Context: an optimization exercise on an open-source flow, tuned for small area and a short achievable clock period. The choices shown serve that exercise and are no tape-out recipe. At most, simulation tests tie the RTL to the original design; equivalence was not proved. Not every run is shown, and edits may drop behaviour that the tests do not exercise. No functional check of the RTL was part of run 4.

[design/flow/config.mk]
export PLATFORM = sky130hd
export DESIGN_NAME = mips_single
export DESIGN_NICKNAME = mips_single
export VERILOG_FILES = /design/flow/design.v
export SDC_FILE = /design/flow/constraint.sdc
export NUM_CORES = 4
export LEC_CHECK = 0
export CAP_MARGIN = 20
export CORE_MARGIN = 2
export CORE_UTILIZATION = 40
export SLEW_MARGIN = 20
[design/flow/constraint.sdc]
create_clock -name core_clock -period 16.0 [get_ports {clk}]
set_input_delay 3.2000 -clock core_clock [delete_from_list [all_inputs] [get_ports {clk}]]
set_output_delay 3.2000 -clock core_clock [all_outputs]
set_load 0.01 [all_outputs]
[design/flow/design.v]
module FA(a, b, c, cout, sum);
    input a, b, c;
    output cout, sum;
    wire   e1, e2, e3;
    xor (e1, a, b);
    and (e2, a, b);
    and (e3, e1, c);
    or (cout,e2, e3);
    xor  (sum, e1, c);
endmodule
module ALU_slice( a, b, cin, inv, less, op, cout, out, sum );
	input a,b,cin,inv,less; 
	input [1:0] op;
	output cout, out,sum;
	wire bi,and1,or1,temp,sum;	
	xor(bi,inv,b);
	and(and1,a,b);
	or(or1,a,b);
	FA FA( .a(a), .b(bi), .c(cin), .cout(cout), .sum(sum) );  
	assign out = ( op[1] ) ? ( op[0] ? less : sum ) : ( op[0] ? or1 : and1 );  
endmodule
module Mux_2to1(in0, in1, sel, out);
    input  in0, in1,sel; 
    output out;
	assign out = (sel) ? in1 : in0;
endmodule
module Shifter(in, shamt, out);
	input [31:0] in ; 
	input [4:0] shamt ;  
	output [31:0] out ;
	wire [31:0] x,y,z,w;
	Mux_2to1  s4_31 (.in0(in[31]),.in1(1'b0),.sel(shamt[4]),.out(w[31]) );
	Mux_2to1  s4_30 (.in0(in[30]),.in1(1'b0),.sel(shamt[4]),.out(w[30]) );
	Mux_2to1  s4_29 (.in0(in[29]),.in1(1'b0),.sel(shamt[4]),.out(w[29]) );
	Mux_2to1  s4_28 (.in0(in[28]),.in1(1'b0),.sel(shamt[4]),.out(w[28]) );
	Mux_2to1  s4_27 (.in0(in[27]),.in1(1'b0),.sel(shamt[4]),.out(w[27]) );
	Mux_2to1  s4_26 (.in0(in[26]),.in1(1'b0),.sel(shamt[4]),.out(w[26]) );
	Mux_2to1  s4_25 (.in0(in[25]),.in1(1'b0),.sel(shamt[4]),.out(w[25]) );
	Mux_2to1  s4_24 (.in0(in[24]),.in1(1'b0),.sel(shamt[4]),.out(w[24]) );
	Mux_2to1  s4_23 (.in0(in[23]),.in1(1'b0),.sel(shamt[4]),.out(w[23]) );
	Mux_2to1  s4_22 (.in0(in[22]),.in1(1'b0),.sel(shamt[4]),.out(w[22]) );
	Mux_2to1  s4_21 (.in0(in[21]),.in1(1'b0),.sel(shamt[4]),.out(w[21]) );
	Mux_2to1  s4_20 (.in0(in[20]),.in1(1'b0),.sel(shamt[4]),.out(w[20]) );
	Mux_2to1  s4_19 (.in0(in[19]),.in1(1'b0),.sel(shamt[4]),.out(w[19]) );
	Mux_2to1  s4_18 (.in0(in[18]),.in1(1'b0),.sel(shamt[4]),.out(w[18]) );
	Mux_2to1  s4_17 (.in0(in[17]),.in1(1'b0),.sel(shamt[4]),.out(w[17]) );
	Mux_2to1  s4_16 (.in0(in[16]),.in1(1'b0),.sel(shamt[4]),.out(w[16]) );
	Mux_2to1  s4_15 (.in0(in[15]),.in1(in[31]),.sel(shamt[4]),.out(w[15]) );
	Mux_2to1  s4_14 (.in0(in[14]),.in1(in[30]),.sel(shamt[4]),.out(w[14]) );
	Mux_2to1  s4_13 (.in0(in[13]),.in1(in[29]),.sel(shamt[4]),.out(w[13]) );
	Mux_2to1  s4_12 (.in0(in[12]),.in1(in[28]),.sel(shamt[4]),.out(w[12]) );
	Mux_2to1  s4_11 (.in0(in[11]),.in1(in[27]),.sel(shamt[4]),.out(w[11]) );
	Mux_2to1  s4_10 (.in0(in[10]),.in1(in[26]),.sel(shamt[4]),.out(w[10]) );
	Mux_2to1  s4_9 (.in0(in[9]),.in1(in[25]),.sel(shamt[4]),.out(w[9]) );
	Mux_2to1  s4_8 (.in0(in[8]),.in1(in[24]),.sel(shamt[4]),.out(w[8]) );
	Mux_2to1  s4_7 (.in0(in[7]),.in1(in[23]),.sel(shamt[4]),.out(w[7]) );
	Mux_2to1  s4_6 (.in0(in[6]),.in1(in[22]),.sel(shamt[4]),.out(w[6]) );
	Mux_2to1  s4_5 (.in0(in[5]),.in1(in[21]),.sel(shamt[4]),.out(w[5]) );
	Mux_2to1  s4_4 (.in0(in[4]),.in1(in[20]),.sel(shamt[4]),.out(w[4]) );
	Mux_2to1  s4_3 (.in0(in[3]),.in1(in[19]),.sel(shamt[4]),.out(w[3]) );
	Mux_2to1  s4_2 (.in0(in[2]),.in1(in[18]),.sel(shamt[4]),.out(w[2]) );
	Mux_2to1  s4_1 (.in0(in[1]),.in1(in[17]),.sel(shamt[4]),.out(w[1]) );
	Mux_2to1  s4_0 (.in0(in[0]),.in1(in[16]),.sel(shamt[4]),.out(w[0]) );
	Mux_2to1  s3_31 (.in0(w[31]),.in1(1'b0),.sel(shamt[3]),.out(z[31]) );
	Mux_2to1  s3_30 (.in0(w[30]),.in1(1'b0),.sel(shamt[3]),.out(z[30]) );
	Mux_2to1  s3_29 (.in0(w[29]),.in1(1'b0),.sel(shamt[3]),.out(z[29]) );
	Mux_2to1  s3_28 (.in0(w[28]),.in1(1'b0),.sel(shamt[3]),.out(z[28]) );
	Mux_2to1  s3_27 (.in0(w[27]),.in1(1'b0),.sel(shamt[3]),.out(z[27]) );
	Mux_2to1  s3_26 (.in0(w[26]),.in1(1'b0),.sel(shamt[3]),.out(z[26]) );
	Mux_2to1  s3_25 (.in0(w[25]),.in1(1'b0),.sel(shamt[3]),.out(z[25]) );
	Mux_2to1  s3_24 (.in0(w[24]),.in1(1'b0),.sel(shamt[3]),.out(z[24]) );
	Mux_2to1  s3_23 (.in0(w[23]),.in1(w[31]),.sel(shamt[3]),.out(z[23]) );
	Mux_2to1  s3_22 (.in0(w[22]),.in1(w[30]),.sel(shamt[3]),.out(z[22]) );
	Mux_2to1  s3_21 (.in0(w[21]),.in1(w[29]),.sel(shamt[3]),.out(z[21]) );
	Mux_2to1  s3_20 (.in0(w[20]),.in1(w[28]),.sel(shamt[3]),.out(z[20]) );
	Mux_2to1  s3_19 (.in0(w[19]),.in1(w[27]),.sel(shamt[3]),.out(z[19]) );
	Mux_2to1  s3_18 (.in0(w[18]),.in1(w[26]),.sel(shamt[3]),.out(z[18]) );
	Mux_2to1  s3_17 (.in0(w[17]),.in1(w[25]),.sel(shamt[3]),.out(z[17]) );
	Mux_2to1  s3_16 (.in0(w[16]),.in1(w[24]),.sel(shamt[3]),.out(z[16]) );
	Mux_2to1  s3_15 (.in0(w[15]),.in1(w[23]),.sel(shamt[3]),.out(z[15]) );
	Mux_2to1  s3_14 (.in0(w[14]),.in1(w[22]),.sel(shamt[3]),.out(z[14]) );
	Mux_2to1  s3_13 (.in0(w[13]),.in1(w[21]),.sel(shamt[3]),.out(z[13]) );
	Mux_2to1  s3_12 (.in0(w[12]),.in1(w[20]),.sel(shamt[3]),.out(z[12]) );
	Mux_2to1  s3_11 (.in0(w[11]),.in1(w[19]),.sel(shamt[3]),.out(z[11]) );
	Mux_2to1  s3_10 (.in0(w[10]),.in1(w[18]),.sel(shamt[3]),.out(z[10]) );
	Mux_2to1  s3_9 (.in0(w[9]),.in1(w[17]),.sel(shamt[3]),.out(z[9]) );
	Mux_2to1  s3_8 (.in0(w[8]),.in1(w[16]),.sel(shamt[3]),.out(z[8]) );
	Mux_2to1  s3_7 (.in0(w[7]),.in1(w[15]),.sel(shamt[3]),.out(z[7]) );
	Mux_2to1  s3_6 (.in0(w[6]),.in1(w[14]),.sel(shamt[3]),.out(z[6]) );
	Mux_2to1  s3_5 (.in0(w[5]),.in1(w[13]),.sel(shamt[3]),.out(z[5]) );
	Mux_2to1  s3_4 (.in0(w[4]),.in1(w[12]),.sel(shamt[3]),.out(z[4]) );
	Mux_2to1  s3_3 (.in0(w[3]),.in1(w[11]),.sel(shamt[3]),.out(z[3]) );
	Mux_2to1  s3_2 (.in0(w[2]),.in1(w[10]),.sel(shamt[3]),.out(z[2]) );
	Mux_2to1  s3_1 (.in0(w[1]),.in1(w[9]),.sel(shamt[3]),.out(z[1]) );
	Mux_2to1  s3_0 (.in0(w[0]),.in1(w[8]),.sel(shamt[3]),.out(z[0]) );
	Mux_2to1  s2_31 (.in0(z[31]),.in1(1'b0),.sel(shamt[2]),.out(y[31]) );
	Mux_2to1  s2_30 (.in0(z[30]),.in1(1'b0),.sel(shamt[2]),.out(y[30]) );
	Mux_2to1  s2_29 (.in0(z[29]),.in1(1'b0),.sel(shamt[2]),.out(y[29]) );
	Mux_2to1  s2_28 (.in0(z[28]),.in1(1'b0),.sel(shamt[2]),.out(y[28]) );
	Mux_2to1  s2_27 (.in0(z[27]),.in1(z[31]),.sel(shamt[2]),.out(y[27]) );
	Mux_2to1  s2_26 (.in0(z[26]),.in1(z[30]),.sel(shamt[2]),.out(y[26]) );
	Mux_2to1  s2_25 (.in0(z[25]),.in1(z[29]),.sel(shamt[2]),.out(y[25]) );
	Mux_2to1  s2_24 (.in0(z[24]),.in1(z[28]),.sel(shamt[2]),.out(y[24]) );
	Mux_2to1  s2_23 (.in0(z[23]),.in1(z[27]),.sel(shamt[2]),.out(y[23]) );
	Mux_2to1  s2_22 (.in0(z[22]),.in1(z[26]),.sel(shamt[2]),.out(y[22]) );
	Mux_2to1  s2_21 (.in0(z[21]),.in1(z[25]),.sel(shamt[2]),.out(y[21]) );
	Mux_2to1  s2_20 (.in0(z[20]),.in1(z[24]),.sel(shamt[2]),.out(y[20]) );
	Mux_2to1  s2_19 (.in0(z[19]),.in1(z[23]),.sel(shamt[2]),.out(y[19]) );
	Mux_2to1  s2_18 (.in0(z[18]),.in1(z[22]),.sel(shamt[2]),.out(y[18]) );
	Mux_2to1  s2_17 (.in0(z[17]),.in1(z[21]),.sel(shamt[2]),.out(y[17]) );
	Mux_2to1  s2_16 (.in0(z[16]),.in1(z[20]),.sel(shamt[2]),.out(y[16]) );
	Mux_2to1  s2_15 (.in0(z[15]),.in1(z[19]),.sel(shamt[2]),.out(y[15]) );
	Mux_2to1  s2_14 (.in0(z[14]),.in1(z[18]),.sel(shamt[2]),.out(y[14]) );
	Mux_2to1  s2_13 (.in0(z[13]),.in1(z[17]),.sel(shamt[2]),.out(y[13]) );
	Mux_2to1  s2_12 (.in0(z[12]),.in1(z[16]),.sel(shamt[2]),.out(y[12]) );
	Mux_2to1  s2_11 (.in0(z[11]),.in1(z[15]),.sel(shamt[2]),.out(y[11]) );
	Mux_2to1  s2_10 (.in0(z[10]),.in1(z[14]),.sel(shamt[2]),.out(y[10]) );
	Mux_2to1  s2_9 (.in0(z[9]),.in1(z[13]),.sel(shamt[2]),.out(y[9]) );
	Mux_2to1  s2_8 (.in0(z[8]),.in1(z[12]),.sel(shamt[2]),.out(y[8]) );
	Mux_2to1  s2_7 (.in0(z[7]),.in1(z[11]),.sel(shamt[2]),.out(y[7]) );
	Mux_2to1  s2_6 (.in0(z[6]),.in1(z[10]),.sel(shamt[2]),.out(y[6]) );
	Mux_2to1  s2_5 (.in0(z[5]),.in1(z[9]),.sel(shamt[2]),.out(y[5]) );
	Mux_2to1  s2_4 (.in0(z[4]),.in1(z[8]),.sel(shamt[2]),.out(y[4]) );
	Mux_2to1  s2_3 (.in0(z[3]),.in1(z[7]),.sel(shamt[2]),.out(y[3]) );
	Mux_2to1  s2_2 (.in0(z[2]),.in1(z[6]),.sel(shamt[2]),.out(y[2]) );
	Mux_2to1  s2_1 (.in0(z[1]),.in1(z[5]),.sel(shamt[2]),.out(y[1]) );
	Mux_2to1  s2_0 (.in0(z[0]),.in1(z[4]),.sel(shamt[2]),.out(y[0]) );
	Mux_2to1  s1_31 (.in0(y[31]),.in1(1'b0),.sel(shamt[1]),.out(x[31]) );
	Mux_2to1  s1_30 (.in0(y[30]),.in1(1'b0),.sel(shamt[1]),.out(x[30]) );
	Mux_2to1  s1_29 (.in0(y[29]),.in1(y[31]),.sel(shamt[1]),.out(x[29]) );
	Mux_2to1  s1_28 (.in0(y[28]),.in1(y[30]),.sel(shamt[1]),.out(x[28]) );
	Mux_2to1  s1_27 (.in0(y[27]),.in1(y[29]),.sel(shamt[1]),.out(x[27]) );
	Mux_2to1  s1_26 (.in0(y[26]),.in1(y[28]),.sel(shamt[1]),.out(x[26]) );
	Mux_2to1  s1_25 (.in0(y[25]),.in1(y[27]),.sel(shamt[1]),.out(x[25]) );
	Mux_2to1  s1_24 (.in0(y[24]),.in1(y[26]),.sel(shamt[1]),.out(x[24]) );
	Mux_2to1  s1_23 (.in0(y[23]),.in1(y[25]),.sel(shamt[1]),.out(x[23]) );
	Mux_2to1  s1_22 (.in0(y[22]),.in1(y[24]),.sel(shamt[1]),.out(x[22]) );
	Mux_2to1  s1_21 (.in0(y[21]),.in1(y[23]),.sel(shamt[1]),.out(x[21]) );
	Mux_2to1  s1_20 (.in0(y[20]),.in1(y[22]),.sel(shamt[1]),.out(x[20]) );
	Mux_2to1  s1_19 (.in0(y[19]),.in1(y[21]),.sel(shamt[1]),.out(x[19]) );
	Mux_2to1  s1_18 (.in0(y[18]),.in1(y[20]),.sel(shamt[1]),.out(x[18]) );
	Mux_2to1  s1_17 (.in0(y[17]),.in1(y[19]),.sel(shamt[1]),.out(x[17]) );
	Mux_2to1  s1_16 (.in0(y[16]),.in1(y[18]),.sel(shamt[1]),.out(x[16]) );
	Mux_2to1  s1_15 (.in0(y[15]),.in1(y[17]),.sel(shamt[1]),.out(x[15]) );
	Mux_2to1  s1_14 (.in0(y[14]),.in1(y[16]),.sel(shamt[1]),.out(x[14]) );
	Mux_2to1  s1_13 (.in0(y[13]),.in1(y[15]),.sel(shamt[1]),.out(x[13]) );
	Mux_2to1  s1_12 (.in0(y[12]),.in1(y[14]),.sel(shamt[1]),.out(x[12]) );
	Mux_2to1  s1_11 (.in0(y[11]),.in1(y[13]),.sel(shamt[1]),.out(x[11]) );
	Mux_2to1  s1_10 (.in0(y[10]),.in1(y[12]),.sel(shamt[1]),.out(x[10]) );
	Mux_2to1  s1_9 (.in0(y[9]),.in1(y[11]),.sel(shamt[1]),.out(x[9]) );
	Mux_2to1  s1_8 (.in0(y[8]),.in1(y[10]),.sel(shamt[1]),.out(x[8]) );
	Mux_2to1  s1_7 (.in0(y[7]),.in1(y[9]),.sel(shamt[1]),.out(x[7]) );
	Mux_2to1  s1_6 (.in0(y[6]),.in1(y[8]),.sel(shamt[1]),.out(x[6]) );
	Mux_2to1  s1_5 (.in0(y[5]),.in1(y[7]),.sel(shamt[1]),.out(x[5]) );
	Mux_2to1  s1_4 (.in0(y[4]),.in1(y[6]),.sel(shamt[1]),.out(x[4]) );
	Mux_2to1  s1_3 (.in0(y[3]),.in1(y[5]),.sel(shamt[1]),.out(x[3]) );
	Mux_2to1  s1_2 (.in0(y[2]),.in1(y[4]),.sel(shamt[1]),.out(x[2]) );
	Mux_2to1  s1_1 (.in0(y[1]),.in1(y[3]),.sel(shamt[1]),.out(x[1]) );
	Mux_2to1  s1_0 (.in0(y[0]),.in1(y[2]),.sel(shamt[1]),.out(x[0]) );	
	Mux_2to1  s0_31 (.in0(x[31]),.in1(1'b0),.sel(shamt[0]),.out(out[31]) );
	Mux_2to1  s0_30 (.in0(x[30]),.in1(x[31]),.sel(shamt[0]),.out(out[30]) );
	Mux_2to1  s0_29 (.in0(x[29]),.in1(x[30]),.sel(shamt[0]),.out(out[29]) );
	Mux_2to1  s0_28 (.in0(x[28]),.in1(x[29]),.sel(shamt[0]),.out(out[28]) );
	Mux_2to1  s0_27 (.in0(x[27]),.in1(x[28]),.sel(shamt[0]),.out(out[27]) );
	Mux_2to1  s0_26 (.in0(x[26]),.in1(x[27]),.sel(shamt[0]),.out(out[26]) );
	Mux_2to1  s0_25 (.in0(x[25]),.in1(x[26]),.sel(shamt[0]),.out(out[25]) );
	Mux_2to1  s0_24 (.in0(x[24]),.in1(x[25]),.sel(shamt[0]),.out(out[24]) );
	Mux_2to1  s0_23 (.in0(x[23]),.in1(x[24]),.sel(shamt[0]),.out(out[23]) );
	Mux_2to1  s0_22 (.in0(x[22]),.in1(x[23]),.sel(shamt[0]),.out(out[22]) );
	Mux_2to1  s0_21 (.in0(x[21]),.in1(x[22]),.sel(shamt[0]),.out(out[21]) );
	Mux_2to1  s0_20 (.in0(x[20]),.in1(x[21]),.sel(shamt[0]),.out(out[20]) );
	Mux_2to1  s0_19 (.in0(x[19]),.in1(x[20]),.sel(shamt[0]),.out(out[19]) );
	Mux_2to1  s0_18 (.in0(x[18]),.in1(x[19]),.sel(shamt[0]),.out(out[18]) );
	Mux_2to1  s0_17 (.in0(x[17]),.in1(x[18]),.sel(shamt[0]),.out(out[17]) );
	Mux_2to1  s0_16 (.in0(x[16]),.in1(x[17]),.sel(shamt[0]),.out(out[16]) );
	Mux_2to1  s0_15 (.in0(x[15]),.in1(x[16]),.sel(shamt[0]),.out(out[15]) );
	Mux_2to1  s0_14 (.in0(x[14]),.in1(x[15]),.sel(shamt[0]),.out(out[14]) );
	Mux_2to1  s0_13 (.in0(x[13]),.in1(x[14]),.sel(shamt[0]),.out(out[13]) );
	Mux_2to1  s0_12 (.in0(x[12]),.in1(x[13]),.sel(shamt[0]),.out(out[12]) );
	Mux_2to1  s0_11 (.in0(x[11]),.in1(x[12]),.sel(shamt[0]),.out(out[11]) );
	Mux_2to1  s0_10 (.in0(x[10]),.in1(x[11]),.sel(shamt[0]),.out(out[10]) );
	Mux_2to1  s0_9 (.in0(x[9]),.in1(x[10]),.sel(shamt[0]),.out(out[9]) );
	Mux_2to1  s0_8 (.in0(x[8]),.in1(x[9]),.sel(shamt[0]),.out(out[8]) );
	Mux_2to1  s0_7 (.in0(x[7]),.in1(x[8]),.sel(shamt[0]),.out(out[7]) );
	Mux_2to1  s0_6 (.in0(x[6]),.in1(x[7]),.sel(shamt[0]),.out(out[6]) );
	Mux_2to1  s0_5 (.in0(x[5]),.in1(x[6]),.sel(shamt[0]),.out(out[5]) );
	Mux_2to1  s0_4 (.in0(x[4]),.in1(x[5]),.sel(shamt[0]),.out(out[4]) );
	Mux_2to1  s0_3 (.in0(x[3]),.in1(x[4]),.sel(shamt[0]),.out(out[3]) );
	Mux_2to1  s0_2 (.in0(x[2]),.in1(x[3]),.sel(shamt[0]),.out(out[2]) );
	Mux_2to1  s0_1 (.in0(x[1]),.in1(x[2]),.sel(shamt[0]),.out(out[1]) );
	Mux_2to1  s0_0 (.in0(x[0]),.in1(x[1]),.sel(shamt[0]),.out(out[0]) );
endmodule
module ALU( ctl, a, b, out, shamt );
  input [31:0] a,b;
  input [2:0] ctl;
  input [4:0] shamt;
  output [31:0] out;
  wire cout,inv;
  wire [1:0] op;
  wire [31:0] c,sum,temp,srl_out;  
  assign op = ctl[1:0];
  assign inv = ctl[2];
  ALU_slice i0( .a(a[0]), .b(b[0]), .cin(inv), .inv(inv), .op(op), .less(sum[31]),  .cout(c[0]), .out(temp[0]), .sum(sum[0]) );
  ALU_slice i1( .a(a[1]), .b(b[1]), .cin(c[0]), .inv(inv), .op(op), .less(1'b0), .cout(c[1]), .out(temp[1]), .sum(sum[1]));
  ALU_slice i2( .a(a[2]), .b(b[2]), .cin(c[1]), .inv(inv), .op(op), .less(1'b0), .cout(c[2]), .out(temp[2]), .sum(sum[2]));
  ALU_slice i3( .a(a[3]), .b(b[3]), .cin(c[2]), .inv(inv), .op(op), .less(1'b0), .cout(c[3]), .out(temp[3]), .sum(sum[3]));	
  ALU_slice i4( .a(a[4]), .b(b[4]), .cin(c[3]), .inv(inv), .op(op), .less(1'b0), .cout(c[4]), .out(temp[4]), .sum(sum[4]));
  ALU_slice i5( .a(a[5]), .b(b[5]), .cin(c[4]), .inv(inv), .op(op), .less(1'b0), .cout(c[5]), .out(temp[5]), .sum(sum[5]));
  ALU_slice i6( .a(a[6]), .b(b[6]), .cin(c[5]), .inv(inv), .op(op), .less(1'b0), .cout(c[6]), .out(temp[6]), .sum(sum[6]));
  ALU_slice i7( .a(a[7]), .b(b[7]), .cin(c[6]), .inv(inv), .op(op), .less(1'b0), .cout(c[7]), .out(temp[7]), .sum(sum[7]));	
  ALU_slice i8( .a(a[8]), .b(b[8]), .cin(c[7]), .inv(inv), .op(op), .less(1'b0), .cout(c[8]), .out(temp[8]), .sum(sum[8]));
  ALU_slice i9( .a(a[9]), .b(b[9]), .cin(c[8]), .inv(inv), .op(op), .less(1'b0), .cout(c[9]), .out(temp[9]), .sum(sum[9]));
  ALU_slice i10( .a(a[10]), .b(b[10]), .cin(c[9]), .inv(inv), .op(op), .less(1'b0), .cout(c[10]), .out(temp[10]), .sum(sum[10]));
  ALU_slice i11( .a(a[11]), .b(b[11]), .cin(c[10]), .inv(inv), .op(op), .less(1'b0), .cout(c[11]), .out(temp[11]), .sum(sum[11]));
  ALU_slice i12( .a(a[12]), .b(b[12]), .cin(c[11]), .inv(inv), .op(op), .less(1'b0), .cout(c[12]), .out(temp[12]), .sum(sum[12]));
  ALU_slice i13( .a(a[13]), .b(b[13]), .cin(c[12]), .inv(inv), .op(op), .less(1'b0), .cout(c[13]), .out(temp[13]), .sum(sum[13]));	
  ALU_slice i14( .a(a[14]), .b(b[14]), .cin(c[13]), .inv(inv), .op(op), .less(1'b0), .cout(c[14]), .out(temp[14]), .sum(sum[14]));
  ALU_slice i15( .a(a[15]), .b(b[15]), .cin(c[14]), .inv(inv), .op(op), .less(1'b0), .cout(c[15]), .out(temp[15]), .sum(sum[15]));
  ALU_slice i16( .a(a[16]), .b(b[16]), .cin(c[15]), .inv(inv), .op(op), .less(1'b0), .cout(c[16]), .out(temp[16]), .sum(sum[16]));
  ALU_slice i17( .a(a[17]), .b(b[17]), .cin(c[16]), .inv(inv), .op(op), .less(1'b0), .cout(c[17]), .out(temp[17]), .sum(sum[17]));	
  ALU_slice i18( .a(a[18]), .b(b[18]), .cin(c[17]), .inv(inv), .op(op), .less(1'b0), .cout(c[18]), .out(temp[18]), .sum(sum[18]));
  ALU_slice i19( .a(a[19]), .b(b[19]), .cin(c[18]), .inv(inv), .op(op), .less(1'b0), .cout(c[19]), .out(temp[19]), .sum(sum[19]));
  ALU_slice i20( .a(a[20]), .b(b[20]), .cin(c[19]), .inv(inv), .op(op), .less(1'b0), .cout(c[20]), .out(temp[20]), .sum(sum[20]));
  ALU_slice i21( .a(a[21]), .b(b[21]), .cin(c[20]), .inv(inv), .op(op), .less(1'b0), .cout(c[21]), .out(temp[21]), .sum(sum[21]));
  ALU_slice i22( .a(a[22]), .b(b[22]), .cin(c[21]), .inv(inv), .op(op), .less(1'b0), .cout(c[22]), .out(temp[22]), .sum(sum[22]));
  ALU_slice i23( .a(a[23]), .b(b[23]), .cin(c[22]), .inv(inv), .op(op), .less(1'b0), .cout(c[23]), .out(temp[23]), .sum(sum[23]));	
  ALU_slice i24( .a(a[24]), .b(b[24]), .cin(c[23]), .inv(inv), .op(op), .less(1'b0), .cout(c[24]), .out(temp[24]), .sum(sum[24]));
  ALU_slice i25( .a(a[25]), .b(b[25]), .cin(c[24]), .inv(inv), .op(op), .less(1'b0), .cout(c[25]), .out(temp[25]), .sum(sum[25]));
  ALU_slice i26( .a(a[26]), .b(b[26]), .cin(c[25]), .inv(inv), .op(op), .less(1'b0), .cout(c[26]), .out(temp[26]), .sum(sum[26]));
  ALU_slice i27( .a(a[27]), .b(b[27]), .cin(c[26]), .inv(inv), .op(op), .less(1'b0), .cout(c[27]), .out(temp[27]), .sum(sum[27]));	
  ALU_slice i28( .a(a[28]), .b(b[28]), .cin(c[27]), .inv(inv), .op(op), .less(1'b0), .cout(c[28]), .out(temp[28]), .sum(sum[28]));
  ALU_slice i29( .a(a[29]), .b(b[29]), .cin(c[28]), .inv(inv), .op(op), .less(1'b0), .cout(c[29]), .out(temp[29]), .sum(sum[29]));
  ALU_slice i30( .a(a[30]), .b(b[30]), .cin(c[29]), .inv(inv), .op(op), .less(1'b0), .cout(c[30]), .out(temp[30]), .sum(sum[30]));
  ALU_slice i31( .a(a[31]), .b(b[31]), .cin(c[30]), .inv(inv), .op(op), .less(1'b0), .cout(c[31]), .out(temp[31]), .sum(sum[31]));
  Shifter shifter( .in(b), .shamt(shamt), .out(srl_out) );
  assign out = (ctl == 3'b011) ? srl_out : temp ;   
endmodule
module add32(a, b, result);
  input [31:0] a, b;
  output [31:0] result;
  assign result = a + b;
endmodule
module sign_extend( immed_in, ext_immed_out );
	input[15:0] immed_in;
	output[31:0] ext_immed_out;
	assign ext_immed_out = { {16{immed_in[15]}}, immed_in };
endmodule
module mux2( sel, a, b, y );
    parameter bitwidth=32;
    input sel;
    input  [bitwidth-1:0] a, b;
    output [bitwidth-1:0] y;
    assign y = sel ? b : a;
endmodule
module mux4( sel, a, b, c, y );
    parameter bitwidth=32;
    input [1:0] sel ;
    input  [bitwidth-1:0] a, b, c;
    output [bitwidth-1:0] y;
    assign y = (sel == 2'b00 ) ? a :(sel == 2'b01) ? b : (sel == 2'b10) ? c : 32'bx	;
endmodule
module branch_equ( opcode, zero, a, b );
    parameter BEQ = 6'd4;
    input  [5:0] opcode;
    input  [31:0] a, b;
    output zero ;
    assign zero = (opcode == BEQ && a == b) ? 1'b1 : 1'b0;
endmodule
module control_single( opcode, RegDst, ALUSrc, MemtoReg, RegWrite,
					   MemRead, MemWrite, Branch, Jump, ALUOp);
    input[5:0] opcode;
    output RegDst, ALUSrc, MemtoReg, RegWrite, MemRead, MemWrite, Branch, Jump;
    output[1:0] ALUOp;
    reg RegDst, ALUSrc, MemtoReg, RegWrite, MemRead, MemWrite, Branch, Jump;
    reg[1:0] ALUOp;
    parameter R_FORMAT = 6'd0;
	parameter MADDU = 6'd28;
	parameter ADDIU = 6'd9;
    parameter LW = 6'd35;
    parameter SW = 6'd43;
    parameter BEQ = 6'd4;
	parameter J = 6'd2;
    always @( opcode ) begin
        case ( opcode )
          R_FORMAT :
          begin
				RegDst = 1'b1; ALUSrc = 1'b0; MemtoReg = 1'b0; RegWrite = 1'b1; MemRead = 1'b0;
				MemWrite = 1'b0; Branch = 1'b0; Jump = 1'b0; ALUOp = 2'b10;
          end
		  ADDIU :
	      begin
				RegDst = 1'b0; ALUSrc = 1'b1; MemtoReg = 1'b0; RegWrite = 1'b1; MemRead = 1'b0;
				MemWrite = 1'b0; Branch = 1'b0; Jump = 1'b0; ALUOp = 2'b00;
		  end
          MADDU :
          begin
				RegDst = 1'b1; ALUSrc = 1'b0; MemtoReg = 1'b0; RegWrite = 1'b1; MemRead = 1'b0;
				MemWrite = 1'b0; Branch = 1'b0; Jump = 1'b0; ALUOp = 2'b10;
          end
          LW :
          begin
				RegDst = 1'b0; ALUSrc = 1'b1; MemtoReg = 1'b1; RegWrite = 1'b1; MemRead = 1'b1;
				MemWrite = 1'b0; Branch = 1'b0; Jump = 1'b0; ALUOp = 2'b00;
          end
          SW :
          begin
				RegDst = 1'b0; ALUSrc = 1'b1; MemtoReg = 1'b0; RegWrite = 1'b0; MemRead = 1'b0;
				MemWrite = 1'b1; Branch = 1'b0; Jump = 1'b0; ALUOp = 2'b00;
          end
          BEQ :
          begin
				RegDst = 1'b0; ALUSrc = 1'b0; MemtoReg = 1'b0; RegWrite = 1'b0; MemRead = 1'b0;
				MemWrite = 1'b0; Branch = 1'b1; Jump = 1'b0; ALUOp = 2'b01;
          end
		  J :
		  begin
				RegDst = 1'b0; ALUSrc = 1'b0; MemtoReg = 1'b0; RegWrite = 1'b0; MemRead = 1'b0;
				MemWrite = 1'b0; Branch = 1'b1; Jump = 1'b1; ALUOp = 2'b01;
		  end
          default
          begin
				RegDst=1'b0; ALUSrc=1'b0; MemtoReg=1'b0; RegWrite=1'b0; MemRead=1'b0;
				MemWrite=1'b0; Branch=1'b0; Jump = 1'b0; ALUOp = 2'b00;
          end
        endcase
    end
endmodule
module alu_ctl(ALUOp, Funct, ALUOperation, mul, sel );
    input [1:0] ALUOp;
    input [5:0] Funct;
    output [2:0] ALUOperation;
    reg    [2:0] ALUOperation;
    output reg [1:0] mul;
    output reg [1:0] sel;
    parameter F_add = 6'd32;
    parameter F_sub = 6'd34;
    parameter F_and = 6'd36;
    parameter F_or  = 6'd37;
    parameter F_slt = 6'd42;
	parameter F_srl = 6'd02;
    parameter F_multu = 6'd25;
	parameter F_maddu = 6'd01;
	parameter F_mfhi = 6'd16;
    parameter F_mflo = 6'd18;
	parameter F_NOP = 6'd0;
    parameter ALU_add = 3'b010;
    parameter ALU_sub = 3'b110;
    parameter ALU_and = 3'b000;
    parameter ALU_or  = 3'b001;
    parameter ALU_slt = 3'b111;
	parameter ALU_srl = 3'b011;
    always @(ALUOp or Funct)
    begin
	mul = 2'b00;
	sel = 2'b00;
	ALUOperation = ALU_and;
        case (ALUOp)
            2'b00 : ALUOperation = ALU_add;
            2'b01 : ALUOperation = ALU_sub;
            2'b10 : case (Funct)
                        F_add : ALUOperation = ALU_add;
                        F_sub : ALUOperation = ALU_sub;
                        F_and : ALUOperation = ALU_and;
                        F_or  : ALUOperation = ALU_or;
                        F_slt : ALUOperation = ALU_slt;
						F_srl : ALUOperation = ALU_srl;
						F_multu :  mul = 2'b01 ;
						F_maddu :  mul = 2'b10 ;
						F_mfhi : sel = 2'b01;
						F_mflo : sel = 2'b10;
                        default ALUOperation = ALU_and;
                    endcase
            default ALUOperation = ALU_and;
        endcase
    end
endmodule
module reg32 ( clk, rst, en_reg, d_in, d_out, mul );
    input clk, rst, en_reg;
	input [1:0] mul;
    input[31:0]	d_in;
    output[31:0] d_out;
    reg [31:0] d_out;
	reg [7:0] counter;
    always @( posedge clk ) begin
        if ( rst ) begin
			d_out <= 32'b0;
			counter <= 8'd0;
		end
		else if ( mul > 0 && counter < 32 )
		  counter <= counter + 1;
        else begin
		  counter <= 8'd0;
		  if ( en_reg )
			d_out <= d_in;
		end
    end
endmodule
module IF_ID ( clk, rst, en_reg, pc_out, ins_out, pc_in, ins_in, mul  );
    input clk, rst, en_reg;
    input[31:0]	pc_in, ins_in;
    output[31:0] pc_out, ins_out;
    reg [31:0] pc_out, ins_out;
   	reg [7:0] counter;
	input [1:0] mul;
    always @( posedge clk ) begin
      if ( rst ) begin
		pc_out  <= 32'b0;
		ins_out <= 32'b0;
		counter <= 8'd0;
	  end
	  else if ( mul > 0 && counter < 32 )
	    counter <= counter + 1;
      else begin
	    counter <= 8'd0;
	    if ( en_reg ) begin
		  pc_out  <= pc_in;
		  ins_out <= ins_in;
	    end
	  end
    end
endmodule
module ID_EX ( clk, rst, en_reg, WB_out, MEM_out, EX_out, shamt_out, funct_out, RD1_out, RD2_out, immed_out, rt_out, rd_out,
							mul, WB_in,  MEM_in,  EX_in,  shamt_in,  funct_in,  RD1_in,  RD2_in,  immed_in,  rt_in,  rd_in );
    input clk, rst, en_reg;
	input [1:0]  WB_in;
	input [1:0]  MEM_in;
	input [3:0]  EX_in;
	input [4:0]	 rt_in, rd_in, shamt_in;
	input [5:0]  funct_in;
    input [31:0] RD1_in, RD2_in, immed_in;
	output reg[1:0]  WB_out;
	output reg[1:0]  MEM_out;
	output reg[3:0]  EX_out;
	output reg[4:0]  rt_out, rd_out, shamt_out;
	output reg[5:0]  funct_out;
    output reg[31:0] RD1_out, RD2_out, immed_out;
   	reg [7:0] counter;
	input [1:0] mul;
    always @( posedge clk ) begin
    if ( rst ) begin
		WB_out    <= 2'b0;
		MEM_out   <= 2'b0;
		EX_out	  <= 4'b0;
		shamt_out <= 5'b0;
		funct_out <= 6'b0;
		RD1_out   <= 32'b0;
		RD2_out   <= 32'b0;
		immed_out <= 32'b0;
		rt_out    <= 5'b0;
		rd_out    <= 5'b0;
		counter   <= 8'd0;
	end
	else if ( mul > 0 && counter < 32 )
	  counter <= counter + 1;
    else begin
	  counter <= 8'd0;
	  if ( en_reg ) begin
		WB_out    <=  WB_in;
		MEM_out   <=  MEM_in;
		EX_out	  <=  EX_in;
		shamt_out <=  shamt_in;
		funct_out <=  funct_in;
		RD1_out   <=  RD1_in;
		RD2_out   <=  RD2_in;
		immed_out <=  immed_in;
		rt_out    <=  rt_in;
		rd_out    <=  rd_in;
	  end
	end
    end
endmodule
module EX_MEM ( clk, rst, en_reg, WB_out, MEM_out, alu_out, RD2_out, WN_out,
								  WB_in,  MEM_in,  alu_in,  RD2_in,  WN_in, mul);
    input clk, rst, en_reg;
	input [1:0]  WB_in;
	input [1:0]  MEM_in;
	input [4:0]	 WN_in;
    input [31:0] RD2_in, alu_in;
	output reg [1:0]  WB_out;
	output reg [1:0]  MEM_out;
	output reg [4:0]  WN_out;
    output reg [31:0] RD2_out, alu_out;
	reg [7:0] counter;
	input [1:0] mul;
    always @( posedge clk ) begin
      if ( rst ) begin
		WB_out    <= 2'b0;
		MEM_out   <= 2'b0;
		alu_out   <= 32'b0;
		RD2_out   <= 32'b0;
		WN_out    <= 5'b0;
		counter   <= 8'd0;
	  end
	  else if ( mul > 0 && counter < 32 )
	    counter <= counter + 1;
      else begin
	    counter <= 8'd0;
	    if ( en_reg ) begin
		  WB_out    <=  WB_in;
		  MEM_out   <=  MEM_in;
		  alu_out   <=  alu_in;
		  RD2_out   <=  RD2_in;
		  WN_out    <=  WN_in;
	    end
	  end
    end
endmodule
module MEM_WB ( clk, rst, en_reg, WB_out, RD_out, ADDR_out, WN_out,
								  WB_in,  RD_in,  ADDR_in,  WN_in , mul);
    input clk, rst, en_reg;
	input [1:0]  WB_in;
	input [4:0]	 WN_in;
    input [31:0] RD_in, ADDR_in;
	output reg[1:0]  WB_out;
	output reg[4:0]  WN_out;
    output reg[31:0] RD_out, ADDR_out;
	reg [7:0] counter;
	input [1:0] mul;
    always @( posedge clk ) begin
      if ( rst ) begin
		WB_out    <= 2'b0;
		RD_out    <= 32'b0;
		ADDR_out  <= 32'b0;
		WN_out    <= 5'b0;
		counter   <= 8'd0;
	  end
	  else if ( mul > 0 && counter < 32 )
	    counter <= counter + 1;
      else begin
	    counter <= 8'd0;
	    if ( en_reg ) begin
		  WB_out    <=  WB_in;
		  RD_out    <=  RD_in;
		  ADDR_out  <=  ADDR_in;
		  WN_out    <=  WN_in;
	    end
	  end
    end
endmodule
module reg_file( clk, RegWrite, RN1, RN2, WN, WD, RD1, RD2, mul );
	input clk;
	input RegWrite;
	input[4:0] RN1, RN2, WN;
	input[31:0] WD;
	output[31:0] RD1, RD2;
	reg [7:0] counter;
	input [1:0] mul;
	reg[31:0] RD1, RD2;
	reg[31:0] file_array[31:1];
	always @( * ) begin
		if ( RN1 == 0 )
			RD1 = 32'd0;
		else
			RD1 = file_array[RN1];
	end
	always @( * ) begin
		if ( RN2 == 0 )
			RD2 = 32'd0;
		else
			RD2 = file_array[RN2];
	end
	always @( posedge clk ) begin
		if ( mul > 0 && counter < 32 )
	      counter <= counter + 1;
		else begin
		  counter <= 8'd0;
		  if ( RegWrite && (WN != 0) )
			file_array[WN] <= WD;
		end
	end
endmodule
module Multiplier( in0, in1, out, reset, clk, mul, open ) ;
    input       [31:0] in0, in1 ;
	input       reset, clk ;
	input       [1:0] mul;
	output reg  [63:0] out ;
	output      open;
	reg         [6:0] count ;
	reg         [63:0] MCND, PROD ;
	reg         [31:0] MPY ;
	assign open = ( mul > 0 && count < 32 ) ;
	always @ ( posedge clk )
	begin
	    if( reset )
		begin
		    MCND <= 0 ;
		    MPY <= 0 ;
		    PROD <= 0 ;
	        count <= 0 ;
		    out <= 0 ;
	    end
		else if( open )
		begin
		    if( count == 0 )
		    begin
		        MCND <= { 31'b0, in0, 1'b0 } ;
		        MPY  <= in1 >> 1 ;
		        PROD <= in1[0] ? { 32'b0, in0 } : 64'b0 ;
		    end
		    else
		    begin
		        if( MPY[0] == 1'b1 )
			        PROD <= PROD + MCND ;
			    MCND <= MCND << 1 ;
			    MPY  <= MPY  >> 1 ;
			    if( count == 31 )
			        out <= MPY[0] ? PROD + MCND : PROD ;
		    end
			count <= count + 1 ;
		end
		else
		    count <= 0 ;
	end
endmodule
module HiLo( clk, MulAns, HiOut, LoOut, reset, mul, open );
	input clk ;
	input reset,open ;
	input [63:0]  MulAns ;
	input [1:0]	  mul;
	output [31:0] HiOut ;
	output [31:0] LoOut ;
	reg [63:0] HiLo ;
	always@( posedge clk )  begin
	  if ( reset == 1'b1 )
		HiLo <= 64'b0 ;
	  else if( open == 0 && mul > 0 ) begin
	    if( mul == 2'b01 )
		  HiLo <= MulAns ;
	    else if( mul == 2'b10 )
	      HiLo <= HiLo + MulAns;
	  end
	end
	assign HiOut = HiLo[63:32] ;
	assign LoOut = HiLo[31:0] ;
endmodule
module mips_single( clk, rst, imem_addr, imem_rdata, dmem_addr, dmem_wdata, dmem_we, dmem_re, dmem_rdata );
	input clk, rst;
	output [31:0] imem_addr;
	input  [31:0] imem_rdata;
	output [31:0] dmem_addr, dmem_wdata;
	output dmem_we, dmem_re;
	input  [31:0] dmem_rdata;
	wire[31:0] instr;
	wire [5:0] opcode, funct;
    wire [4:0] rs, rt, rd, shamt;
    wire [15:0] immed;
    wire [31:0] extend_immed, b_offset;
    wire [25:0] jumpoffset;
    wire [4:0] rfile_wn;
    wire [31:0] rfile_rd1, rfile_rd2, rfile_wd, alu_b, alu_ans, b_tgt, pc_next,
                pc, pc_incr, dmem_rdata_w, jump_addr, branch_addr,HiOut,LoOut;
    wire RegWrite, Branch, PCSrc, RegDst, MemtoReg, MemRead, MemWrite, ALUSrc, Zero, Jump, open;
    wire [1:0] ALUOp, ALU_Out_Sel,mul;
    wire [2:0] Operation;
	wire [63:0] mul_ans;
	wire [1:0] WB_reg_1, WB_reg_2, WB_reg_3, WB_reg_4;
	wire [1:0] MEM_reg_1, MEM_reg_2, MEM_reg_3;
	wire [3:0] EX_reg_1, EX_reg_2;
	wire [4:0] wn_2, wn_3, rt_out, rd_out, shamt_out;
	wire [5:0] funct_out;
	wire [31:0] rfile_rd1_out, rfile_rd2_out, rd2ToWD, aluToADDR, alu_out, ADDR_out, b_tgt_out, pc_incr_out, dmem_rdata_out,
				result_immd_out, instr_out;
    assign opcode = instr_out[31:26];
    assign rs = instr_out[25:21];
    assign rt = instr_out[20:16];
    assign rd = instr_out[15:11];
    assign shamt = instr_out[10:6];
    assign funct = instr_out[5:0];
    assign immed = instr_out[15:0];
    assign jumpoffset = instr_out[25:0];
    assign b_offset = extend_immed << 2;
	assign jump_addr = { pc_incr[31:28], jumpoffset << 2 };
	assign WB_reg_1 = { RegWrite, MemtoReg };
	assign MEM_reg_1 = { MemRead, MemWrite };
	assign EX_reg_1 = { RegDst, ALUOp, ALUSrc };
	assign imem_addr = pc;
	assign instr = imem_rdata;
	assign dmem_addr = aluToADDR;
	assign dmem_wdata = rd2ToWD;
	assign dmem_we = MEM_reg_3[0] & ~open;
	assign dmem_re = MEM_reg_3[1];
	assign dmem_rdata_w = dmem_rdata;
	reg32 PC( .clk(clk), .rst(rst), .en_reg(1'b1), .d_in(pc_next), .d_out(pc),.mul(mul) );
	sign_extend SignExt( .immed_in(immed), .ext_immed_out(extend_immed) );
	add32 PCADD( .a(pc), .b(32'd4), .result(pc_incr) );
    add32 BRADD( .a(pc_incr_out), .b(b_offset), .result(b_tgt) );
    ALU AlU( .a(rfile_rd1_out), .b(alu_b), .ctl(Operation), .out(alu_ans), .shamt(shamt_out) );
	Multiplier  multiplier( .clk(clk), .in0(rfile_rd1_out), .in1(rfile_rd2_out), .out(mul_ans), .mul(mul), .reset(rst), .open(open) );
	HiLo Hilo( .clk(clk), .MulAns(mul_ans), .HiOut(HiOut), .LoOut(LoOut), .reset(rst), .mul(mul), .open(open) );
	branch_equ equ( .opcode(opcode), .zero(Zero), .a(rfile_rd1), .b(rfile_rd2) );
    and BR_AND(PCSrc, Branch, Zero);
    mux2 #(5) RFMUX( .sel(EX_reg_2[3]), .a(rt_out), .b(rd_out), .y(wn_2) );  
    mux2 #(32) PCMUX( .sel(PCSrc), .a(pc_incr), .b(b_tgt), .y(branch_addr) );  
	mux2 #(32) JMUX( .sel(Jump), .a(branch_addr), .b(jump_addr), .y(pc_next) );  
    mux2 #(32) ALUMUX( .sel(EX_reg_2[0]), .a(rfile_rd2_out), .b(result_immd_out), .y(alu_b) );  
    mux2 #(32) WRMUX( .sel(WB_reg_4[0]), .a(ADDR_out), .b(dmem_rdata_out), .y(rfile_wd) );  
	mux4 #(32) OUTMUX( .sel(ALU_Out_Sel), .a(alu_ans), .b(HiOut), .c(LoOut), .y(alu_out) );  
    control_single CTL(.opcode(opcode), .RegDst(RegDst), .ALUSrc(ALUSrc), .MemtoReg(MemtoReg),
                       .RegWrite(RegWrite), .MemRead(MemRead), .MemWrite(MemWrite), .Branch(Branch),
                       .Jump(Jump), .ALUOp(ALUOp) );
    alu_ctl ALUCTL( .ALUOp(EX_reg_2[2:1]), .Funct(funct_out), .ALUOperation(Operation), .mul(mul), .sel(ALU_Out_Sel) );
	reg_file RegFile( .clk(clk), .RegWrite(WB_reg_4[1]), .RN1(rs), .RN2(rt), .WN(rfile_wn), .WD(rfile_wd), .RD1(rfile_rd1), .RD2(rfile_rd2), .mul(mul) );
	IF_ID IF_ID_Reg( .clk(clk), .rst(rst), .en_reg(1'b1), .pc_out(pc_incr_out), .ins_out(instr_out), .pc_in(pc_incr), .ins_in(instr), .mul(mul) );
	ID_EX ID_EX_Reg( .clk(clk), .rst(rst), .en_reg(1'b1), .WB_out(WB_reg_2), .MEM_out(MEM_reg_2), .EX_out(EX_reg_2), .shamt_out(shamt_out), .funct_out(funct_out),
					 .RD1_out(rfile_rd1_out), .RD2_out(rfile_rd2_out), .immed_out(result_immd_out), .rt_out(rt_out), .rd_out(rd_out),
					 .WB_in(WB_reg_1), .MEM_in(MEM_reg_1), .EX_in(EX_reg_1), .shamt_in(shamt), .funct_in(funct), .RD1_in(rfile_rd1), .RD2_in(rfile_rd2),
					 .immed_in(extend_immed), .rt_in(rt), .rd_in(rd), .mul(mul) );
	EX_MEM EX_MEM_Reg( .clk(clk), .rst(rst), .en_reg(1'b1), .WB_out(WB_reg_3), .MEM_out(MEM_reg_3), .alu_out(aluToADDR), .RD2_out(rd2ToWD), .WN_out(wn_3)
											, .mul(mul) , .WB_in(WB_reg_2), .MEM_in(MEM_reg_2), .alu_in(alu_out), .RD2_in(rfile_rd2_out), .WN_in(wn_2) );
	MEM_WB MEM_WB_Reg( .clk(clk), .rst(rst), .en_reg(1'b1), .WB_out(WB_reg_4), .RD_out(dmem_rdata_out), .ADDR_out(ADDR_out), .WN_out(rfile_wn)
														  ,	.WB_in(WB_reg_3), .RD_in(dmem_rdata_w), .ADDR_in(aluToADDR), .WN_in(wn_3), .mul(mul) );
endmodule
[design/flow/run.sh]
#!/bin/bash
# synth_recipe.tcl (not shown) runs the flow's synth.tcl, then flattens the netlist and writes it again
# the make line also repeats each setting of config.mk as NAME=value (left out here)
make -C /OpenROAD-flow-scripts/flow DESIGN_CONFIG=/design/flow/config.mk WORK_HOME=/design/flow/orfs CLKGATE_MAP_FILE= SYNTH_SCRIPT=/design/flow/synth_recipe.tcl finish
==> run_1/m2.png <==
Scale: 1 px per um.
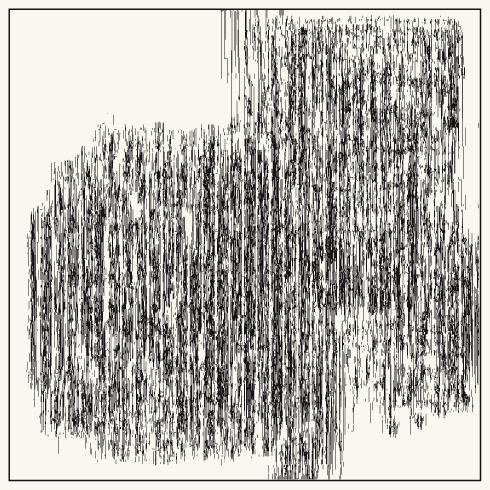
share of all routed wire = 45%
longest straight run = 248 um
main direction = vertical
wire length on this layer = 140 mm

==> run_1/m4.png <==
Scale: 1.5 px per um. Supply wires on this layer in gray.
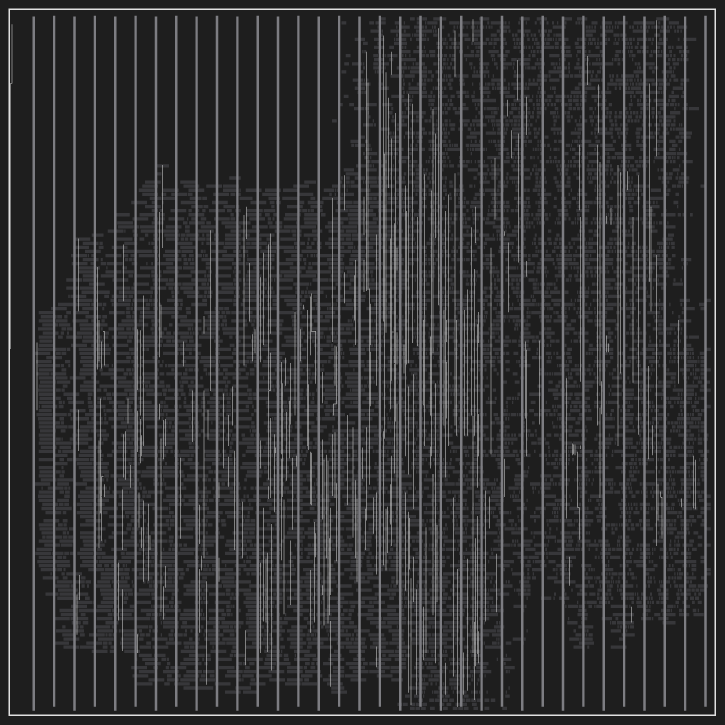
longest straight run = 205 um
main direction = vertical
wire length on this layer = 16000 um
share of all routed wire = 5.2%
nets with wire on the layer = 161

==> run_1/top_view.png <==
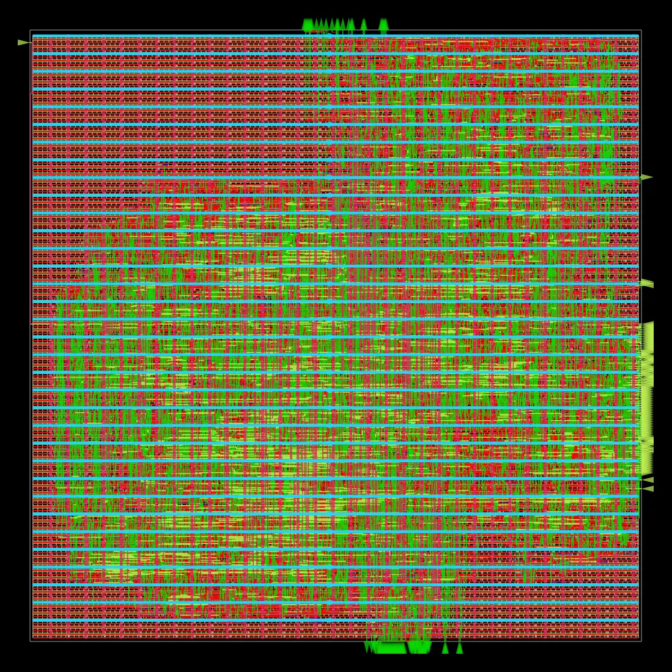
final cell utilization of the core: 45.3%
die span in y: 470 um
die width: 470 um

==> impl_metrics.env, run 1 <==
export IMPL_drc_errors=0
export IMPL_finalSetupTns_ns=0
export IMPL_hold_class="reg -> reg"
export IMPL_syn_inst=7968
export IMPL_synth_ff_type="edfxtp_1"
export IMPL_worst_hold_slack_ns=0.438
export IMPL_hold_depth=1
export IMPL_grt_overflow=0
export IMPL_io_pins=164
export IMPL_status="no timing/DRC/antenna violations"
export IMPL_hold_buffers=0
export IMPL_antenna_left=0
export IMPL_synthSimpleGateAreaFrac_pct=11.2
export IMPL_core_area_um2=215000
export IMPL_async_reset_ff_share_pct=0
export IMPL_cp_required_ns=16.81
export IMPL_io_buffers=163
export IMPL_worst_setup_path_type="reg -> reg"
export IMPL_avgSynthCellArea_um2=10.9
export IMPL_setup_viol=0
export IMPL_skew_ns=0.0807
export IMPL_die_area_um2=221000
export IMPL_synth_cell_types=93
export IMPL_synth_seq_cells=1674
export IMPL_fin_nets=8148
export IMPL_path_buf_inv=1
export IMPL_hp_start="PC.counter[0]"
export IMPL_reg2regPathDepth=42
export IMPL_crit_end="EX_MEM_Reg.alu_out[0]"
## run 1: cells by family after synthesis
kind of cell,Yosys count
adders and majority gates,229
xor gates and xnor gates,236
muxes,1050
other,1
and+or+nand+nor,2200
DFF,1674
AOI/OAI and AO/OA,1888
buffers and inverters,690
## run 1: per-layer routing
metal	GRT usage [%]	vias up	routed length, um
li1	-	29900	-
met1	36.3	33700	126000
met2	42.7	3283	140000
met3	4.43	635	26300
met4	13.0	0	16000
met5	0	-	0
## run 1: through the flow
stage          area [um2]  cells  setup WS [ns]  util (%)
2_1_floorplan       86800   7980          0.344         -
3_3_place_gp        91100  10500          0.280      42.4
3_5_place_dp        91100  10500          0.326      42.4
4_1_cts             97300  10900          0.281      45.2
5_1_grt             97300  10900         0.0210      45.3
6_report            97300  10900          0.548      45.3
## run 1: area by class of cell
cell class | count | area (um2)
flip-flops and latches | 1674 | 43500
clock inverters | 102 | 1210
clock buffers | 245 | 5000
repair buffers | 320 | 2900
diodes | 7 | 17.5
fillers | 19600 | 118000
multi-input cells | 5616 | 40800
well taps | 2838 | 3550
inverters | 87 | 327
## run 1: Yosys cell counts (all sizes together), types with 145 or more instances
cell type,number,area share [%]
ha,165,2.4
dfxtp,682,16
mux2i,714,8.2
a211oi,230,2.0
mux2,145,1.9
mux4,191,5.0
nand2,824,3.6
o21ai,322,1.9
edfxtp,992,34
a22oi,228,2.0
a21oi,505,2.9
buf,191,1.3
xnor2,148,1.5
nor2,675,2.9
nand3,248,1.4
clkbuf,412,1.8
## run 1: flip-flops by register name (all words and copies together) (netlist names), 16 cells and up, named ones only
register,count
MEM_WB_Reg.RD_out,32
multiplier.out,64
multiplier.MPY,31
IF_ID_Reg.pc_out,32
IF_ID_Reg.ins_out,32
ID_EX_Reg.RD2_out,32
ID_EX_Reg.RD1_out,32
Hilo.HiLo,64
multiplier.MCND,63
multiplier.PROD,64
MEM_WB_Reg.ADDR_out,32
PC.d_out,32
RegFile.file_array,992
EX_MEM_Reg.RD2_out,32
EX_MEM_Reg.alu_out,32
ID_EX_Reg.immed_out,16
## run 1: what timing repair did
action                     4_1_cts  5_1_grt
resized for setup                0        6
setup buffers                    0        0
setup endpoints to repair        0        2
--- run 2 (changed files replaced; the others as in run 1) ---
==> design/flow/design.v <==
module mips_single( clk, rst, imem_addr, imem_rdata, dmem_addr, dmem_wdata, dmem_we, dmem_re, dmem_rdata );
	input clk, rst;
	output [31:0] imem_addr;
	input  [31:0] imem_rdata;
	output [31:0] dmem_addr, dmem_wdata;
	output dmem_we, dmem_re;
	input  [31:0] dmem_rdata;
	reg [31:2] pc;                  
	reg [31:2] pc4_d;               
	reg [31:0] ins_d;               
	reg [3:0]  s1h_d, s2h_d;        
	reg [7:0]  s1l_d, s2l_d;        
	reg        v_d;                 
	reg [31:0] a_e, b_e;            
	reg [15:0] imm_e;               
	reg [4:0]  wn_e;                
	reg        we_e, mr_e, mw_e;    
	reg        madd_e;              
	reg        isimm_e, inv_e;      
	reg [2:0]  rsel_e;              
	reg [31:0] alu_m, sd_m;         
	reg [4:0]  wn_m;
	reg        we_m, mr_m, mw_m;
	reg        ld_m;                
	reg        dwe;                 
	reg [31:0] wd_w;                
	reg [4:0]  wn_w;
	reg        we_w;
	reg [63:0] hilo;
	reg [4:0]  cnt;                 
	reg [5:0]  stl;                 
	reg        fin;                 
	reg        xk;                  
	reg        ya;                  
	reg        yh;                  
	reg [31:0] rf [31:1];
	wire [31:2] pc4f = pc + 30'd1;
	wire [5:0] op = ins_d[31:26];
	wire [4:0] rt = ins_d[20:16];
	wire [4:0] rd = ins_d[15:11];
	wire [5:0] fn = ins_d[5:0];
	wire [31:0] rd1, rd2;
	wire [31:1] sel1, sel2;
	genvar gi, gb;
	generate
		for (gi = 1; gi < 32; gi = gi + 1) begin : g_sel
			assign sel1[gi] = s1h_d[gi / 8] & s1l_d[gi % 8];
			assign sel2[gi] = s2h_d[gi / 8] & s2l_d[gi % 8];
		end
		for (gb = 0; gb < 32; gb = gb + 1) begin : g_rd
			wire [31:1] col;
			for (gi = 1; gi < 32; gi = gi + 1) begin : g_col
				assign col[gi] = rf[gi][gb];
			end
			rf_rdbit u1 (.d(col), .s(sel1), .y(rd1[gb]));
			rf_rdbit u2 (.d(col), .s(sel2), .y(rd2[gb]));
		end
	endgenerate
	wire rtyp   = (op == 6'd0) | (op == 6'd28);    
	wire i_addi = (op == 6'd9);
	wire i_lw   = (op == 6'd35);
	wire i_sw   = (op == 6'd43);
	wire i_beq  = (op == 6'd4);
	wire i_j    = (op == 6'd2);
	wire [4:0] wn_d = rtyp ? rd : rt;
	wire we_d  = v_d & (rtyp | i_addi | i_lw) & (wn_d != 5'd0);
	wire mul_d = v_d & rtyp & ~fn[5] & fn[0];
	reg [2:0] rsel_d;
	always @(*) begin
		if (!rtyp)        rsel_d = 3'd0;
		else if (fn[5]) begin
			if (fn[3])      rsel_d = 3'd1;
			else if (fn[2]) rsel_d = fn[0] ? 3'd3 : 3'd2;
			else            rsel_d = 3'd0;
		end
		else if (fn[4])   rsel_d = fn[1] ? 3'd6 : 3'd5;
		else              rsel_d = 3'd4;
	end
	wire inv_d = rtyp & fn[1] & fn[5];    
	wire taken = v_d & i_beq & (rd1 == rd2);
	wire jump  = v_d & i_j;
	wire [31:2] btgt = pc4_d + {{14{ins_d[15]}}, ins_d[15:0]};
	wire [31:2] jtgt = {2'b00, pc4f[31:28], ins_d[23:0]};
	wire [31:0] bop = isimm_e ? {{16{imm_e[15]}}, imm_e} : b_e;
	wire [31:0] sum = a_e + (bop ^ {32{inv_e}}) + {31'd0, inv_e};
	wire [31:0] srl = b_e >> imm_e[10:6];
	reg  [31:0] res;
	always @(*) begin
		case (rsel_e)
			3'd0: res = sum;
			3'd1: res = {31'd0, sum[31]};
			3'd2: res = a_e & b_e;
			3'd3: res = a_e | b_e;
			3'd4: res = srl;
			3'd5: res = hilo[63:32];
			3'd6: res = hilo[31:0];
			default: res = sum;
		endcase
	end
	wire [31:0] mx = hilo[31:0] & {32{~xk}};
	wire [31:0] my = (a_e & {32{ya}}) | (hilo[63:32] & {32{yh}});
	wire [32:0] msum = {1'b0, mx} + {1'b0, my};
	wire last = &cnt;               
	wire stall = stl[0];
	integer k;
	always @(posedge clk) begin
		for (k = 0; k < 6; k = k + 1)
			stl[k] <= ~rst & (stl[k] ? ~last : mul_d);
		fin <= ~rst & stall & last;
		xk  <= ~rst & ~stall & mul_d & fn[4];
		ya  <= ~rst & (stall ? (~last & b_e[1]) : (mul_d & rd2[0]));
		yh  <= ~rst & stall & last & madd_e;
		dwe <= ~rst & (stall ? (mw_m & last) : (mw_e & ~mul_d));
		cnt <= (rst | ~stall) ? 5'd0 : cnt + 5'd1;
	end
	always @(posedge clk) begin
		if (rst) begin
			pc <= 30'd0;
		end else if (v_d & i_beq & (rd1 == rd2) & ~stl[1]) begin
			pc <= btgt;
		end else if (!stl[1]) begin
			pc <= jump ? jtgt : pc4f;
		end
	end
	always @(posedge clk) begin
		if (rst) begin
			v_d <= 1'b0;
			we_e <= 1'b0; mr_e <= 1'b0; mw_e <= 1'b0;
			we_m <= 1'b0; mr_m <= 1'b0; mw_m <= 1'b0; ld_m <= 1'b0;
			we_w <= 1'b0;
		end else if (!stl[2]) begin
			v_d <= 1'b1;
			we_e <= we_d; mr_e <= v_d & i_lw; mw_e <= v_d & i_sw;
			we_m <= we_e; mr_m <= mr_e; mw_m <= mw_e; ld_m <= mr_e & we_e;
			we_w <= we_m;
		end
	end
	always @(posedge clk) begin
		if (!stl[1]) begin
			pc4_d <= pc4f;
			ins_d <= imem_rdata;
			s1h_d <= 4'b0001 << imem_rdata[25:24];
			s1l_d <= 8'b00000001 << imem_rdata[23:21];
			s2h_d <= 4'b0001 << imem_rdata[20:19];
			s2l_d <= 8'b00000001 << imem_rdata[18:16];
		end
	end
	always @(posedge clk) begin
		if (!stl[3]) begin
			a_e <= rd1;
			imm_e <= ins_d[15:0];
			wn_e <= wn_d;
			madd_e <= ~fn[4];
			isimm_e <= ~rtyp;
			inv_e <= inv_d;
			rsel_e <= rsel_d;
		end
	end
	always @(posedge clk) begin
		if (stl[3])
			b_e <= {msum[0], b_e[31:1]};
		else
			b_e <= rd2;
	end
	always @(posedge clk) begin
		if (!stl[4]) begin
			alu_m <= res;
			sd_m <= b_e;
			wn_m <= wn_e;
			wd_w <= ld_m ? dmem_rdata : alu_m;
			wn_w <= wn_m;
		end
	end
	always @(posedge clk) begin
		if (rst)
			hilo <= 64'd0;
		else if (stl[5])
			hilo[31:0] <= msum[32:1];
		else if (fin)
			hilo <= {msum[31:0], b_e};
	end
	always @(posedge clk) begin
		if (we_w & ~stl[5])
			rf[wn_w] <= wd_w;
	end
	assign imem_addr  = {pc, 2'b00};
	assign dmem_addr  = alu_m;
	assign dmem_wdata = sd_m;
	assign dmem_we    = dwe;
	assign dmem_re    = mr_m;
endmodule
module rf_rdbit( d, s, y );
	input  [31:1] d, s;
	output y;
	wire [10:0] n;
	genvar k;
	generate
		for (k = 0; k < 10; k = k + 1) begin : g_aoi
			aoi222 u( .a0(d[3*k+1]), .s0(s[3*k+1]), .a1(d[3*k+2]), .s1(s[3*k+2]),
			          .a2(d[3*k+3]), .s2(s[3*k+3]), .y(n[k]) );
		end
	endgenerate
	assign n[10] = ~(d[31] & s[31]);
	assign y = ~&n;
endmodule
module aoi222( a0, s0, a1, s1, a2, s2, y );
	input  a0, s0, a1, s1, a2, s2;
	output y;
	assign y = ~((a0 & s0) | (a1 & s1) | (a2 & s2));
endmodule
==> design/flow/config.mk <==
export PLATFORM = sky130hd
export DESIGN_NAME = mips_single
export DESIGN_NICKNAME = mips_single
export VERILOG_FILES = /design/flow/design.v
export SDC_FILE = /design/flow/constraint.sdc
export NUM_CORES = 4
export LEC_CHECK = 0
export CAP_MARGIN = 20
export CORE_MARGIN = 2
export CORE_UTILIZATION = 60
export SLEW_MARGIN = 20
export SYNTH_HIERARCHICAL = 1
==> impl_metrics.env, run 2 <==
export IMPL_syn_inst=4393
export IMPL_status="no timing/DRC/antenna violations"
export IMPL_io_buffers=161
export IMPL_cp_required_ns=12.80
export IMPL_skew_ns=0.0286
export IMPL_hold_class="reg -> reg"
export IMPL_die_height_um=326
export IMPL_path_buf_inv=1
export IMPL_hold_buffers=0
export IMPL_worst_setup_path_type="reg -> out"
export IMPL_yosys_area_top_type="edfxtp_1"
export IMPL_avgSynthCellArea_um2=14.2
export IMPL_synth_area_top_cells="edfxtp_1 (60%), a222oi_1 (10%), dfxtp_1 (4.9%)"
export IMPL_placed_area_um2=66600
export IMPL_synthTopCellsByCount="edfxtp_1 (1241), a222oi_1 (641), nand2_1 (259)"
export IMPL_fin_nets=4888
export IMPL_grt_overflow=0
export IMPL_setup_viol=0
export IMPL_synth_ff_type="edfxtp_1"
export IMPL_async_reset_ff_share_pct=0
export IMPL_finalSetupTns_ns=0
export IMPL_die_w_um=326
export IMPL_hold_depth=0
export IMPL_antenna_left=0
export IMPL_synth_most_common_cell="edfxtp_1"
export IMPL_synth_seq_cells=1392
export IMPL_core_area_um2=103000
export IMPL_cts_resized=0
export IMPL_post_cts_buffers=0
-- run 2: kinds of logic (layout without fill, tap and decap cells) --
group	after synthesis	count (layout)	share of synthesized area, %
muxes	184	184	3.19
xor gates and xnor gates	170	170	2.39
DFF	1392	1392	64.7
other	1	4	0.00602
adders and majority gates	101	101	2.05
and+or+nand+nor	940	940	7.62
buffers and inverters	198	645	1.23
AOI/OAI and AO/OA	1407	1407	18.8
-- run 2: layout make-up --
class | instances | area, um2
timing repair buffer | 325 | 3010
fill | 7173 | 31800
multi-input combinational | 2804 | 21500
clock buffer | 180 | 3830
inverter | 58 | 223
tap | 1380 | 1730
clock inverter | 82 | 812
antenna | 2 | 5.00
sequential | 1392 | 40300
-- run 2: routing by layer --
metal | up-vias | GRT usage [%] | share of wire [%] | wire length (um)
li1 | 19800 | - | - | -
met1 | 23500 | 57.2 | 35 | 80900
met2 | 4185 | 60.3 | 42 | 97000
met3 | 718 | 15.0 | 17 | 37800
met4 | 22 | 19.6 | 5.4 | 12400
met5 | - | 1.15 | 0.11 | 241
-- run 2: worst paths after layout --
check            start             to
max          alu_m[26]  dmem_addr[26]
min            wn_e[4]        wn_m[4]
max reg2reg   s1h_d[2]          pc[6]
min reg2reg    wn_e[4]        wn_m[4]
-- run 2: modules after synthesis, one instance, submodules excluded --
module	cells inside	times used	flip-flops and latches
mips_single	3497	1	1392
rf_rdbit	4	64	0
aoi222	1	640	0
-- run 2: per-stage QoR --
step                      util [%]  instances  setup slack, ns  hold slack, ns
after global placement        64.4       5940            11.11           0.404
after detailed placement      64.5       5947            11.09           0.405
after floorplan                  -       4394            11.74           0.400
after global routing          69.2       6221            10.58           0.426
final                         69.2       6223            10.56           0.413
after CTS                     69.0       6209            10.65           0.419
==> run_2/top_view.png <==
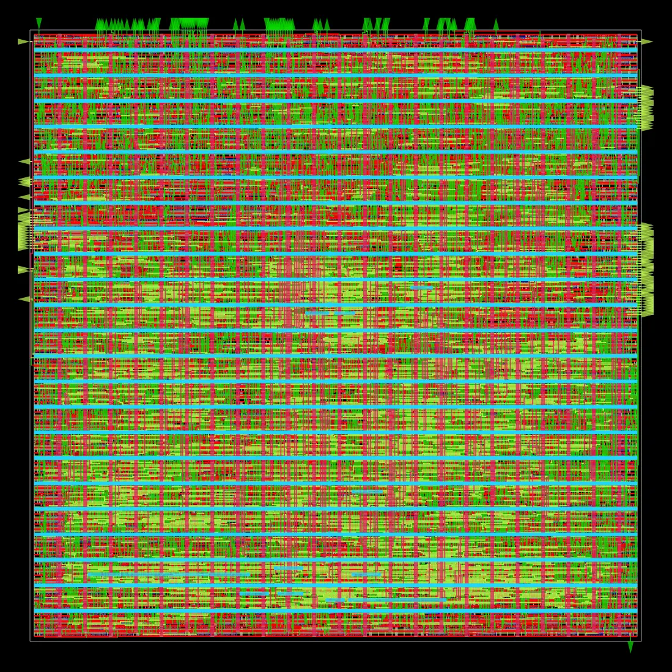
IO Count: 164
die area: 106000 um2

==> run_2/m2.png <==
Scale: 1.5 px per um.
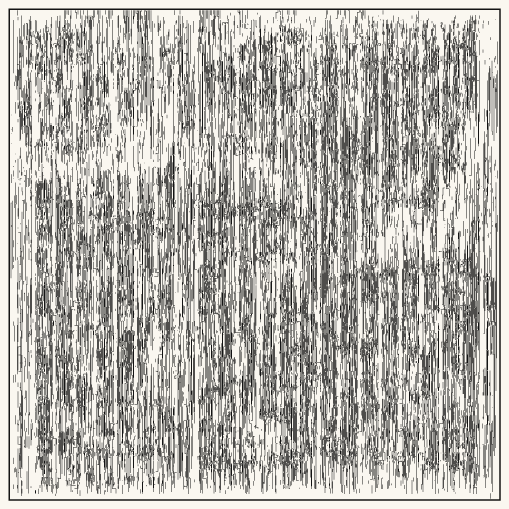
share of all routed wire = 42%
wire length on this layer = 97.0 mm
longest straight run = 139 um
main direction = vertical
nets with wire on the layer = 4287

==> run_2/ff_map.png <==
Scale: 1.5 px per um. Other sequential cells in the stronger gray, the rest of the logic in the fainter gray.
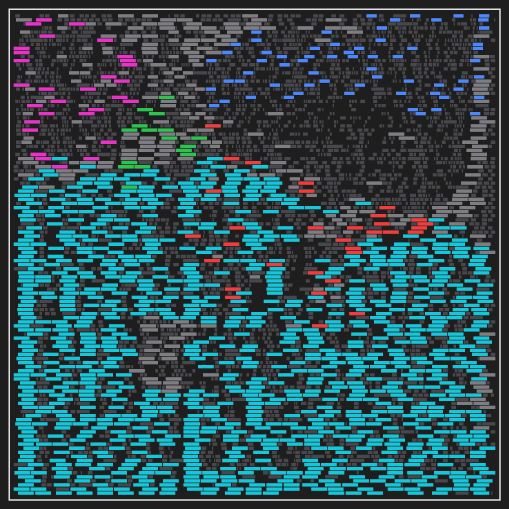

==> run 2 -> run 3 <==
--- a/design/flow/design.v
+++ b/design/flow/design.v
@@ -32,5 +32,6 @@
 	reg        fin;                 
-	reg        xk;                  
 	reg        ya;                  
 	reg        yh;                  
+	reg        sb;                  
+	reg        sl;                  
 	reg [31:0] rf [31:1];
@@ -83,4 +84,5 @@
 	wire [31:2] jtgt = {2'b00, pc4f[31:28], ins_d[23:0]};
-	wire [31:0] bop = isimm_e ? {{16{imm_e[15]}}, imm_e} : b_e;
-	wire [31:0] sum = a_e + (bop ^ {32{inv_e}}) + {31'd0, inv_e};
+	wire [31:0] ain = (a_e & {32{ya}}) | (hilo[63:32] & {32{yh}});
+	wire [31:0] bop = ({{16{imm_e[15]}}, imm_e} & {32{isimm_e}}) | (b_e & {32{sb}}) | (hilo[31:0] & {32{sl}});
+	wire [32:0] sum = {1'b0, ain} + {1'b0, bop ^ {32{inv_e}}} + {32'd0, inv_e};
 	wire [31:0] srl = b_e >> imm_e[10:6];
@@ -89,3 +91,3 @@
 		case (rsel_e)
-			3'd0: res = sum;
+			3'd0: res = sum[31:0];
 			3'd1: res = {31'd0, sum[31]};
@@ -96,8 +98,5 @@
 			3'd6: res = hilo[31:0];
-			default: res = sum;
+			default: res = sum[31:0];
 		endcase
 	end
-	wire [31:0] mx = hilo[31:0] & {32{~xk}};
-	wire [31:0] my = (a_e & {32{ya}}) | (hilo[63:32] & {32{yh}});
-	wire [32:0] msum = {1'b0, mx} + {1'b0, my};
 	wire last = &cnt;               
@@ -109,5 +108,6 @@
 		fin <= ~rst & stall & last;
-		xk  <= ~rst & ~stall & mul_d & fn[4];
-		ya  <= ~rst & (stall ? (~last & b_e[1]) : (mul_d & rd2[0]));
+		ya  <= rst | (stall ? (~last & b_e[1]) : (~mul_d | rd2[0]));
 		yh  <= ~rst & stall & last & madd_e;
+		sb  <= rst | (~stall & ~mul_d & rtyp);
+		sl  <= ~rst & (stall | (mul_d & ~fn[4]));
 		dwe <= ~rst & (stall ? (mw_m & last) : (mw_e & ~mul_d));
@@ -160,3 +160,3 @@
 		if (stl[3])
-			b_e <= {msum[0], b_e[31:1]};
+			b_e <= {sum[0], b_e[31:1]};
 		else
@@ -177,5 +177,5 @@
 		else if (stl[5])
-			hilo[31:0] <= msum[32:1];
+			hilo[31:0] <= sum[32:1];
 		else if (fin)
-			hilo <= {msum[31:0], b_e};
+			hilo <= {sum[31:0], b_e};
 	end
==> run_3/ff_map.png <==
Scale: 2 px per um. Other sequential cells in the stronger gray, the rest of the logic in the fainter gray.
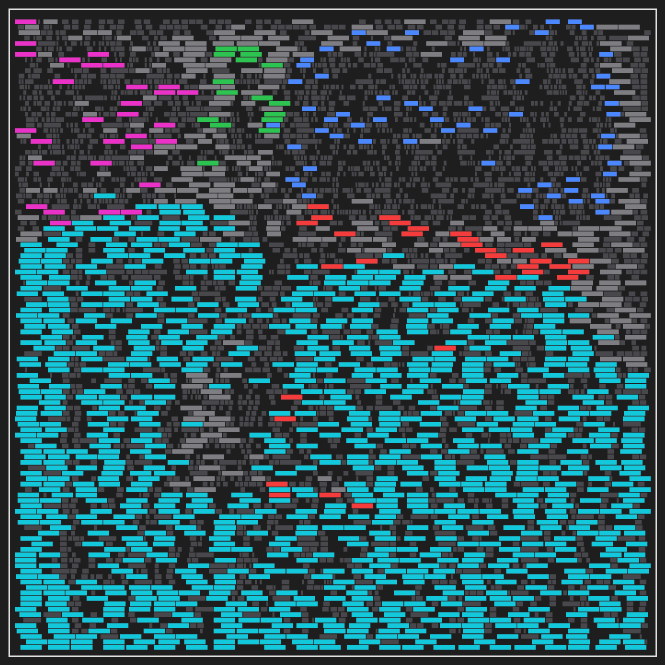
cyan -> rf  # sequential cells 992
green -> imm_e  # sequential cells 16
blue -> hilo  # sequential cells 64
red -> a_e  # sequential cells 32
magenta -> pc4_d  # sequential cells 30, where north-west

==> impl_metrics.env, run 3 <==
export IMPL_status="no timing/DRC/antenna violations"
export IMPL_synth_area_top_cells="edfxtp_1 (61%), a222oi_1 (11%), dfxtp_1 (5.0%)"
export IMPL_synthTopCellsByCount="edfxtp_1 (1241), a222oi_1 (655), nand2_1 (255)"
export IMPL_finalSetupTns_ns=0
export IMPL_synth_ff_type="edfxtp_1"
export IMPL_hold_end="wn_w[0]"
export IMPL_cts_resized=0
export IMPL_avgSynthCellArea_um2=14.5
export IMPL_synth_most_common_cell="edfxtp_1"
export IMPL_hold_depth=0
export IMPL_r2r_end="pc[20]"
export IMPL_skew_ns=0.0361
export IMPL_setup_viol=0
export IMPL_grt_overflow=0
export IMPL_io_buffers=161
export IMPL_die_height_um=323
export IMPL_cp_required_ns=16.64
export IMPL_yosys_area_top_type="edfxtp_1"
export IMPL_hold_class="reg -> reg"
export IMPL_async_reset_ff_share_pct=0
export IMPL_r2r_start="s2h_d[0]"
export IMPL_antenna_left=0
export IMPL_synth_seq_cells=1393
export IMPL_hold_buffers=0
export IMPL_synth_warnings=7
export IMPL_path_buf_inv=2
export IMPL_die_area_um2=104000
export IMPL_syn_inst=4207
export IMPL_io_pins=164
export IMPL_hp_start="wn_m[0]"
export IMPL_worst_setup_path_type="reg -> reg"
export IMPL_fin_nets=4667
==> run_3/placed.png <==
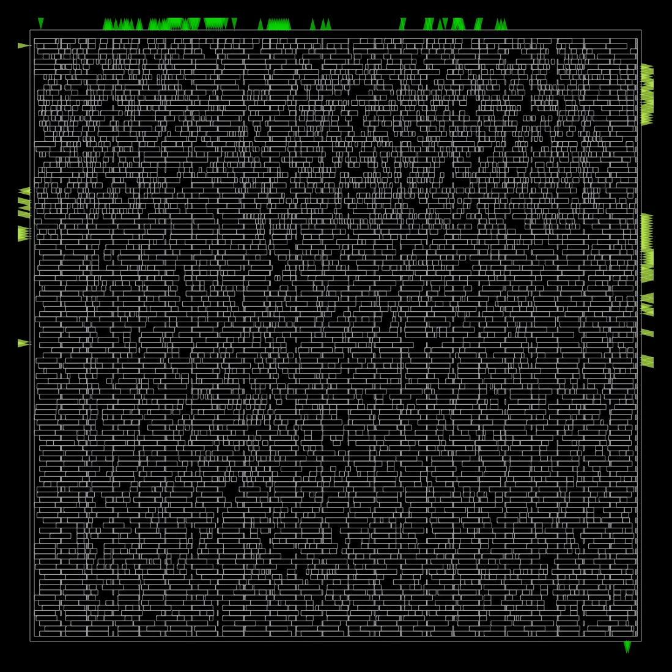
row count: 116
final cell utilization of the core: 69.6%

-- run 3: cells by family after synthesis --
logic type / synth area share (%)
flip-flops: 66.1
AO/OA/AOI/OAI: 19.1
AND/OR/NAND/NOR: 7.27
buffers and inverters: 1.30
multiplexers: 2.74
XOR/XNOR: 2.05
adder cells (fa/ha/maj): 1.39
other: 0.00615
-- run 3: final cells by class --
class / count / area (um2)
diodes: 1 / 2.50
fillers: 7019 / 30500
multi-input cells: 2607 / 20100
repair buffers: 322 / 2910
inverters: 67 / 255
clock buffers: 176 / 3860
flip-flops and latches: 1393 / 40300
well taps: 1357 / 1700
clock inverters: 83 / 787
-- run 3: stage by stage --
stage                     setup WS, ns  util, %  area (um2)  cells
final                            10.58     69.6       70000   6006
after global routing             10.45     69.6       69900   6005
after CTS                        10.79     69.6       69900   6001
after detailed placement         10.85     65.0       65200   5742
after global placement           10.91     64.9       65100   5737
after floorplan                  12.06        -       61000   4208
-- run 3: how the worst max path moves through the flow --
| stage | slack, ns | endpoint | start | depth (start not counted) |
|---|---|---|---|---|
| 6_report | 10.58 | pc[20] | s2h_d[0] | 13 |
| 5_1_grt | 10.45 | pc[24] | s2h_d[2] | 14 |
| 4_1_cts | 10.79 | pc[20] | s1h_d[2] | 13 |
| 3_5_place_dp | 10.85 | hilo[52] | rst | 4 |
| 3_3_place_gp | 10.91 | hilo[52] | rst | 4 |
| 2_1_floorplan | 12.06 | hilo[19] | rst | 3 |
-- run 3: per-module statistics from Yosys (local to each module, per instance) --
module,cell area (um2),cells inside,flops+latches,times used
mips_single,52800,3311,1393,1
rf_rdbit,27.5,4,0,64
aoi222,10.0,1,0,640
-- run 3: metal layers --
layer	GRT usage [%]	part of all wire (%)	wire, um
met1	57.1	35	78100
met2	61.0	42	94700
met3	15.6	17	37600
met4	22.3	6.4	14300
met5	0	0.10	235
==> run 3 -> run 4 <==
--- a/design/flow/design.v
+++ b/design/flow/design.v
@@ -28,3 +28,4 @@
 	reg        we_w;
-	reg [63:0] hilo;
+	reg [63:0] hilo;                
+	reg        hz;                  
 	reg [4:0]  cnt;                 
@@ -68,2 +69,4 @@
 	wire mul_d = v_d & rtyp & ~fn[5] & fn[0];
+	wire mfhi_d = rtyp & ~fn[5] & fn[4] & ~fn[0] & ~fn[1];
+	wire mflo_d = rtyp & ~fn[5] & fn[4] & ~fn[0] &  fn[1];
 	reg [2:0] rsel_d;
@@ -76,3 +79,3 @@
 		end
-		else if (fn[4])   rsel_d = fn[1] ? 3'd6 : 3'd5;
+		else if (fn[4])   rsel_d = 3'd0;
 		else              rsel_d = 3'd4;
@@ -96,4 +99,2 @@
 			3'd4: res = srl;
-			3'd5: res = hilo[63:32];
-			3'd6: res = hilo[31:0];
 			default: res = sum[31:0];
@@ -103,2 +104,3 @@
 	wire stall = stl[0];
+	wire hz_n = rst | (hz & ~fin);
 	integer k;
@@ -108,6 +110,7 @@
 		fin <= ~rst & stall & last;
-		ya  <= rst | (stall ? (~last & b_e[1]) : (~mul_d | rd2[0]));
-		yh  <= ~rst & stall & last & madd_e;
-		sb  <= rst | (~stall & ~mul_d & rtyp);
-		sl  <= ~rst & (stall | (mul_d & ~fn[4]));
+		ya  <= stall ? (~last & b_e[1]) : (mul_d ? rd2[0] : ~(mfhi_d | mflo_d));
+		yh  <= stall ? (last & madd_e & ~hz) : (mfhi_d & ~hz_n);
+		sb  <= ~stall & ~mul_d & ~mfhi_d & ~mflo_d & rtyp;
+		sl  <= stall | (((mul_d & ~fn[4]) | mflo_d) & ~hz_n);
+		hz  <= hz_n;
 		dwe <= ~rst & (stall ? (mw_m & last) : (mw_e & ~mul_d));
@@ -150,4 +153,2 @@
 			a_e <= rd1;
-			imm_e <= ins_d[15:0];
-			wn_e <= wn_d;
 			madd_e <= ~fn[4];
@@ -157,2 +158,6 @@
 		end
+	end
+	always @(posedge clk) begin
+		imm_e <= ins_d[15:0];
+		wn_e <= wn_d;
 	end
@@ -174,5 +179,3 @@
 	always @(posedge clk) begin
-		if (rst)
-			hilo <= 64'd0;
-		else if (stl[5])
+		if (stl[5])
 			hilo[31:0] <= sum[32:1];
==> design/flow/flow/run.sh (new file) <==
#!/bin/bash
# Own flow: the standard layout (standard synthesis unchanged, same constraints), with the
# timing repair steps asked to reach a setup margin, so that they size and buffer the critical
# paths instead of stopping at the clock period. Each tool's log stays under orfs/logs here;
# make's own output goes to run_make.log.
set -euo pipefail
bash standard.sh SETUP_SLACK_MARGIN=11.5 finish > run_make.log 2>&1
==> design/flow/standard.sh (new file) <==
#!/bin/bash
# synth_recipe.tcl (not shown) runs the flow's synth.tcl, then flattens the netlist and writes it again
# the make line also repeats each setting of config.mk as NAME=value (left out here)
make -C /OpenROAD-flow-scripts/flow DESIGN_CONFIG=/design/flow/config.mk WORK_HOME=/design/flow/orfs CLKGATE_MAP_FILE= SYNTH_SCRIPT=/design/flow/synth_recipe.tcl "${@:-finish}"
removed: design/flow/run.sh
==> impl_metrics.env, run 4 <==
export IMPL_io_pins=164
export IMPL_setup_ws_ns=11.28
export IMPL_synth_adder_area_share_pct=1.49
export IMPL_async_reset_ff_share_pct=0
export IMPL_syn_inst=3958
export IMPL_hold_buffers=0
export IMPL_synth_seq_cells=1394
export IMPL_hold_depth=0
export IMPL_skew_ns=0.0304
export IMPL_dpl_cell_count=5457
export IMPL_synth_top_family_by_area="compound AO/OA/AOI/OAI gates"
export IMPL_setup_viol=0
export IMPL_synth_warnings=7
export IMPL_instances_no_fill=5829
export IMPL_synth_most_common_cell="edfxtp_1"
export IMPL_place_ws_ns=10.37
export IMPL_status="no timing/DRC/antenna violations"
export IMPL_synthXorXnorAreaFrac_pct=2.02
export IMPL_avgSynthCellArea_um2=15.2
export IMPL_finalSetupTns_ns=0
export IMPL_final_area_um2=70700
export IMPL_die_area_um2=103000
[run 4: per-module statistics from Yosys, one instance, submodules excluded]
module,cells,flops+latches,cell area [um2],times used
aoi222,1,0,10.0,640
mips_single,3062,1394,52100,1
rf_rdbit,4,0,27.5,64
[run 4: cell families after synthesis]
logic type               after synthesis
flip-flops                          1394
AO/OA/AOI/OAI                       1238
AND/OR/NAND/NOR                      801
multiplexers                         157
buffers and inverters                156
XOR/XNOR                             139
adder cells (fa/ha/maj)               72
other                                  1
[run 4: area by class of cell]
class | instances | area, um2 | share of cell area [%]
Sequential cell | 1394 | 40900 | 57.8
Multi-Input combinational cell | 2409 | 19500 | 27.6
Clock buffer | 191 | 3990 | 5.63
Timing Repair Buffer | 417 | 3850 | 5.44
Tap cell | 1298 | 1620 | 2.30
Clock inverter | 71 | 717 | 1.01
Inverter | 46 | 185 | 0.262
Timing Repair inverter | 1 | 7.51 | 0.0106
Antenna cell | 2 | 5.00 | 0.00708
[run 4: path summary, 6_finish.rpt]
path,to,slack [ns],from
min reg2reg,wn_m[4],0.40,wn_e[4]
min,wn_m[4],0.40,wn_e[4]
max,pc[29],11.28,s1h_d[1]
max reg2reg,pc[29],11.28,s1h_d[1]
[run 4: worst max-delay path: stages, from the launching register on]
cell	delay, ns
edfxtp_1	0.40
buf_4	0.17
and2_4	0.20
buf_12	0.17
a222oi_1	0.39
nand4_1	0.63
a2111o_1	0.70
xor2_4	0.22
nor4_4	0.32
nand4b_1	0.13
or3_4	0.41
buf_12	0.17
or4b_2	0.63
nand3_1	0.10
[run 4: what timing repair did]
item / in CTS / in global routing
setup endpoints to repair: 153 / 112
setup buffers: 54 / 32
pin swaps: 52 / 65
resized for setup: 522 / 97
gates cloned: 6 / 6
hold endpoints to repair: 0 / 0
[run 4: metal layers]
layer,global-route usage [%],vias up,routed length (um)
met1,56.0,22200,76600
met5,0,-,259
met2,61.2,4276,95500
met3,15.5,826,38200
met4,28.2,34,17900
li1,-,18500,-
==> run_4/m2.png <==
Scale: 1.5 px per um.
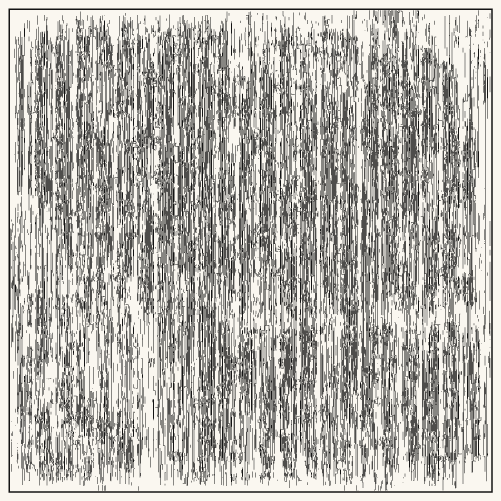
main direction = vertical
share of all routed wire = 42%
longest straight run = 173 um
nets with wire on the layer = 4002
wire length on this layer = 95.5 mm

==> run_4/placed.png <==
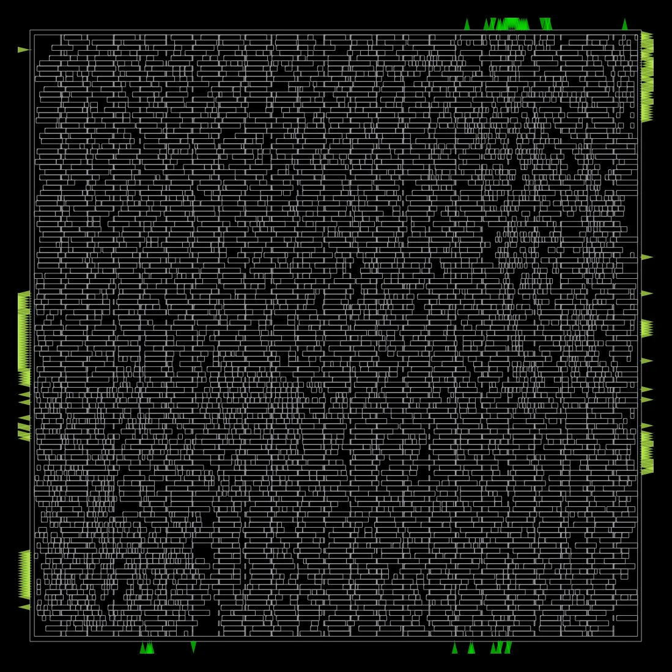
FILL cells: 6634
Core Box Area: 99900 um2
final cell utilization of the core: 70.8%

==> run_4/ff_map.png <==
Scale: 2 px per um. Other sequential cells in the stronger gray, the rest of the logic in the fainter gray.
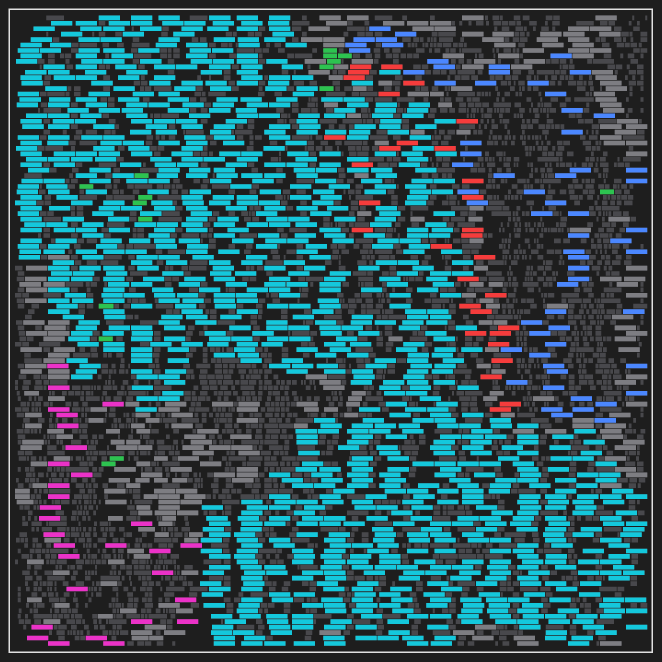

==> run 4 -> run 5 <==
--- a/design/flow/design.v
+++ b/design/flow/design.v
@@ -171,4 +171,2 @@
 		if (!stl[4]) begin
-			alu_m <= res;
-			sd_m <= b_e;
 			wn_m <= wn_e;
@@ -183,2 +181,11 @@
 			hilo <= {sum[31:0], b_e};
+	end
+	always @(posedge clk) begin
+		if (rst) begin
+			alu_m <= 32'd0;
+			sd_m <= 32'd0;
+		end else if (!stl[4]) begin
+			alu_m <= res;
+			sd_m <= b_e;
+		end
 	end
--- a/design/flow/config.mk
+++ b/design/flow/config.mk
@@ -10,2 +10,4 @@
 export CORE_UTILIZATION = 60
+export CTS_CLUSTER_DIAMETER = 100
+export CTS_CLUSTER_SIZE = 24
 export SLEW_MARGIN = 20
==> run_5/ff_map.png <==
Scale: 2 px per um. Other sequential cells in the stronger gray, the rest of the logic in the fainter gray.
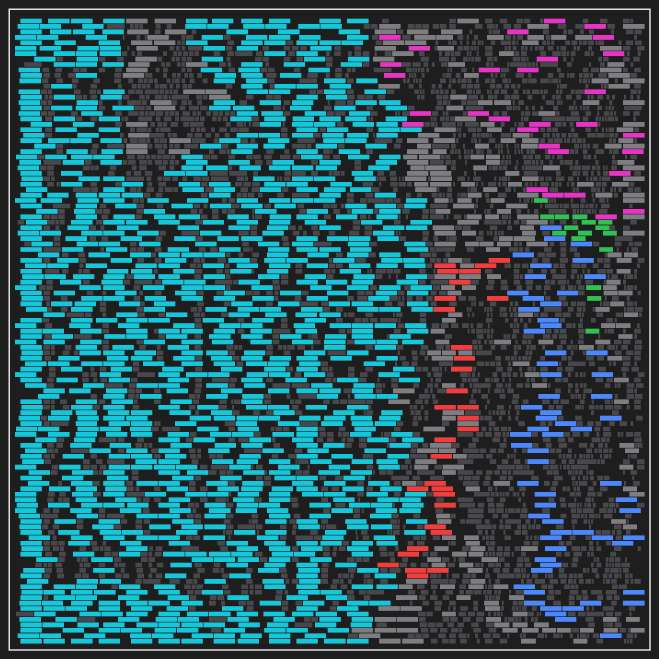
blue -> hilo  # sequential cells 64
green -> imm_e  # sequential cells 16
magenta -> pc4_d  # sequential cells 30, where north-east
red -> a_e  # sequential cells 32
cyan -> rf  # sequential cells 992
not colored = 260

==> run_5/placed.png <==
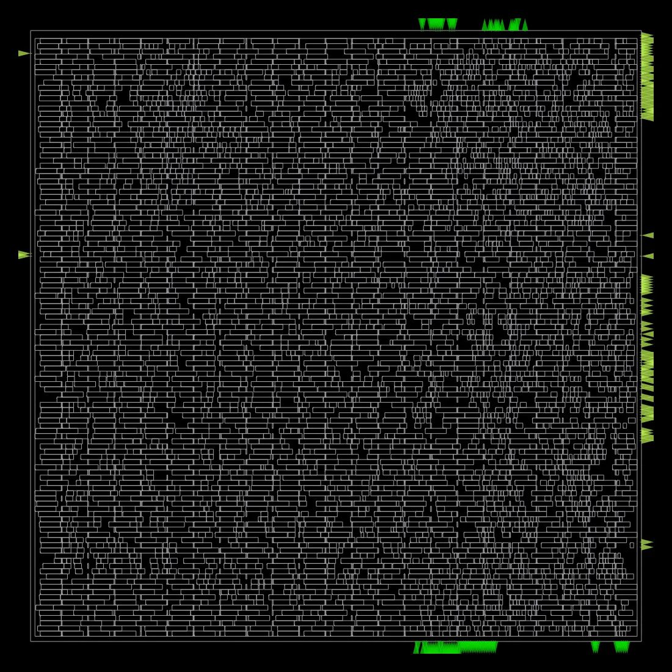
Core Box Area: 98600 um2
final std cells w/o fill: 5626
Seq/total area: 59.7%

==> impl_metrics.env, run 5 <==
export IMPL_status="no timing/DRC/antenna violations"
export IMPL_setup_viol=0
export IMPL_path_buf_inv=4
export IMPL_synth_most_common_cell="edfxtp_1"
export IMPL_io_pins=164
export IMPL_hold_end="wn_m[3]"
export IMPL_avgSynthCellArea_um2=15.2
export IMPL_die_area_um2=102000
export IMPL_syn_inst=3945
export IMPL_skew_ns=0.0367
export IMPL_setup_ws_ns=11.37
export IMPL_worstPathCellList="buf_4 > and2_1 > buf_6 > a222oi_1 > nand4_1 > a2111o_1 > xnor2_4 > nand4_1 > or4_4 > nor3_4 > buf_12 > buf_12 > nand2_1 > nand3_1 > a21oi_1 > a311oi_1"
export IMPL_cp_top_family="simple AND/OR/NAND/NOR gates"
export IMPL_synth_seq_cells=1394
export IMPL_r2r_end="pc[7]"
export IMPL_hp_start="wn_e[3]"
export IMPL_hold_buffers=0
export IMPL_crit_slowest_cell="or4_4"
export IMPL_hold_depth=0
export IMPL_finalSetupTns_ns=0
export IMPL_async_reset_ff_share_pct=0
export IMPL_r2r_start="s1h_d[3]"
export IMPL_dpl_cell_count=5411
export IMPL_synth_warnings=7
-- run 5: worst max path at each step --
stage	startpoint	end	slack, ns	cells past startpoint
4_1_cts	s1h_d[1]	pc[19]	11.48	14
3_3_place_gp	s1h_d[1]	pc[19]	10.69	14
2_1_floorplan	imm_e[7]	hilo[27]	11.71	16
6_report	s1h_d[3]	pc[7]	11.37	16
3_5_place_dp	s1h_d[1]	pc[19]	10.69	14
5_1_grt	s1l_d[1]	pc[26]	11.43	17
-- run 5: area by class of cell --
type	instances	area [um2]
clock buffers	86	1810
multi-input cells	2394	19500
diodes	1	2.50
clock inverters	9	126
repair buffers	409	3980
inverters	46	178
well taps	1287	1610
flip-flops and latches	1394	40300
fillers	6917	31100
-- run 5: repair_timing --
| item | in CTS | in global routing |
|---|---|---|
| pin swaps | 11 | 41 |
| endpoints found under the setup margin | 130 | 66 |
| resized for setup | 392 | 141 |
| endpoints found under the hold margin | 0 | 0 |
| buffers inserted | 55 | 31 |
| cloned | 1 | 8 |
-- run 5: metal layers --
layer	track usage (%)	part of all wire (%)	vias up
met5	0.189	0.010	-
met4	18.1	5.4	4
met3	11.3	15	715
met2	63.5	45	3959
met1	53.6	35	21900
li1	-	-	18100
-- run 5: cell families after synthesis --
family          after synthesis  synth area share (%)
compound gates             1192                  17.5
xor+xnor                    142                  2.11
fa+ha+maj                    95                  1.89
buf+inv                     158                  1.02
flops                      1394                  67.1
mux                         195                  3.86
other cells                   1               0.00627
simple gates                768                  6.51
-- run 5: per-stage QoR --
step,utilization [%],instance area (um2)
after floorplan,-,59800
after global placement,64.7,63800
after detailed placement,64.7,63800
after CTS,67.4,66400
after global routing,68.4,67500
final,68.4,67500
-- run 5: modules after synthesis, one instance, submodules excluded --
| module | area, um2 | times used | flip-flops and latches | cells |
|---|---|---|---|---|
| aoi222 | 10.0 | 640 | 0 | 1 |
| mips_single | 51600 | 1 | 1394 | 3049 |
| rf_rdbit | 27.5 | 64 | 0 | 4 |
==> run 5 -> run 6 <==
==> design/flow/flow/run.sh (replaced) <==
#!/bin/bash
# Own flow: the standard layout (standard synthesis unchanged, same constraints), with
#  - the timing repair steps asked to reach a setup margin, so that they size and buffer the
#    critical paths instead of stopping at the clock period;
#  - every input and output port still buffered, with buf_2 rather than the default delay cell.
# Each tool's log stays under orfs/logs here; make's own output goes to run_make.log.
set -euo pipefail
bash standard.sh SETUP_SLACK_MARGIN=11.5 "BUFFER_PORTS_ARGS=-buffer_cell sky130_fd_sc_hd__buf_2" finish > run_make.log 2>&1
==> run_6/placed.png <==
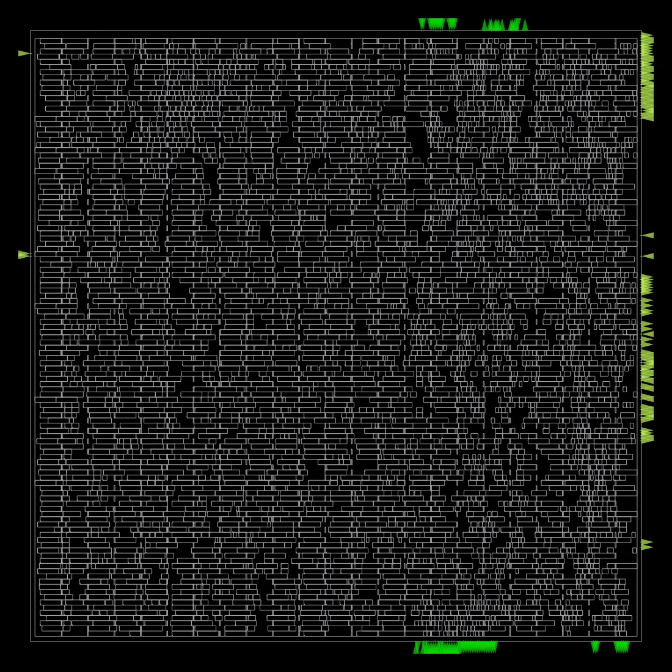
Well Taps: 1287
row count: 115
FFs & Latches: 1394
final cell utilization of the core: 67.1%
FILL cells: 6883

==> run_6/top_view.png <==
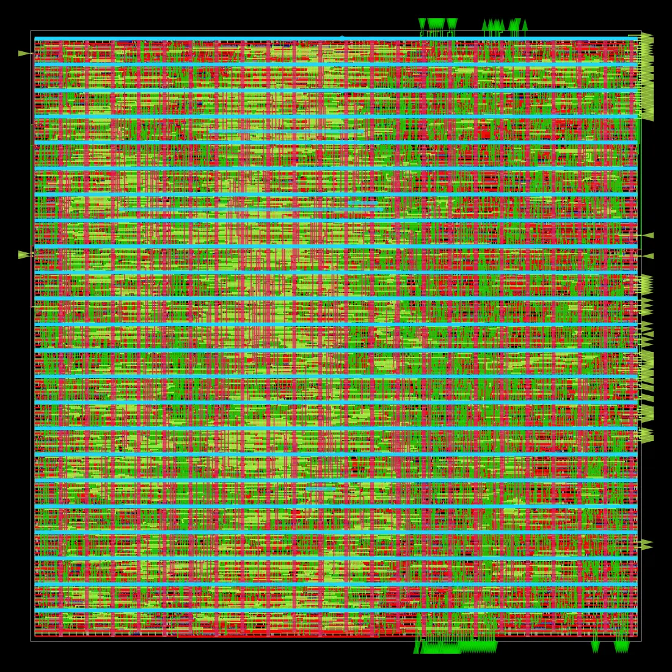
die width: 320 um
wirelength, routed: 216 mm

==> impl_metrics.env, run 6 <==
export IMPL_status="no timing/DRC/antenna violations"
export IMPL_top_layer="met5"
export IMPL_setup_viol=0
export IMPL_r2r_end="pc[7]"
export IMPL_use_met1_pct=52.7
export IMPL_r2r_start="s1h_d[0]"
export IMPL_path_buf_inv=3
export IMPL_synth_most_common_cell="edfxtp_1"
export IMPL_hold_end="wn_m[2]"
export IMPL_synth_mux_area_share_pct=3.86
export IMPL_hold_buffers=0
export IMPL_synth_compound_area_share_pct=17.5
export IMPL_async_reset_ff_share_pct=0
export IMPL_grtUsageMet3_pct=13.1
export IMPL_avgSynthCellArea_um2=15.2
export IMPL_synthSimpleGateAreaFrac_pct=6.51
export IMPL_finalSetupTns_ns=0
export IMPL_synth_warnings=7
export IMPL_die_area_um2=102000
export IMPL_wl_met1_mm=73.0
export IMPL_synth_seq_cells=1394
export IMPL_syn_inst=3945
export IMPL_hp_start="wn_e[2]"
export IMPL_synthXorXnorAreaFrac_pct=2.11
export IMPL_grt_busiest_layer="met2"
-- run 6: cell count changes in the layout (fill, tap and decap cells not counted), moves of 10 or more --
cell	previous run	this run
dfxtp_1	98	120
buf_4	174	131
dfxtp_4	32	15
clkbuf_2	17	0
buf_8	28	18
clkdlybuf4s15_2	47	0
buf_2	27	160
clkdlybuf4s50_1	64	0
-- run 6: what timing repair did --
item                                    CTS  global route
gates resized for setup                  68           108
endpoints found under the hold margin     0             0
endpoints found under the setup margin  111            58
buffers inserted                         15            23
gates cloned                              1             1
pin swaps                                19            48
-- run 6: Yosys stat by module (local to each module, per instance) --
module       copies in the design  area (um2)  flops+latches  cells
mips_single                     1       51600           1394   3049
rf_rdbit                       64        27.5              0      4
aoi222                        640        10.0              0      1
-- run 6: how the worst max path moves through the flow --
stage | start | end | slack, ns | depth (start not counted)
after floorplan | imm_e[7] | hilo[27] | 11.71 | 16
after global placement | rst | alu_m[25] | 9.88 | 7
after detailed placement | rst | alu_m[25] | 9.82 | 7
after CTS | alu_m[5] | dmem_addr[5] | 11.50 | 1
after global routing | s2h_d[3] | pc[7] | 11.45 | 15
final | s1h_d[0] | pc[7] | 11.45 | 14
-- run 6: final cells by class --
class / count / area [um2]
Inverter: 46 / 180
Clock buffer: 86 / 1790
Clock inverter: 11 / 205
Fill cell: 6883 / 32400
Antenna cell: 2 / 5.00
Multi-Input combinational cell: 2394 / 19500
Tap cell: 1287 / 1610
Sequential cell: 1394 / 40200
Timing Repair Buffer: 348 / 2650
-- run 6: stage by stage --
| step | cells | instance area [um2] | util (%) | worst slack, ns |
|---|---|---|---|---|
| after floorplan | 3946 | 59800 | - | 11.71 |
| after global placement | 5409 | 63000 | 63.9 | 9.88 |
| after detailed placement | 5410 | 63000 | 63.9 | 9.82 |
| after CTS | 5523 | 65300 | 66.2 | 11.50 |
| after global routing | 5567 | 66200 | 67.1 | 11.45 |
| final | 5568 | 66200 | 67.1 | 11.45 |
==> run 6 -> run 7 <==
--- a/design/flow/config.mk
+++ b/design/flow/config.mk
@@ -9,5 +9,6 @@
 export CORE_MARGIN = 2
-export CORE_UTILIZATION = 60
+export CORE_UTILIZATION = 70
 export CTS_CLUSTER_DIAMETER = 100
 export CTS_CLUSTER_SIZE = 24
+export PLACE_DENSITY = 0.78
 export SLEW_MARGIN = 20
==> run_7/m4.png <==
Scale: 2 px per um. Supply wires on this layer in gray.
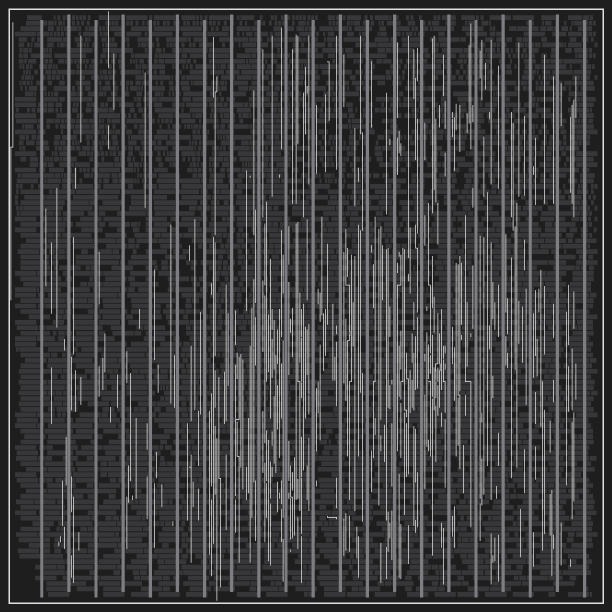
via count: 45500
wirelength, routed: 209 mm

==> run_7/ff_map.png <==
Scale: 2 px per um. Other sequential cells in the stronger gray, the rest of the logic in the fainter gray.
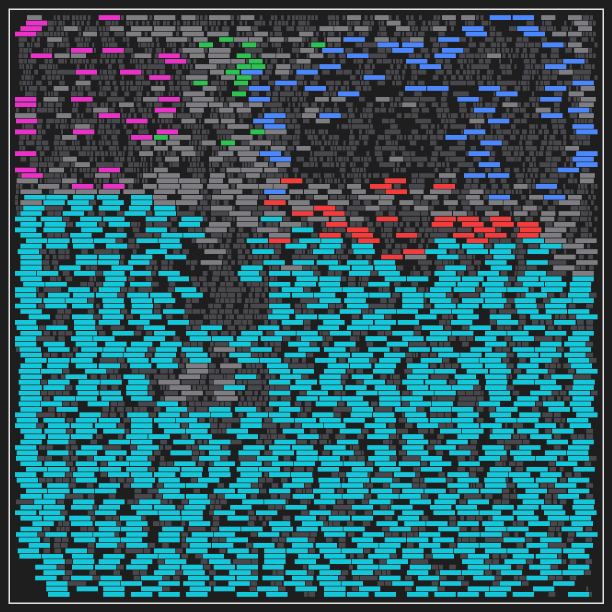
magenta -> pc4_d  # sequential cells 30, where north-west
green -> imm_e  # sequential cells 16, where north
cyan -> rf  # sequential cells 992
blue -> hilo  # sequential cells 64
red -> a_e  # sequential cells 32
not colored = 260

==> impl_metrics.env, run 7 <==
export IMPL_setup_ws_ns=11.33
export IMPL_r2r_end="pc[19]"
export IMPL_hold_buffers=0
export IMPL_slew_viol_final=0
export IMPL_finalSetupTns_ns=0
export IMPL_instances_no_fill=5444
export IMPL_hold_end="wn_m[3]"
export IMPL_synth_seq_cells=1394
export IMPL_regMostFlops="rf"
export IMPL_syn_inst=3945
export IMPL_async_reset_ff_share_pct=0
export IMPL_numCtsBuffers=68
export IMPL_rows=107
export IMPL_fin_util_pct=77.8
export IMPL_hp_start="wn_e[3]"
export IMPL_die_w_um=296
export IMPL_synth_most_common_cell="edfxtp_1"
export IMPL_place_ws_ns=10.86
export IMPL_drc_errors=0
export IMPL_r2r_start="s1h_d[0]"
export IMPL_tightest_slew_ns=1.17
export IMPL_placed_area_um2=63000
export IMPL_synthTopCellsByCount="edfxtp_1 (1220), a222oi_1 (655), nor2_1 (185)"
export IMPL_status="no timing/DRC/antenna violations"
export IMPL_drt_iter0_markers=11900
export IMPL_avgSynthCellArea_um2=15.2
export IMPL_n_fill_cell=5134
export IMPL_synth_warnings=7
export IMPL_clk_pin_slew_ns=0.10
export IMPL_worstSkewPairLatency_ns=0.69
export IMPL_dpl_cell_count=5280
export IMPL_wl_per_cell_um=38.4
export IMPL_r2r_slack_ns=11.33
export IMPL_final_area_um2=66000
export IMPL_antenna_left=0
export IMPL_die_area_um2=87800
export IMPL_fmax_mhz=214
export IMPL_setup_viol=0
## run 7: changes by cell type in the layout (fill, tap and decap cells not counted), sizes merged
cell | previous run | this run
buf | 347 | 364
clkbuf | 87 | 92
clkinv | 8 | 6
inv | 49 | 48
## run 7: logic make-up (layout without fill, tap and decap cells)
kind of cell               Yosys count  after routing  synth area share [%]
buffers and inverters              158            510                  1.02
adders and majority gates           95             95                  1.89
other                                1              4               0.00627
DFF                               1394           1394                  67.1
and+or+nand+nor                    768            768                  6.51
xor gates and xnor gates           142            142                  2.11
AOI/OAI and AO/OA                 1192           1192                  17.5
muxes                              195            195                  3.86
## run 7: critical path, stage by stage (launching register included)
cell and delay [ns]:
edfxtp_1 0.52, and2_4 0.23, buf_12 0.16, a222oi_1 0.42
nand4_1 0.46, a2111o_1 0.60, xnor2_2 0.20, nand4_1 0.23
or4_4 0.61, nor3_4 0.22, buf_12 0.15, buf_12 0.12
inv_2 0.08, and3_1 0.19, a221oi_2 0.16, a211oi_1 0.10
## run 7: how the worst max path moves through the flow
stage,from,end,slack [ns],cells after the start
floorplan,imm_e[7],hilo[27],11.71,16
global placement,rst,pc[30],10.86,9
detailed placement,s1h_d[2],pc[19],10.86,14
CTS,s2h_d[1],pc[19],11.42,14
global route,s1h_d[0],pc[19],11.36,15
finish,s1h_d[0],pc[19],11.33,15
## run 7: per-module statistics from Yosys, one instance, submodules excluded
module,flip-flops and latches,cells,area [um2]
aoi222,0,1,10.0
mips_single,1394,3049,51600
rf_rdbit,0,4,27.5
## run 7: layout make-up
cell class	instances	area, um2	area share, %
flip-flops and latches	1394	40200	60.8
repair buffers	366	2840	4.30
multi-input cells	2394	19500	29.5
clock inverters	8	135	0.205
diodes	2	5.00	0.00758
inverters	46	175	0.265
clock buffers	90	1810	2.73
well taps	1144	1430	2.17
## run 7: what timing repair did
action,CTS,global route
gates cloned,0,2
endpoints found under the setup margin,58,45
setup buffers,10,32
resized for setup,45,96
pin swaps,12,49
## run 7: layer usage
metal  up-vias  track usage (%)  wire (um)
li1      18000                -          -
met1     21800             61.5      66700
met2      4728             65.4      88000
met3       928             20.2      39400
met4        16             24.0      14700
met5         -             1.50        411
==> run 7 -> run 8 <==
--- a/design/flow/design.v
+++ b/design/flow/design.v
@@ -89,3 +89,4 @@
 	wire [31:0] bop = ({{16{imm_e[15]}}, imm_e} & {32{isimm_e}}) | (b_e & {32{sb}}) | (hilo[31:0] & {32{sl}});
-	wire [32:0] sum = {1'b0, ain} + {1'b0, bop ^ {32{inv_e}}} + {32'd0, inv_e};
+	wire [32:0] sum;
+	add32bk u_add( .a(ain), .b(bop ^ {32{inv_e}}), .ci(inv_e), .s(sum) );
 	wire [31:0] srl = b_e >> imm_e[10:6];
@@ -144,2 +145,8 @@
 			ins_d <= imem_rdata;
+		end
+	end
+	always @(posedge clk) begin
+		if (rst) begin
+			s1h_d <= 4'd0; s1l_d <= 8'd0; s2h_d <= 4'd0; s2l_d <= 8'd0;
+		end else if (!stl[1]) begin
 			s1h_d <= 4'b0001 << imem_rdata[25:24];
@@ -220 +227,76 @@
 endmodule
+module add32bk( a, b, ci, s );
+	input  [31:0] a, b;
+	input         ci;
+	output [32:0] s;
+	wire [31:0] p0 = a ^ b;
+	wire [31:0] g0 = a & b;
+	wire [31:0] g = {g0[31:1], g0[0] | (p0[0] & ci)};
+	wire [31:0] p = p0;
+	wire [31:0] g1, p1, g2, p2, g3, p3, g4, p4, g5, p5;
+	genvar i;
+	generate
+		for (i = 0; i < 32; i = i + 1) begin : l1
+			if (i % 2 == 1) begin : n
+				assign g1[i] = g[i] | (p[i] & g[i-1]);
+				assign p1[i] = p[i] & p[i-1];
+			end else begin : c
+				assign g1[i] = g[i]; assign p1[i] = p[i];
+			end
+		end
+		for (i = 0; i < 32; i = i + 1) begin : l2
+			if (i % 4 == 3) begin : n
+				assign g2[i] = g1[i] | (p1[i] & g1[i-2]);
+				assign p2[i] = p1[i] & p1[i-2];
+			end else begin : c
+				assign g2[i] = g1[i]; assign p2[i] = p1[i];
+			end
+		end
+		for (i = 0; i < 32; i = i + 1) begin : l3
+			if (i % 8 == 7) begin : n
+				assign g3[i] = g2[i] | (p2[i] & g2[i-4]);
+				assign p3[i] = p2[i] & p2[i-4];
+			end else begin : c
+				assign g3[i] = g2[i]; assign p3[i] = p2[i];
+			end
+		end
+		for (i = 0; i < 32; i = i + 1) begin : l4
+			if (i % 16 == 15) begin : n
+				assign g4[i] = g3[i] | (p3[i] & g3[i-8]);
+				assign p4[i] = p3[i] & p3[i-8];
+			end else begin : c
+				assign g4[i] = g3[i]; assign p4[i] = p3[i];
+			end
+		end
+		for (i = 0; i < 32; i = i + 1) begin : l5
+			if (i == 31) begin : n
+				assign g5[i] = g4[i] | (p4[i] & g4[i-16]);
+				assign p5[i] = p4[i] & p4[i-16];
+			end else begin : c
+				assign g5[i] = g4[i]; assign p5[i] = p4[i];
+			end
+		end
+	endgenerate
+	wire [31:0] c;
+	assign c[31] = g5[31]; assign c[15] = g5[15]; assign c[7] = g5[7]; assign c[3] = g5[3];
+	assign c[1] = g5[1]; assign c[0] = g5[0];
+	assign c[23] = g5[23] | (p5[23] & c[15]);
+	assign c[11] = g5[11] | (p5[11] & c[7]);
+	assign c[19] = g5[19] | (p5[19] & c[15]);
+	assign c[27] = g5[27] | (p5[27] & c[23]);
+	generate
+		for (i = 5; i < 32; i = i + 4) begin : d2
+			assign c[i] = g5[i] | (p5[i] & c[i-2]);
+		end
+		for (i = 2; i < 32; i = i + 2) begin : d1
+			assign c[i] = g[i] | (p[i] & c[i-1]);
+		end
+	endgenerate
+	assign s[0] = p0[0] ^ ci;
+	generate
+		for (i = 1; i < 32; i = i + 1) begin : sm
+			assign s[i] = p0[i] ^ c[i-1];
+		end
+	endgenerate
+	assign s[32] = c[31];
+endmodule
--- a/design/flow/config.mk
+++ b/design/flow/config.mk
@@ -9,6 +9,5 @@
 export CORE_MARGIN = 2
-export CORE_UTILIZATION = 70
+export CORE_UTILIZATION = 60
 export CTS_CLUSTER_DIAMETER = 100
 export CTS_CLUSTER_SIZE = 24
-export PLACE_DENSITY = 0.78
 export SLEW_MARGIN = 20
==> impl_metrics.env, run 8 <==
export IMPL_status="no timing/DRC/antenna violations"
export IMPL_start_kind="register"
export IMPL_numCtsBuffers=68
export IMPL_avgSynthCellArea_um2=15.1
export IMPL_regMostFlops="rf"
export IMPL_fmax_mhz=222
export IMPL_finalSetupTns_ns=0
export IMPL_hold_end="wn_m[4]"
export IMPL_clk_pin_slew_ns=0.10
export IMPL_drt_iter0_markers=9696
export IMPL_dpl_cell_count=5388
export IMPL_drc_errors=0
export IMPL_setup_ws_ns=11.49
export IMPL_r2r_start="s1h_d[2]"
export IMPL_root_buffer="clkbuf_16"
export IMPL_hold_buffers=0
export IMPL_tightest_slew_ns=1.19
export IMPL_initial_utilization_pct=60.7
export IMPL_async_reset_ff_share_pct=0
export IMPL_synth_seq_cells=1394
export IMPL_slew_viol_final=0
export IMPL_wl_per_cell_um=37.3
export IMPL_max_slew_margin_rel_pct=20.5
export IMPL_r2r_slack_ns=11.49
export IMPL_die_area_um2=102000
export IMPL_final_area_um2=65500
export IMPL_rows=115
export IMPL_antenna_left=0
export IMPL_synth_warnings=7
export IMPL_placed_area_um2=63000
export IMPL_synthesis_area_um2=59900
export IMPL_die_w_um=320
export IMPL_synthTopCellsByCount="edfxtp_1 (1196), a222oi_1 (655), dfxtp_1 (198)"
export IMPL_io_buffers=161
export IMPL_synth_edf_count=1196
export IMPL_syn_inst=3952
export IMPL_grt_pass1_wl_mm=293
export IMPL_rsz0062_at_grt="yes"
export IMPL_r2r_end="pc[31]"
export IMPL_hp_start="wn_e[4]"
export IMPL_worstSkewPairLatency_ns=0.70
export IMPL_synth_most_common_cell="edfxtp_1"
export IMPL_setup_viol=0
==> run 8: cell count changes after synthesis, sizes merged, moves of 13 or more <==
cell	change
clkbuf	+13
a221oi	+30
buf	+13
nor3	+18
inv	+29
edfxtp	-24
a21oi	-45
fa	+16
nand4	+17
xor2	-21
dfxtp	+24
o21ai	-25
mux2	-20
==> run 8: critical path, cell delays in order (launching register included) <==
cell	delay, ns
dfxtp_1	0.42
and2_1	0.21
buf_4	0.32
a222oi_1	0.49
nand4_1	0.39
a2111o_1	0.45
xnor2_1	0.38
nand4_1	0.20
nor4b_1	0.35
and4_2	0.32
buf_8	0.22
a211oi_1	0.09
a2111oi_2	0.36
and3_1	0.19
==> run 8: routing by layer <==
layer	share of wire, %	GRT usage [%]
met5	0.017	0
met4	5.3	18.9
met3	14	11.1
met2	46	61.1
met1	35	51.1
==> run 8: cells by family after synthesis <==
logic type / Yosys count / synth area share [%]
xor+xnor: 124 / 1.83
buf+inv: 212 / 1.37
flops: 1394 / 66.6
other cells: 1 / 0.00627
simple gates: 772 / 6.63
fa+ha+maj: 109 / 2.38
compound gates: 1159 / 17.4
mux: 181 / 3.73
==> run 8: worst max path at each step <==
stage / from / cells past startpoint / slack, ns / to
after floorplan: rst / 4 / 11.77 / alu_m[2]
after global placement: rst / 6 / 10.80 / pc[26]
after detailed placement: rst / 5 / 10.78 / pc[27]
after CTS: pc[3] / 1 / 11.50 / imem_addr[3]
after global routing: s2h_d[0] / 13 / 11.40 / pc[12]
final: s1h_d[2] / 13 / 11.49 / pc[31]
==> run 8: area by class of cell <==
cell class / count / area, um2 / area share (%)
flip-flops and latches: 1394 / 40000 / 61.1
clock inverters: 10 / 129 / 0.197
repair buffers: 311 / 2090 / 3.19
diodes: 2 / 5.00 / 0.00764
well taps: 1287 / 1610 / 2.46
clock buffers: 92 / 1820 / 2.78
multi-input cells: 2347 / 19600 / 29.9
inverters: 74 / 283 / 0.432
==> run 8: timing repair <==
action	4_1_cts	5_1_grt
pin swaps	3	16
resized for setup	51	54
endpoints found under the setup margin	67	50
cloned	0	2
setup buffers	5	7
==> run_8/placed.png <==
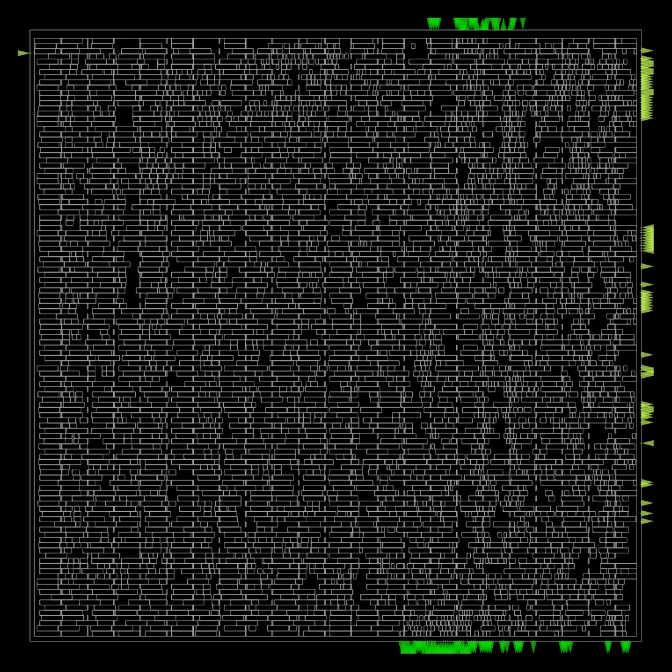
FILL cells: 6970
Seq/total area: 61.1%
final std cells w/o fill: 5517
final cell utilization of the core: 66.4%

==> run_8/m4.png <==
Scale: 2 px per um. Supply wires on this layer in gray.
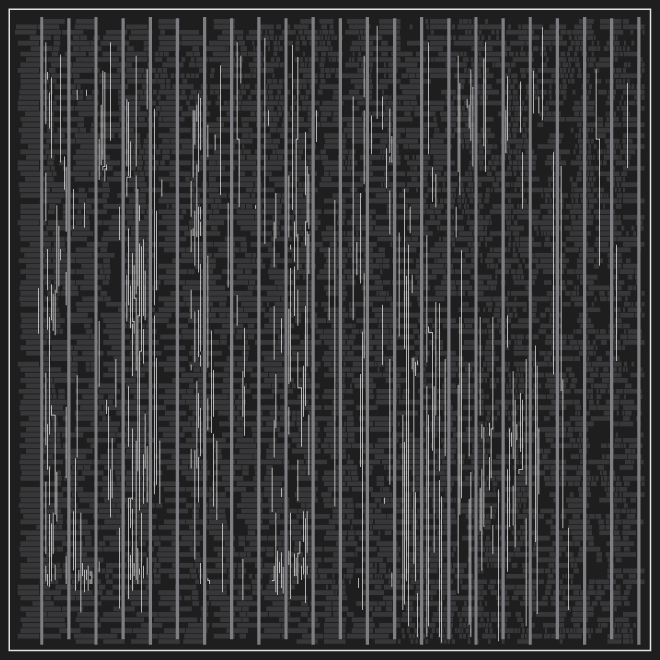
via count: 44200
wirelength, routed: 206 mm

==> run 8 -> run 9 <==
--- a/design/flow/config.mk
+++ b/design/flow/config.mk
@@ -7,3 +7,3 @@
 export LEC_CHECK = 0
-export CAP_MARGIN = 20
+export CAP_MARGIN = 10
 export CORE_MARGIN = 2
@@ -12,3 +12,3 @@
 export CTS_CLUSTER_SIZE = 24
-export SLEW_MARGIN = 20
+export SLEW_MARGIN = 10
 export SYNTH_HIERARCHICAL = 1
==> impl_metrics.env, run 9 <==
export IMPL_synth_compound_area_share_pct=17.4
export IMPL_max_slew_margin_rel_pct=12.4
export IMPL_clk_pin_slew_ns=0.10
export IMPL_fmax_mhz=220
export IMPL_wl_per_cell_um=37.3
export IMPL_synth_mux_area_share_pct=3.73
export IMPL_slew_viol_final=0
export IMPL_synth_most_common_cell="edfxtp_1"
export IMPL_root_buffer="clkbuf_16"
export IMPL_status="no timing/DRC/antenna violations"
export IMPL_synthXorXnorAreaFrac_pct=1.83
export IMPL_r2r_start="s2h_d[2]"
export IMPL_synth_warnings=7
export IMPL_rsz0062_at_grt="no"
export IMPL_r2r_slack_ns=11.46
export IMPL_grt_pass1_wl_mm=293
export IMPL_finalSetupTns_ns=0
export IMPL_async_reset_ff_share_pct=0
export IMPL_instances_no_fill=5510
export IMPL_worstSkewPairLatency_ns=0.70
export IMPL_numCtsBuffers=68
export IMPL_synthesis_area_um2=59900
export IMPL_hold_end="wn_m[4]"
export IMPL_crit_start="s2h_d[2]"
-- run 9: cell counts after synthesis --
Identical to the previous run, type by type.
-- run 9: cell families (layout without fill, tap and decap cells) --
family                     Yosys count  in the layout
muxes                              181            181
buffers and inverters              212            480
other                                1              4
DFF                               1394           1394
adders and majority gates          109            109
xor gates and xnor gates           124            124
and+or+nand+nor                    772            772
AOI/OAI and AO/OA                 1159           1159
-- run 9: worst max-delay path, cell delays in order, from the launching register on --
cell,delay (ns)
dfxtp_1,0.43
and2_1,0.22
buf_4,0.30
a222oi_1,0.44
nand4_1,0.40
a2111o_1,0.54
xnor2_2,0.36
nand4_1,0.13
nor4_1,0.35
and4_2,0.34
buf_12,0.19
a211oi_1,0.08
a2111oi_2,0.40
and3_1,0.21
-- run 9: final cells by class --
class                      instances  area [um2]  share of cell area, %
clock buffer                      94        1850                   2.83
tap                             1287        1610                   2.46
inverter                          74         283                  0.433
sequential                      1394       40000                   61.1
clock inverter                     7        81.3                  0.124
timing repair buffer             305        1990                   3.05
antenna                            2        5.00                0.00766
multi-input combinational       2347       19600                   29.9
-- run 9: stage by stage --
stage               setup slack [ns]  utilization, %  area (um2)
finish                         11.46            66.3       65400
global route                   11.42            66.3       65300
CTS                            11.49            66.0       65000
detailed placement             10.78            63.9       62900
global placement               10.80            63.9       62900
floorplan                      11.77               -       59900
-- run 9: routing by layer --
layer	global-route usage, %	wire, um	share of wire, %
met4	19.2	11300	5.5
met1	50.8	71400	35
met5	0	64	0.031
met2	61.4	94200	46
met3	10.9	28600	14
-- run 9: timing repair --
action / 4_1_cts / 5_1_grt
setup endpoints to repair: 64 / 45
pin swaps: 3 / 27
hold buffers: 0 / 0
endpoints found under the hold margin: 0 / 0
resized for setup: 45 / 50
buffers inserted: 6 / 11
-- run 9: how the worst max path moves through the flow --
stage / cells past startpoint / endpoint
2_1_floorplan: 4 / alu_m[2]
3_3_place_gp: 6 / pc[26]
3_5_place_dp: 5 / pc[27]
4_1_cts: 1 / imem_addr[29]
5_1_grt: 13 / pc[9]
6_report: 13 / pc[31]
-- run 9: modules after synthesis (local to each module, per instance) --
module,times used,flip-flops and latches
add32bk,1,0
mips_single,1,1394
rf_rdbit,64,0
aoi222,640,0
==> run_9/ff_map.png <==
Scale: 2 px per um. Other sequential cells in the stronger gray, the rest of the logic in the fainter gray.
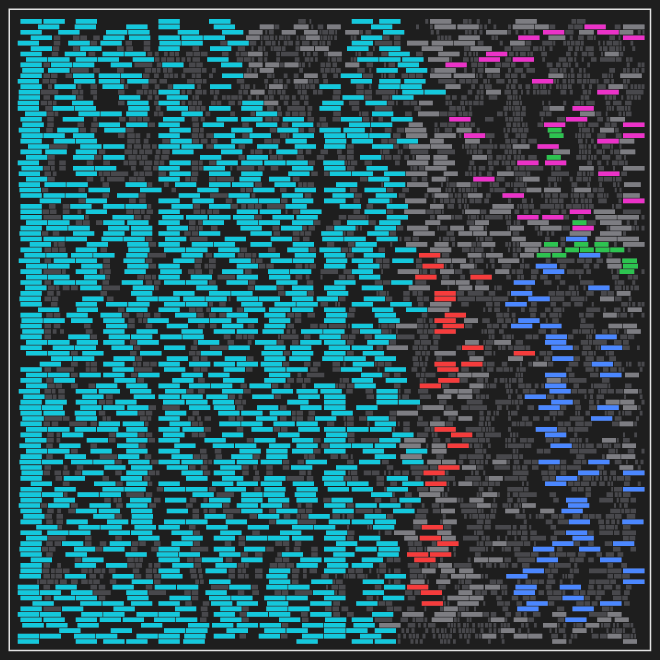
cyan -> rf  # sequential cells 992
magenta -> pc4_d  # sequential cells 30, where north-east
blue -> hilo  # sequential cells 64
red -> a_e  # sequential cells 32
green -> imm_e  # sequential cells 16
not colored = 260

==> run_9/m4.png <==
Scale: 2 px per um. Supply wires on this layer in gray.
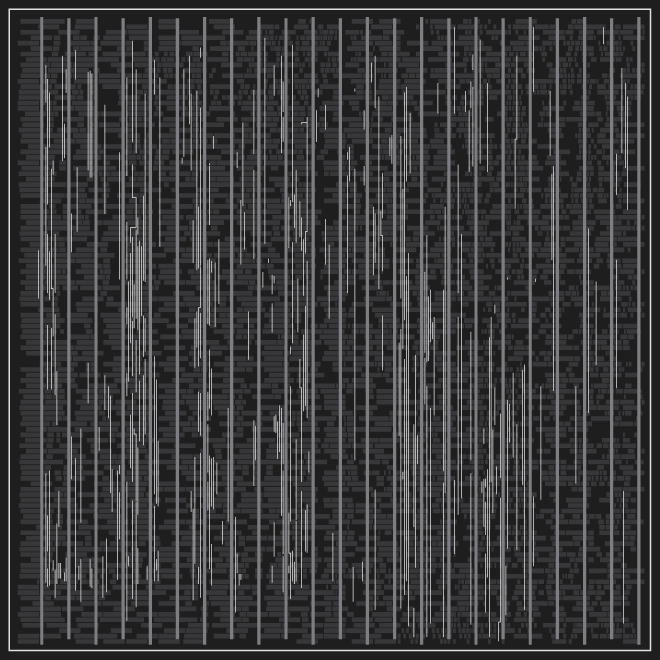
wire length on this layer = 11300 um
nets with wire on the layer = 175
main direction = vertical
share of all routed wire = 5.5%

==> run_9/placed.png <==
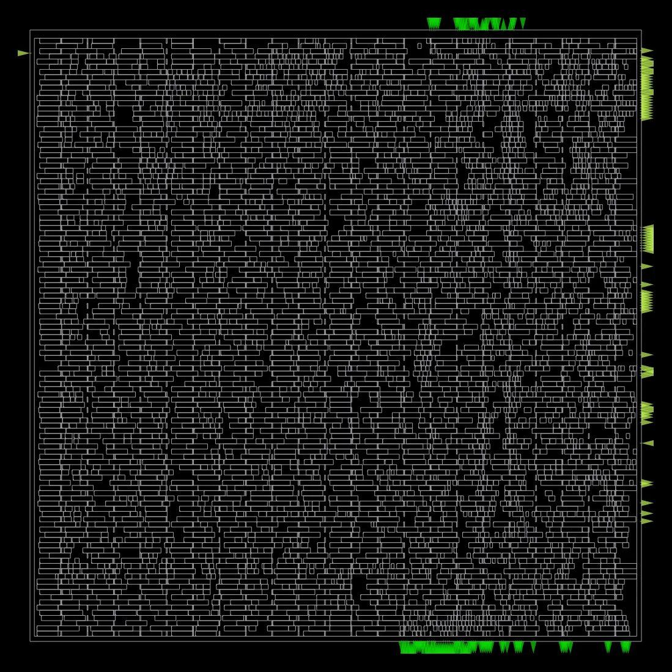

==> run 9 -> run 10 <==
--- a/design/flow/config.mk
+++ b/design/flow/config.mk
@@ -12,2 +12,3 @@
 export CTS_CLUSTER_SIZE = 24
+export PLACE_DENSITY = 0.7
 export SLEW_MARGIN = 10
==> run_10/placed.png <==
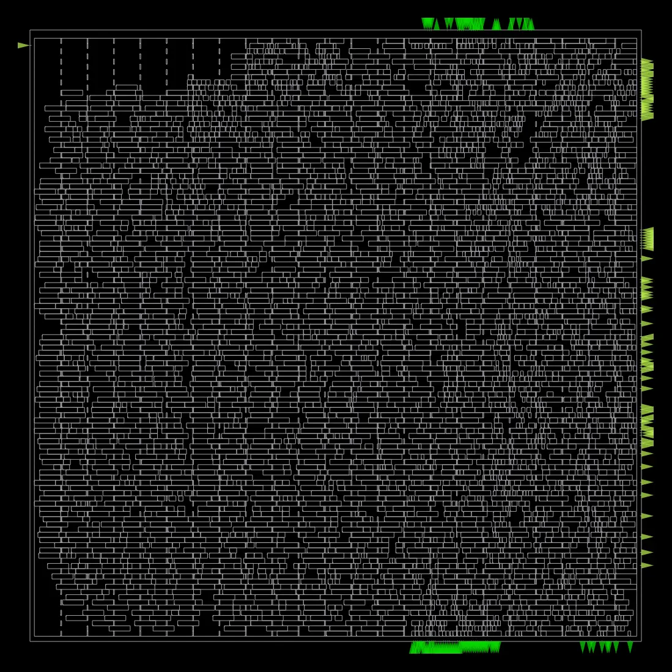
FILL cells: 7022
Seq/total area: 61.2%
final cell utilization of the core: 66.2%

==> run_10/top_view.png <==
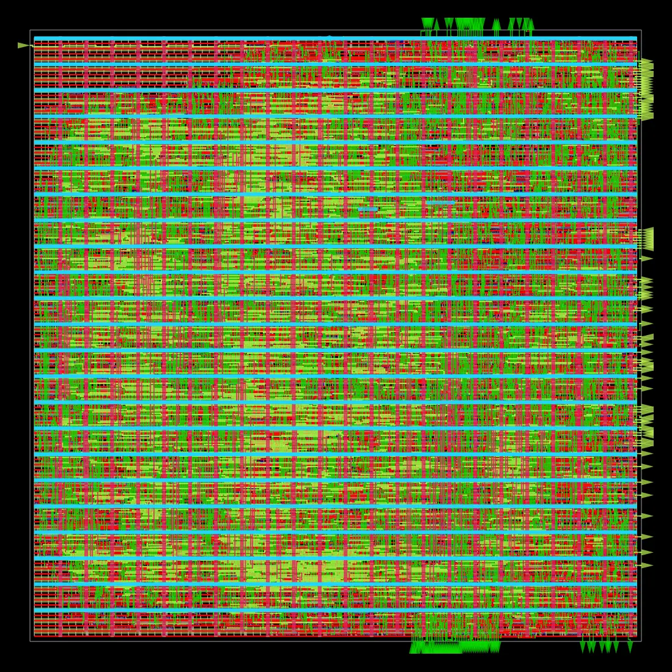
die width: 320 um
die span in y: 320 um

==> impl_metrics.env, run 10 <==
export IMPL_synthesis_area_um2=59900
export IMPL_slew_viol_final=0
export IMPL_use_met1_pct=50.9
export IMPL_clk_pin_slew_ns=0.10
export IMPL_cpPeakStageDelay_ns=0.42
export IMPL_worstPathCellList="buf_2"
export IMPL_grt_busiest_layer="met2"
export IMPL_synth_most_common_cell="edfxtp_1"
export IMPL_placed_area_um2=63000
export IMPL_crit_slowest_cell="dfxtp_1"
export IMPL_path_buf_inv=1
export IMPL_worstSkewPairLatency_ns=0.70
export IMPL_async_reset_ff_share_pct=0
export IMPL_finalSetupTns_ns=0
export IMPL_cp_depth=1
export IMPL_synth_warnings=7
export IMPL_crit_end="dmem_addr[13]"
export IMPL_grt_met2_usage_pct=59.4
export IMPL_cp_top_family="flip-flops"
export IMPL_crit_start="alu_m[13]"
export IMPL_grtUsageMet3_pct=11.2
export IMPL_status="no timing/DRC/antenna violations"
export IMPL_final_area_um2=65300
export IMPL_max_slew_margin_rel_pct=13.4
## run 10: cell counts after synthesis
Identical to the previous run, type by type.
## run 10: kinds of logic after synthesis
family          share of synthesized area (%)
simple gates                             6.63
mux                                      3.73
flops                                    66.6
buf+inv                                  1.37
fa+ha+maj                                2.38
xor+xnor                                 1.83
compound gates                           17.4
other cells                           0.00627
## run 10: timing repair
action,in CTS,in global routing
cloned,0,0
pin swaps,3,20
endpoints found under the setup margin,56,49
setup buffers,6,8
resized for setup,50,40
hold buffers,0,0
## run 10: worst min-delay path by stage
stage / start / end / depth (start not counted)
floorplan: ins_d[10] / imm_e[10] / 0
global placement: wn_e[2] / wn_m[2] / 0
detailed placement: wn_e[4] / wn_m[4] / 0
CTS: wn_e[1] / wn_m[1] / 0
global route: wn_e[1] / wn_m[1] / 0
finish: wn_e[4] / wn_m[4] / 0
## run 10: layout make-up
type,instances,area [um2]
Sequential cell,1394,40000
Fill cell,7022,33300
Multi-Input combinational cell,2347,19600
Timing Repair Buffer,303,1910
Clock buffer,96,1810
Tap cell,1287,1610
Inverter,74,283
Clock inverter,9,136
Antenna cell,1,2.50
## run 10: layer usage
metal	wire, um	up-vias
li1	-	17900
met1	70600	21800
met2	91300	3625
met3	29200	564
met4	8980	4
met5	21	-
## run 10: stage by stage
stage,util [%],worst slack (ns),std cells
floorplan,-,11.77,3953
global placement,63.9,10.71,5391
detailed placement,63.9,10.71,5391
CTS,66.0,11.50,5502
global route,66.2,11.49,5510
finish,66.2,11.52,5511
## run 10: Yosys stat by module, one instance, submodules excluded
module / cells / cell area (um2) / flip-flops and latches
mips_single: 2901 / 50300 / 1394
add32bk: 155 / 1390 / 0
rf_rdbit: 4 / 27.5 / 0
aoi222: 1 / 10.0 / 0
==> run_10/m4.png <==
Scale: 2 px per um. Supply wires on this layer in gray.
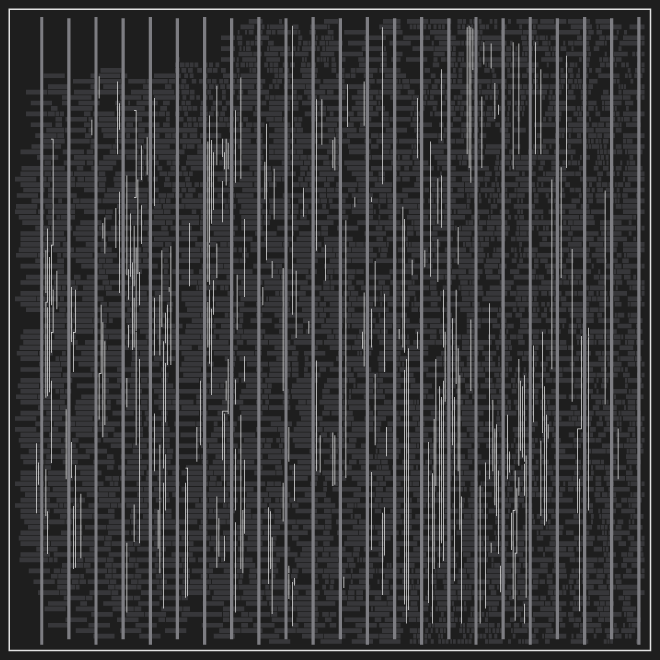

==> run 10 -> run 11 <==
--- a/design/flow/config.mk
+++ b/design/flow/config.mk
@@ -9,6 +9,5 @@
 export CORE_MARGIN = 2
-export CORE_UTILIZATION = 60
+export CORE_UTILIZATION = 50
 export CTS_CLUSTER_DIAMETER = 100
 export CTS_CLUSTER_SIZE = 24
-export PLACE_DENSITY = 0.7
 export SLEW_MARGIN = 10
==> run_11/m4.png <==
Scale: 2 px per um. Supply wires on this layer in gray.
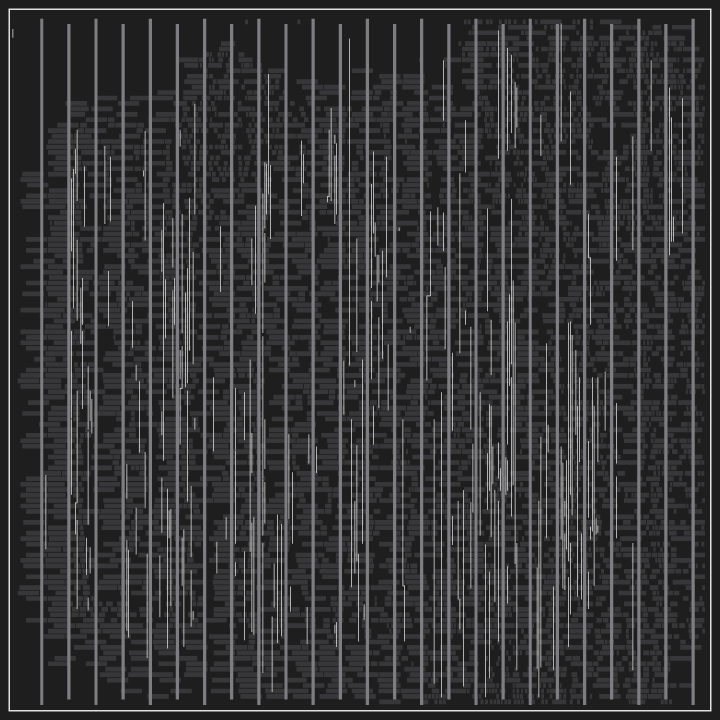
wirelength, routed: 211 mm
via count: 43200

==> impl_metrics.env, run 11 <==
export IMPL_status="no timing/DRC/antenna violations"
export IMPL_worstPathCellList="buf_2"
export IMPL_synth_mux_area_share_pct=3.73
export IMPL_finalSetupTns_ns=0
export IMPL_hold_buffers=0
export IMPL_grt_use_total_pct=33.5
export IMPL_drive_above_1_share_pct=15.0
export IMPL_synth_most_common_cell="edfxtp_1"
export IMPL_cp_top_family="flip-flops"
export IMPL_path_buf_inv=1
export IMPL_synth_ff_type="edfxtp_1"
export IMPL_place_gp_congestion=0.979
export IMPL_hold_viol=0
export IMPL_synthesis_area_um2=59900
export IMPL_grt_pass1_vias=41100
export IMPL_cpPeakStageDelay_ns=0.42
export IMPL_die_height_um=350
export IMPL_synth_compound_area_share_pct=17.4
export IMPL_cts_max_level=3
export IMPL_synthXorXnorAreaFrac_pct=1.83
export IMPL_n_fill_cell=9563
export IMPL_die_area_um2=122000
export IMPL_drt_iter0_markers=8485
export IMPL_async_reset_ff_share_pct=0
export IMPL_avgSynthCellArea_um2=15.1
export IMPL_initial_utilization_pct=50.6
export IMPL_synth_warnings=7
export IMPL_tightest_slew_ns=1.27
export IMPL_worstSkewPairLatency_ns=0.71
export IMPL_slew_viol_final=0
export IMPL_crit_slowest_cell="dfxtp_1"
export IMPL_reg2regPathDepth=13
export IMPL_synth_top_family_by_area="compound AO/OA/AOI/OAI gates"
export IMPL_grt_pass1_wl_mm=295
export IMPL_max_slew_margin_rel_pct=15.5
export IMPL_rows=126
export IMPL_hpwl_mm=131
export IMPL_clk_pin_slew_ns=0.10
export IMPL_fin_util_pct=55.6
export IMPL_cp_depth=1
export IMPL_clk_path_buf_depth=3
export IMPL_die_w_um=350
export IMPL_regMostFlops="rf"
export IMPL_synth_cell_types=88
export IMPL_synth_adder_area_share_pct=2.38
export IMPL_layout_commonest_cell="edfxtp_1"
export IMPL_synthSimpleGateAreaFrac_pct=6.63
export IMPL_root_buffer="clkbuf_16"
export IMPL_hold_depth=0
export IMPL_worst_setup_path_type="reg -> out"
export IMPL_fin_nets=4333
export IMPL_synthTopCellsByCount="edfxtp_1 (1196), a222oi_1 (655), dfxtp_1 (198)"
==> run_11/ff_map.png <==
Scale: 1.5 px per um. Other sequential cells in the stronger gray, the rest of the logic in the fainter gray.
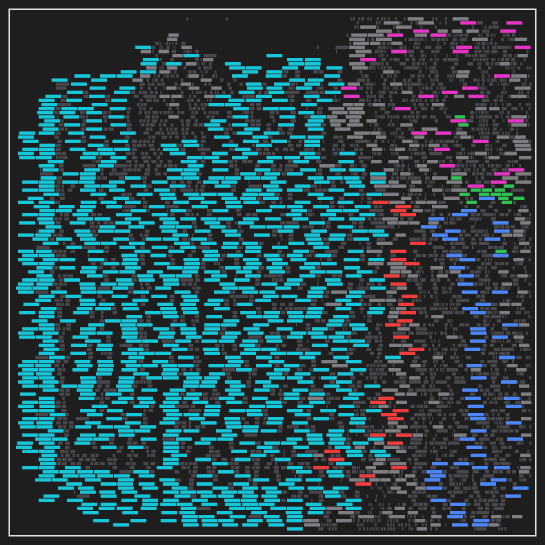
magenta -> pc4_d  # sequential cells 30, where north-east
green -> imm_e  # sequential cells 16
cyan -> rf  # sequential cells 992
red -> a_e  # sequential cells 32
blue -> hilo  # sequential cells 64

-- run 11: worst paths after layout --
check	from	endpoint	slack (ns)
setup / recovery	alu_m[4]	dmem_addr[4]	11.52
hold / removal	wn_e[0]	wn_m[0]	0.40
setup reg to reg	s1h_d[1]	pc[31]	11.59
hold reg to reg	wn_e[0]	wn_m[0]	0.40
-- run 11: kinds of logic after synthesis --
| kind of cell | Yosys count |
|---|---|
| multiplexers | 181 |
| XOR/XNOR | 124 |
| AO/OA/AOI/OAI | 1159 |
| AND/OR/NAND/NOR | 772 |
| other | 1 |
| adder cells (fa/ha/maj) | 109 |
| buffers and inverters | 212 |
| flip-flops | 1394 |
-- run 11: area by class of cell --
type,instances,area [um2],area share [%]
clock buffers,101,1870,2.84
well taps,1600,2000,3.04
clock inverters,11,110,0.167
inverters,74,279,0.424
multi-input cells,2347,19600,29.7
repair buffers,301,1990,3.02
flip-flops and latches,1394,40000,60.8
diodes,5,12.5,0.0190
-- run 11: per-layer routing --
layer	GRT usage, %	part of all wire, %	routed length [um]	vias up
met3	8.93	13	26600	527
met4	13.7	4.5	9390	8
met1	44.5	37	78600	21600
met2	52.4	46	96200	3144
met5	0	0.026	55	-
li1	-	-	-	17900
-- run 11: timing repair --
item,4_1_cts,5_1_grt
buffers inserted,6,7
hold endpoints to repair,0,0
endpoints found under the setup margin,83,50
pin swaps,1,28
cloned,0,0
gates resized for setup,59,53
-- run 11: per-stage QoR --
step	cell area [um2]	worst slack (ns)	hold slack [ns]	instances
6_report	65800	11.52	0.403	5833
5_1_grt	65800	11.49	0.415	5828
4_1_cts	65500	11.50	0.415	5819
3_5_place_dp	63300	10.91	0.390	5701
3_3_place_gp	63300	10.93	0.391	5701
2_1_floorplan	59900	11.77	0.374	3953
-- run 11: modules after synthesis, one instance, submodules excluded --
module | cells inside | copies in the design | flops+latches
add32bk | 155 | 1 | 0
aoi222 | 1 | 640 | 0
rf_rdbit | 4 | 64 | 0
mips_single | 2901 | 1 | 1394
==> run 11 -> run 12 <==
--- a/design/flow/config.mk
+++ b/design/flow/config.mk
@@ -12,2 +12,3 @@
 export CTS_CLUSTER_SIZE = 24
+export PLACE_DENSITY = 0.7
 export SLEW_MARGIN = 10
==> run_12/top_view.png <==
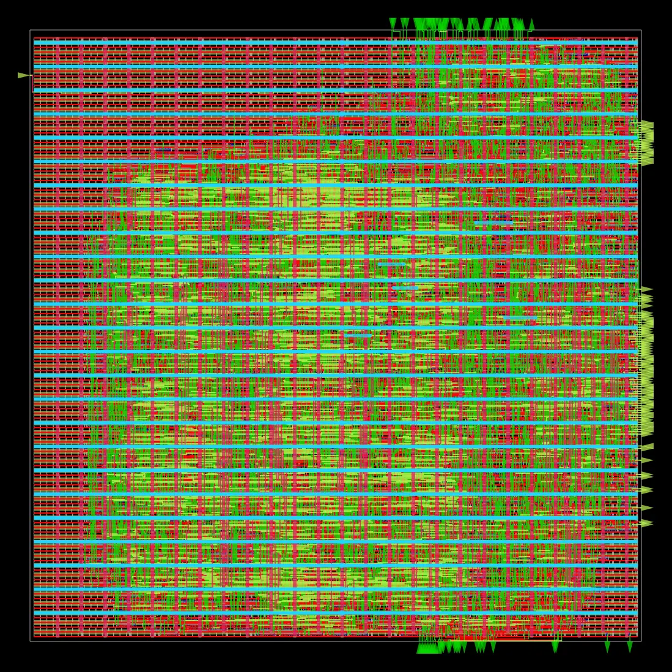
die span in y: 350 um
design area: 65700 um2
die width: 350 um

==> run_12/m2.png <==
Scale: 1.5 px per um.
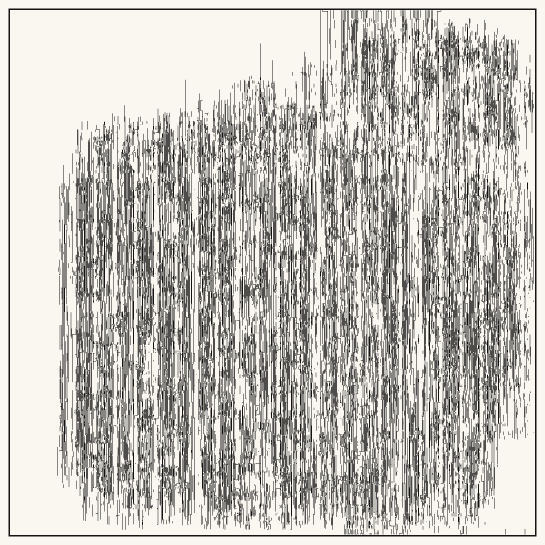
met2 Resource Use GR: 49.2%
via count: 43400

==> impl_metrics.env, run 12 <==
export IMPL_clk_path_buf_depth=3
export IMPL_hpwl_mm=121
export IMPL_place_gp_congestion=0.988
export IMPL_max_slew_margin_rel_pct=15.2
export IMPL_synth_cell_types=88
export IMPL_setup_ws_ns=11.52
export IMPL_drt_total_wl_mm=199
export IMPL_root_buffer="clkbuf_16"
export IMPL_grt_pass1_vias=41400
export IMPL_status="no timing/DRC/antenna violations"
export IMPL_synthTopCellsByCount="edfxtp_1 (1196), a222oi_1 (655), dfxtp_1 (198)"
export IMPL_drive_above_1_share_pct=14.8
export IMPL_place_ws_ns=10.85
export IMPL_worstPathCellList="buf_2"
export IMPL_grt_pass1_wl_mm=282
export IMPL_path_buf_inv=1
export IMPL_worst_setup_path_type="reg -> out"
export IMPL_die_area_um2=122000
export IMPL_synth_most_common_cell="edfxtp_1"
export IMPL_async_reset_ff_share_pct=0
export IMPL_rows=126
export IMPL_tightest_slew_ns=1.27
export IMPL_placed_area_um2=63300
export IMPL_grt_use_total_pct=31.5
export IMPL_avgSynthCellArea_um2=15.1
export IMPL_hold_viol=0
export IMPL_drt_iter0_markers=10200
export IMPL_synth_ff_type="edfxtp_1"
export IMPL_synthesis_area_um2=59900
export IMPL_cts_max_level=3
export IMPL_regMostFlops="rf"
export IMPL_numCtsBuffers=69
export IMPL_slew_viol_final=0
export IMPL_fin_util_pct=55.5
export IMPL_cp_top_family="flip-flops"
export IMPL_synth_area_top_cells="edfxtp_1 (60%), a222oi_1 (11%), dfxtp_1 (6.6%)"
export IMPL_crit_slowest_cell="dfxtp_1"
export IMPL_finalSetupTns_ns=0
export IMPL_hold_buffers=0
export IMPL_cpPeakStageDelay_ns=0.42
export IMPL_layout_commonest_cell="edfxtp_1"
export IMPL_clk_pin_slew_ns=0.11
export IMPL_fin_nets=4326
export IMPL_initial_utilization_pct=50.6
export IMPL_worstSkewPairLatency_ns=0.70
## run 12: cell counts after synthesis
Identical to the previous run, type by type.
## run 12: cell families after synthesis
group | share of synthesized area (%)
flops | 66.6
compound gates | 17.4
simple gates | 6.63
buf+inv | 1.37
mux | 3.73
xor+xnor | 1.83
fa+ha+maj | 2.38
other cells | 0.00627
## run 12: metrics by stage
stage / hold WS, ns / cells
floorplan: 0.374 / 3953
global placement: 0.388 / 5693
detailed placement: 0.389 / 5693
CTS: 0.399 / 5808
global route: 0.429 / 5816
finish: 0.406 / 5817
## run 12: repair_timing
action / 4_1_cts / 5_1_grt
pin swaps: 6 / 21
gates resized for setup: 51 / 37
setup buffers: 8 / 8
endpoints found under the setup margin: 61 / 35
## run 12: final cells by class
type                       count  area [um2]
clock inverter                 9         144
clock buffer                  98        1910
antenna                        1        2.50
timing repair buffer         294        1870
fill                        9275       52700
sequential                  1394       40000
multi-input combinational   2347       19600
inverter                      74         283
tap                         1600        2000
## run 12: routing by layer
metal | vias up | track usage, % | routed length, um
li1 | 17900 | - | -
met5 | - | 0 | 78
met1 | 21400 | 41.1 | 70300
met3 | 569 | 8.57 | 28800
met2 | 3523 | 49.2 | 91100
met4 | 10 | 14.5 | 9040
## run 12: Yosys stat by module (local to each module, per instance)
| module | cells | area, um2 |
|---|---|---|
| add32bk | 155 | 1390 |
| mips_single | 2901 | 50300 |
| rf_rdbit | 4 | 27.5 |
| aoi222 | 1 | 10.0 |
## run 12: worst register-to-register path: stages, from the launching register on
cell and delay, ns:
dfxtp_1 0.43, and2_1 0.19, buf_4 0.29, a222oi_1 0.55
nand4_1 0.38, a2111o_1 0.51, xnor2_2 0.39, nand4_1 0.17
nor4_1 0.31, and4_2 0.35, buf_12 0.20, a211oi_1 0.09
a2111oi_2 0.34, and3_1 0.20
## run 12: path summary, 6_finish.rpt
| check | slack [ns] | to | start | cells after the start |
|---|---|---|---|---|
| worst min register to register | 0.41 | wn_m[4] | wn_e[4] | 0 |
| worst max register to register | 11.56 | pc[31] | s2l_d[6] | 13 |
| worst max-delay path | 11.52 | dmem_addr[15] | alu_m[15] | 1 |
| worst min-delay path | 0.41 | wn_m[4] | wn_e[4] | 0 |
==> run 12 -> run 13 <==
--- a/design/flow/config.mk
+++ b/design/flow/config.mk
@@ -9,6 +9,6 @@
 export CORE_MARGIN = 2
-export CORE_UTILIZATION = 50
+export CORE_UTILIZATION = 60
 export CTS_CLUSTER_DIAMETER = 100
 export CTS_CLUSTER_SIZE = 24
-export PLACE_DENSITY = 0.7
+export PLACE_DENSITY = 0.8
 export SLEW_MARGIN = 10
==> run_13/top_view.png <==
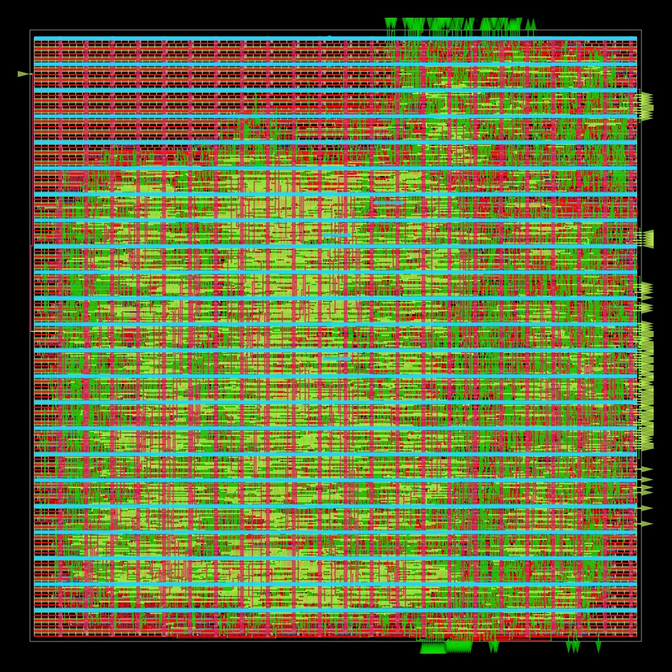
wirelength, routed: 198 mm
design area: 65200 um2
die width: 320 um
final cell utilization of the core: 66.2%
die span in y: 320 um

==> impl_metrics.env, run 13 <==
export IMPL_wl_met1_mm=65.6
export IMPL_dr_wl_met2_mm=89.5
export IMPL_grt_pass1_wl_mm=282
export IMPL_synth_top_cell_area_share_pct=60.0
export IMPL_route_met3_wl_mm=33.3
export IMPL_avgSynthCellArea_um2=15.1
export IMPL_hpwl_mm=121
export IMPL_worstSkewPairLatency_ns=0.71
export IMPL_slew_viol_final=0
export IMPL_initial_utilization_pct=60.7
export IMPL_synthesis_area_um2=59900
export IMPL_tightest_slew_ns=1.24
export IMPL_max_slew_margin_rel_pct=17.4
export IMPL_top_layer="met5"
export IMPL_drt_iter0_markers=11200
export IMPL_regMostFlops="rf"
export IMPL_grt_use_total_pct=37.4
export IMPL_clk_path_buf_depth=3
export IMPL_finalSetupTns_ns=0
export IMPL_synthTopCellsByCount="edfxtp_1 (1196), a222oi_1 (655), dfxtp_1 (198)"
export IMPL_yosys_area_top_type="edfxtp_1"
export IMPL_numCtsBuffers=68
export IMPL_layout_commonest_cell="edfxtp_1"
export IMPL_synth_ff_type="edfxtp_1"
export IMPL_fin_nets=4319
export IMPL_grt_pass1_vias=42700
export IMPL_synth_most_common_cell="edfxtp_1"
export IMPL_synth_edf_count=1196
export IMPL_synth_cell_types=88
export IMPL_worst_setup_path_type="reg -> reg"
export IMPL_clk_pin_slew_ns=0.10
export IMPL_dpl_cell_count=5381
export IMPL_hold_viol=0
export IMPL_layout_common_cells="edfxtp_1 (1196), a222oi_1 (655), nand2_1 (193)"
export IMPL_cts_max_level=3
export IMPL_rows=115
export IMPL_cts_sinks=1394
export IMPL_async_reset_ff_share_pct=0
export IMPL_instances_no_fill=5495
export IMPL_synth_area_top_cells="edfxtp_1 (60%), a222oi_1 (11%), dfxtp_1 (6.6%)"
export IMPL_drive_above_1_share_pct=14.6
export IMPL_synth_warnings=7
export IMPL_place_gp_congestion=0.962
export IMPL_root_buffer="clkbuf_16"
export IMPL_placed_area_um2=62900
export IMPL_finalCriticalPeriod_ns=4.55
export IMPL_status="no timing/DRC/antenna violations"
export IMPL_die_area_um2=102000
==> run_13/m4.png <==
Scale: 2 px per um. Supply wires on this layer in gray.
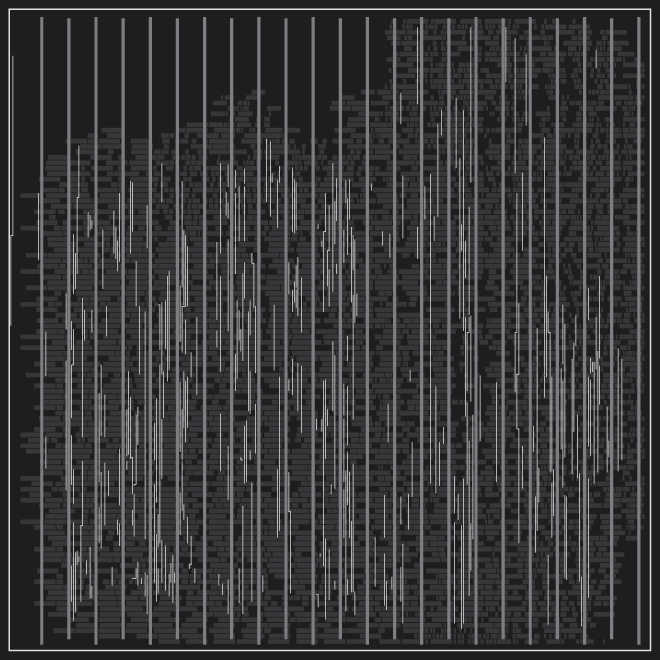
via count: 44500

run 13: path summary, 6_finish.rpt:
kind | from | to | slack (ns) | depth (start not counted)
hold / removal | wn_m[0] | wn_w[0] | 0.43 | 0
hold reg to reg | wn_m[0] | wn_w[0] | 0.43 | 0
setup / recovery | s1h_d[2] | pc[31] | 11.45 | 13
setup reg to reg | s1h_d[2] | pc[31] | 11.45 | 13
run 13: Yosys stat by module (local to each module, per instance):
module,cell area (um2),flip-flops and latches,cells,times used
add32bk,1390,0,155,1
aoi222,10.0,0,1,640
mips_single,50300,1394,2901,1
rf_rdbit,27.5,0,4,64
run 13: cell families after synthesis:
family | share of synthesized area [%]
adder cells (fa/ha/maj) | 2.38
AND/OR/NAND/NOR | 6.63
XOR/XNOR | 1.83
other | 0.00627
multiplexers | 3.73
buffers and inverters | 1.37
AO/OA/AOI/OAI | 17.4
flip-flops | 66.6
run 13: metal layers:
layer | GRT usage (%) | up-vias
met1 | 48.1 | 21600
met3 | 12.8 | 737
met4 | 16.2 | 6
met5 | 0 | -
li1 | - | 17900
met2 | 58.0 | 4340
run 13: worst max-delay path, cell delays in order, from the launching register on:
cell and delay (ns):
dfxtp_1 0.41, and2_1 0.21, buf_4 0.28, a222oi_1 0.39
nand4_1 0.45, a2111o_1 0.57, xnor2_2 0.33, nand4_1 0.21
nor4b_4 0.39, and4_4 0.31, buf_12 0.19, nand3_1 0.09
or3_1 0.32, and3_1 0.20
run 13: per-stage QoR:
stage | hold slack, ns | setup WS [ns]
after global placement | 0.404 | 10.91
after CTS | 0.425 | 11.50
after floorplan | 0.374 | 11.77
final | 0.427 | 11.45
after global routing | 0.435 | 11.47
after detailed placement | 0.403 | 10.90
run 13: what timing repair did:
action                                  4_1_cts  5_1_grt
hold buffers                                  0        0
resized for setup                            53       41
endpoints found under the setup margin       62       38
setup buffers                                 5        4
pin swaps                                     5       33
run 13: final cells by class:
type	instances	area, um2
Tap cell	1287	1610
Clock inverter	9	126
Timing Repair Buffer	288	1830
Inverter	74	279
Multi-Input combinational cell	2347	19600
Clock buffer	94	1820
Antenna cell	2	5.00
Fill cell	6732	33300
Sequential cell	1394	40000
==> run_13/placed.png <==
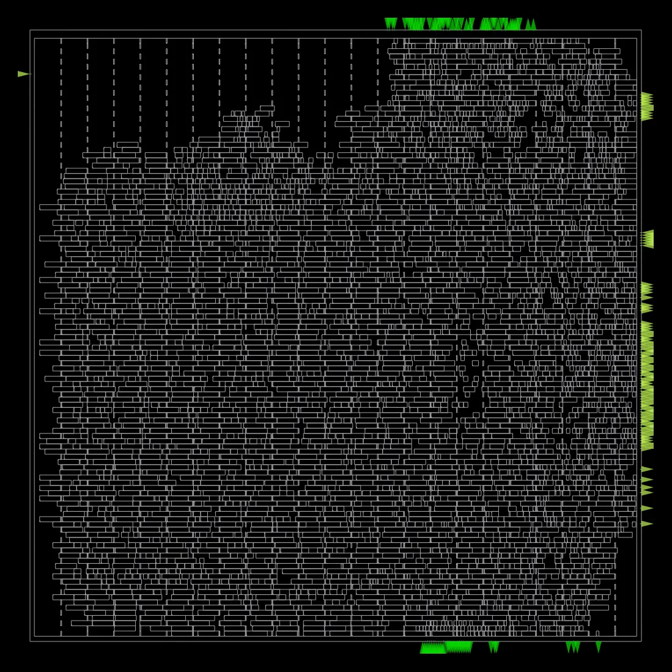

==> run 13 -> run 14 <==
--- a/design/flow/config.mk
+++ b/design/flow/config.mk
@@ -9,6 +9,5 @@
 export CORE_MARGIN = 2
-export CORE_UTILIZATION = 60
+export CORE_UTILIZATION = 40
 export CTS_CLUSTER_DIAMETER = 100
 export CTS_CLUSTER_SIZE = 24
-export PLACE_DENSITY = 0.8
 export SLEW_MARGIN = 10
==> run_14/placed.png <==
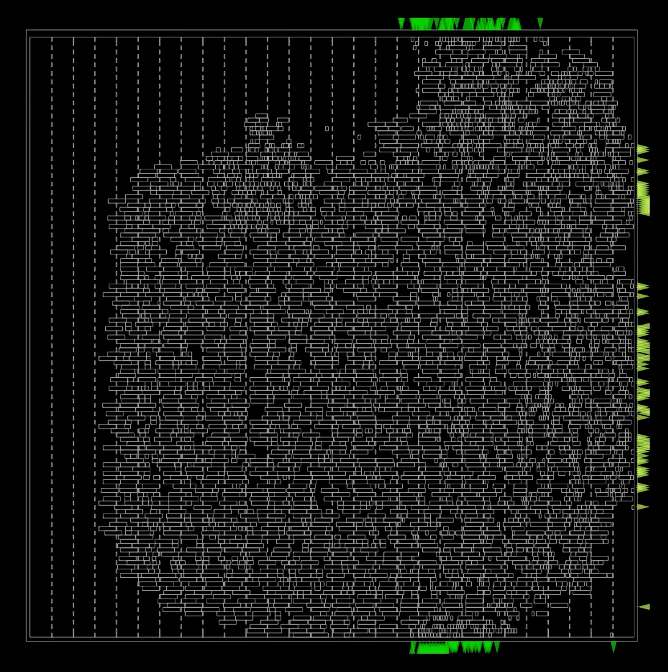
Seq/total area: 60.3%
final std cells w/o fill: 6170
FILL cells: 13000
final cell utilization of the core: 44.8%

==> impl_metrics.env, run 14 <==
export IMPL_status="no timing/DRC/antenna violations"
export IMPL_initial_utilization_pct=40.4
export IMPL_grtUsageMet3_pct=7.87
export IMPL_drt_iter0_markers=8561
export IMPL_die_height_um=391
export IMPL_regMostFlops="rf"
export IMPL_place_ws_ns=10.65
export IMPL_crit_start="alu_m[19]"
export IMPL_grt_pass1_wl_mm=303
export IMPL_layout_common_cells="edfxtp_1 (1196), a222oi_1 (655), nand2_1 (193)"
export IMPL_hp_start="wn_e[3]"
export IMPL_rows=141
export IMPL_hpwl_mm=131
export IMPL_wl_met1_mm=79.1
export IMPL_slew_viol_final=0
export IMPL_synthesis_area_um2=59900
export IMPL_grt_met2_usage_pct=42.6
export IMPL_crit_slowest_cell="dfxtp_4"
export IMPL_synth_top_cell_area_share_pct=60.0
export IMPL_cpPeakStageDelay_ns=0.45
export IMPL_cts_sinks=1394
export IMPL_cts_max_level=3
export IMPL_worst_setup_path_type="reg -> out"
export IMPL_synth_edf_count=1196
export IMPL_path_buf_inv=1
export IMPL_async_reset_ff_share_pct=0
export IMPL_yosys_area_top_type="edfxtp_1"
export IMPL_hold_viol=0
export IMPL_worstPathCellList="buf_6"
export IMPL_finalSetupTns_ns=0
export IMPL_grt_use_total_pct=27.3
export IMPL_finalCriticalPeriod_ns=4.48
export IMPL_synth_ff_type="edfxtp_1"
export IMPL_cp_top_family="flip-flops"
export IMPL_clk_path_buf_depth=3
export IMPL_synthTopCellsByCount="edfxtp_1 (1196), a222oi_1 (655), dfxtp_1 (198)"
export IMPL_worstSkewPairLatency_ns=0.72
export IMPL_setup_ws_ns=11.52
export IMPL_antenna_cells=0
export IMPL_root_buffer="clkbuf_16"
export IMPL_tightest_slew_ns=1.29
export IMPL_use_met1_pct=35.3
export IMPL_top_layer="met5"
export IMPL_fin_nets=4347
export IMPL_grt_busiest_layer="met2"
export IMPL_layout_commonest_cell="edfxtp_1"
export IMPL_r2r_start="s2h_d[1]"
==> run_14/m4.png <==
Scale: 2 px per um. Supply wires on this layer in gray.
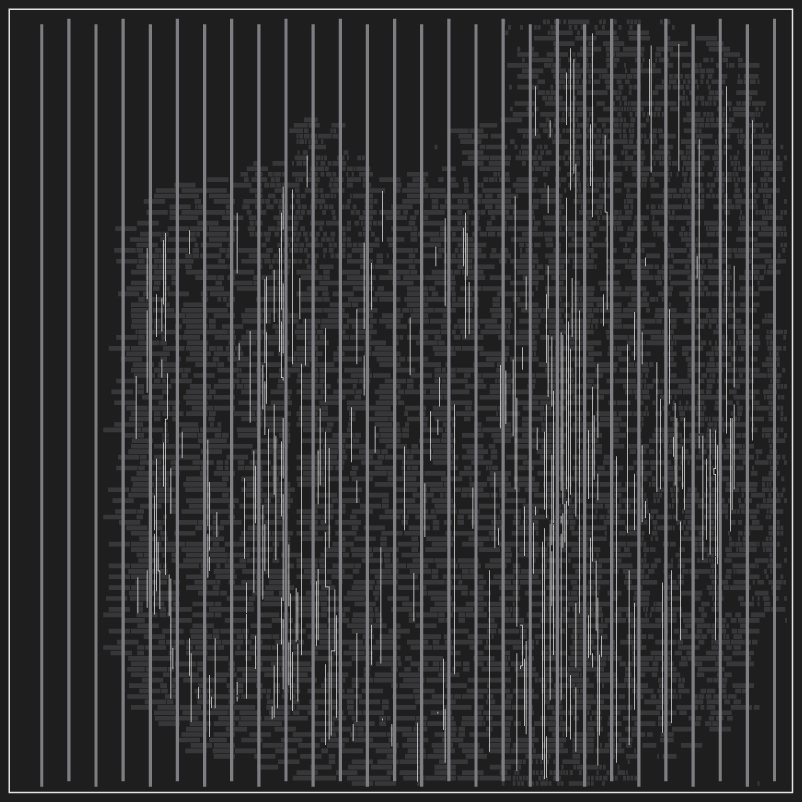
via count: 43700
wirelength, routed: 216 mm

## run 14: logic make-up (layout without fill, tap and decap cells)
logic type / Yosys count / in the layout / share of synthesized area, %
DFF: 1394 / 1394 / 66.6
AOI/OAI and AO/OA: 1159 / 1159 / 17.4
and+or+nand+nor: 772 / 772 / 6.63
buffers and inverters: 212 / 499 / 1.37
muxes: 181 / 181 / 3.73
xor gates and xnor gates: 124 / 124 / 1.83
adders and majority gates: 109 / 109 / 2.38
other: 1 / 2 / 0.00627
## run 14: modules after synthesis, one instance, submodules excluded
module,flops+latches,area [um2]
add32bk,0,1390
rf_rdbit,0,27.5
mips_single,1394,50300
aoi222,0,10.0
## run 14: final cells by class
class                      instances  area, um2  share of cell area, %
tap                             1930       2410                   3.64
sequential                      1394      40000                   60.3
inverter                          74        279                  0.420
clock buffer                      96       1830                   2.75
multi-input combinational       2347      19600                   29.5
timing repair buffer             315       2070                   3.11
clock inverter                    14        215                  0.324
## run 14: worst register-to-register path, stage by stage, from the launching register on
cell	delay (ns)
dfxtp_1	0.41
and2_1	0.20
buf_4	0.31
a222oi_1	0.52
nand4_1	0.41
a2111o_1	0.49
xnor2_1	0.44
nand4_1	0.20
nor4_2	0.22
and4_4	0.35
nor2_2	0.07
buf_4	0.26
a221o_1	0.33
a21o_1	0.17
## run 14: worst paths after layout
kind / endpoint / slack [ns] / cells after the start
min reg2reg: wn_m[3] / 0.40 / 0
max: dmem_addr[19] / 11.52 / 1
max reg2reg: pc[22] / 11.55 / 13
min: wn_m[3] / 0.40 / 0
## run 14: repair_timing
| action | CTS | global route |
|---|---|---|
| cloned | 0 | 1 |
| resized for setup | 92 | 33 |
| endpoints found under the setup margin | 96 | 38 |
| buffers inserted | 15 | 11 |
| pin swaps | 4 | 17 |
## run 14: metrics by stage
step	hold slack, ns	std cells	cell area, um2
CTS	0.398	6158	66100
floorplan	0.374	3953	59900
global placement	0.391	6033	63800
global route	0.404	6170	66400
finish	0.402	6170	66400
detailed placement	0.396	6033	63800
==> run_14/ff_map.png <==
Scale: 1.5 px per um. Other sequential cells in the stronger gray, the rest of the logic in the fainter gray.
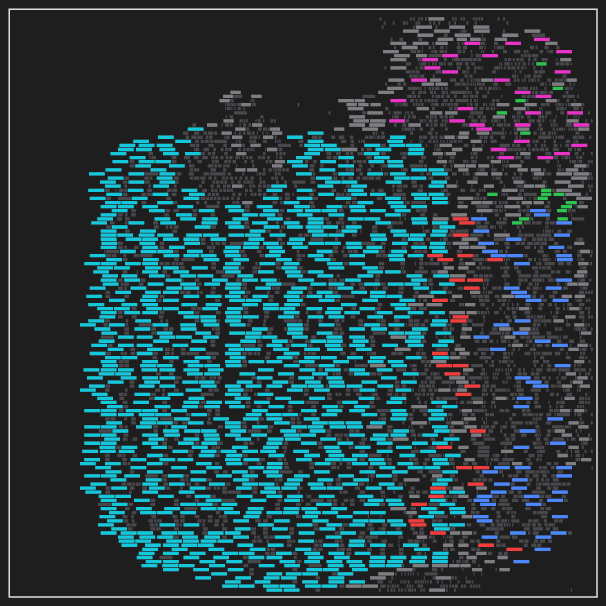

==> run 14 -> run 15 <==
--- a/design/flow/config.mk
+++ b/design/flow/config.mk
@@ -9,5 +9,6 @@
 export CORE_MARGIN = 2
-export CORE_UTILIZATION = 40
+export CORE_UTILIZATION = 50
 export CTS_CLUSTER_DIAMETER = 100
-export CTS_CLUSTER_SIZE = 24
+export CTS_CLUSTER_SIZE = 20
+export PLACE_DENSITY = 0.7
 export SLEW_MARGIN = 10
==> run_15/ff_map.png <==
Scale: 1.5 px per um. Other sequential cells in the stronger gray, the rest of the logic in the fainter gray.
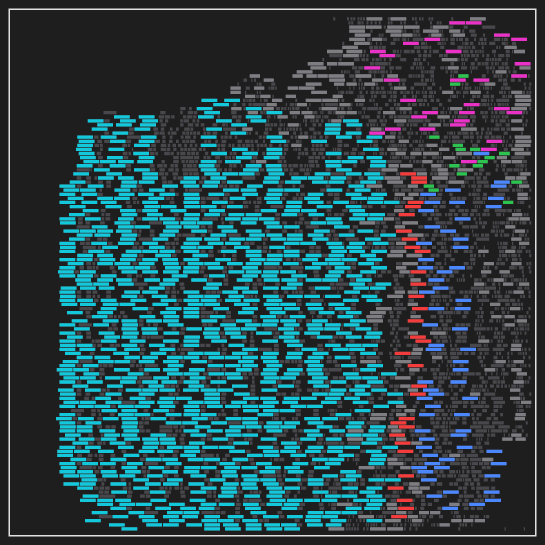
magenta -> pc4_d  # sequential cells 30, where north-east
red -> a_e  # sequential cells 32
cyan -> rf  # sequential cells 992
green -> imm_e  # sequential cells 16
blue -> hilo  # sequential cells 64

==> run_15/m4.png <==
Scale: 2 px per um. Supply wires on this layer in gray.
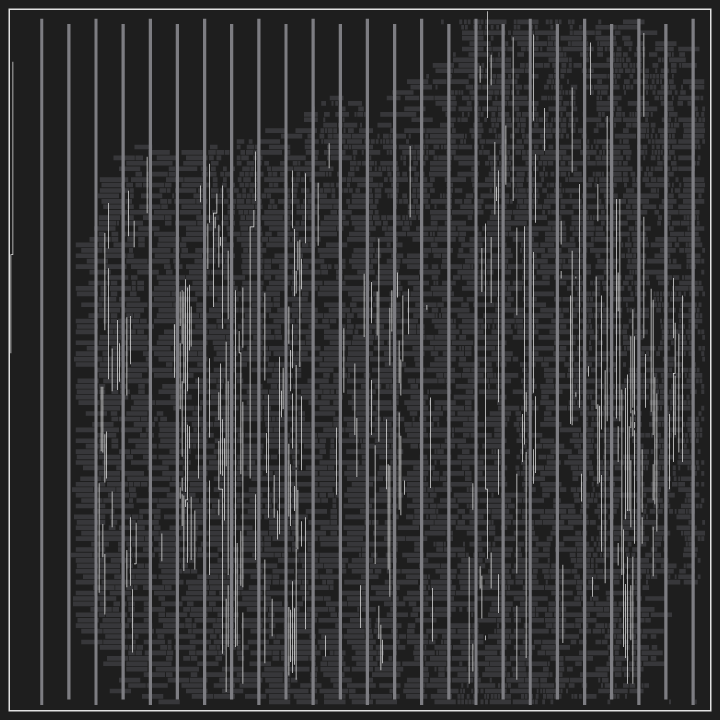
longest straight run = 178 um
wire length on this layer = 9240 um
share of all routed wire = 4.6%
nets with wire on the layer = 134
main direction = vertical

==> impl_metrics.env, run 15 <==
export IMPL_grt_met2_usage_pct=49.3
export IMPL_register_area_um2=40000
export IMPL_grt_use_total_pct=31.6
export IMPL_clk_path_buf_depth=3
export IMPL_yosys_area_top_type="edfxtp_1"
export IMPL_synth_edf_count=1196
export IMPL_finalSetupTns_ns=0
export IMPL_finalCriticalPeriod_ns=4.56
export IMPL_hold_viol=0
export IMPL_hpwl_mm=121
export IMPL_drt_total_wl_mm=200
export IMPL_use_met1_pct=41.4
export IMPL_cpPeakStageDelay_ns=0.65
export IMPL_worst_setup_path_type="reg -> reg"
export IMPL_worst_hold_slack_ns=0.395
export IMPL_cp_depth=13
export IMPL_reg2regPathDepth=13
export IMPL_cp_top_family="simple AND/OR/NAND/NOR gates"
export IMPL_final_area_um2=66000
export IMPL_grt_pass1_wl_mm=283
export IMPL_fin_nets=4337
export IMPL_tightest_slew_ns=1.25
export IMPL_synthesis_area_um2=59900
export IMPL_multi_input_area_um2=19600
export IMPL_cts_sinks=1394
export IMPL_path_buf_inv=2
export IMPL_layout_common_cells="edfxtp_1 (1196), a222oi_1 (655), nand2_1 (193)"
export IMPL_grtUsageMet3_pct=8.63
export IMPL_async_reset_ff_share_pct=0
export IMPL_regMostFlops="rf"
export IMPL_fin_util_pct=55.8
export IMPL_r2r_start="s2h_d[1]"
export IMPL_status="no timing/DRC/antenna violations"
export IMPL_die_height_um=350
export IMPL_n_fill_cell=9254
export IMPL_crit_slowest_cell="a2111o_1"
export IMPL_layout_commonest_cell="edfxtp_1"
-- run 15: cell counts after synthesis --
Identical to the previous run, type by type.
-- run 15: kinds of logic (layout without fill, tap and decap cells) --
| group | Yosys count | after routing | synth area share [%] |
|---|---|---|---|
| compound gates | 1159 | 1159 | 17.4 |
| xor+xnor | 124 | 124 | 1.83 |
| fa+ha+maj | 109 | 109 | 2.38 |
| buf+inv | 212 | 491 | 1.37 |
| flops | 1394 | 1394 | 66.6 |
| mux | 181 | 181 | 3.73 |
| other cells | 1 | 2 | 0.00627 |
| simple gates | 772 | 772 | 6.63 |
-- run 15: how the worst min path moves through the flow --
stage | startpoint | endpoint | slack (ns) | cells after the start
after global routing | wn_e[4] | wn_m[4] | 0.41 | 0
after detailed placement | wn_e[4] | wn_m[4] | 0.39 | 0
after floorplan | ins_d[10] | imm_e[10] | 0.37 | 0
after CTS | wn_e[4] | wn_m[4] | 0.39 | 0
after global placement | wn_e[4] | wn_m[4] | 0.39 | 0
final | wn_e[4] | wn_m[4] | 0.40 | 0
-- run 15: Yosys stat by module (local to each module, per instance) --
module | times used | cells inside | flip-flops and latches | area, um2
add32bk | 1 | 155 | 0 | 1390
aoi222 | 640 | 1 | 0 | 10.0
mips_single | 1 | 2901 | 1394 | 50300
rf_rdbit | 64 | 4 | 0 | 27.5
-- run 15: layout make-up --
cell class                 instances  share of cell area, %
multi-input combinational       2347                   29.7
clock inverter                    10                  0.280
clock buffer                     113                   3.25
tap                             1600                   3.03
sequential                      1394                   60.5
inverter                          74                  0.428
timing repair buffer             294                   2.84
-- run 15: what timing repair did --
item,CTS,global route
setup endpoints to repair,62,41
resized for setup,51,44
pin swaps,5,22
hold buffers,0,0
setup buffers,9,7
-- run 15: per-layer routing --
metal  wire (um)  part of all wire [%]
met1       69800                    35
met2       90600                    45
met3       30000                    15
met4        9240                   4.6
met5          47                 0.024
==> run 15 -> run 16 <==
--- a/design/flow/design.v
+++ b/design/flow/design.v
@@ -119,11 +119,7 @@
 	end
-	always @(posedge clk) begin
-		if (rst) begin
-			pc <= 30'd0;
-		end else if (v_d & i_beq & (rd1 == rd2) & ~stl[1]) begin
-			pc <= btgt;
-		end else if (!stl[1]) begin
-			pc <= jump ? jtgt : pc4f;
-		end
-	end
+	wire [31:2] pc_alt = rst ? 30'd0 : (stl[1] ? pc : (jump ? jtgt : pc4f));
+	wire [31:2] pc_nx;
+	mux30 u_pcmux( .s(v_d & i_beq & (rd1 == rd2) & ~stl[1] & ~rst), .a(pc_alt), .b(btgt), .y(pc_nx) );
+	always @(posedge clk)
+		pc <= pc_nx;
 	always @(posedge clk) begin
@@ -302 +298,7 @@
 endmodule
+module mux30( s, a, b, y );
+	input         s;
+	input  [29:0] a, b;
+	output [29:0] y;
+	assign y = s ? b : a;
+endmodule
==> design/flow/config.mk (replaced) <==
export PLATFORM = sky130hd
export DESIGN_NAME = mips_single
export DESIGN_NICKNAME = mips_single
export VERILOG_FILES = /design/flow/design.v
export SDC_FILE = /design/flow/constraint.sdc
export NUM_CORES = 4
export LEC_CHECK = 0
export CAP_MARGIN = 20
export CORE_MARGIN = 2
export CORE_UTILIZATION = 60
export CTS_CLUSTER_DIAMETER = 100
export CTS_CLUSTER_SIZE = 24
export SLEW_MARGIN = 20
export SYNTH_HIERARCHICAL = 1
==> run_16/top_view.png <==
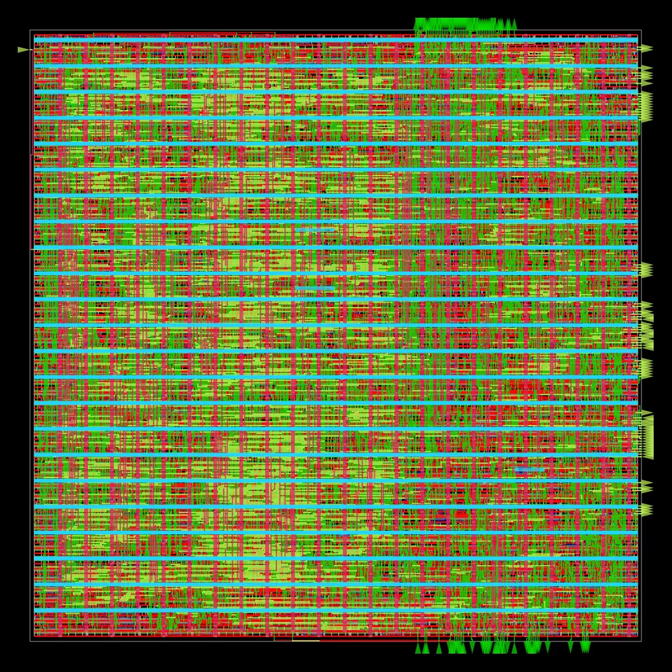
row count: 116
final std cells w/o fill: 5531
die width: 321 um
die area: 103000 um2
final cell utilization of the core: 65.9%

==> impl_metrics.env, run 16 <==
export IMPL_register_area_um2=40000
export IMPL_cpPeakStageDelay_ns=0.52
export IMPL_finalSetupTns_ns=0
export IMPL_synth_adder_area_share_pct=2.40
export IMPL_synthSimpleGateAreaFrac_pct=6.43
export IMPL_drt_total_wl_mm=206
export IMPL_synth_compound_area_share_pct=16.7
export IMPL_wl_met1_mm=71.0
export IMPL_clk_path_buf_depth=3
export IMPL_yosys_area_top_type="edfxtp_1"
export IMPL_status="no timing/DRC/antenna violations"
export IMPL_async_reset_ff_share_pct=0
export IMPL_dr_wl_met2_mm=94.4
export IMPL_slew_viol_final=0
export IMPL_grt_use_total_pct=39.1
export IMPL_synth_top_family_by_area="compound AO/OA/AOI/OAI gates"
export IMPL_layout_common_cells="edfxtp_1 (1196), a222oi_1 (655), nand2_1 (181)"
export IMPL_grt_max_degree=97
export IMPL_crit_slowest_cell="a222oi_1"
export IMPL_tightest_slew_ns=1.16
export IMPL_hpwl_mm=129
export IMPL_regMostFlops="rf"
export IMPL_hold_viol=0
export IMPL_route_met3_wl_mm=29.6
export IMPL_synthXorXnorAreaFrac_pct=1.96
export IMPL_finalCriticalPeriod_ns=4.56
export IMPL_synth_edf_count=1196
export IMPL_multi_input_area_um2=20000
export IMPL_grt_pass1_wl_mm=293
export IMPL_n_fill_cell=7104
export IMPL_worst_setup_path_type="reg -> reg"
export IMPL_cts_sinks=1394
export IMPL_hold_depth=0
export IMPL_top_layer="met5"
export IMPL_synthesis_area_um2=60200
export IMPL_setup_viol=0
export IMPL_synth_mux_area_share_pct=5.07
==> run_16/m4.png <==
Scale: 2 px per um. Supply wires on this layer in gray.
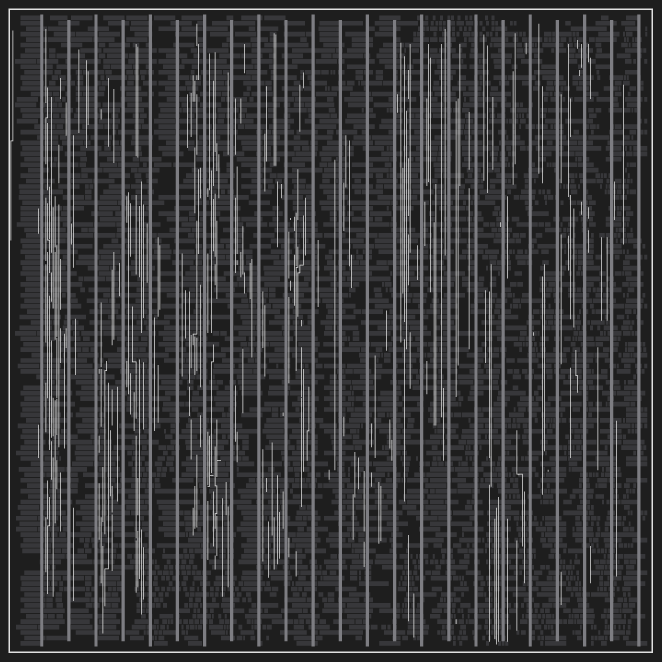
share of all routed wire = 5.5%
nets with wire on the layer = 158
main direction = vertical
wire length on this layer = 11400 um
longest straight run = 186 um

run 16: path summary, 6_finish.rpt:
check	from	end	slack [ns]
setup / recovery	s2h_d[1]	pc[19]	11.44
hold / removal	wn_e[1]	wn_m[1]	0.41
setup reg to reg	s2h_d[1]	pc[19]	11.44
hold reg to reg	wn_e[1]	wn_m[1]	0.41
run 16: cell families after synthesis:
| group | Yosys count |
|---|---|
| flops | 1394 |
| other cells | 1 |
| fa+ha+maj | 111 |
| buf+inv | 168 |
| xor+xnor | 135 |
| compound gates | 1126 |
| simple gates | 763 |
| mux | 245 |
run 16: per-stage QoR:
step	hold slack [ns]	setup WS, ns	area (um2)	std cells
2_1_floorplan	0.365	11.26	60200	3944
3_3_place_gp	0.393	10.54	63300	5400
3_5_place_dp	0.389	10.49	63300	5400
4_1_cts	0.412	11.50	65500	5517
5_1_grt	0.425	11.49	65800	5531
6_report	0.406	11.44	65800	5531
run 16: layer usage:
metal / up-vias / GRT usage [%]
met1: 21700 / 50.8
met3: 717 / 11.2
li1: 17800 / -
met4: 6 / 19.4
met5: - / 0
met2: 3728 / 60.7
run 16: critical path, delay by kind of cell, from the launching register on:
family	cells	cell delay [ns]
AND/OR/NAND/NOR	5	1.62
AO/OA/AOI/OAI	2	1.03
buffers and inverters	4	0.79
flip-flops	1	0.40
multiplexers	1	0.30
XOR/XNOR	1	0.25
run 16: area by class of cell:
cell class,count,share of cell area [%]
inverter,45,0.259
sequential,1394,60.8
clock buffer,101,2.82
clock inverter,9,0.188
tap,1298,2.47
multi-input combinational,2382,30.4
timing repair buffer,302,3.12
run 16: repair_timing:
action | in CTS | in global routing
gates resized for setup | 56 | 16
cloned | 1 | 1
setup buffers | 6 | 2
endpoints found under the setup margin | 81 | 39
hold endpoints to repair | 0 | 0
hold buffers | 0 | 0
pin swaps | 4 | 8
run 16: Yosys stat by module, one instance, submodules excluded:
module       copies in the design  area [um2]  flip-flops and latches
mux30                           1         484                       0
mips_single                     1       50100                    1394
aoi222                        640        10.0                       0
add32bk                         1        1440                       0
rf_rdbit                       64        27.5                       0
==> run_16/m2.png <==
Scale: 1.5 px per um.
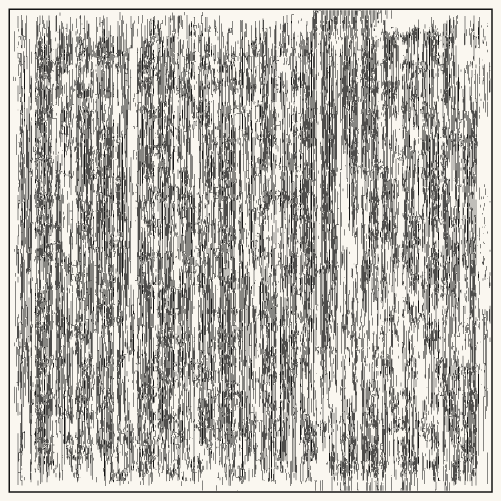

==> run 16 -> run 17 <==
--- a/design/flow/design.v
+++ b/design/flow/design.v
@@ -10,4 +10,3 @@
 	reg [31:0] ins_d;               
-	reg [3:0]  s1h_d, s2h_d;        
-	reg [7:0]  s1l_d, s2l_d;        
+	reg [31:1] sel1, sel2;          
 	reg        v_d;                 
@@ -38,2 +37,10 @@
 	reg [31:0] rf [31:1];
+	function [31:1] dec31;
+		input [4:0] r;
+		integer q;
+		begin
+			for (q = 1; q < 32; q = q + 1)
+				dec31[q] = (r == q);
+		end
+	endfunction
 	wire [31:2] pc4f = pc + 30'd1;
@@ -44,3 +51,2 @@
 	wire [31:0] rd1, rd2;
-	wire [31:1] sel1, sel2;
 	genvar gi, gb;
@@ -48,4 +54,2 @@
 		for (gi = 1; gi < 32; gi = gi + 1) begin : g_sel
-			assign sel1[gi] = s1h_d[gi / 8] & s1l_d[gi % 8];
-			assign sel2[gi] = s2h_d[gi / 8] & s2l_d[gi % 8];
 		end
@@ -119,7 +123,11 @@
 	end
-	wire [31:2] pc_alt = rst ? 30'd0 : (stl[1] ? pc : (jump ? jtgt : pc4f));
-	wire [31:2] pc_nx;
-	mux30 u_pcmux( .s(v_d & i_beq & (rd1 == rd2) & ~stl[1] & ~rst), .a(pc_alt), .b(btgt), .y(pc_nx) );
-	always @(posedge clk)
-		pc <= pc_nx;
+	always @(posedge clk) begin
+		if (rst) begin
+			pc <= 30'd0;
+		end else if (v_d & i_beq & (rd1 == rd2) & ~stl[1]) begin
+			pc <= btgt;
+		end else if (!stl[1]) begin
+			pc <= jump ? jtgt : pc4f;
+		end
+	end
 	always @(posedge clk) begin
@@ -145,8 +153,6 @@
 		if (rst) begin
-			s1h_d <= 4'd0; s1l_d <= 8'd0; s2h_d <= 4'd0; s2l_d <= 8'd0;
+			sel1 <= 31'd0; sel2 <= 31'd0;
 		end else if (!stl[1]) begin
-			s1h_d <= 4'b0001 << imem_rdata[25:24];
-			s1l_d <= 8'b00000001 << imem_rdata[23:21];
-			s2h_d <= 4'b0001 << imem_rdata[20:19];
-			s2l_d <= 8'b00000001 << imem_rdata[18:16];
+			sel1 <= dec31(imem_rdata[25:21]);
+			sel2 <= dec31(imem_rdata[20:16]);
 		end
@@ -298,7 +304 @@
 endmodule
-module mux30( s, a, b, y );
-	input         s;
-	input  [29:0] a, b;
-	output [29:0] y;
-	assign y = s ? b : a;
-endmodule
--- a/design/flow/config.mk
+++ b/design/flow/config.mk
@@ -7,8 +7,9 @@
 export LEC_CHECK = 0
-export CAP_MARGIN = 20
+export CAP_MARGIN = 10
 export CORE_MARGIN = 2
-export CORE_UTILIZATION = 60
+export CORE_UTILIZATION = 50
 export CTS_CLUSTER_DIAMETER = 100
 export CTS_CLUSTER_SIZE = 24
-export SLEW_MARGIN = 20
+export PLACE_DENSITY = 0.7
+export SLEW_MARGIN = 10
 export SYNTH_HIERARCHICAL = 1
==> run_17/m2.png <==
Scale: 1.5 px per um.
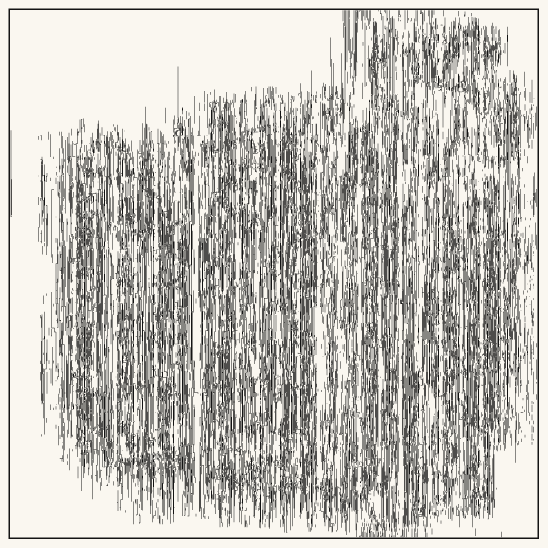
main direction = vertical
longest straight run = 109 um
nets with wire on the layer = 3917

==> impl_metrics.env, run 17 <==
export IMPL_status="no timing/DRC/antenna violations"
export IMPL_finalSetupTns_ns=0
export IMPL_slew_viol_final=0
export IMPL_crit_slowest_cell="a2111o_1"
export IMPL_setup_ws_ns=11.49
export IMPL_grt_busiest_layer="met2"
export IMPL_yosys_area_top_type="edfxtp_1"
export IMPL_hold_viol=0
export IMPL_grt_met2_usage_pct=49.4
export IMPL_finalCriticalPeriod_ns=4.51
export IMPL_use_met1_pct=42.8
export IMPL_place_ws_ns=10.79
export IMPL_regMostFlops="rf"
export IMPL_synth_edf_count=1196
export IMPL_clk_path_buf_depth=3
export IMPL_top_layer="met5"
export IMPL_grtUsageMet3_pct=7.90
export IMPL_hold_buffers=0
export IMPL_async_reset_ff_share_pct=0
export IMPL_synthesis_area_um2=60500
export IMPL_grt_use_total_pct=31.6
export IMPL_cp_top_family="compound AO/OA/AOI/OAI gates"
export IMPL_dr_wl_met2_mm=91.2
export IMPL_die_w_um=352
export IMPL_layout_common_cells="edfxtp_1 (1196), a222oi_1 (655), dfxtp_1 (204)"
export IMPL_grt_max_degree=89
==> run_17/ff_map.png <==
Scale: 1.5 px per um. Other sequential cells in the stronger gray, the rest of the logic in the fainter gray.
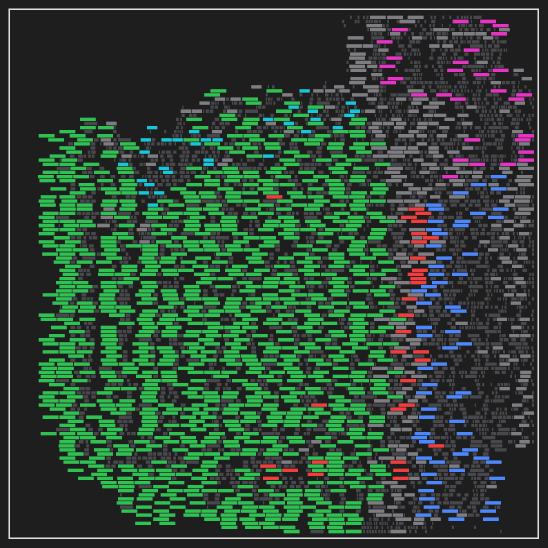
final cell utilization of the core: 55.4%
Seq/total area: 61.2%
Storage cell area: 40700 um2

run 17: cell types whose count changed in the layout (fill, tap and decap cells not counted), sizes merged, moves of 11 or more:
cell / previous run / this run
mux2: 150 / 87
and2: 74 / 14
a221oi: 45 / 104
a22oi: 18 / 72
inv: 48 / 89
dfxtp: 198 / 236
nor2: 188 / 222
nand2: 181 / 203
a21oi: 105 / 88
mux2i: 71 / 55
clkbuf: 103 / 117
nand3: 49 / 37
a21o: 8 / 19
run 17: cells by family after synthesis:
kind of cell / share of synthesized area (%)
xor gates and xnor gates: 1.97
and+or+nand+nor: 5.99
adders and majority gates: 2.33
muxes: 3.42
DFF: 67.2
other: 0.00620
AOI/OAI and AO/OA: 17.6
buffers and inverters: 1.43
run 17: stage by stage:
stage / hold slack [ns] / area, um2 / instances
2_1_floorplan: 0.374 / 60500 / 4003
3_3_place_gp: 0.398 / 64100 / 5776
3_5_place_dp: 0.404 / 64100 / 5776
4_1_cts: 0.426 / 66300 / 5905
5_1_grt: 0.430 / 66500 / 5909
6_report: 0.425 / 66500 / 5909
run 17: path summary, 6_finish.rpt:
path,cells after the start,slack [ns],startpoint,to
hold / removal,0,0.43,wn_e[0],wn_m[0]
setup / recovery,16,11.49,sel2[16],pc[28]
hold reg to reg,0,0.43,wn_e[0],wn_m[0]
setup reg to reg,16,11.49,sel2[16],pc[28]
run 17: final cells by class:
| cell class | count | area [um2] |
|---|---|---|
| multi-input cells | 2349 | 19400 |
| fillers | 9473 | 53500 |
| clock buffers | 115 | 1980 |
| clock inverters | 8 | 83.8 |
| flip-flops and latches | 1432 | 40700 |
| inverters | 86 | 323 |
| repair buffers | 307 | 2000 |
| well taps | 1612 | 2020 |
run 17: timing repair:
action                                  CTS  global route
endpoints found under the setup margin   60            45
resized for setup                        30            28
pin swaps                                 6            12
gates cloned                              1             0
setup buffers                             5             2
run 17: worst register-to-register path, cell delays in order, from the launching register on:
cell	delay [ns]
dfxtp_1	0.31
buf_4	0.22
buf_4	0.27
a222oi_1	0.40
nand4_1	0.45
a2111o_1	0.66
xor2_1	0.22
nor4_4	0.35
nand3_2	0.16
nor3_4	0.23
buf_12	0.15
buf_12	0.17
nor2_2	0.09
buf_6	0.20
a221o_1	0.33
o21ai_0	0.07
a21oi_1	0.08
==> run 17 -> run 18 <==
--- a/design/flow/flow/run.sh
+++ b/design/flow/flow/run.sh
@@ -7,2 +7,2 @@
 set -euo pipefail
-bash standard.sh SETUP_SLACK_MARGIN=11.5 "BUFFER_PORTS_ARGS=-buffer_cell sky130_fd_sc_hd__buf_2" finish > run_make.log 2>&1
+bash standard.sh SETUP_SLACK_MARGIN=11.7 "BUFFER_PORTS_ARGS=-buffer_cell sky130_fd_sc_hd__buf_2" finish > run_make.log 2>&1
==> run_18/m4.png <==
Scale: 2 px per um. Supply wires on this layer in gray.
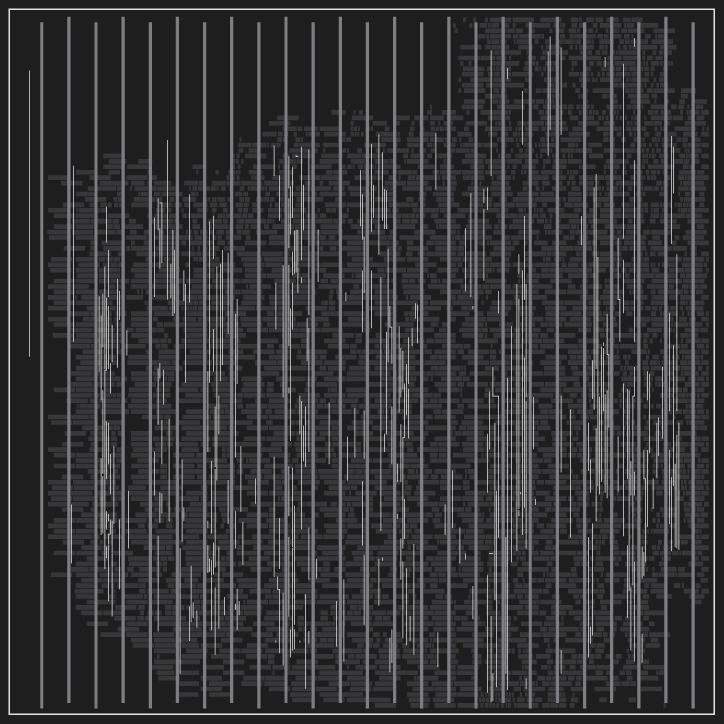
via count: 44600
wirelength, routed: 204 mm

==> impl_metrics.env, run 18 <==
export IMPL_setup_viol=0
export IMPL_cpPeakStageDelay_ns=0.42
export IMPL_layout_common_cells="edfxtp_1 (1196), a222oi_1 (655), nand2_1 (202)"
export IMPL_fmax_mhz=226
export IMPL_synth_area_top_cells="edfxtp_1 (59%), a222oi_1 (11%), dfxtp_1 (7.8%)"
export IMPL_synth_mux_area_share_pct=3.42
export IMPL_antenna_found_initial=11
export IMPL_top_layer="met5"
export IMPL_cp_required_ns=12.80
export IMPL_dr_wl_met2_mm=92.3
export IMPL_regMostFlops="rf"
export IMPL_cts_tree="done"
export IMPL_hold_class="reg -> reg"
export IMPL_grt_use_total_pct=32.0
export IMPL_worstSkewPairLatency_ns=0.70
export IMPL_drt_iter0_markers=11500
export IMPL_largest_reg_flops=992
export IMPL_finalSetupTns_ns=0
export IMPL_grt_overflow=0
export IMPL_cts_sinks=1432
export IMPL_initial_utilization_pct=50.4
export IMPL_finalCriticalPeriod_ns=4.43
export IMPL_hold_viol=0
export IMPL_core_area_um2=120000
export IMPL_cp_top_family="flip-flops"
export IMPL_crit_slowest_cell="dfxtp_4"
export IMPL_synthSimpleGateAreaFrac_pct=5.99
export IMPL_start_kind="register"
export IMPL_fin_util_pct=56.7
export IMPL_maxCapViolations=0
export IMPL_synth_edf_count=1196
export IMPL_hold_buffers=0
export IMPL_grt_max_degree=89
export IMPL_synth_ff_type="edfxtp_1"
export IMPL_synthesis_area_um2=60500
export IMPL_numCtsBuffers=70
export IMPL_async_reset_ff_share_pct=0
export IMPL_synthXorXnorAreaFrac_pct=1.97
export IMPL_slew_viol_final=0
export IMPL_synth_top_family_by_area="compound AO/OA/AOI/OAI gates"
export IMPL_worstPathCellList="buf_6"
export IMPL_top_regs="rf: 992 flops, hilo: 64 flops"
export IMPL_synth_warnings=7
export IMPL_route_met3_wl_mm=28.8
export IMPL_yosys_area_top_type="edfxtp_1"
export IMPL_die_w_um=352
export IMPL_path_buf_inv=1
export IMPL_synth_compound_area_share_pct=17.6
export IMPL_io_pins=164
export IMPL_status="no timing/DRC/antenna violations"
export IMPL_path_max_fanout=2
export IMPL_synth_adder_area_share_pct=2.33
export IMPL_avgSynthCellArea_um2=15.1
export IMPL_clk_path_buf_depth=3
==> run_18/top_view.png <==
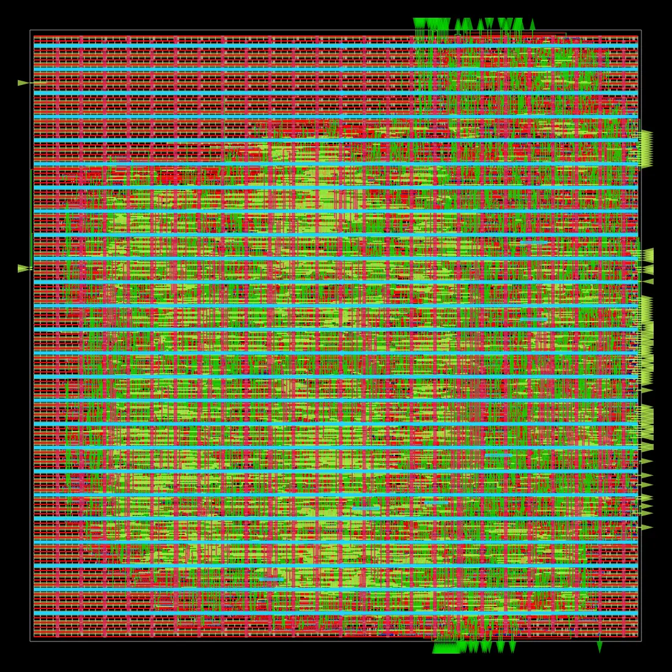
row count: 127
final std cells w/o fill: 5976

-- run 18: cell counts after synthesis --
Identical to the previous run, type by type.
-- run 18: path summary, 6_finish.rpt --
path         startpoint      endpoint  slack [ns]  cells after the start
max            alu_m[8]  dmem_addr[8]       11.57                      1
min reg2reg     wn_e[0]       wn_m[0]        0.42                      0
max reg2reg    sel1[16]        pc[28]       11.59                     15
min             wn_e[0]       wn_m[0]        0.42                      0
-- run 18: repair_timing --
action | 4_1_cts | 5_1_grt
cloned | 1 | 1
endpoints found under the setup margin | 164 | 147
buffers inserted | 53 | 20
gates resized for setup | 253 | 83
endpoints found under the hold margin | 0 | 0
pin swaps | 9 | 35
-- run 18: per-layer routing --
layer	vias up	global-route usage [%]
li1	18200	-
met1	21900	42.8
met2	3797	50.0
met3	687	8.29
met4	12	12.7
met5	-	0
-- run 18: area by class of cell --
| cell class | instances | area, um2 |
|---|---|---|
| Multi-Input combinational cell | 2349 | 19500 |
| Fill cell | 9272 | 51900 |
| Inverter | 86 | 323 |
| Timing Repair Buffer | 374 | 3270 |
| Clock buffer | 115 | 1980 |
| Clock inverter | 8 | 83.8 |
| Sequential cell | 1432 | 40800 |
| Tap cell | 1612 | 2020 |
-- run 18: per-module statistics from Yosys (local to each module, per instance) --
module | cell area (um2) | cells inside | copies in the design
mips_single | 50900 | 2951 | 1
rf_rdbit | 27.5 | 4 | 64
aoi222 | 10.0 | 1 | 640
add32bk | 1410 | 155 | 1
-- run 18: stage by stage --
step           setup WS [ns]  cell area (um2)  hold WS (ns)  cells
2_1_floorplan          12.06            60500         0.374   4003
3_3_place_gp           10.84            64100         0.398   5776
3_5_place_dp           10.79            64100         0.404   5776
4_1_cts                11.54            67500         0.426   5953
5_1_grt                11.54            68100         0.430   5976
6_report               11.57            68100         0.419   5976
-- run 18: logic make-up after synthesis --
family,Yosys count
other cells,1
xor+xnor,135
fa+ha+maj,107
compound gates,1192
buf+inv,222
mux,166
flops,1432
simple gates,747

separate check: timing with driven ports:
How much do the figures lean on ideal ports? The routed layouts below were timed once more, with nothing changed but the port constraints.
Step 1 assumes that a clkbuf_16 drives the clock port and a buf_2 every other input.
Step 2 moves the port delays by t, midway between the first and last clock arrival at a register: inputs arrive t later, outputs are due t later. That takes back most of the time a late clock gives input paths.
Three values: ideal ports, drivers, drivers and shift; two values: the first two.
run	t, ns	setup WS [ns]	latest minus earliest clock arrival (ns)	worst data-port slew with drivers (ns)	pins driven straight from the clock port
run 1	0.934	0.548 / 0.548 / 0.548	0.095 / 0.095	0.11	1
run 2	0.849	10.563 / 10.488 / 10.812	0.032 / 0.031	0.15	1
run 3	0.826	10.583 / 10.583 / 10.583	0.038 / 0.038	0.09	1
run 4	0.839	11.279 / 11.242 / 10.888	0.038 / 0.038	0.09	1
run 5	0.760	11.368 / 11.368 / 10.952	0.038 / 0.039	0.06	1
run 6	0.773	11.445 / 11.442 / 10.901	0.040 / 0.040	0.06	1
run 7	0.735	11.335 / 11.335 / 11.015	0.048 / 0.048	0.14	1
run 8	0.765	11.492 / 11.432 / 11.075	0.036 / 0.036	0.07	1
run 9	0.764	11.461 / 11.426 / 11.069	0.032 / 0.032	0.06	1
run 10	0.758	11.519 / 11.447 / 10.996	0.028 / 0.027	0.07	1
run 11	0.762	11.524 / 11.449 / 10.869	0.040 / 0.040	0.08	1
run 12	0.762	11.518 / 11.441 / 10.914	0.033 / 0.033	0.06	1
run 13	0.759	11.449 / 11.449 / 10.842	0.040 / 0.040	0.05	1
run 14	0.786	11.522 / 11.438 / 10.854	0.053 / 0.052	0.07	1
run 15	0.766	11.439 / 11.439 / 10.890	0.051 / 0.051	0.07	1
run 16	0.758	11.444 / 11.444 / 10.870	0.036 / 0.035	0.09	1
run 17	0.755	11.486 / 11.427 / 11.023	0.041 / 0.042	0.15	1
run 18	0.755	11.570 / 11.496 / 11.087	0.039 / 0.038	0.13	1
After both steps every run listed still meets setup and hold. For run 14, which loses most, drivers alone change the setup slack by -0.084 ns; drivers and shift together by -0.668 ns.
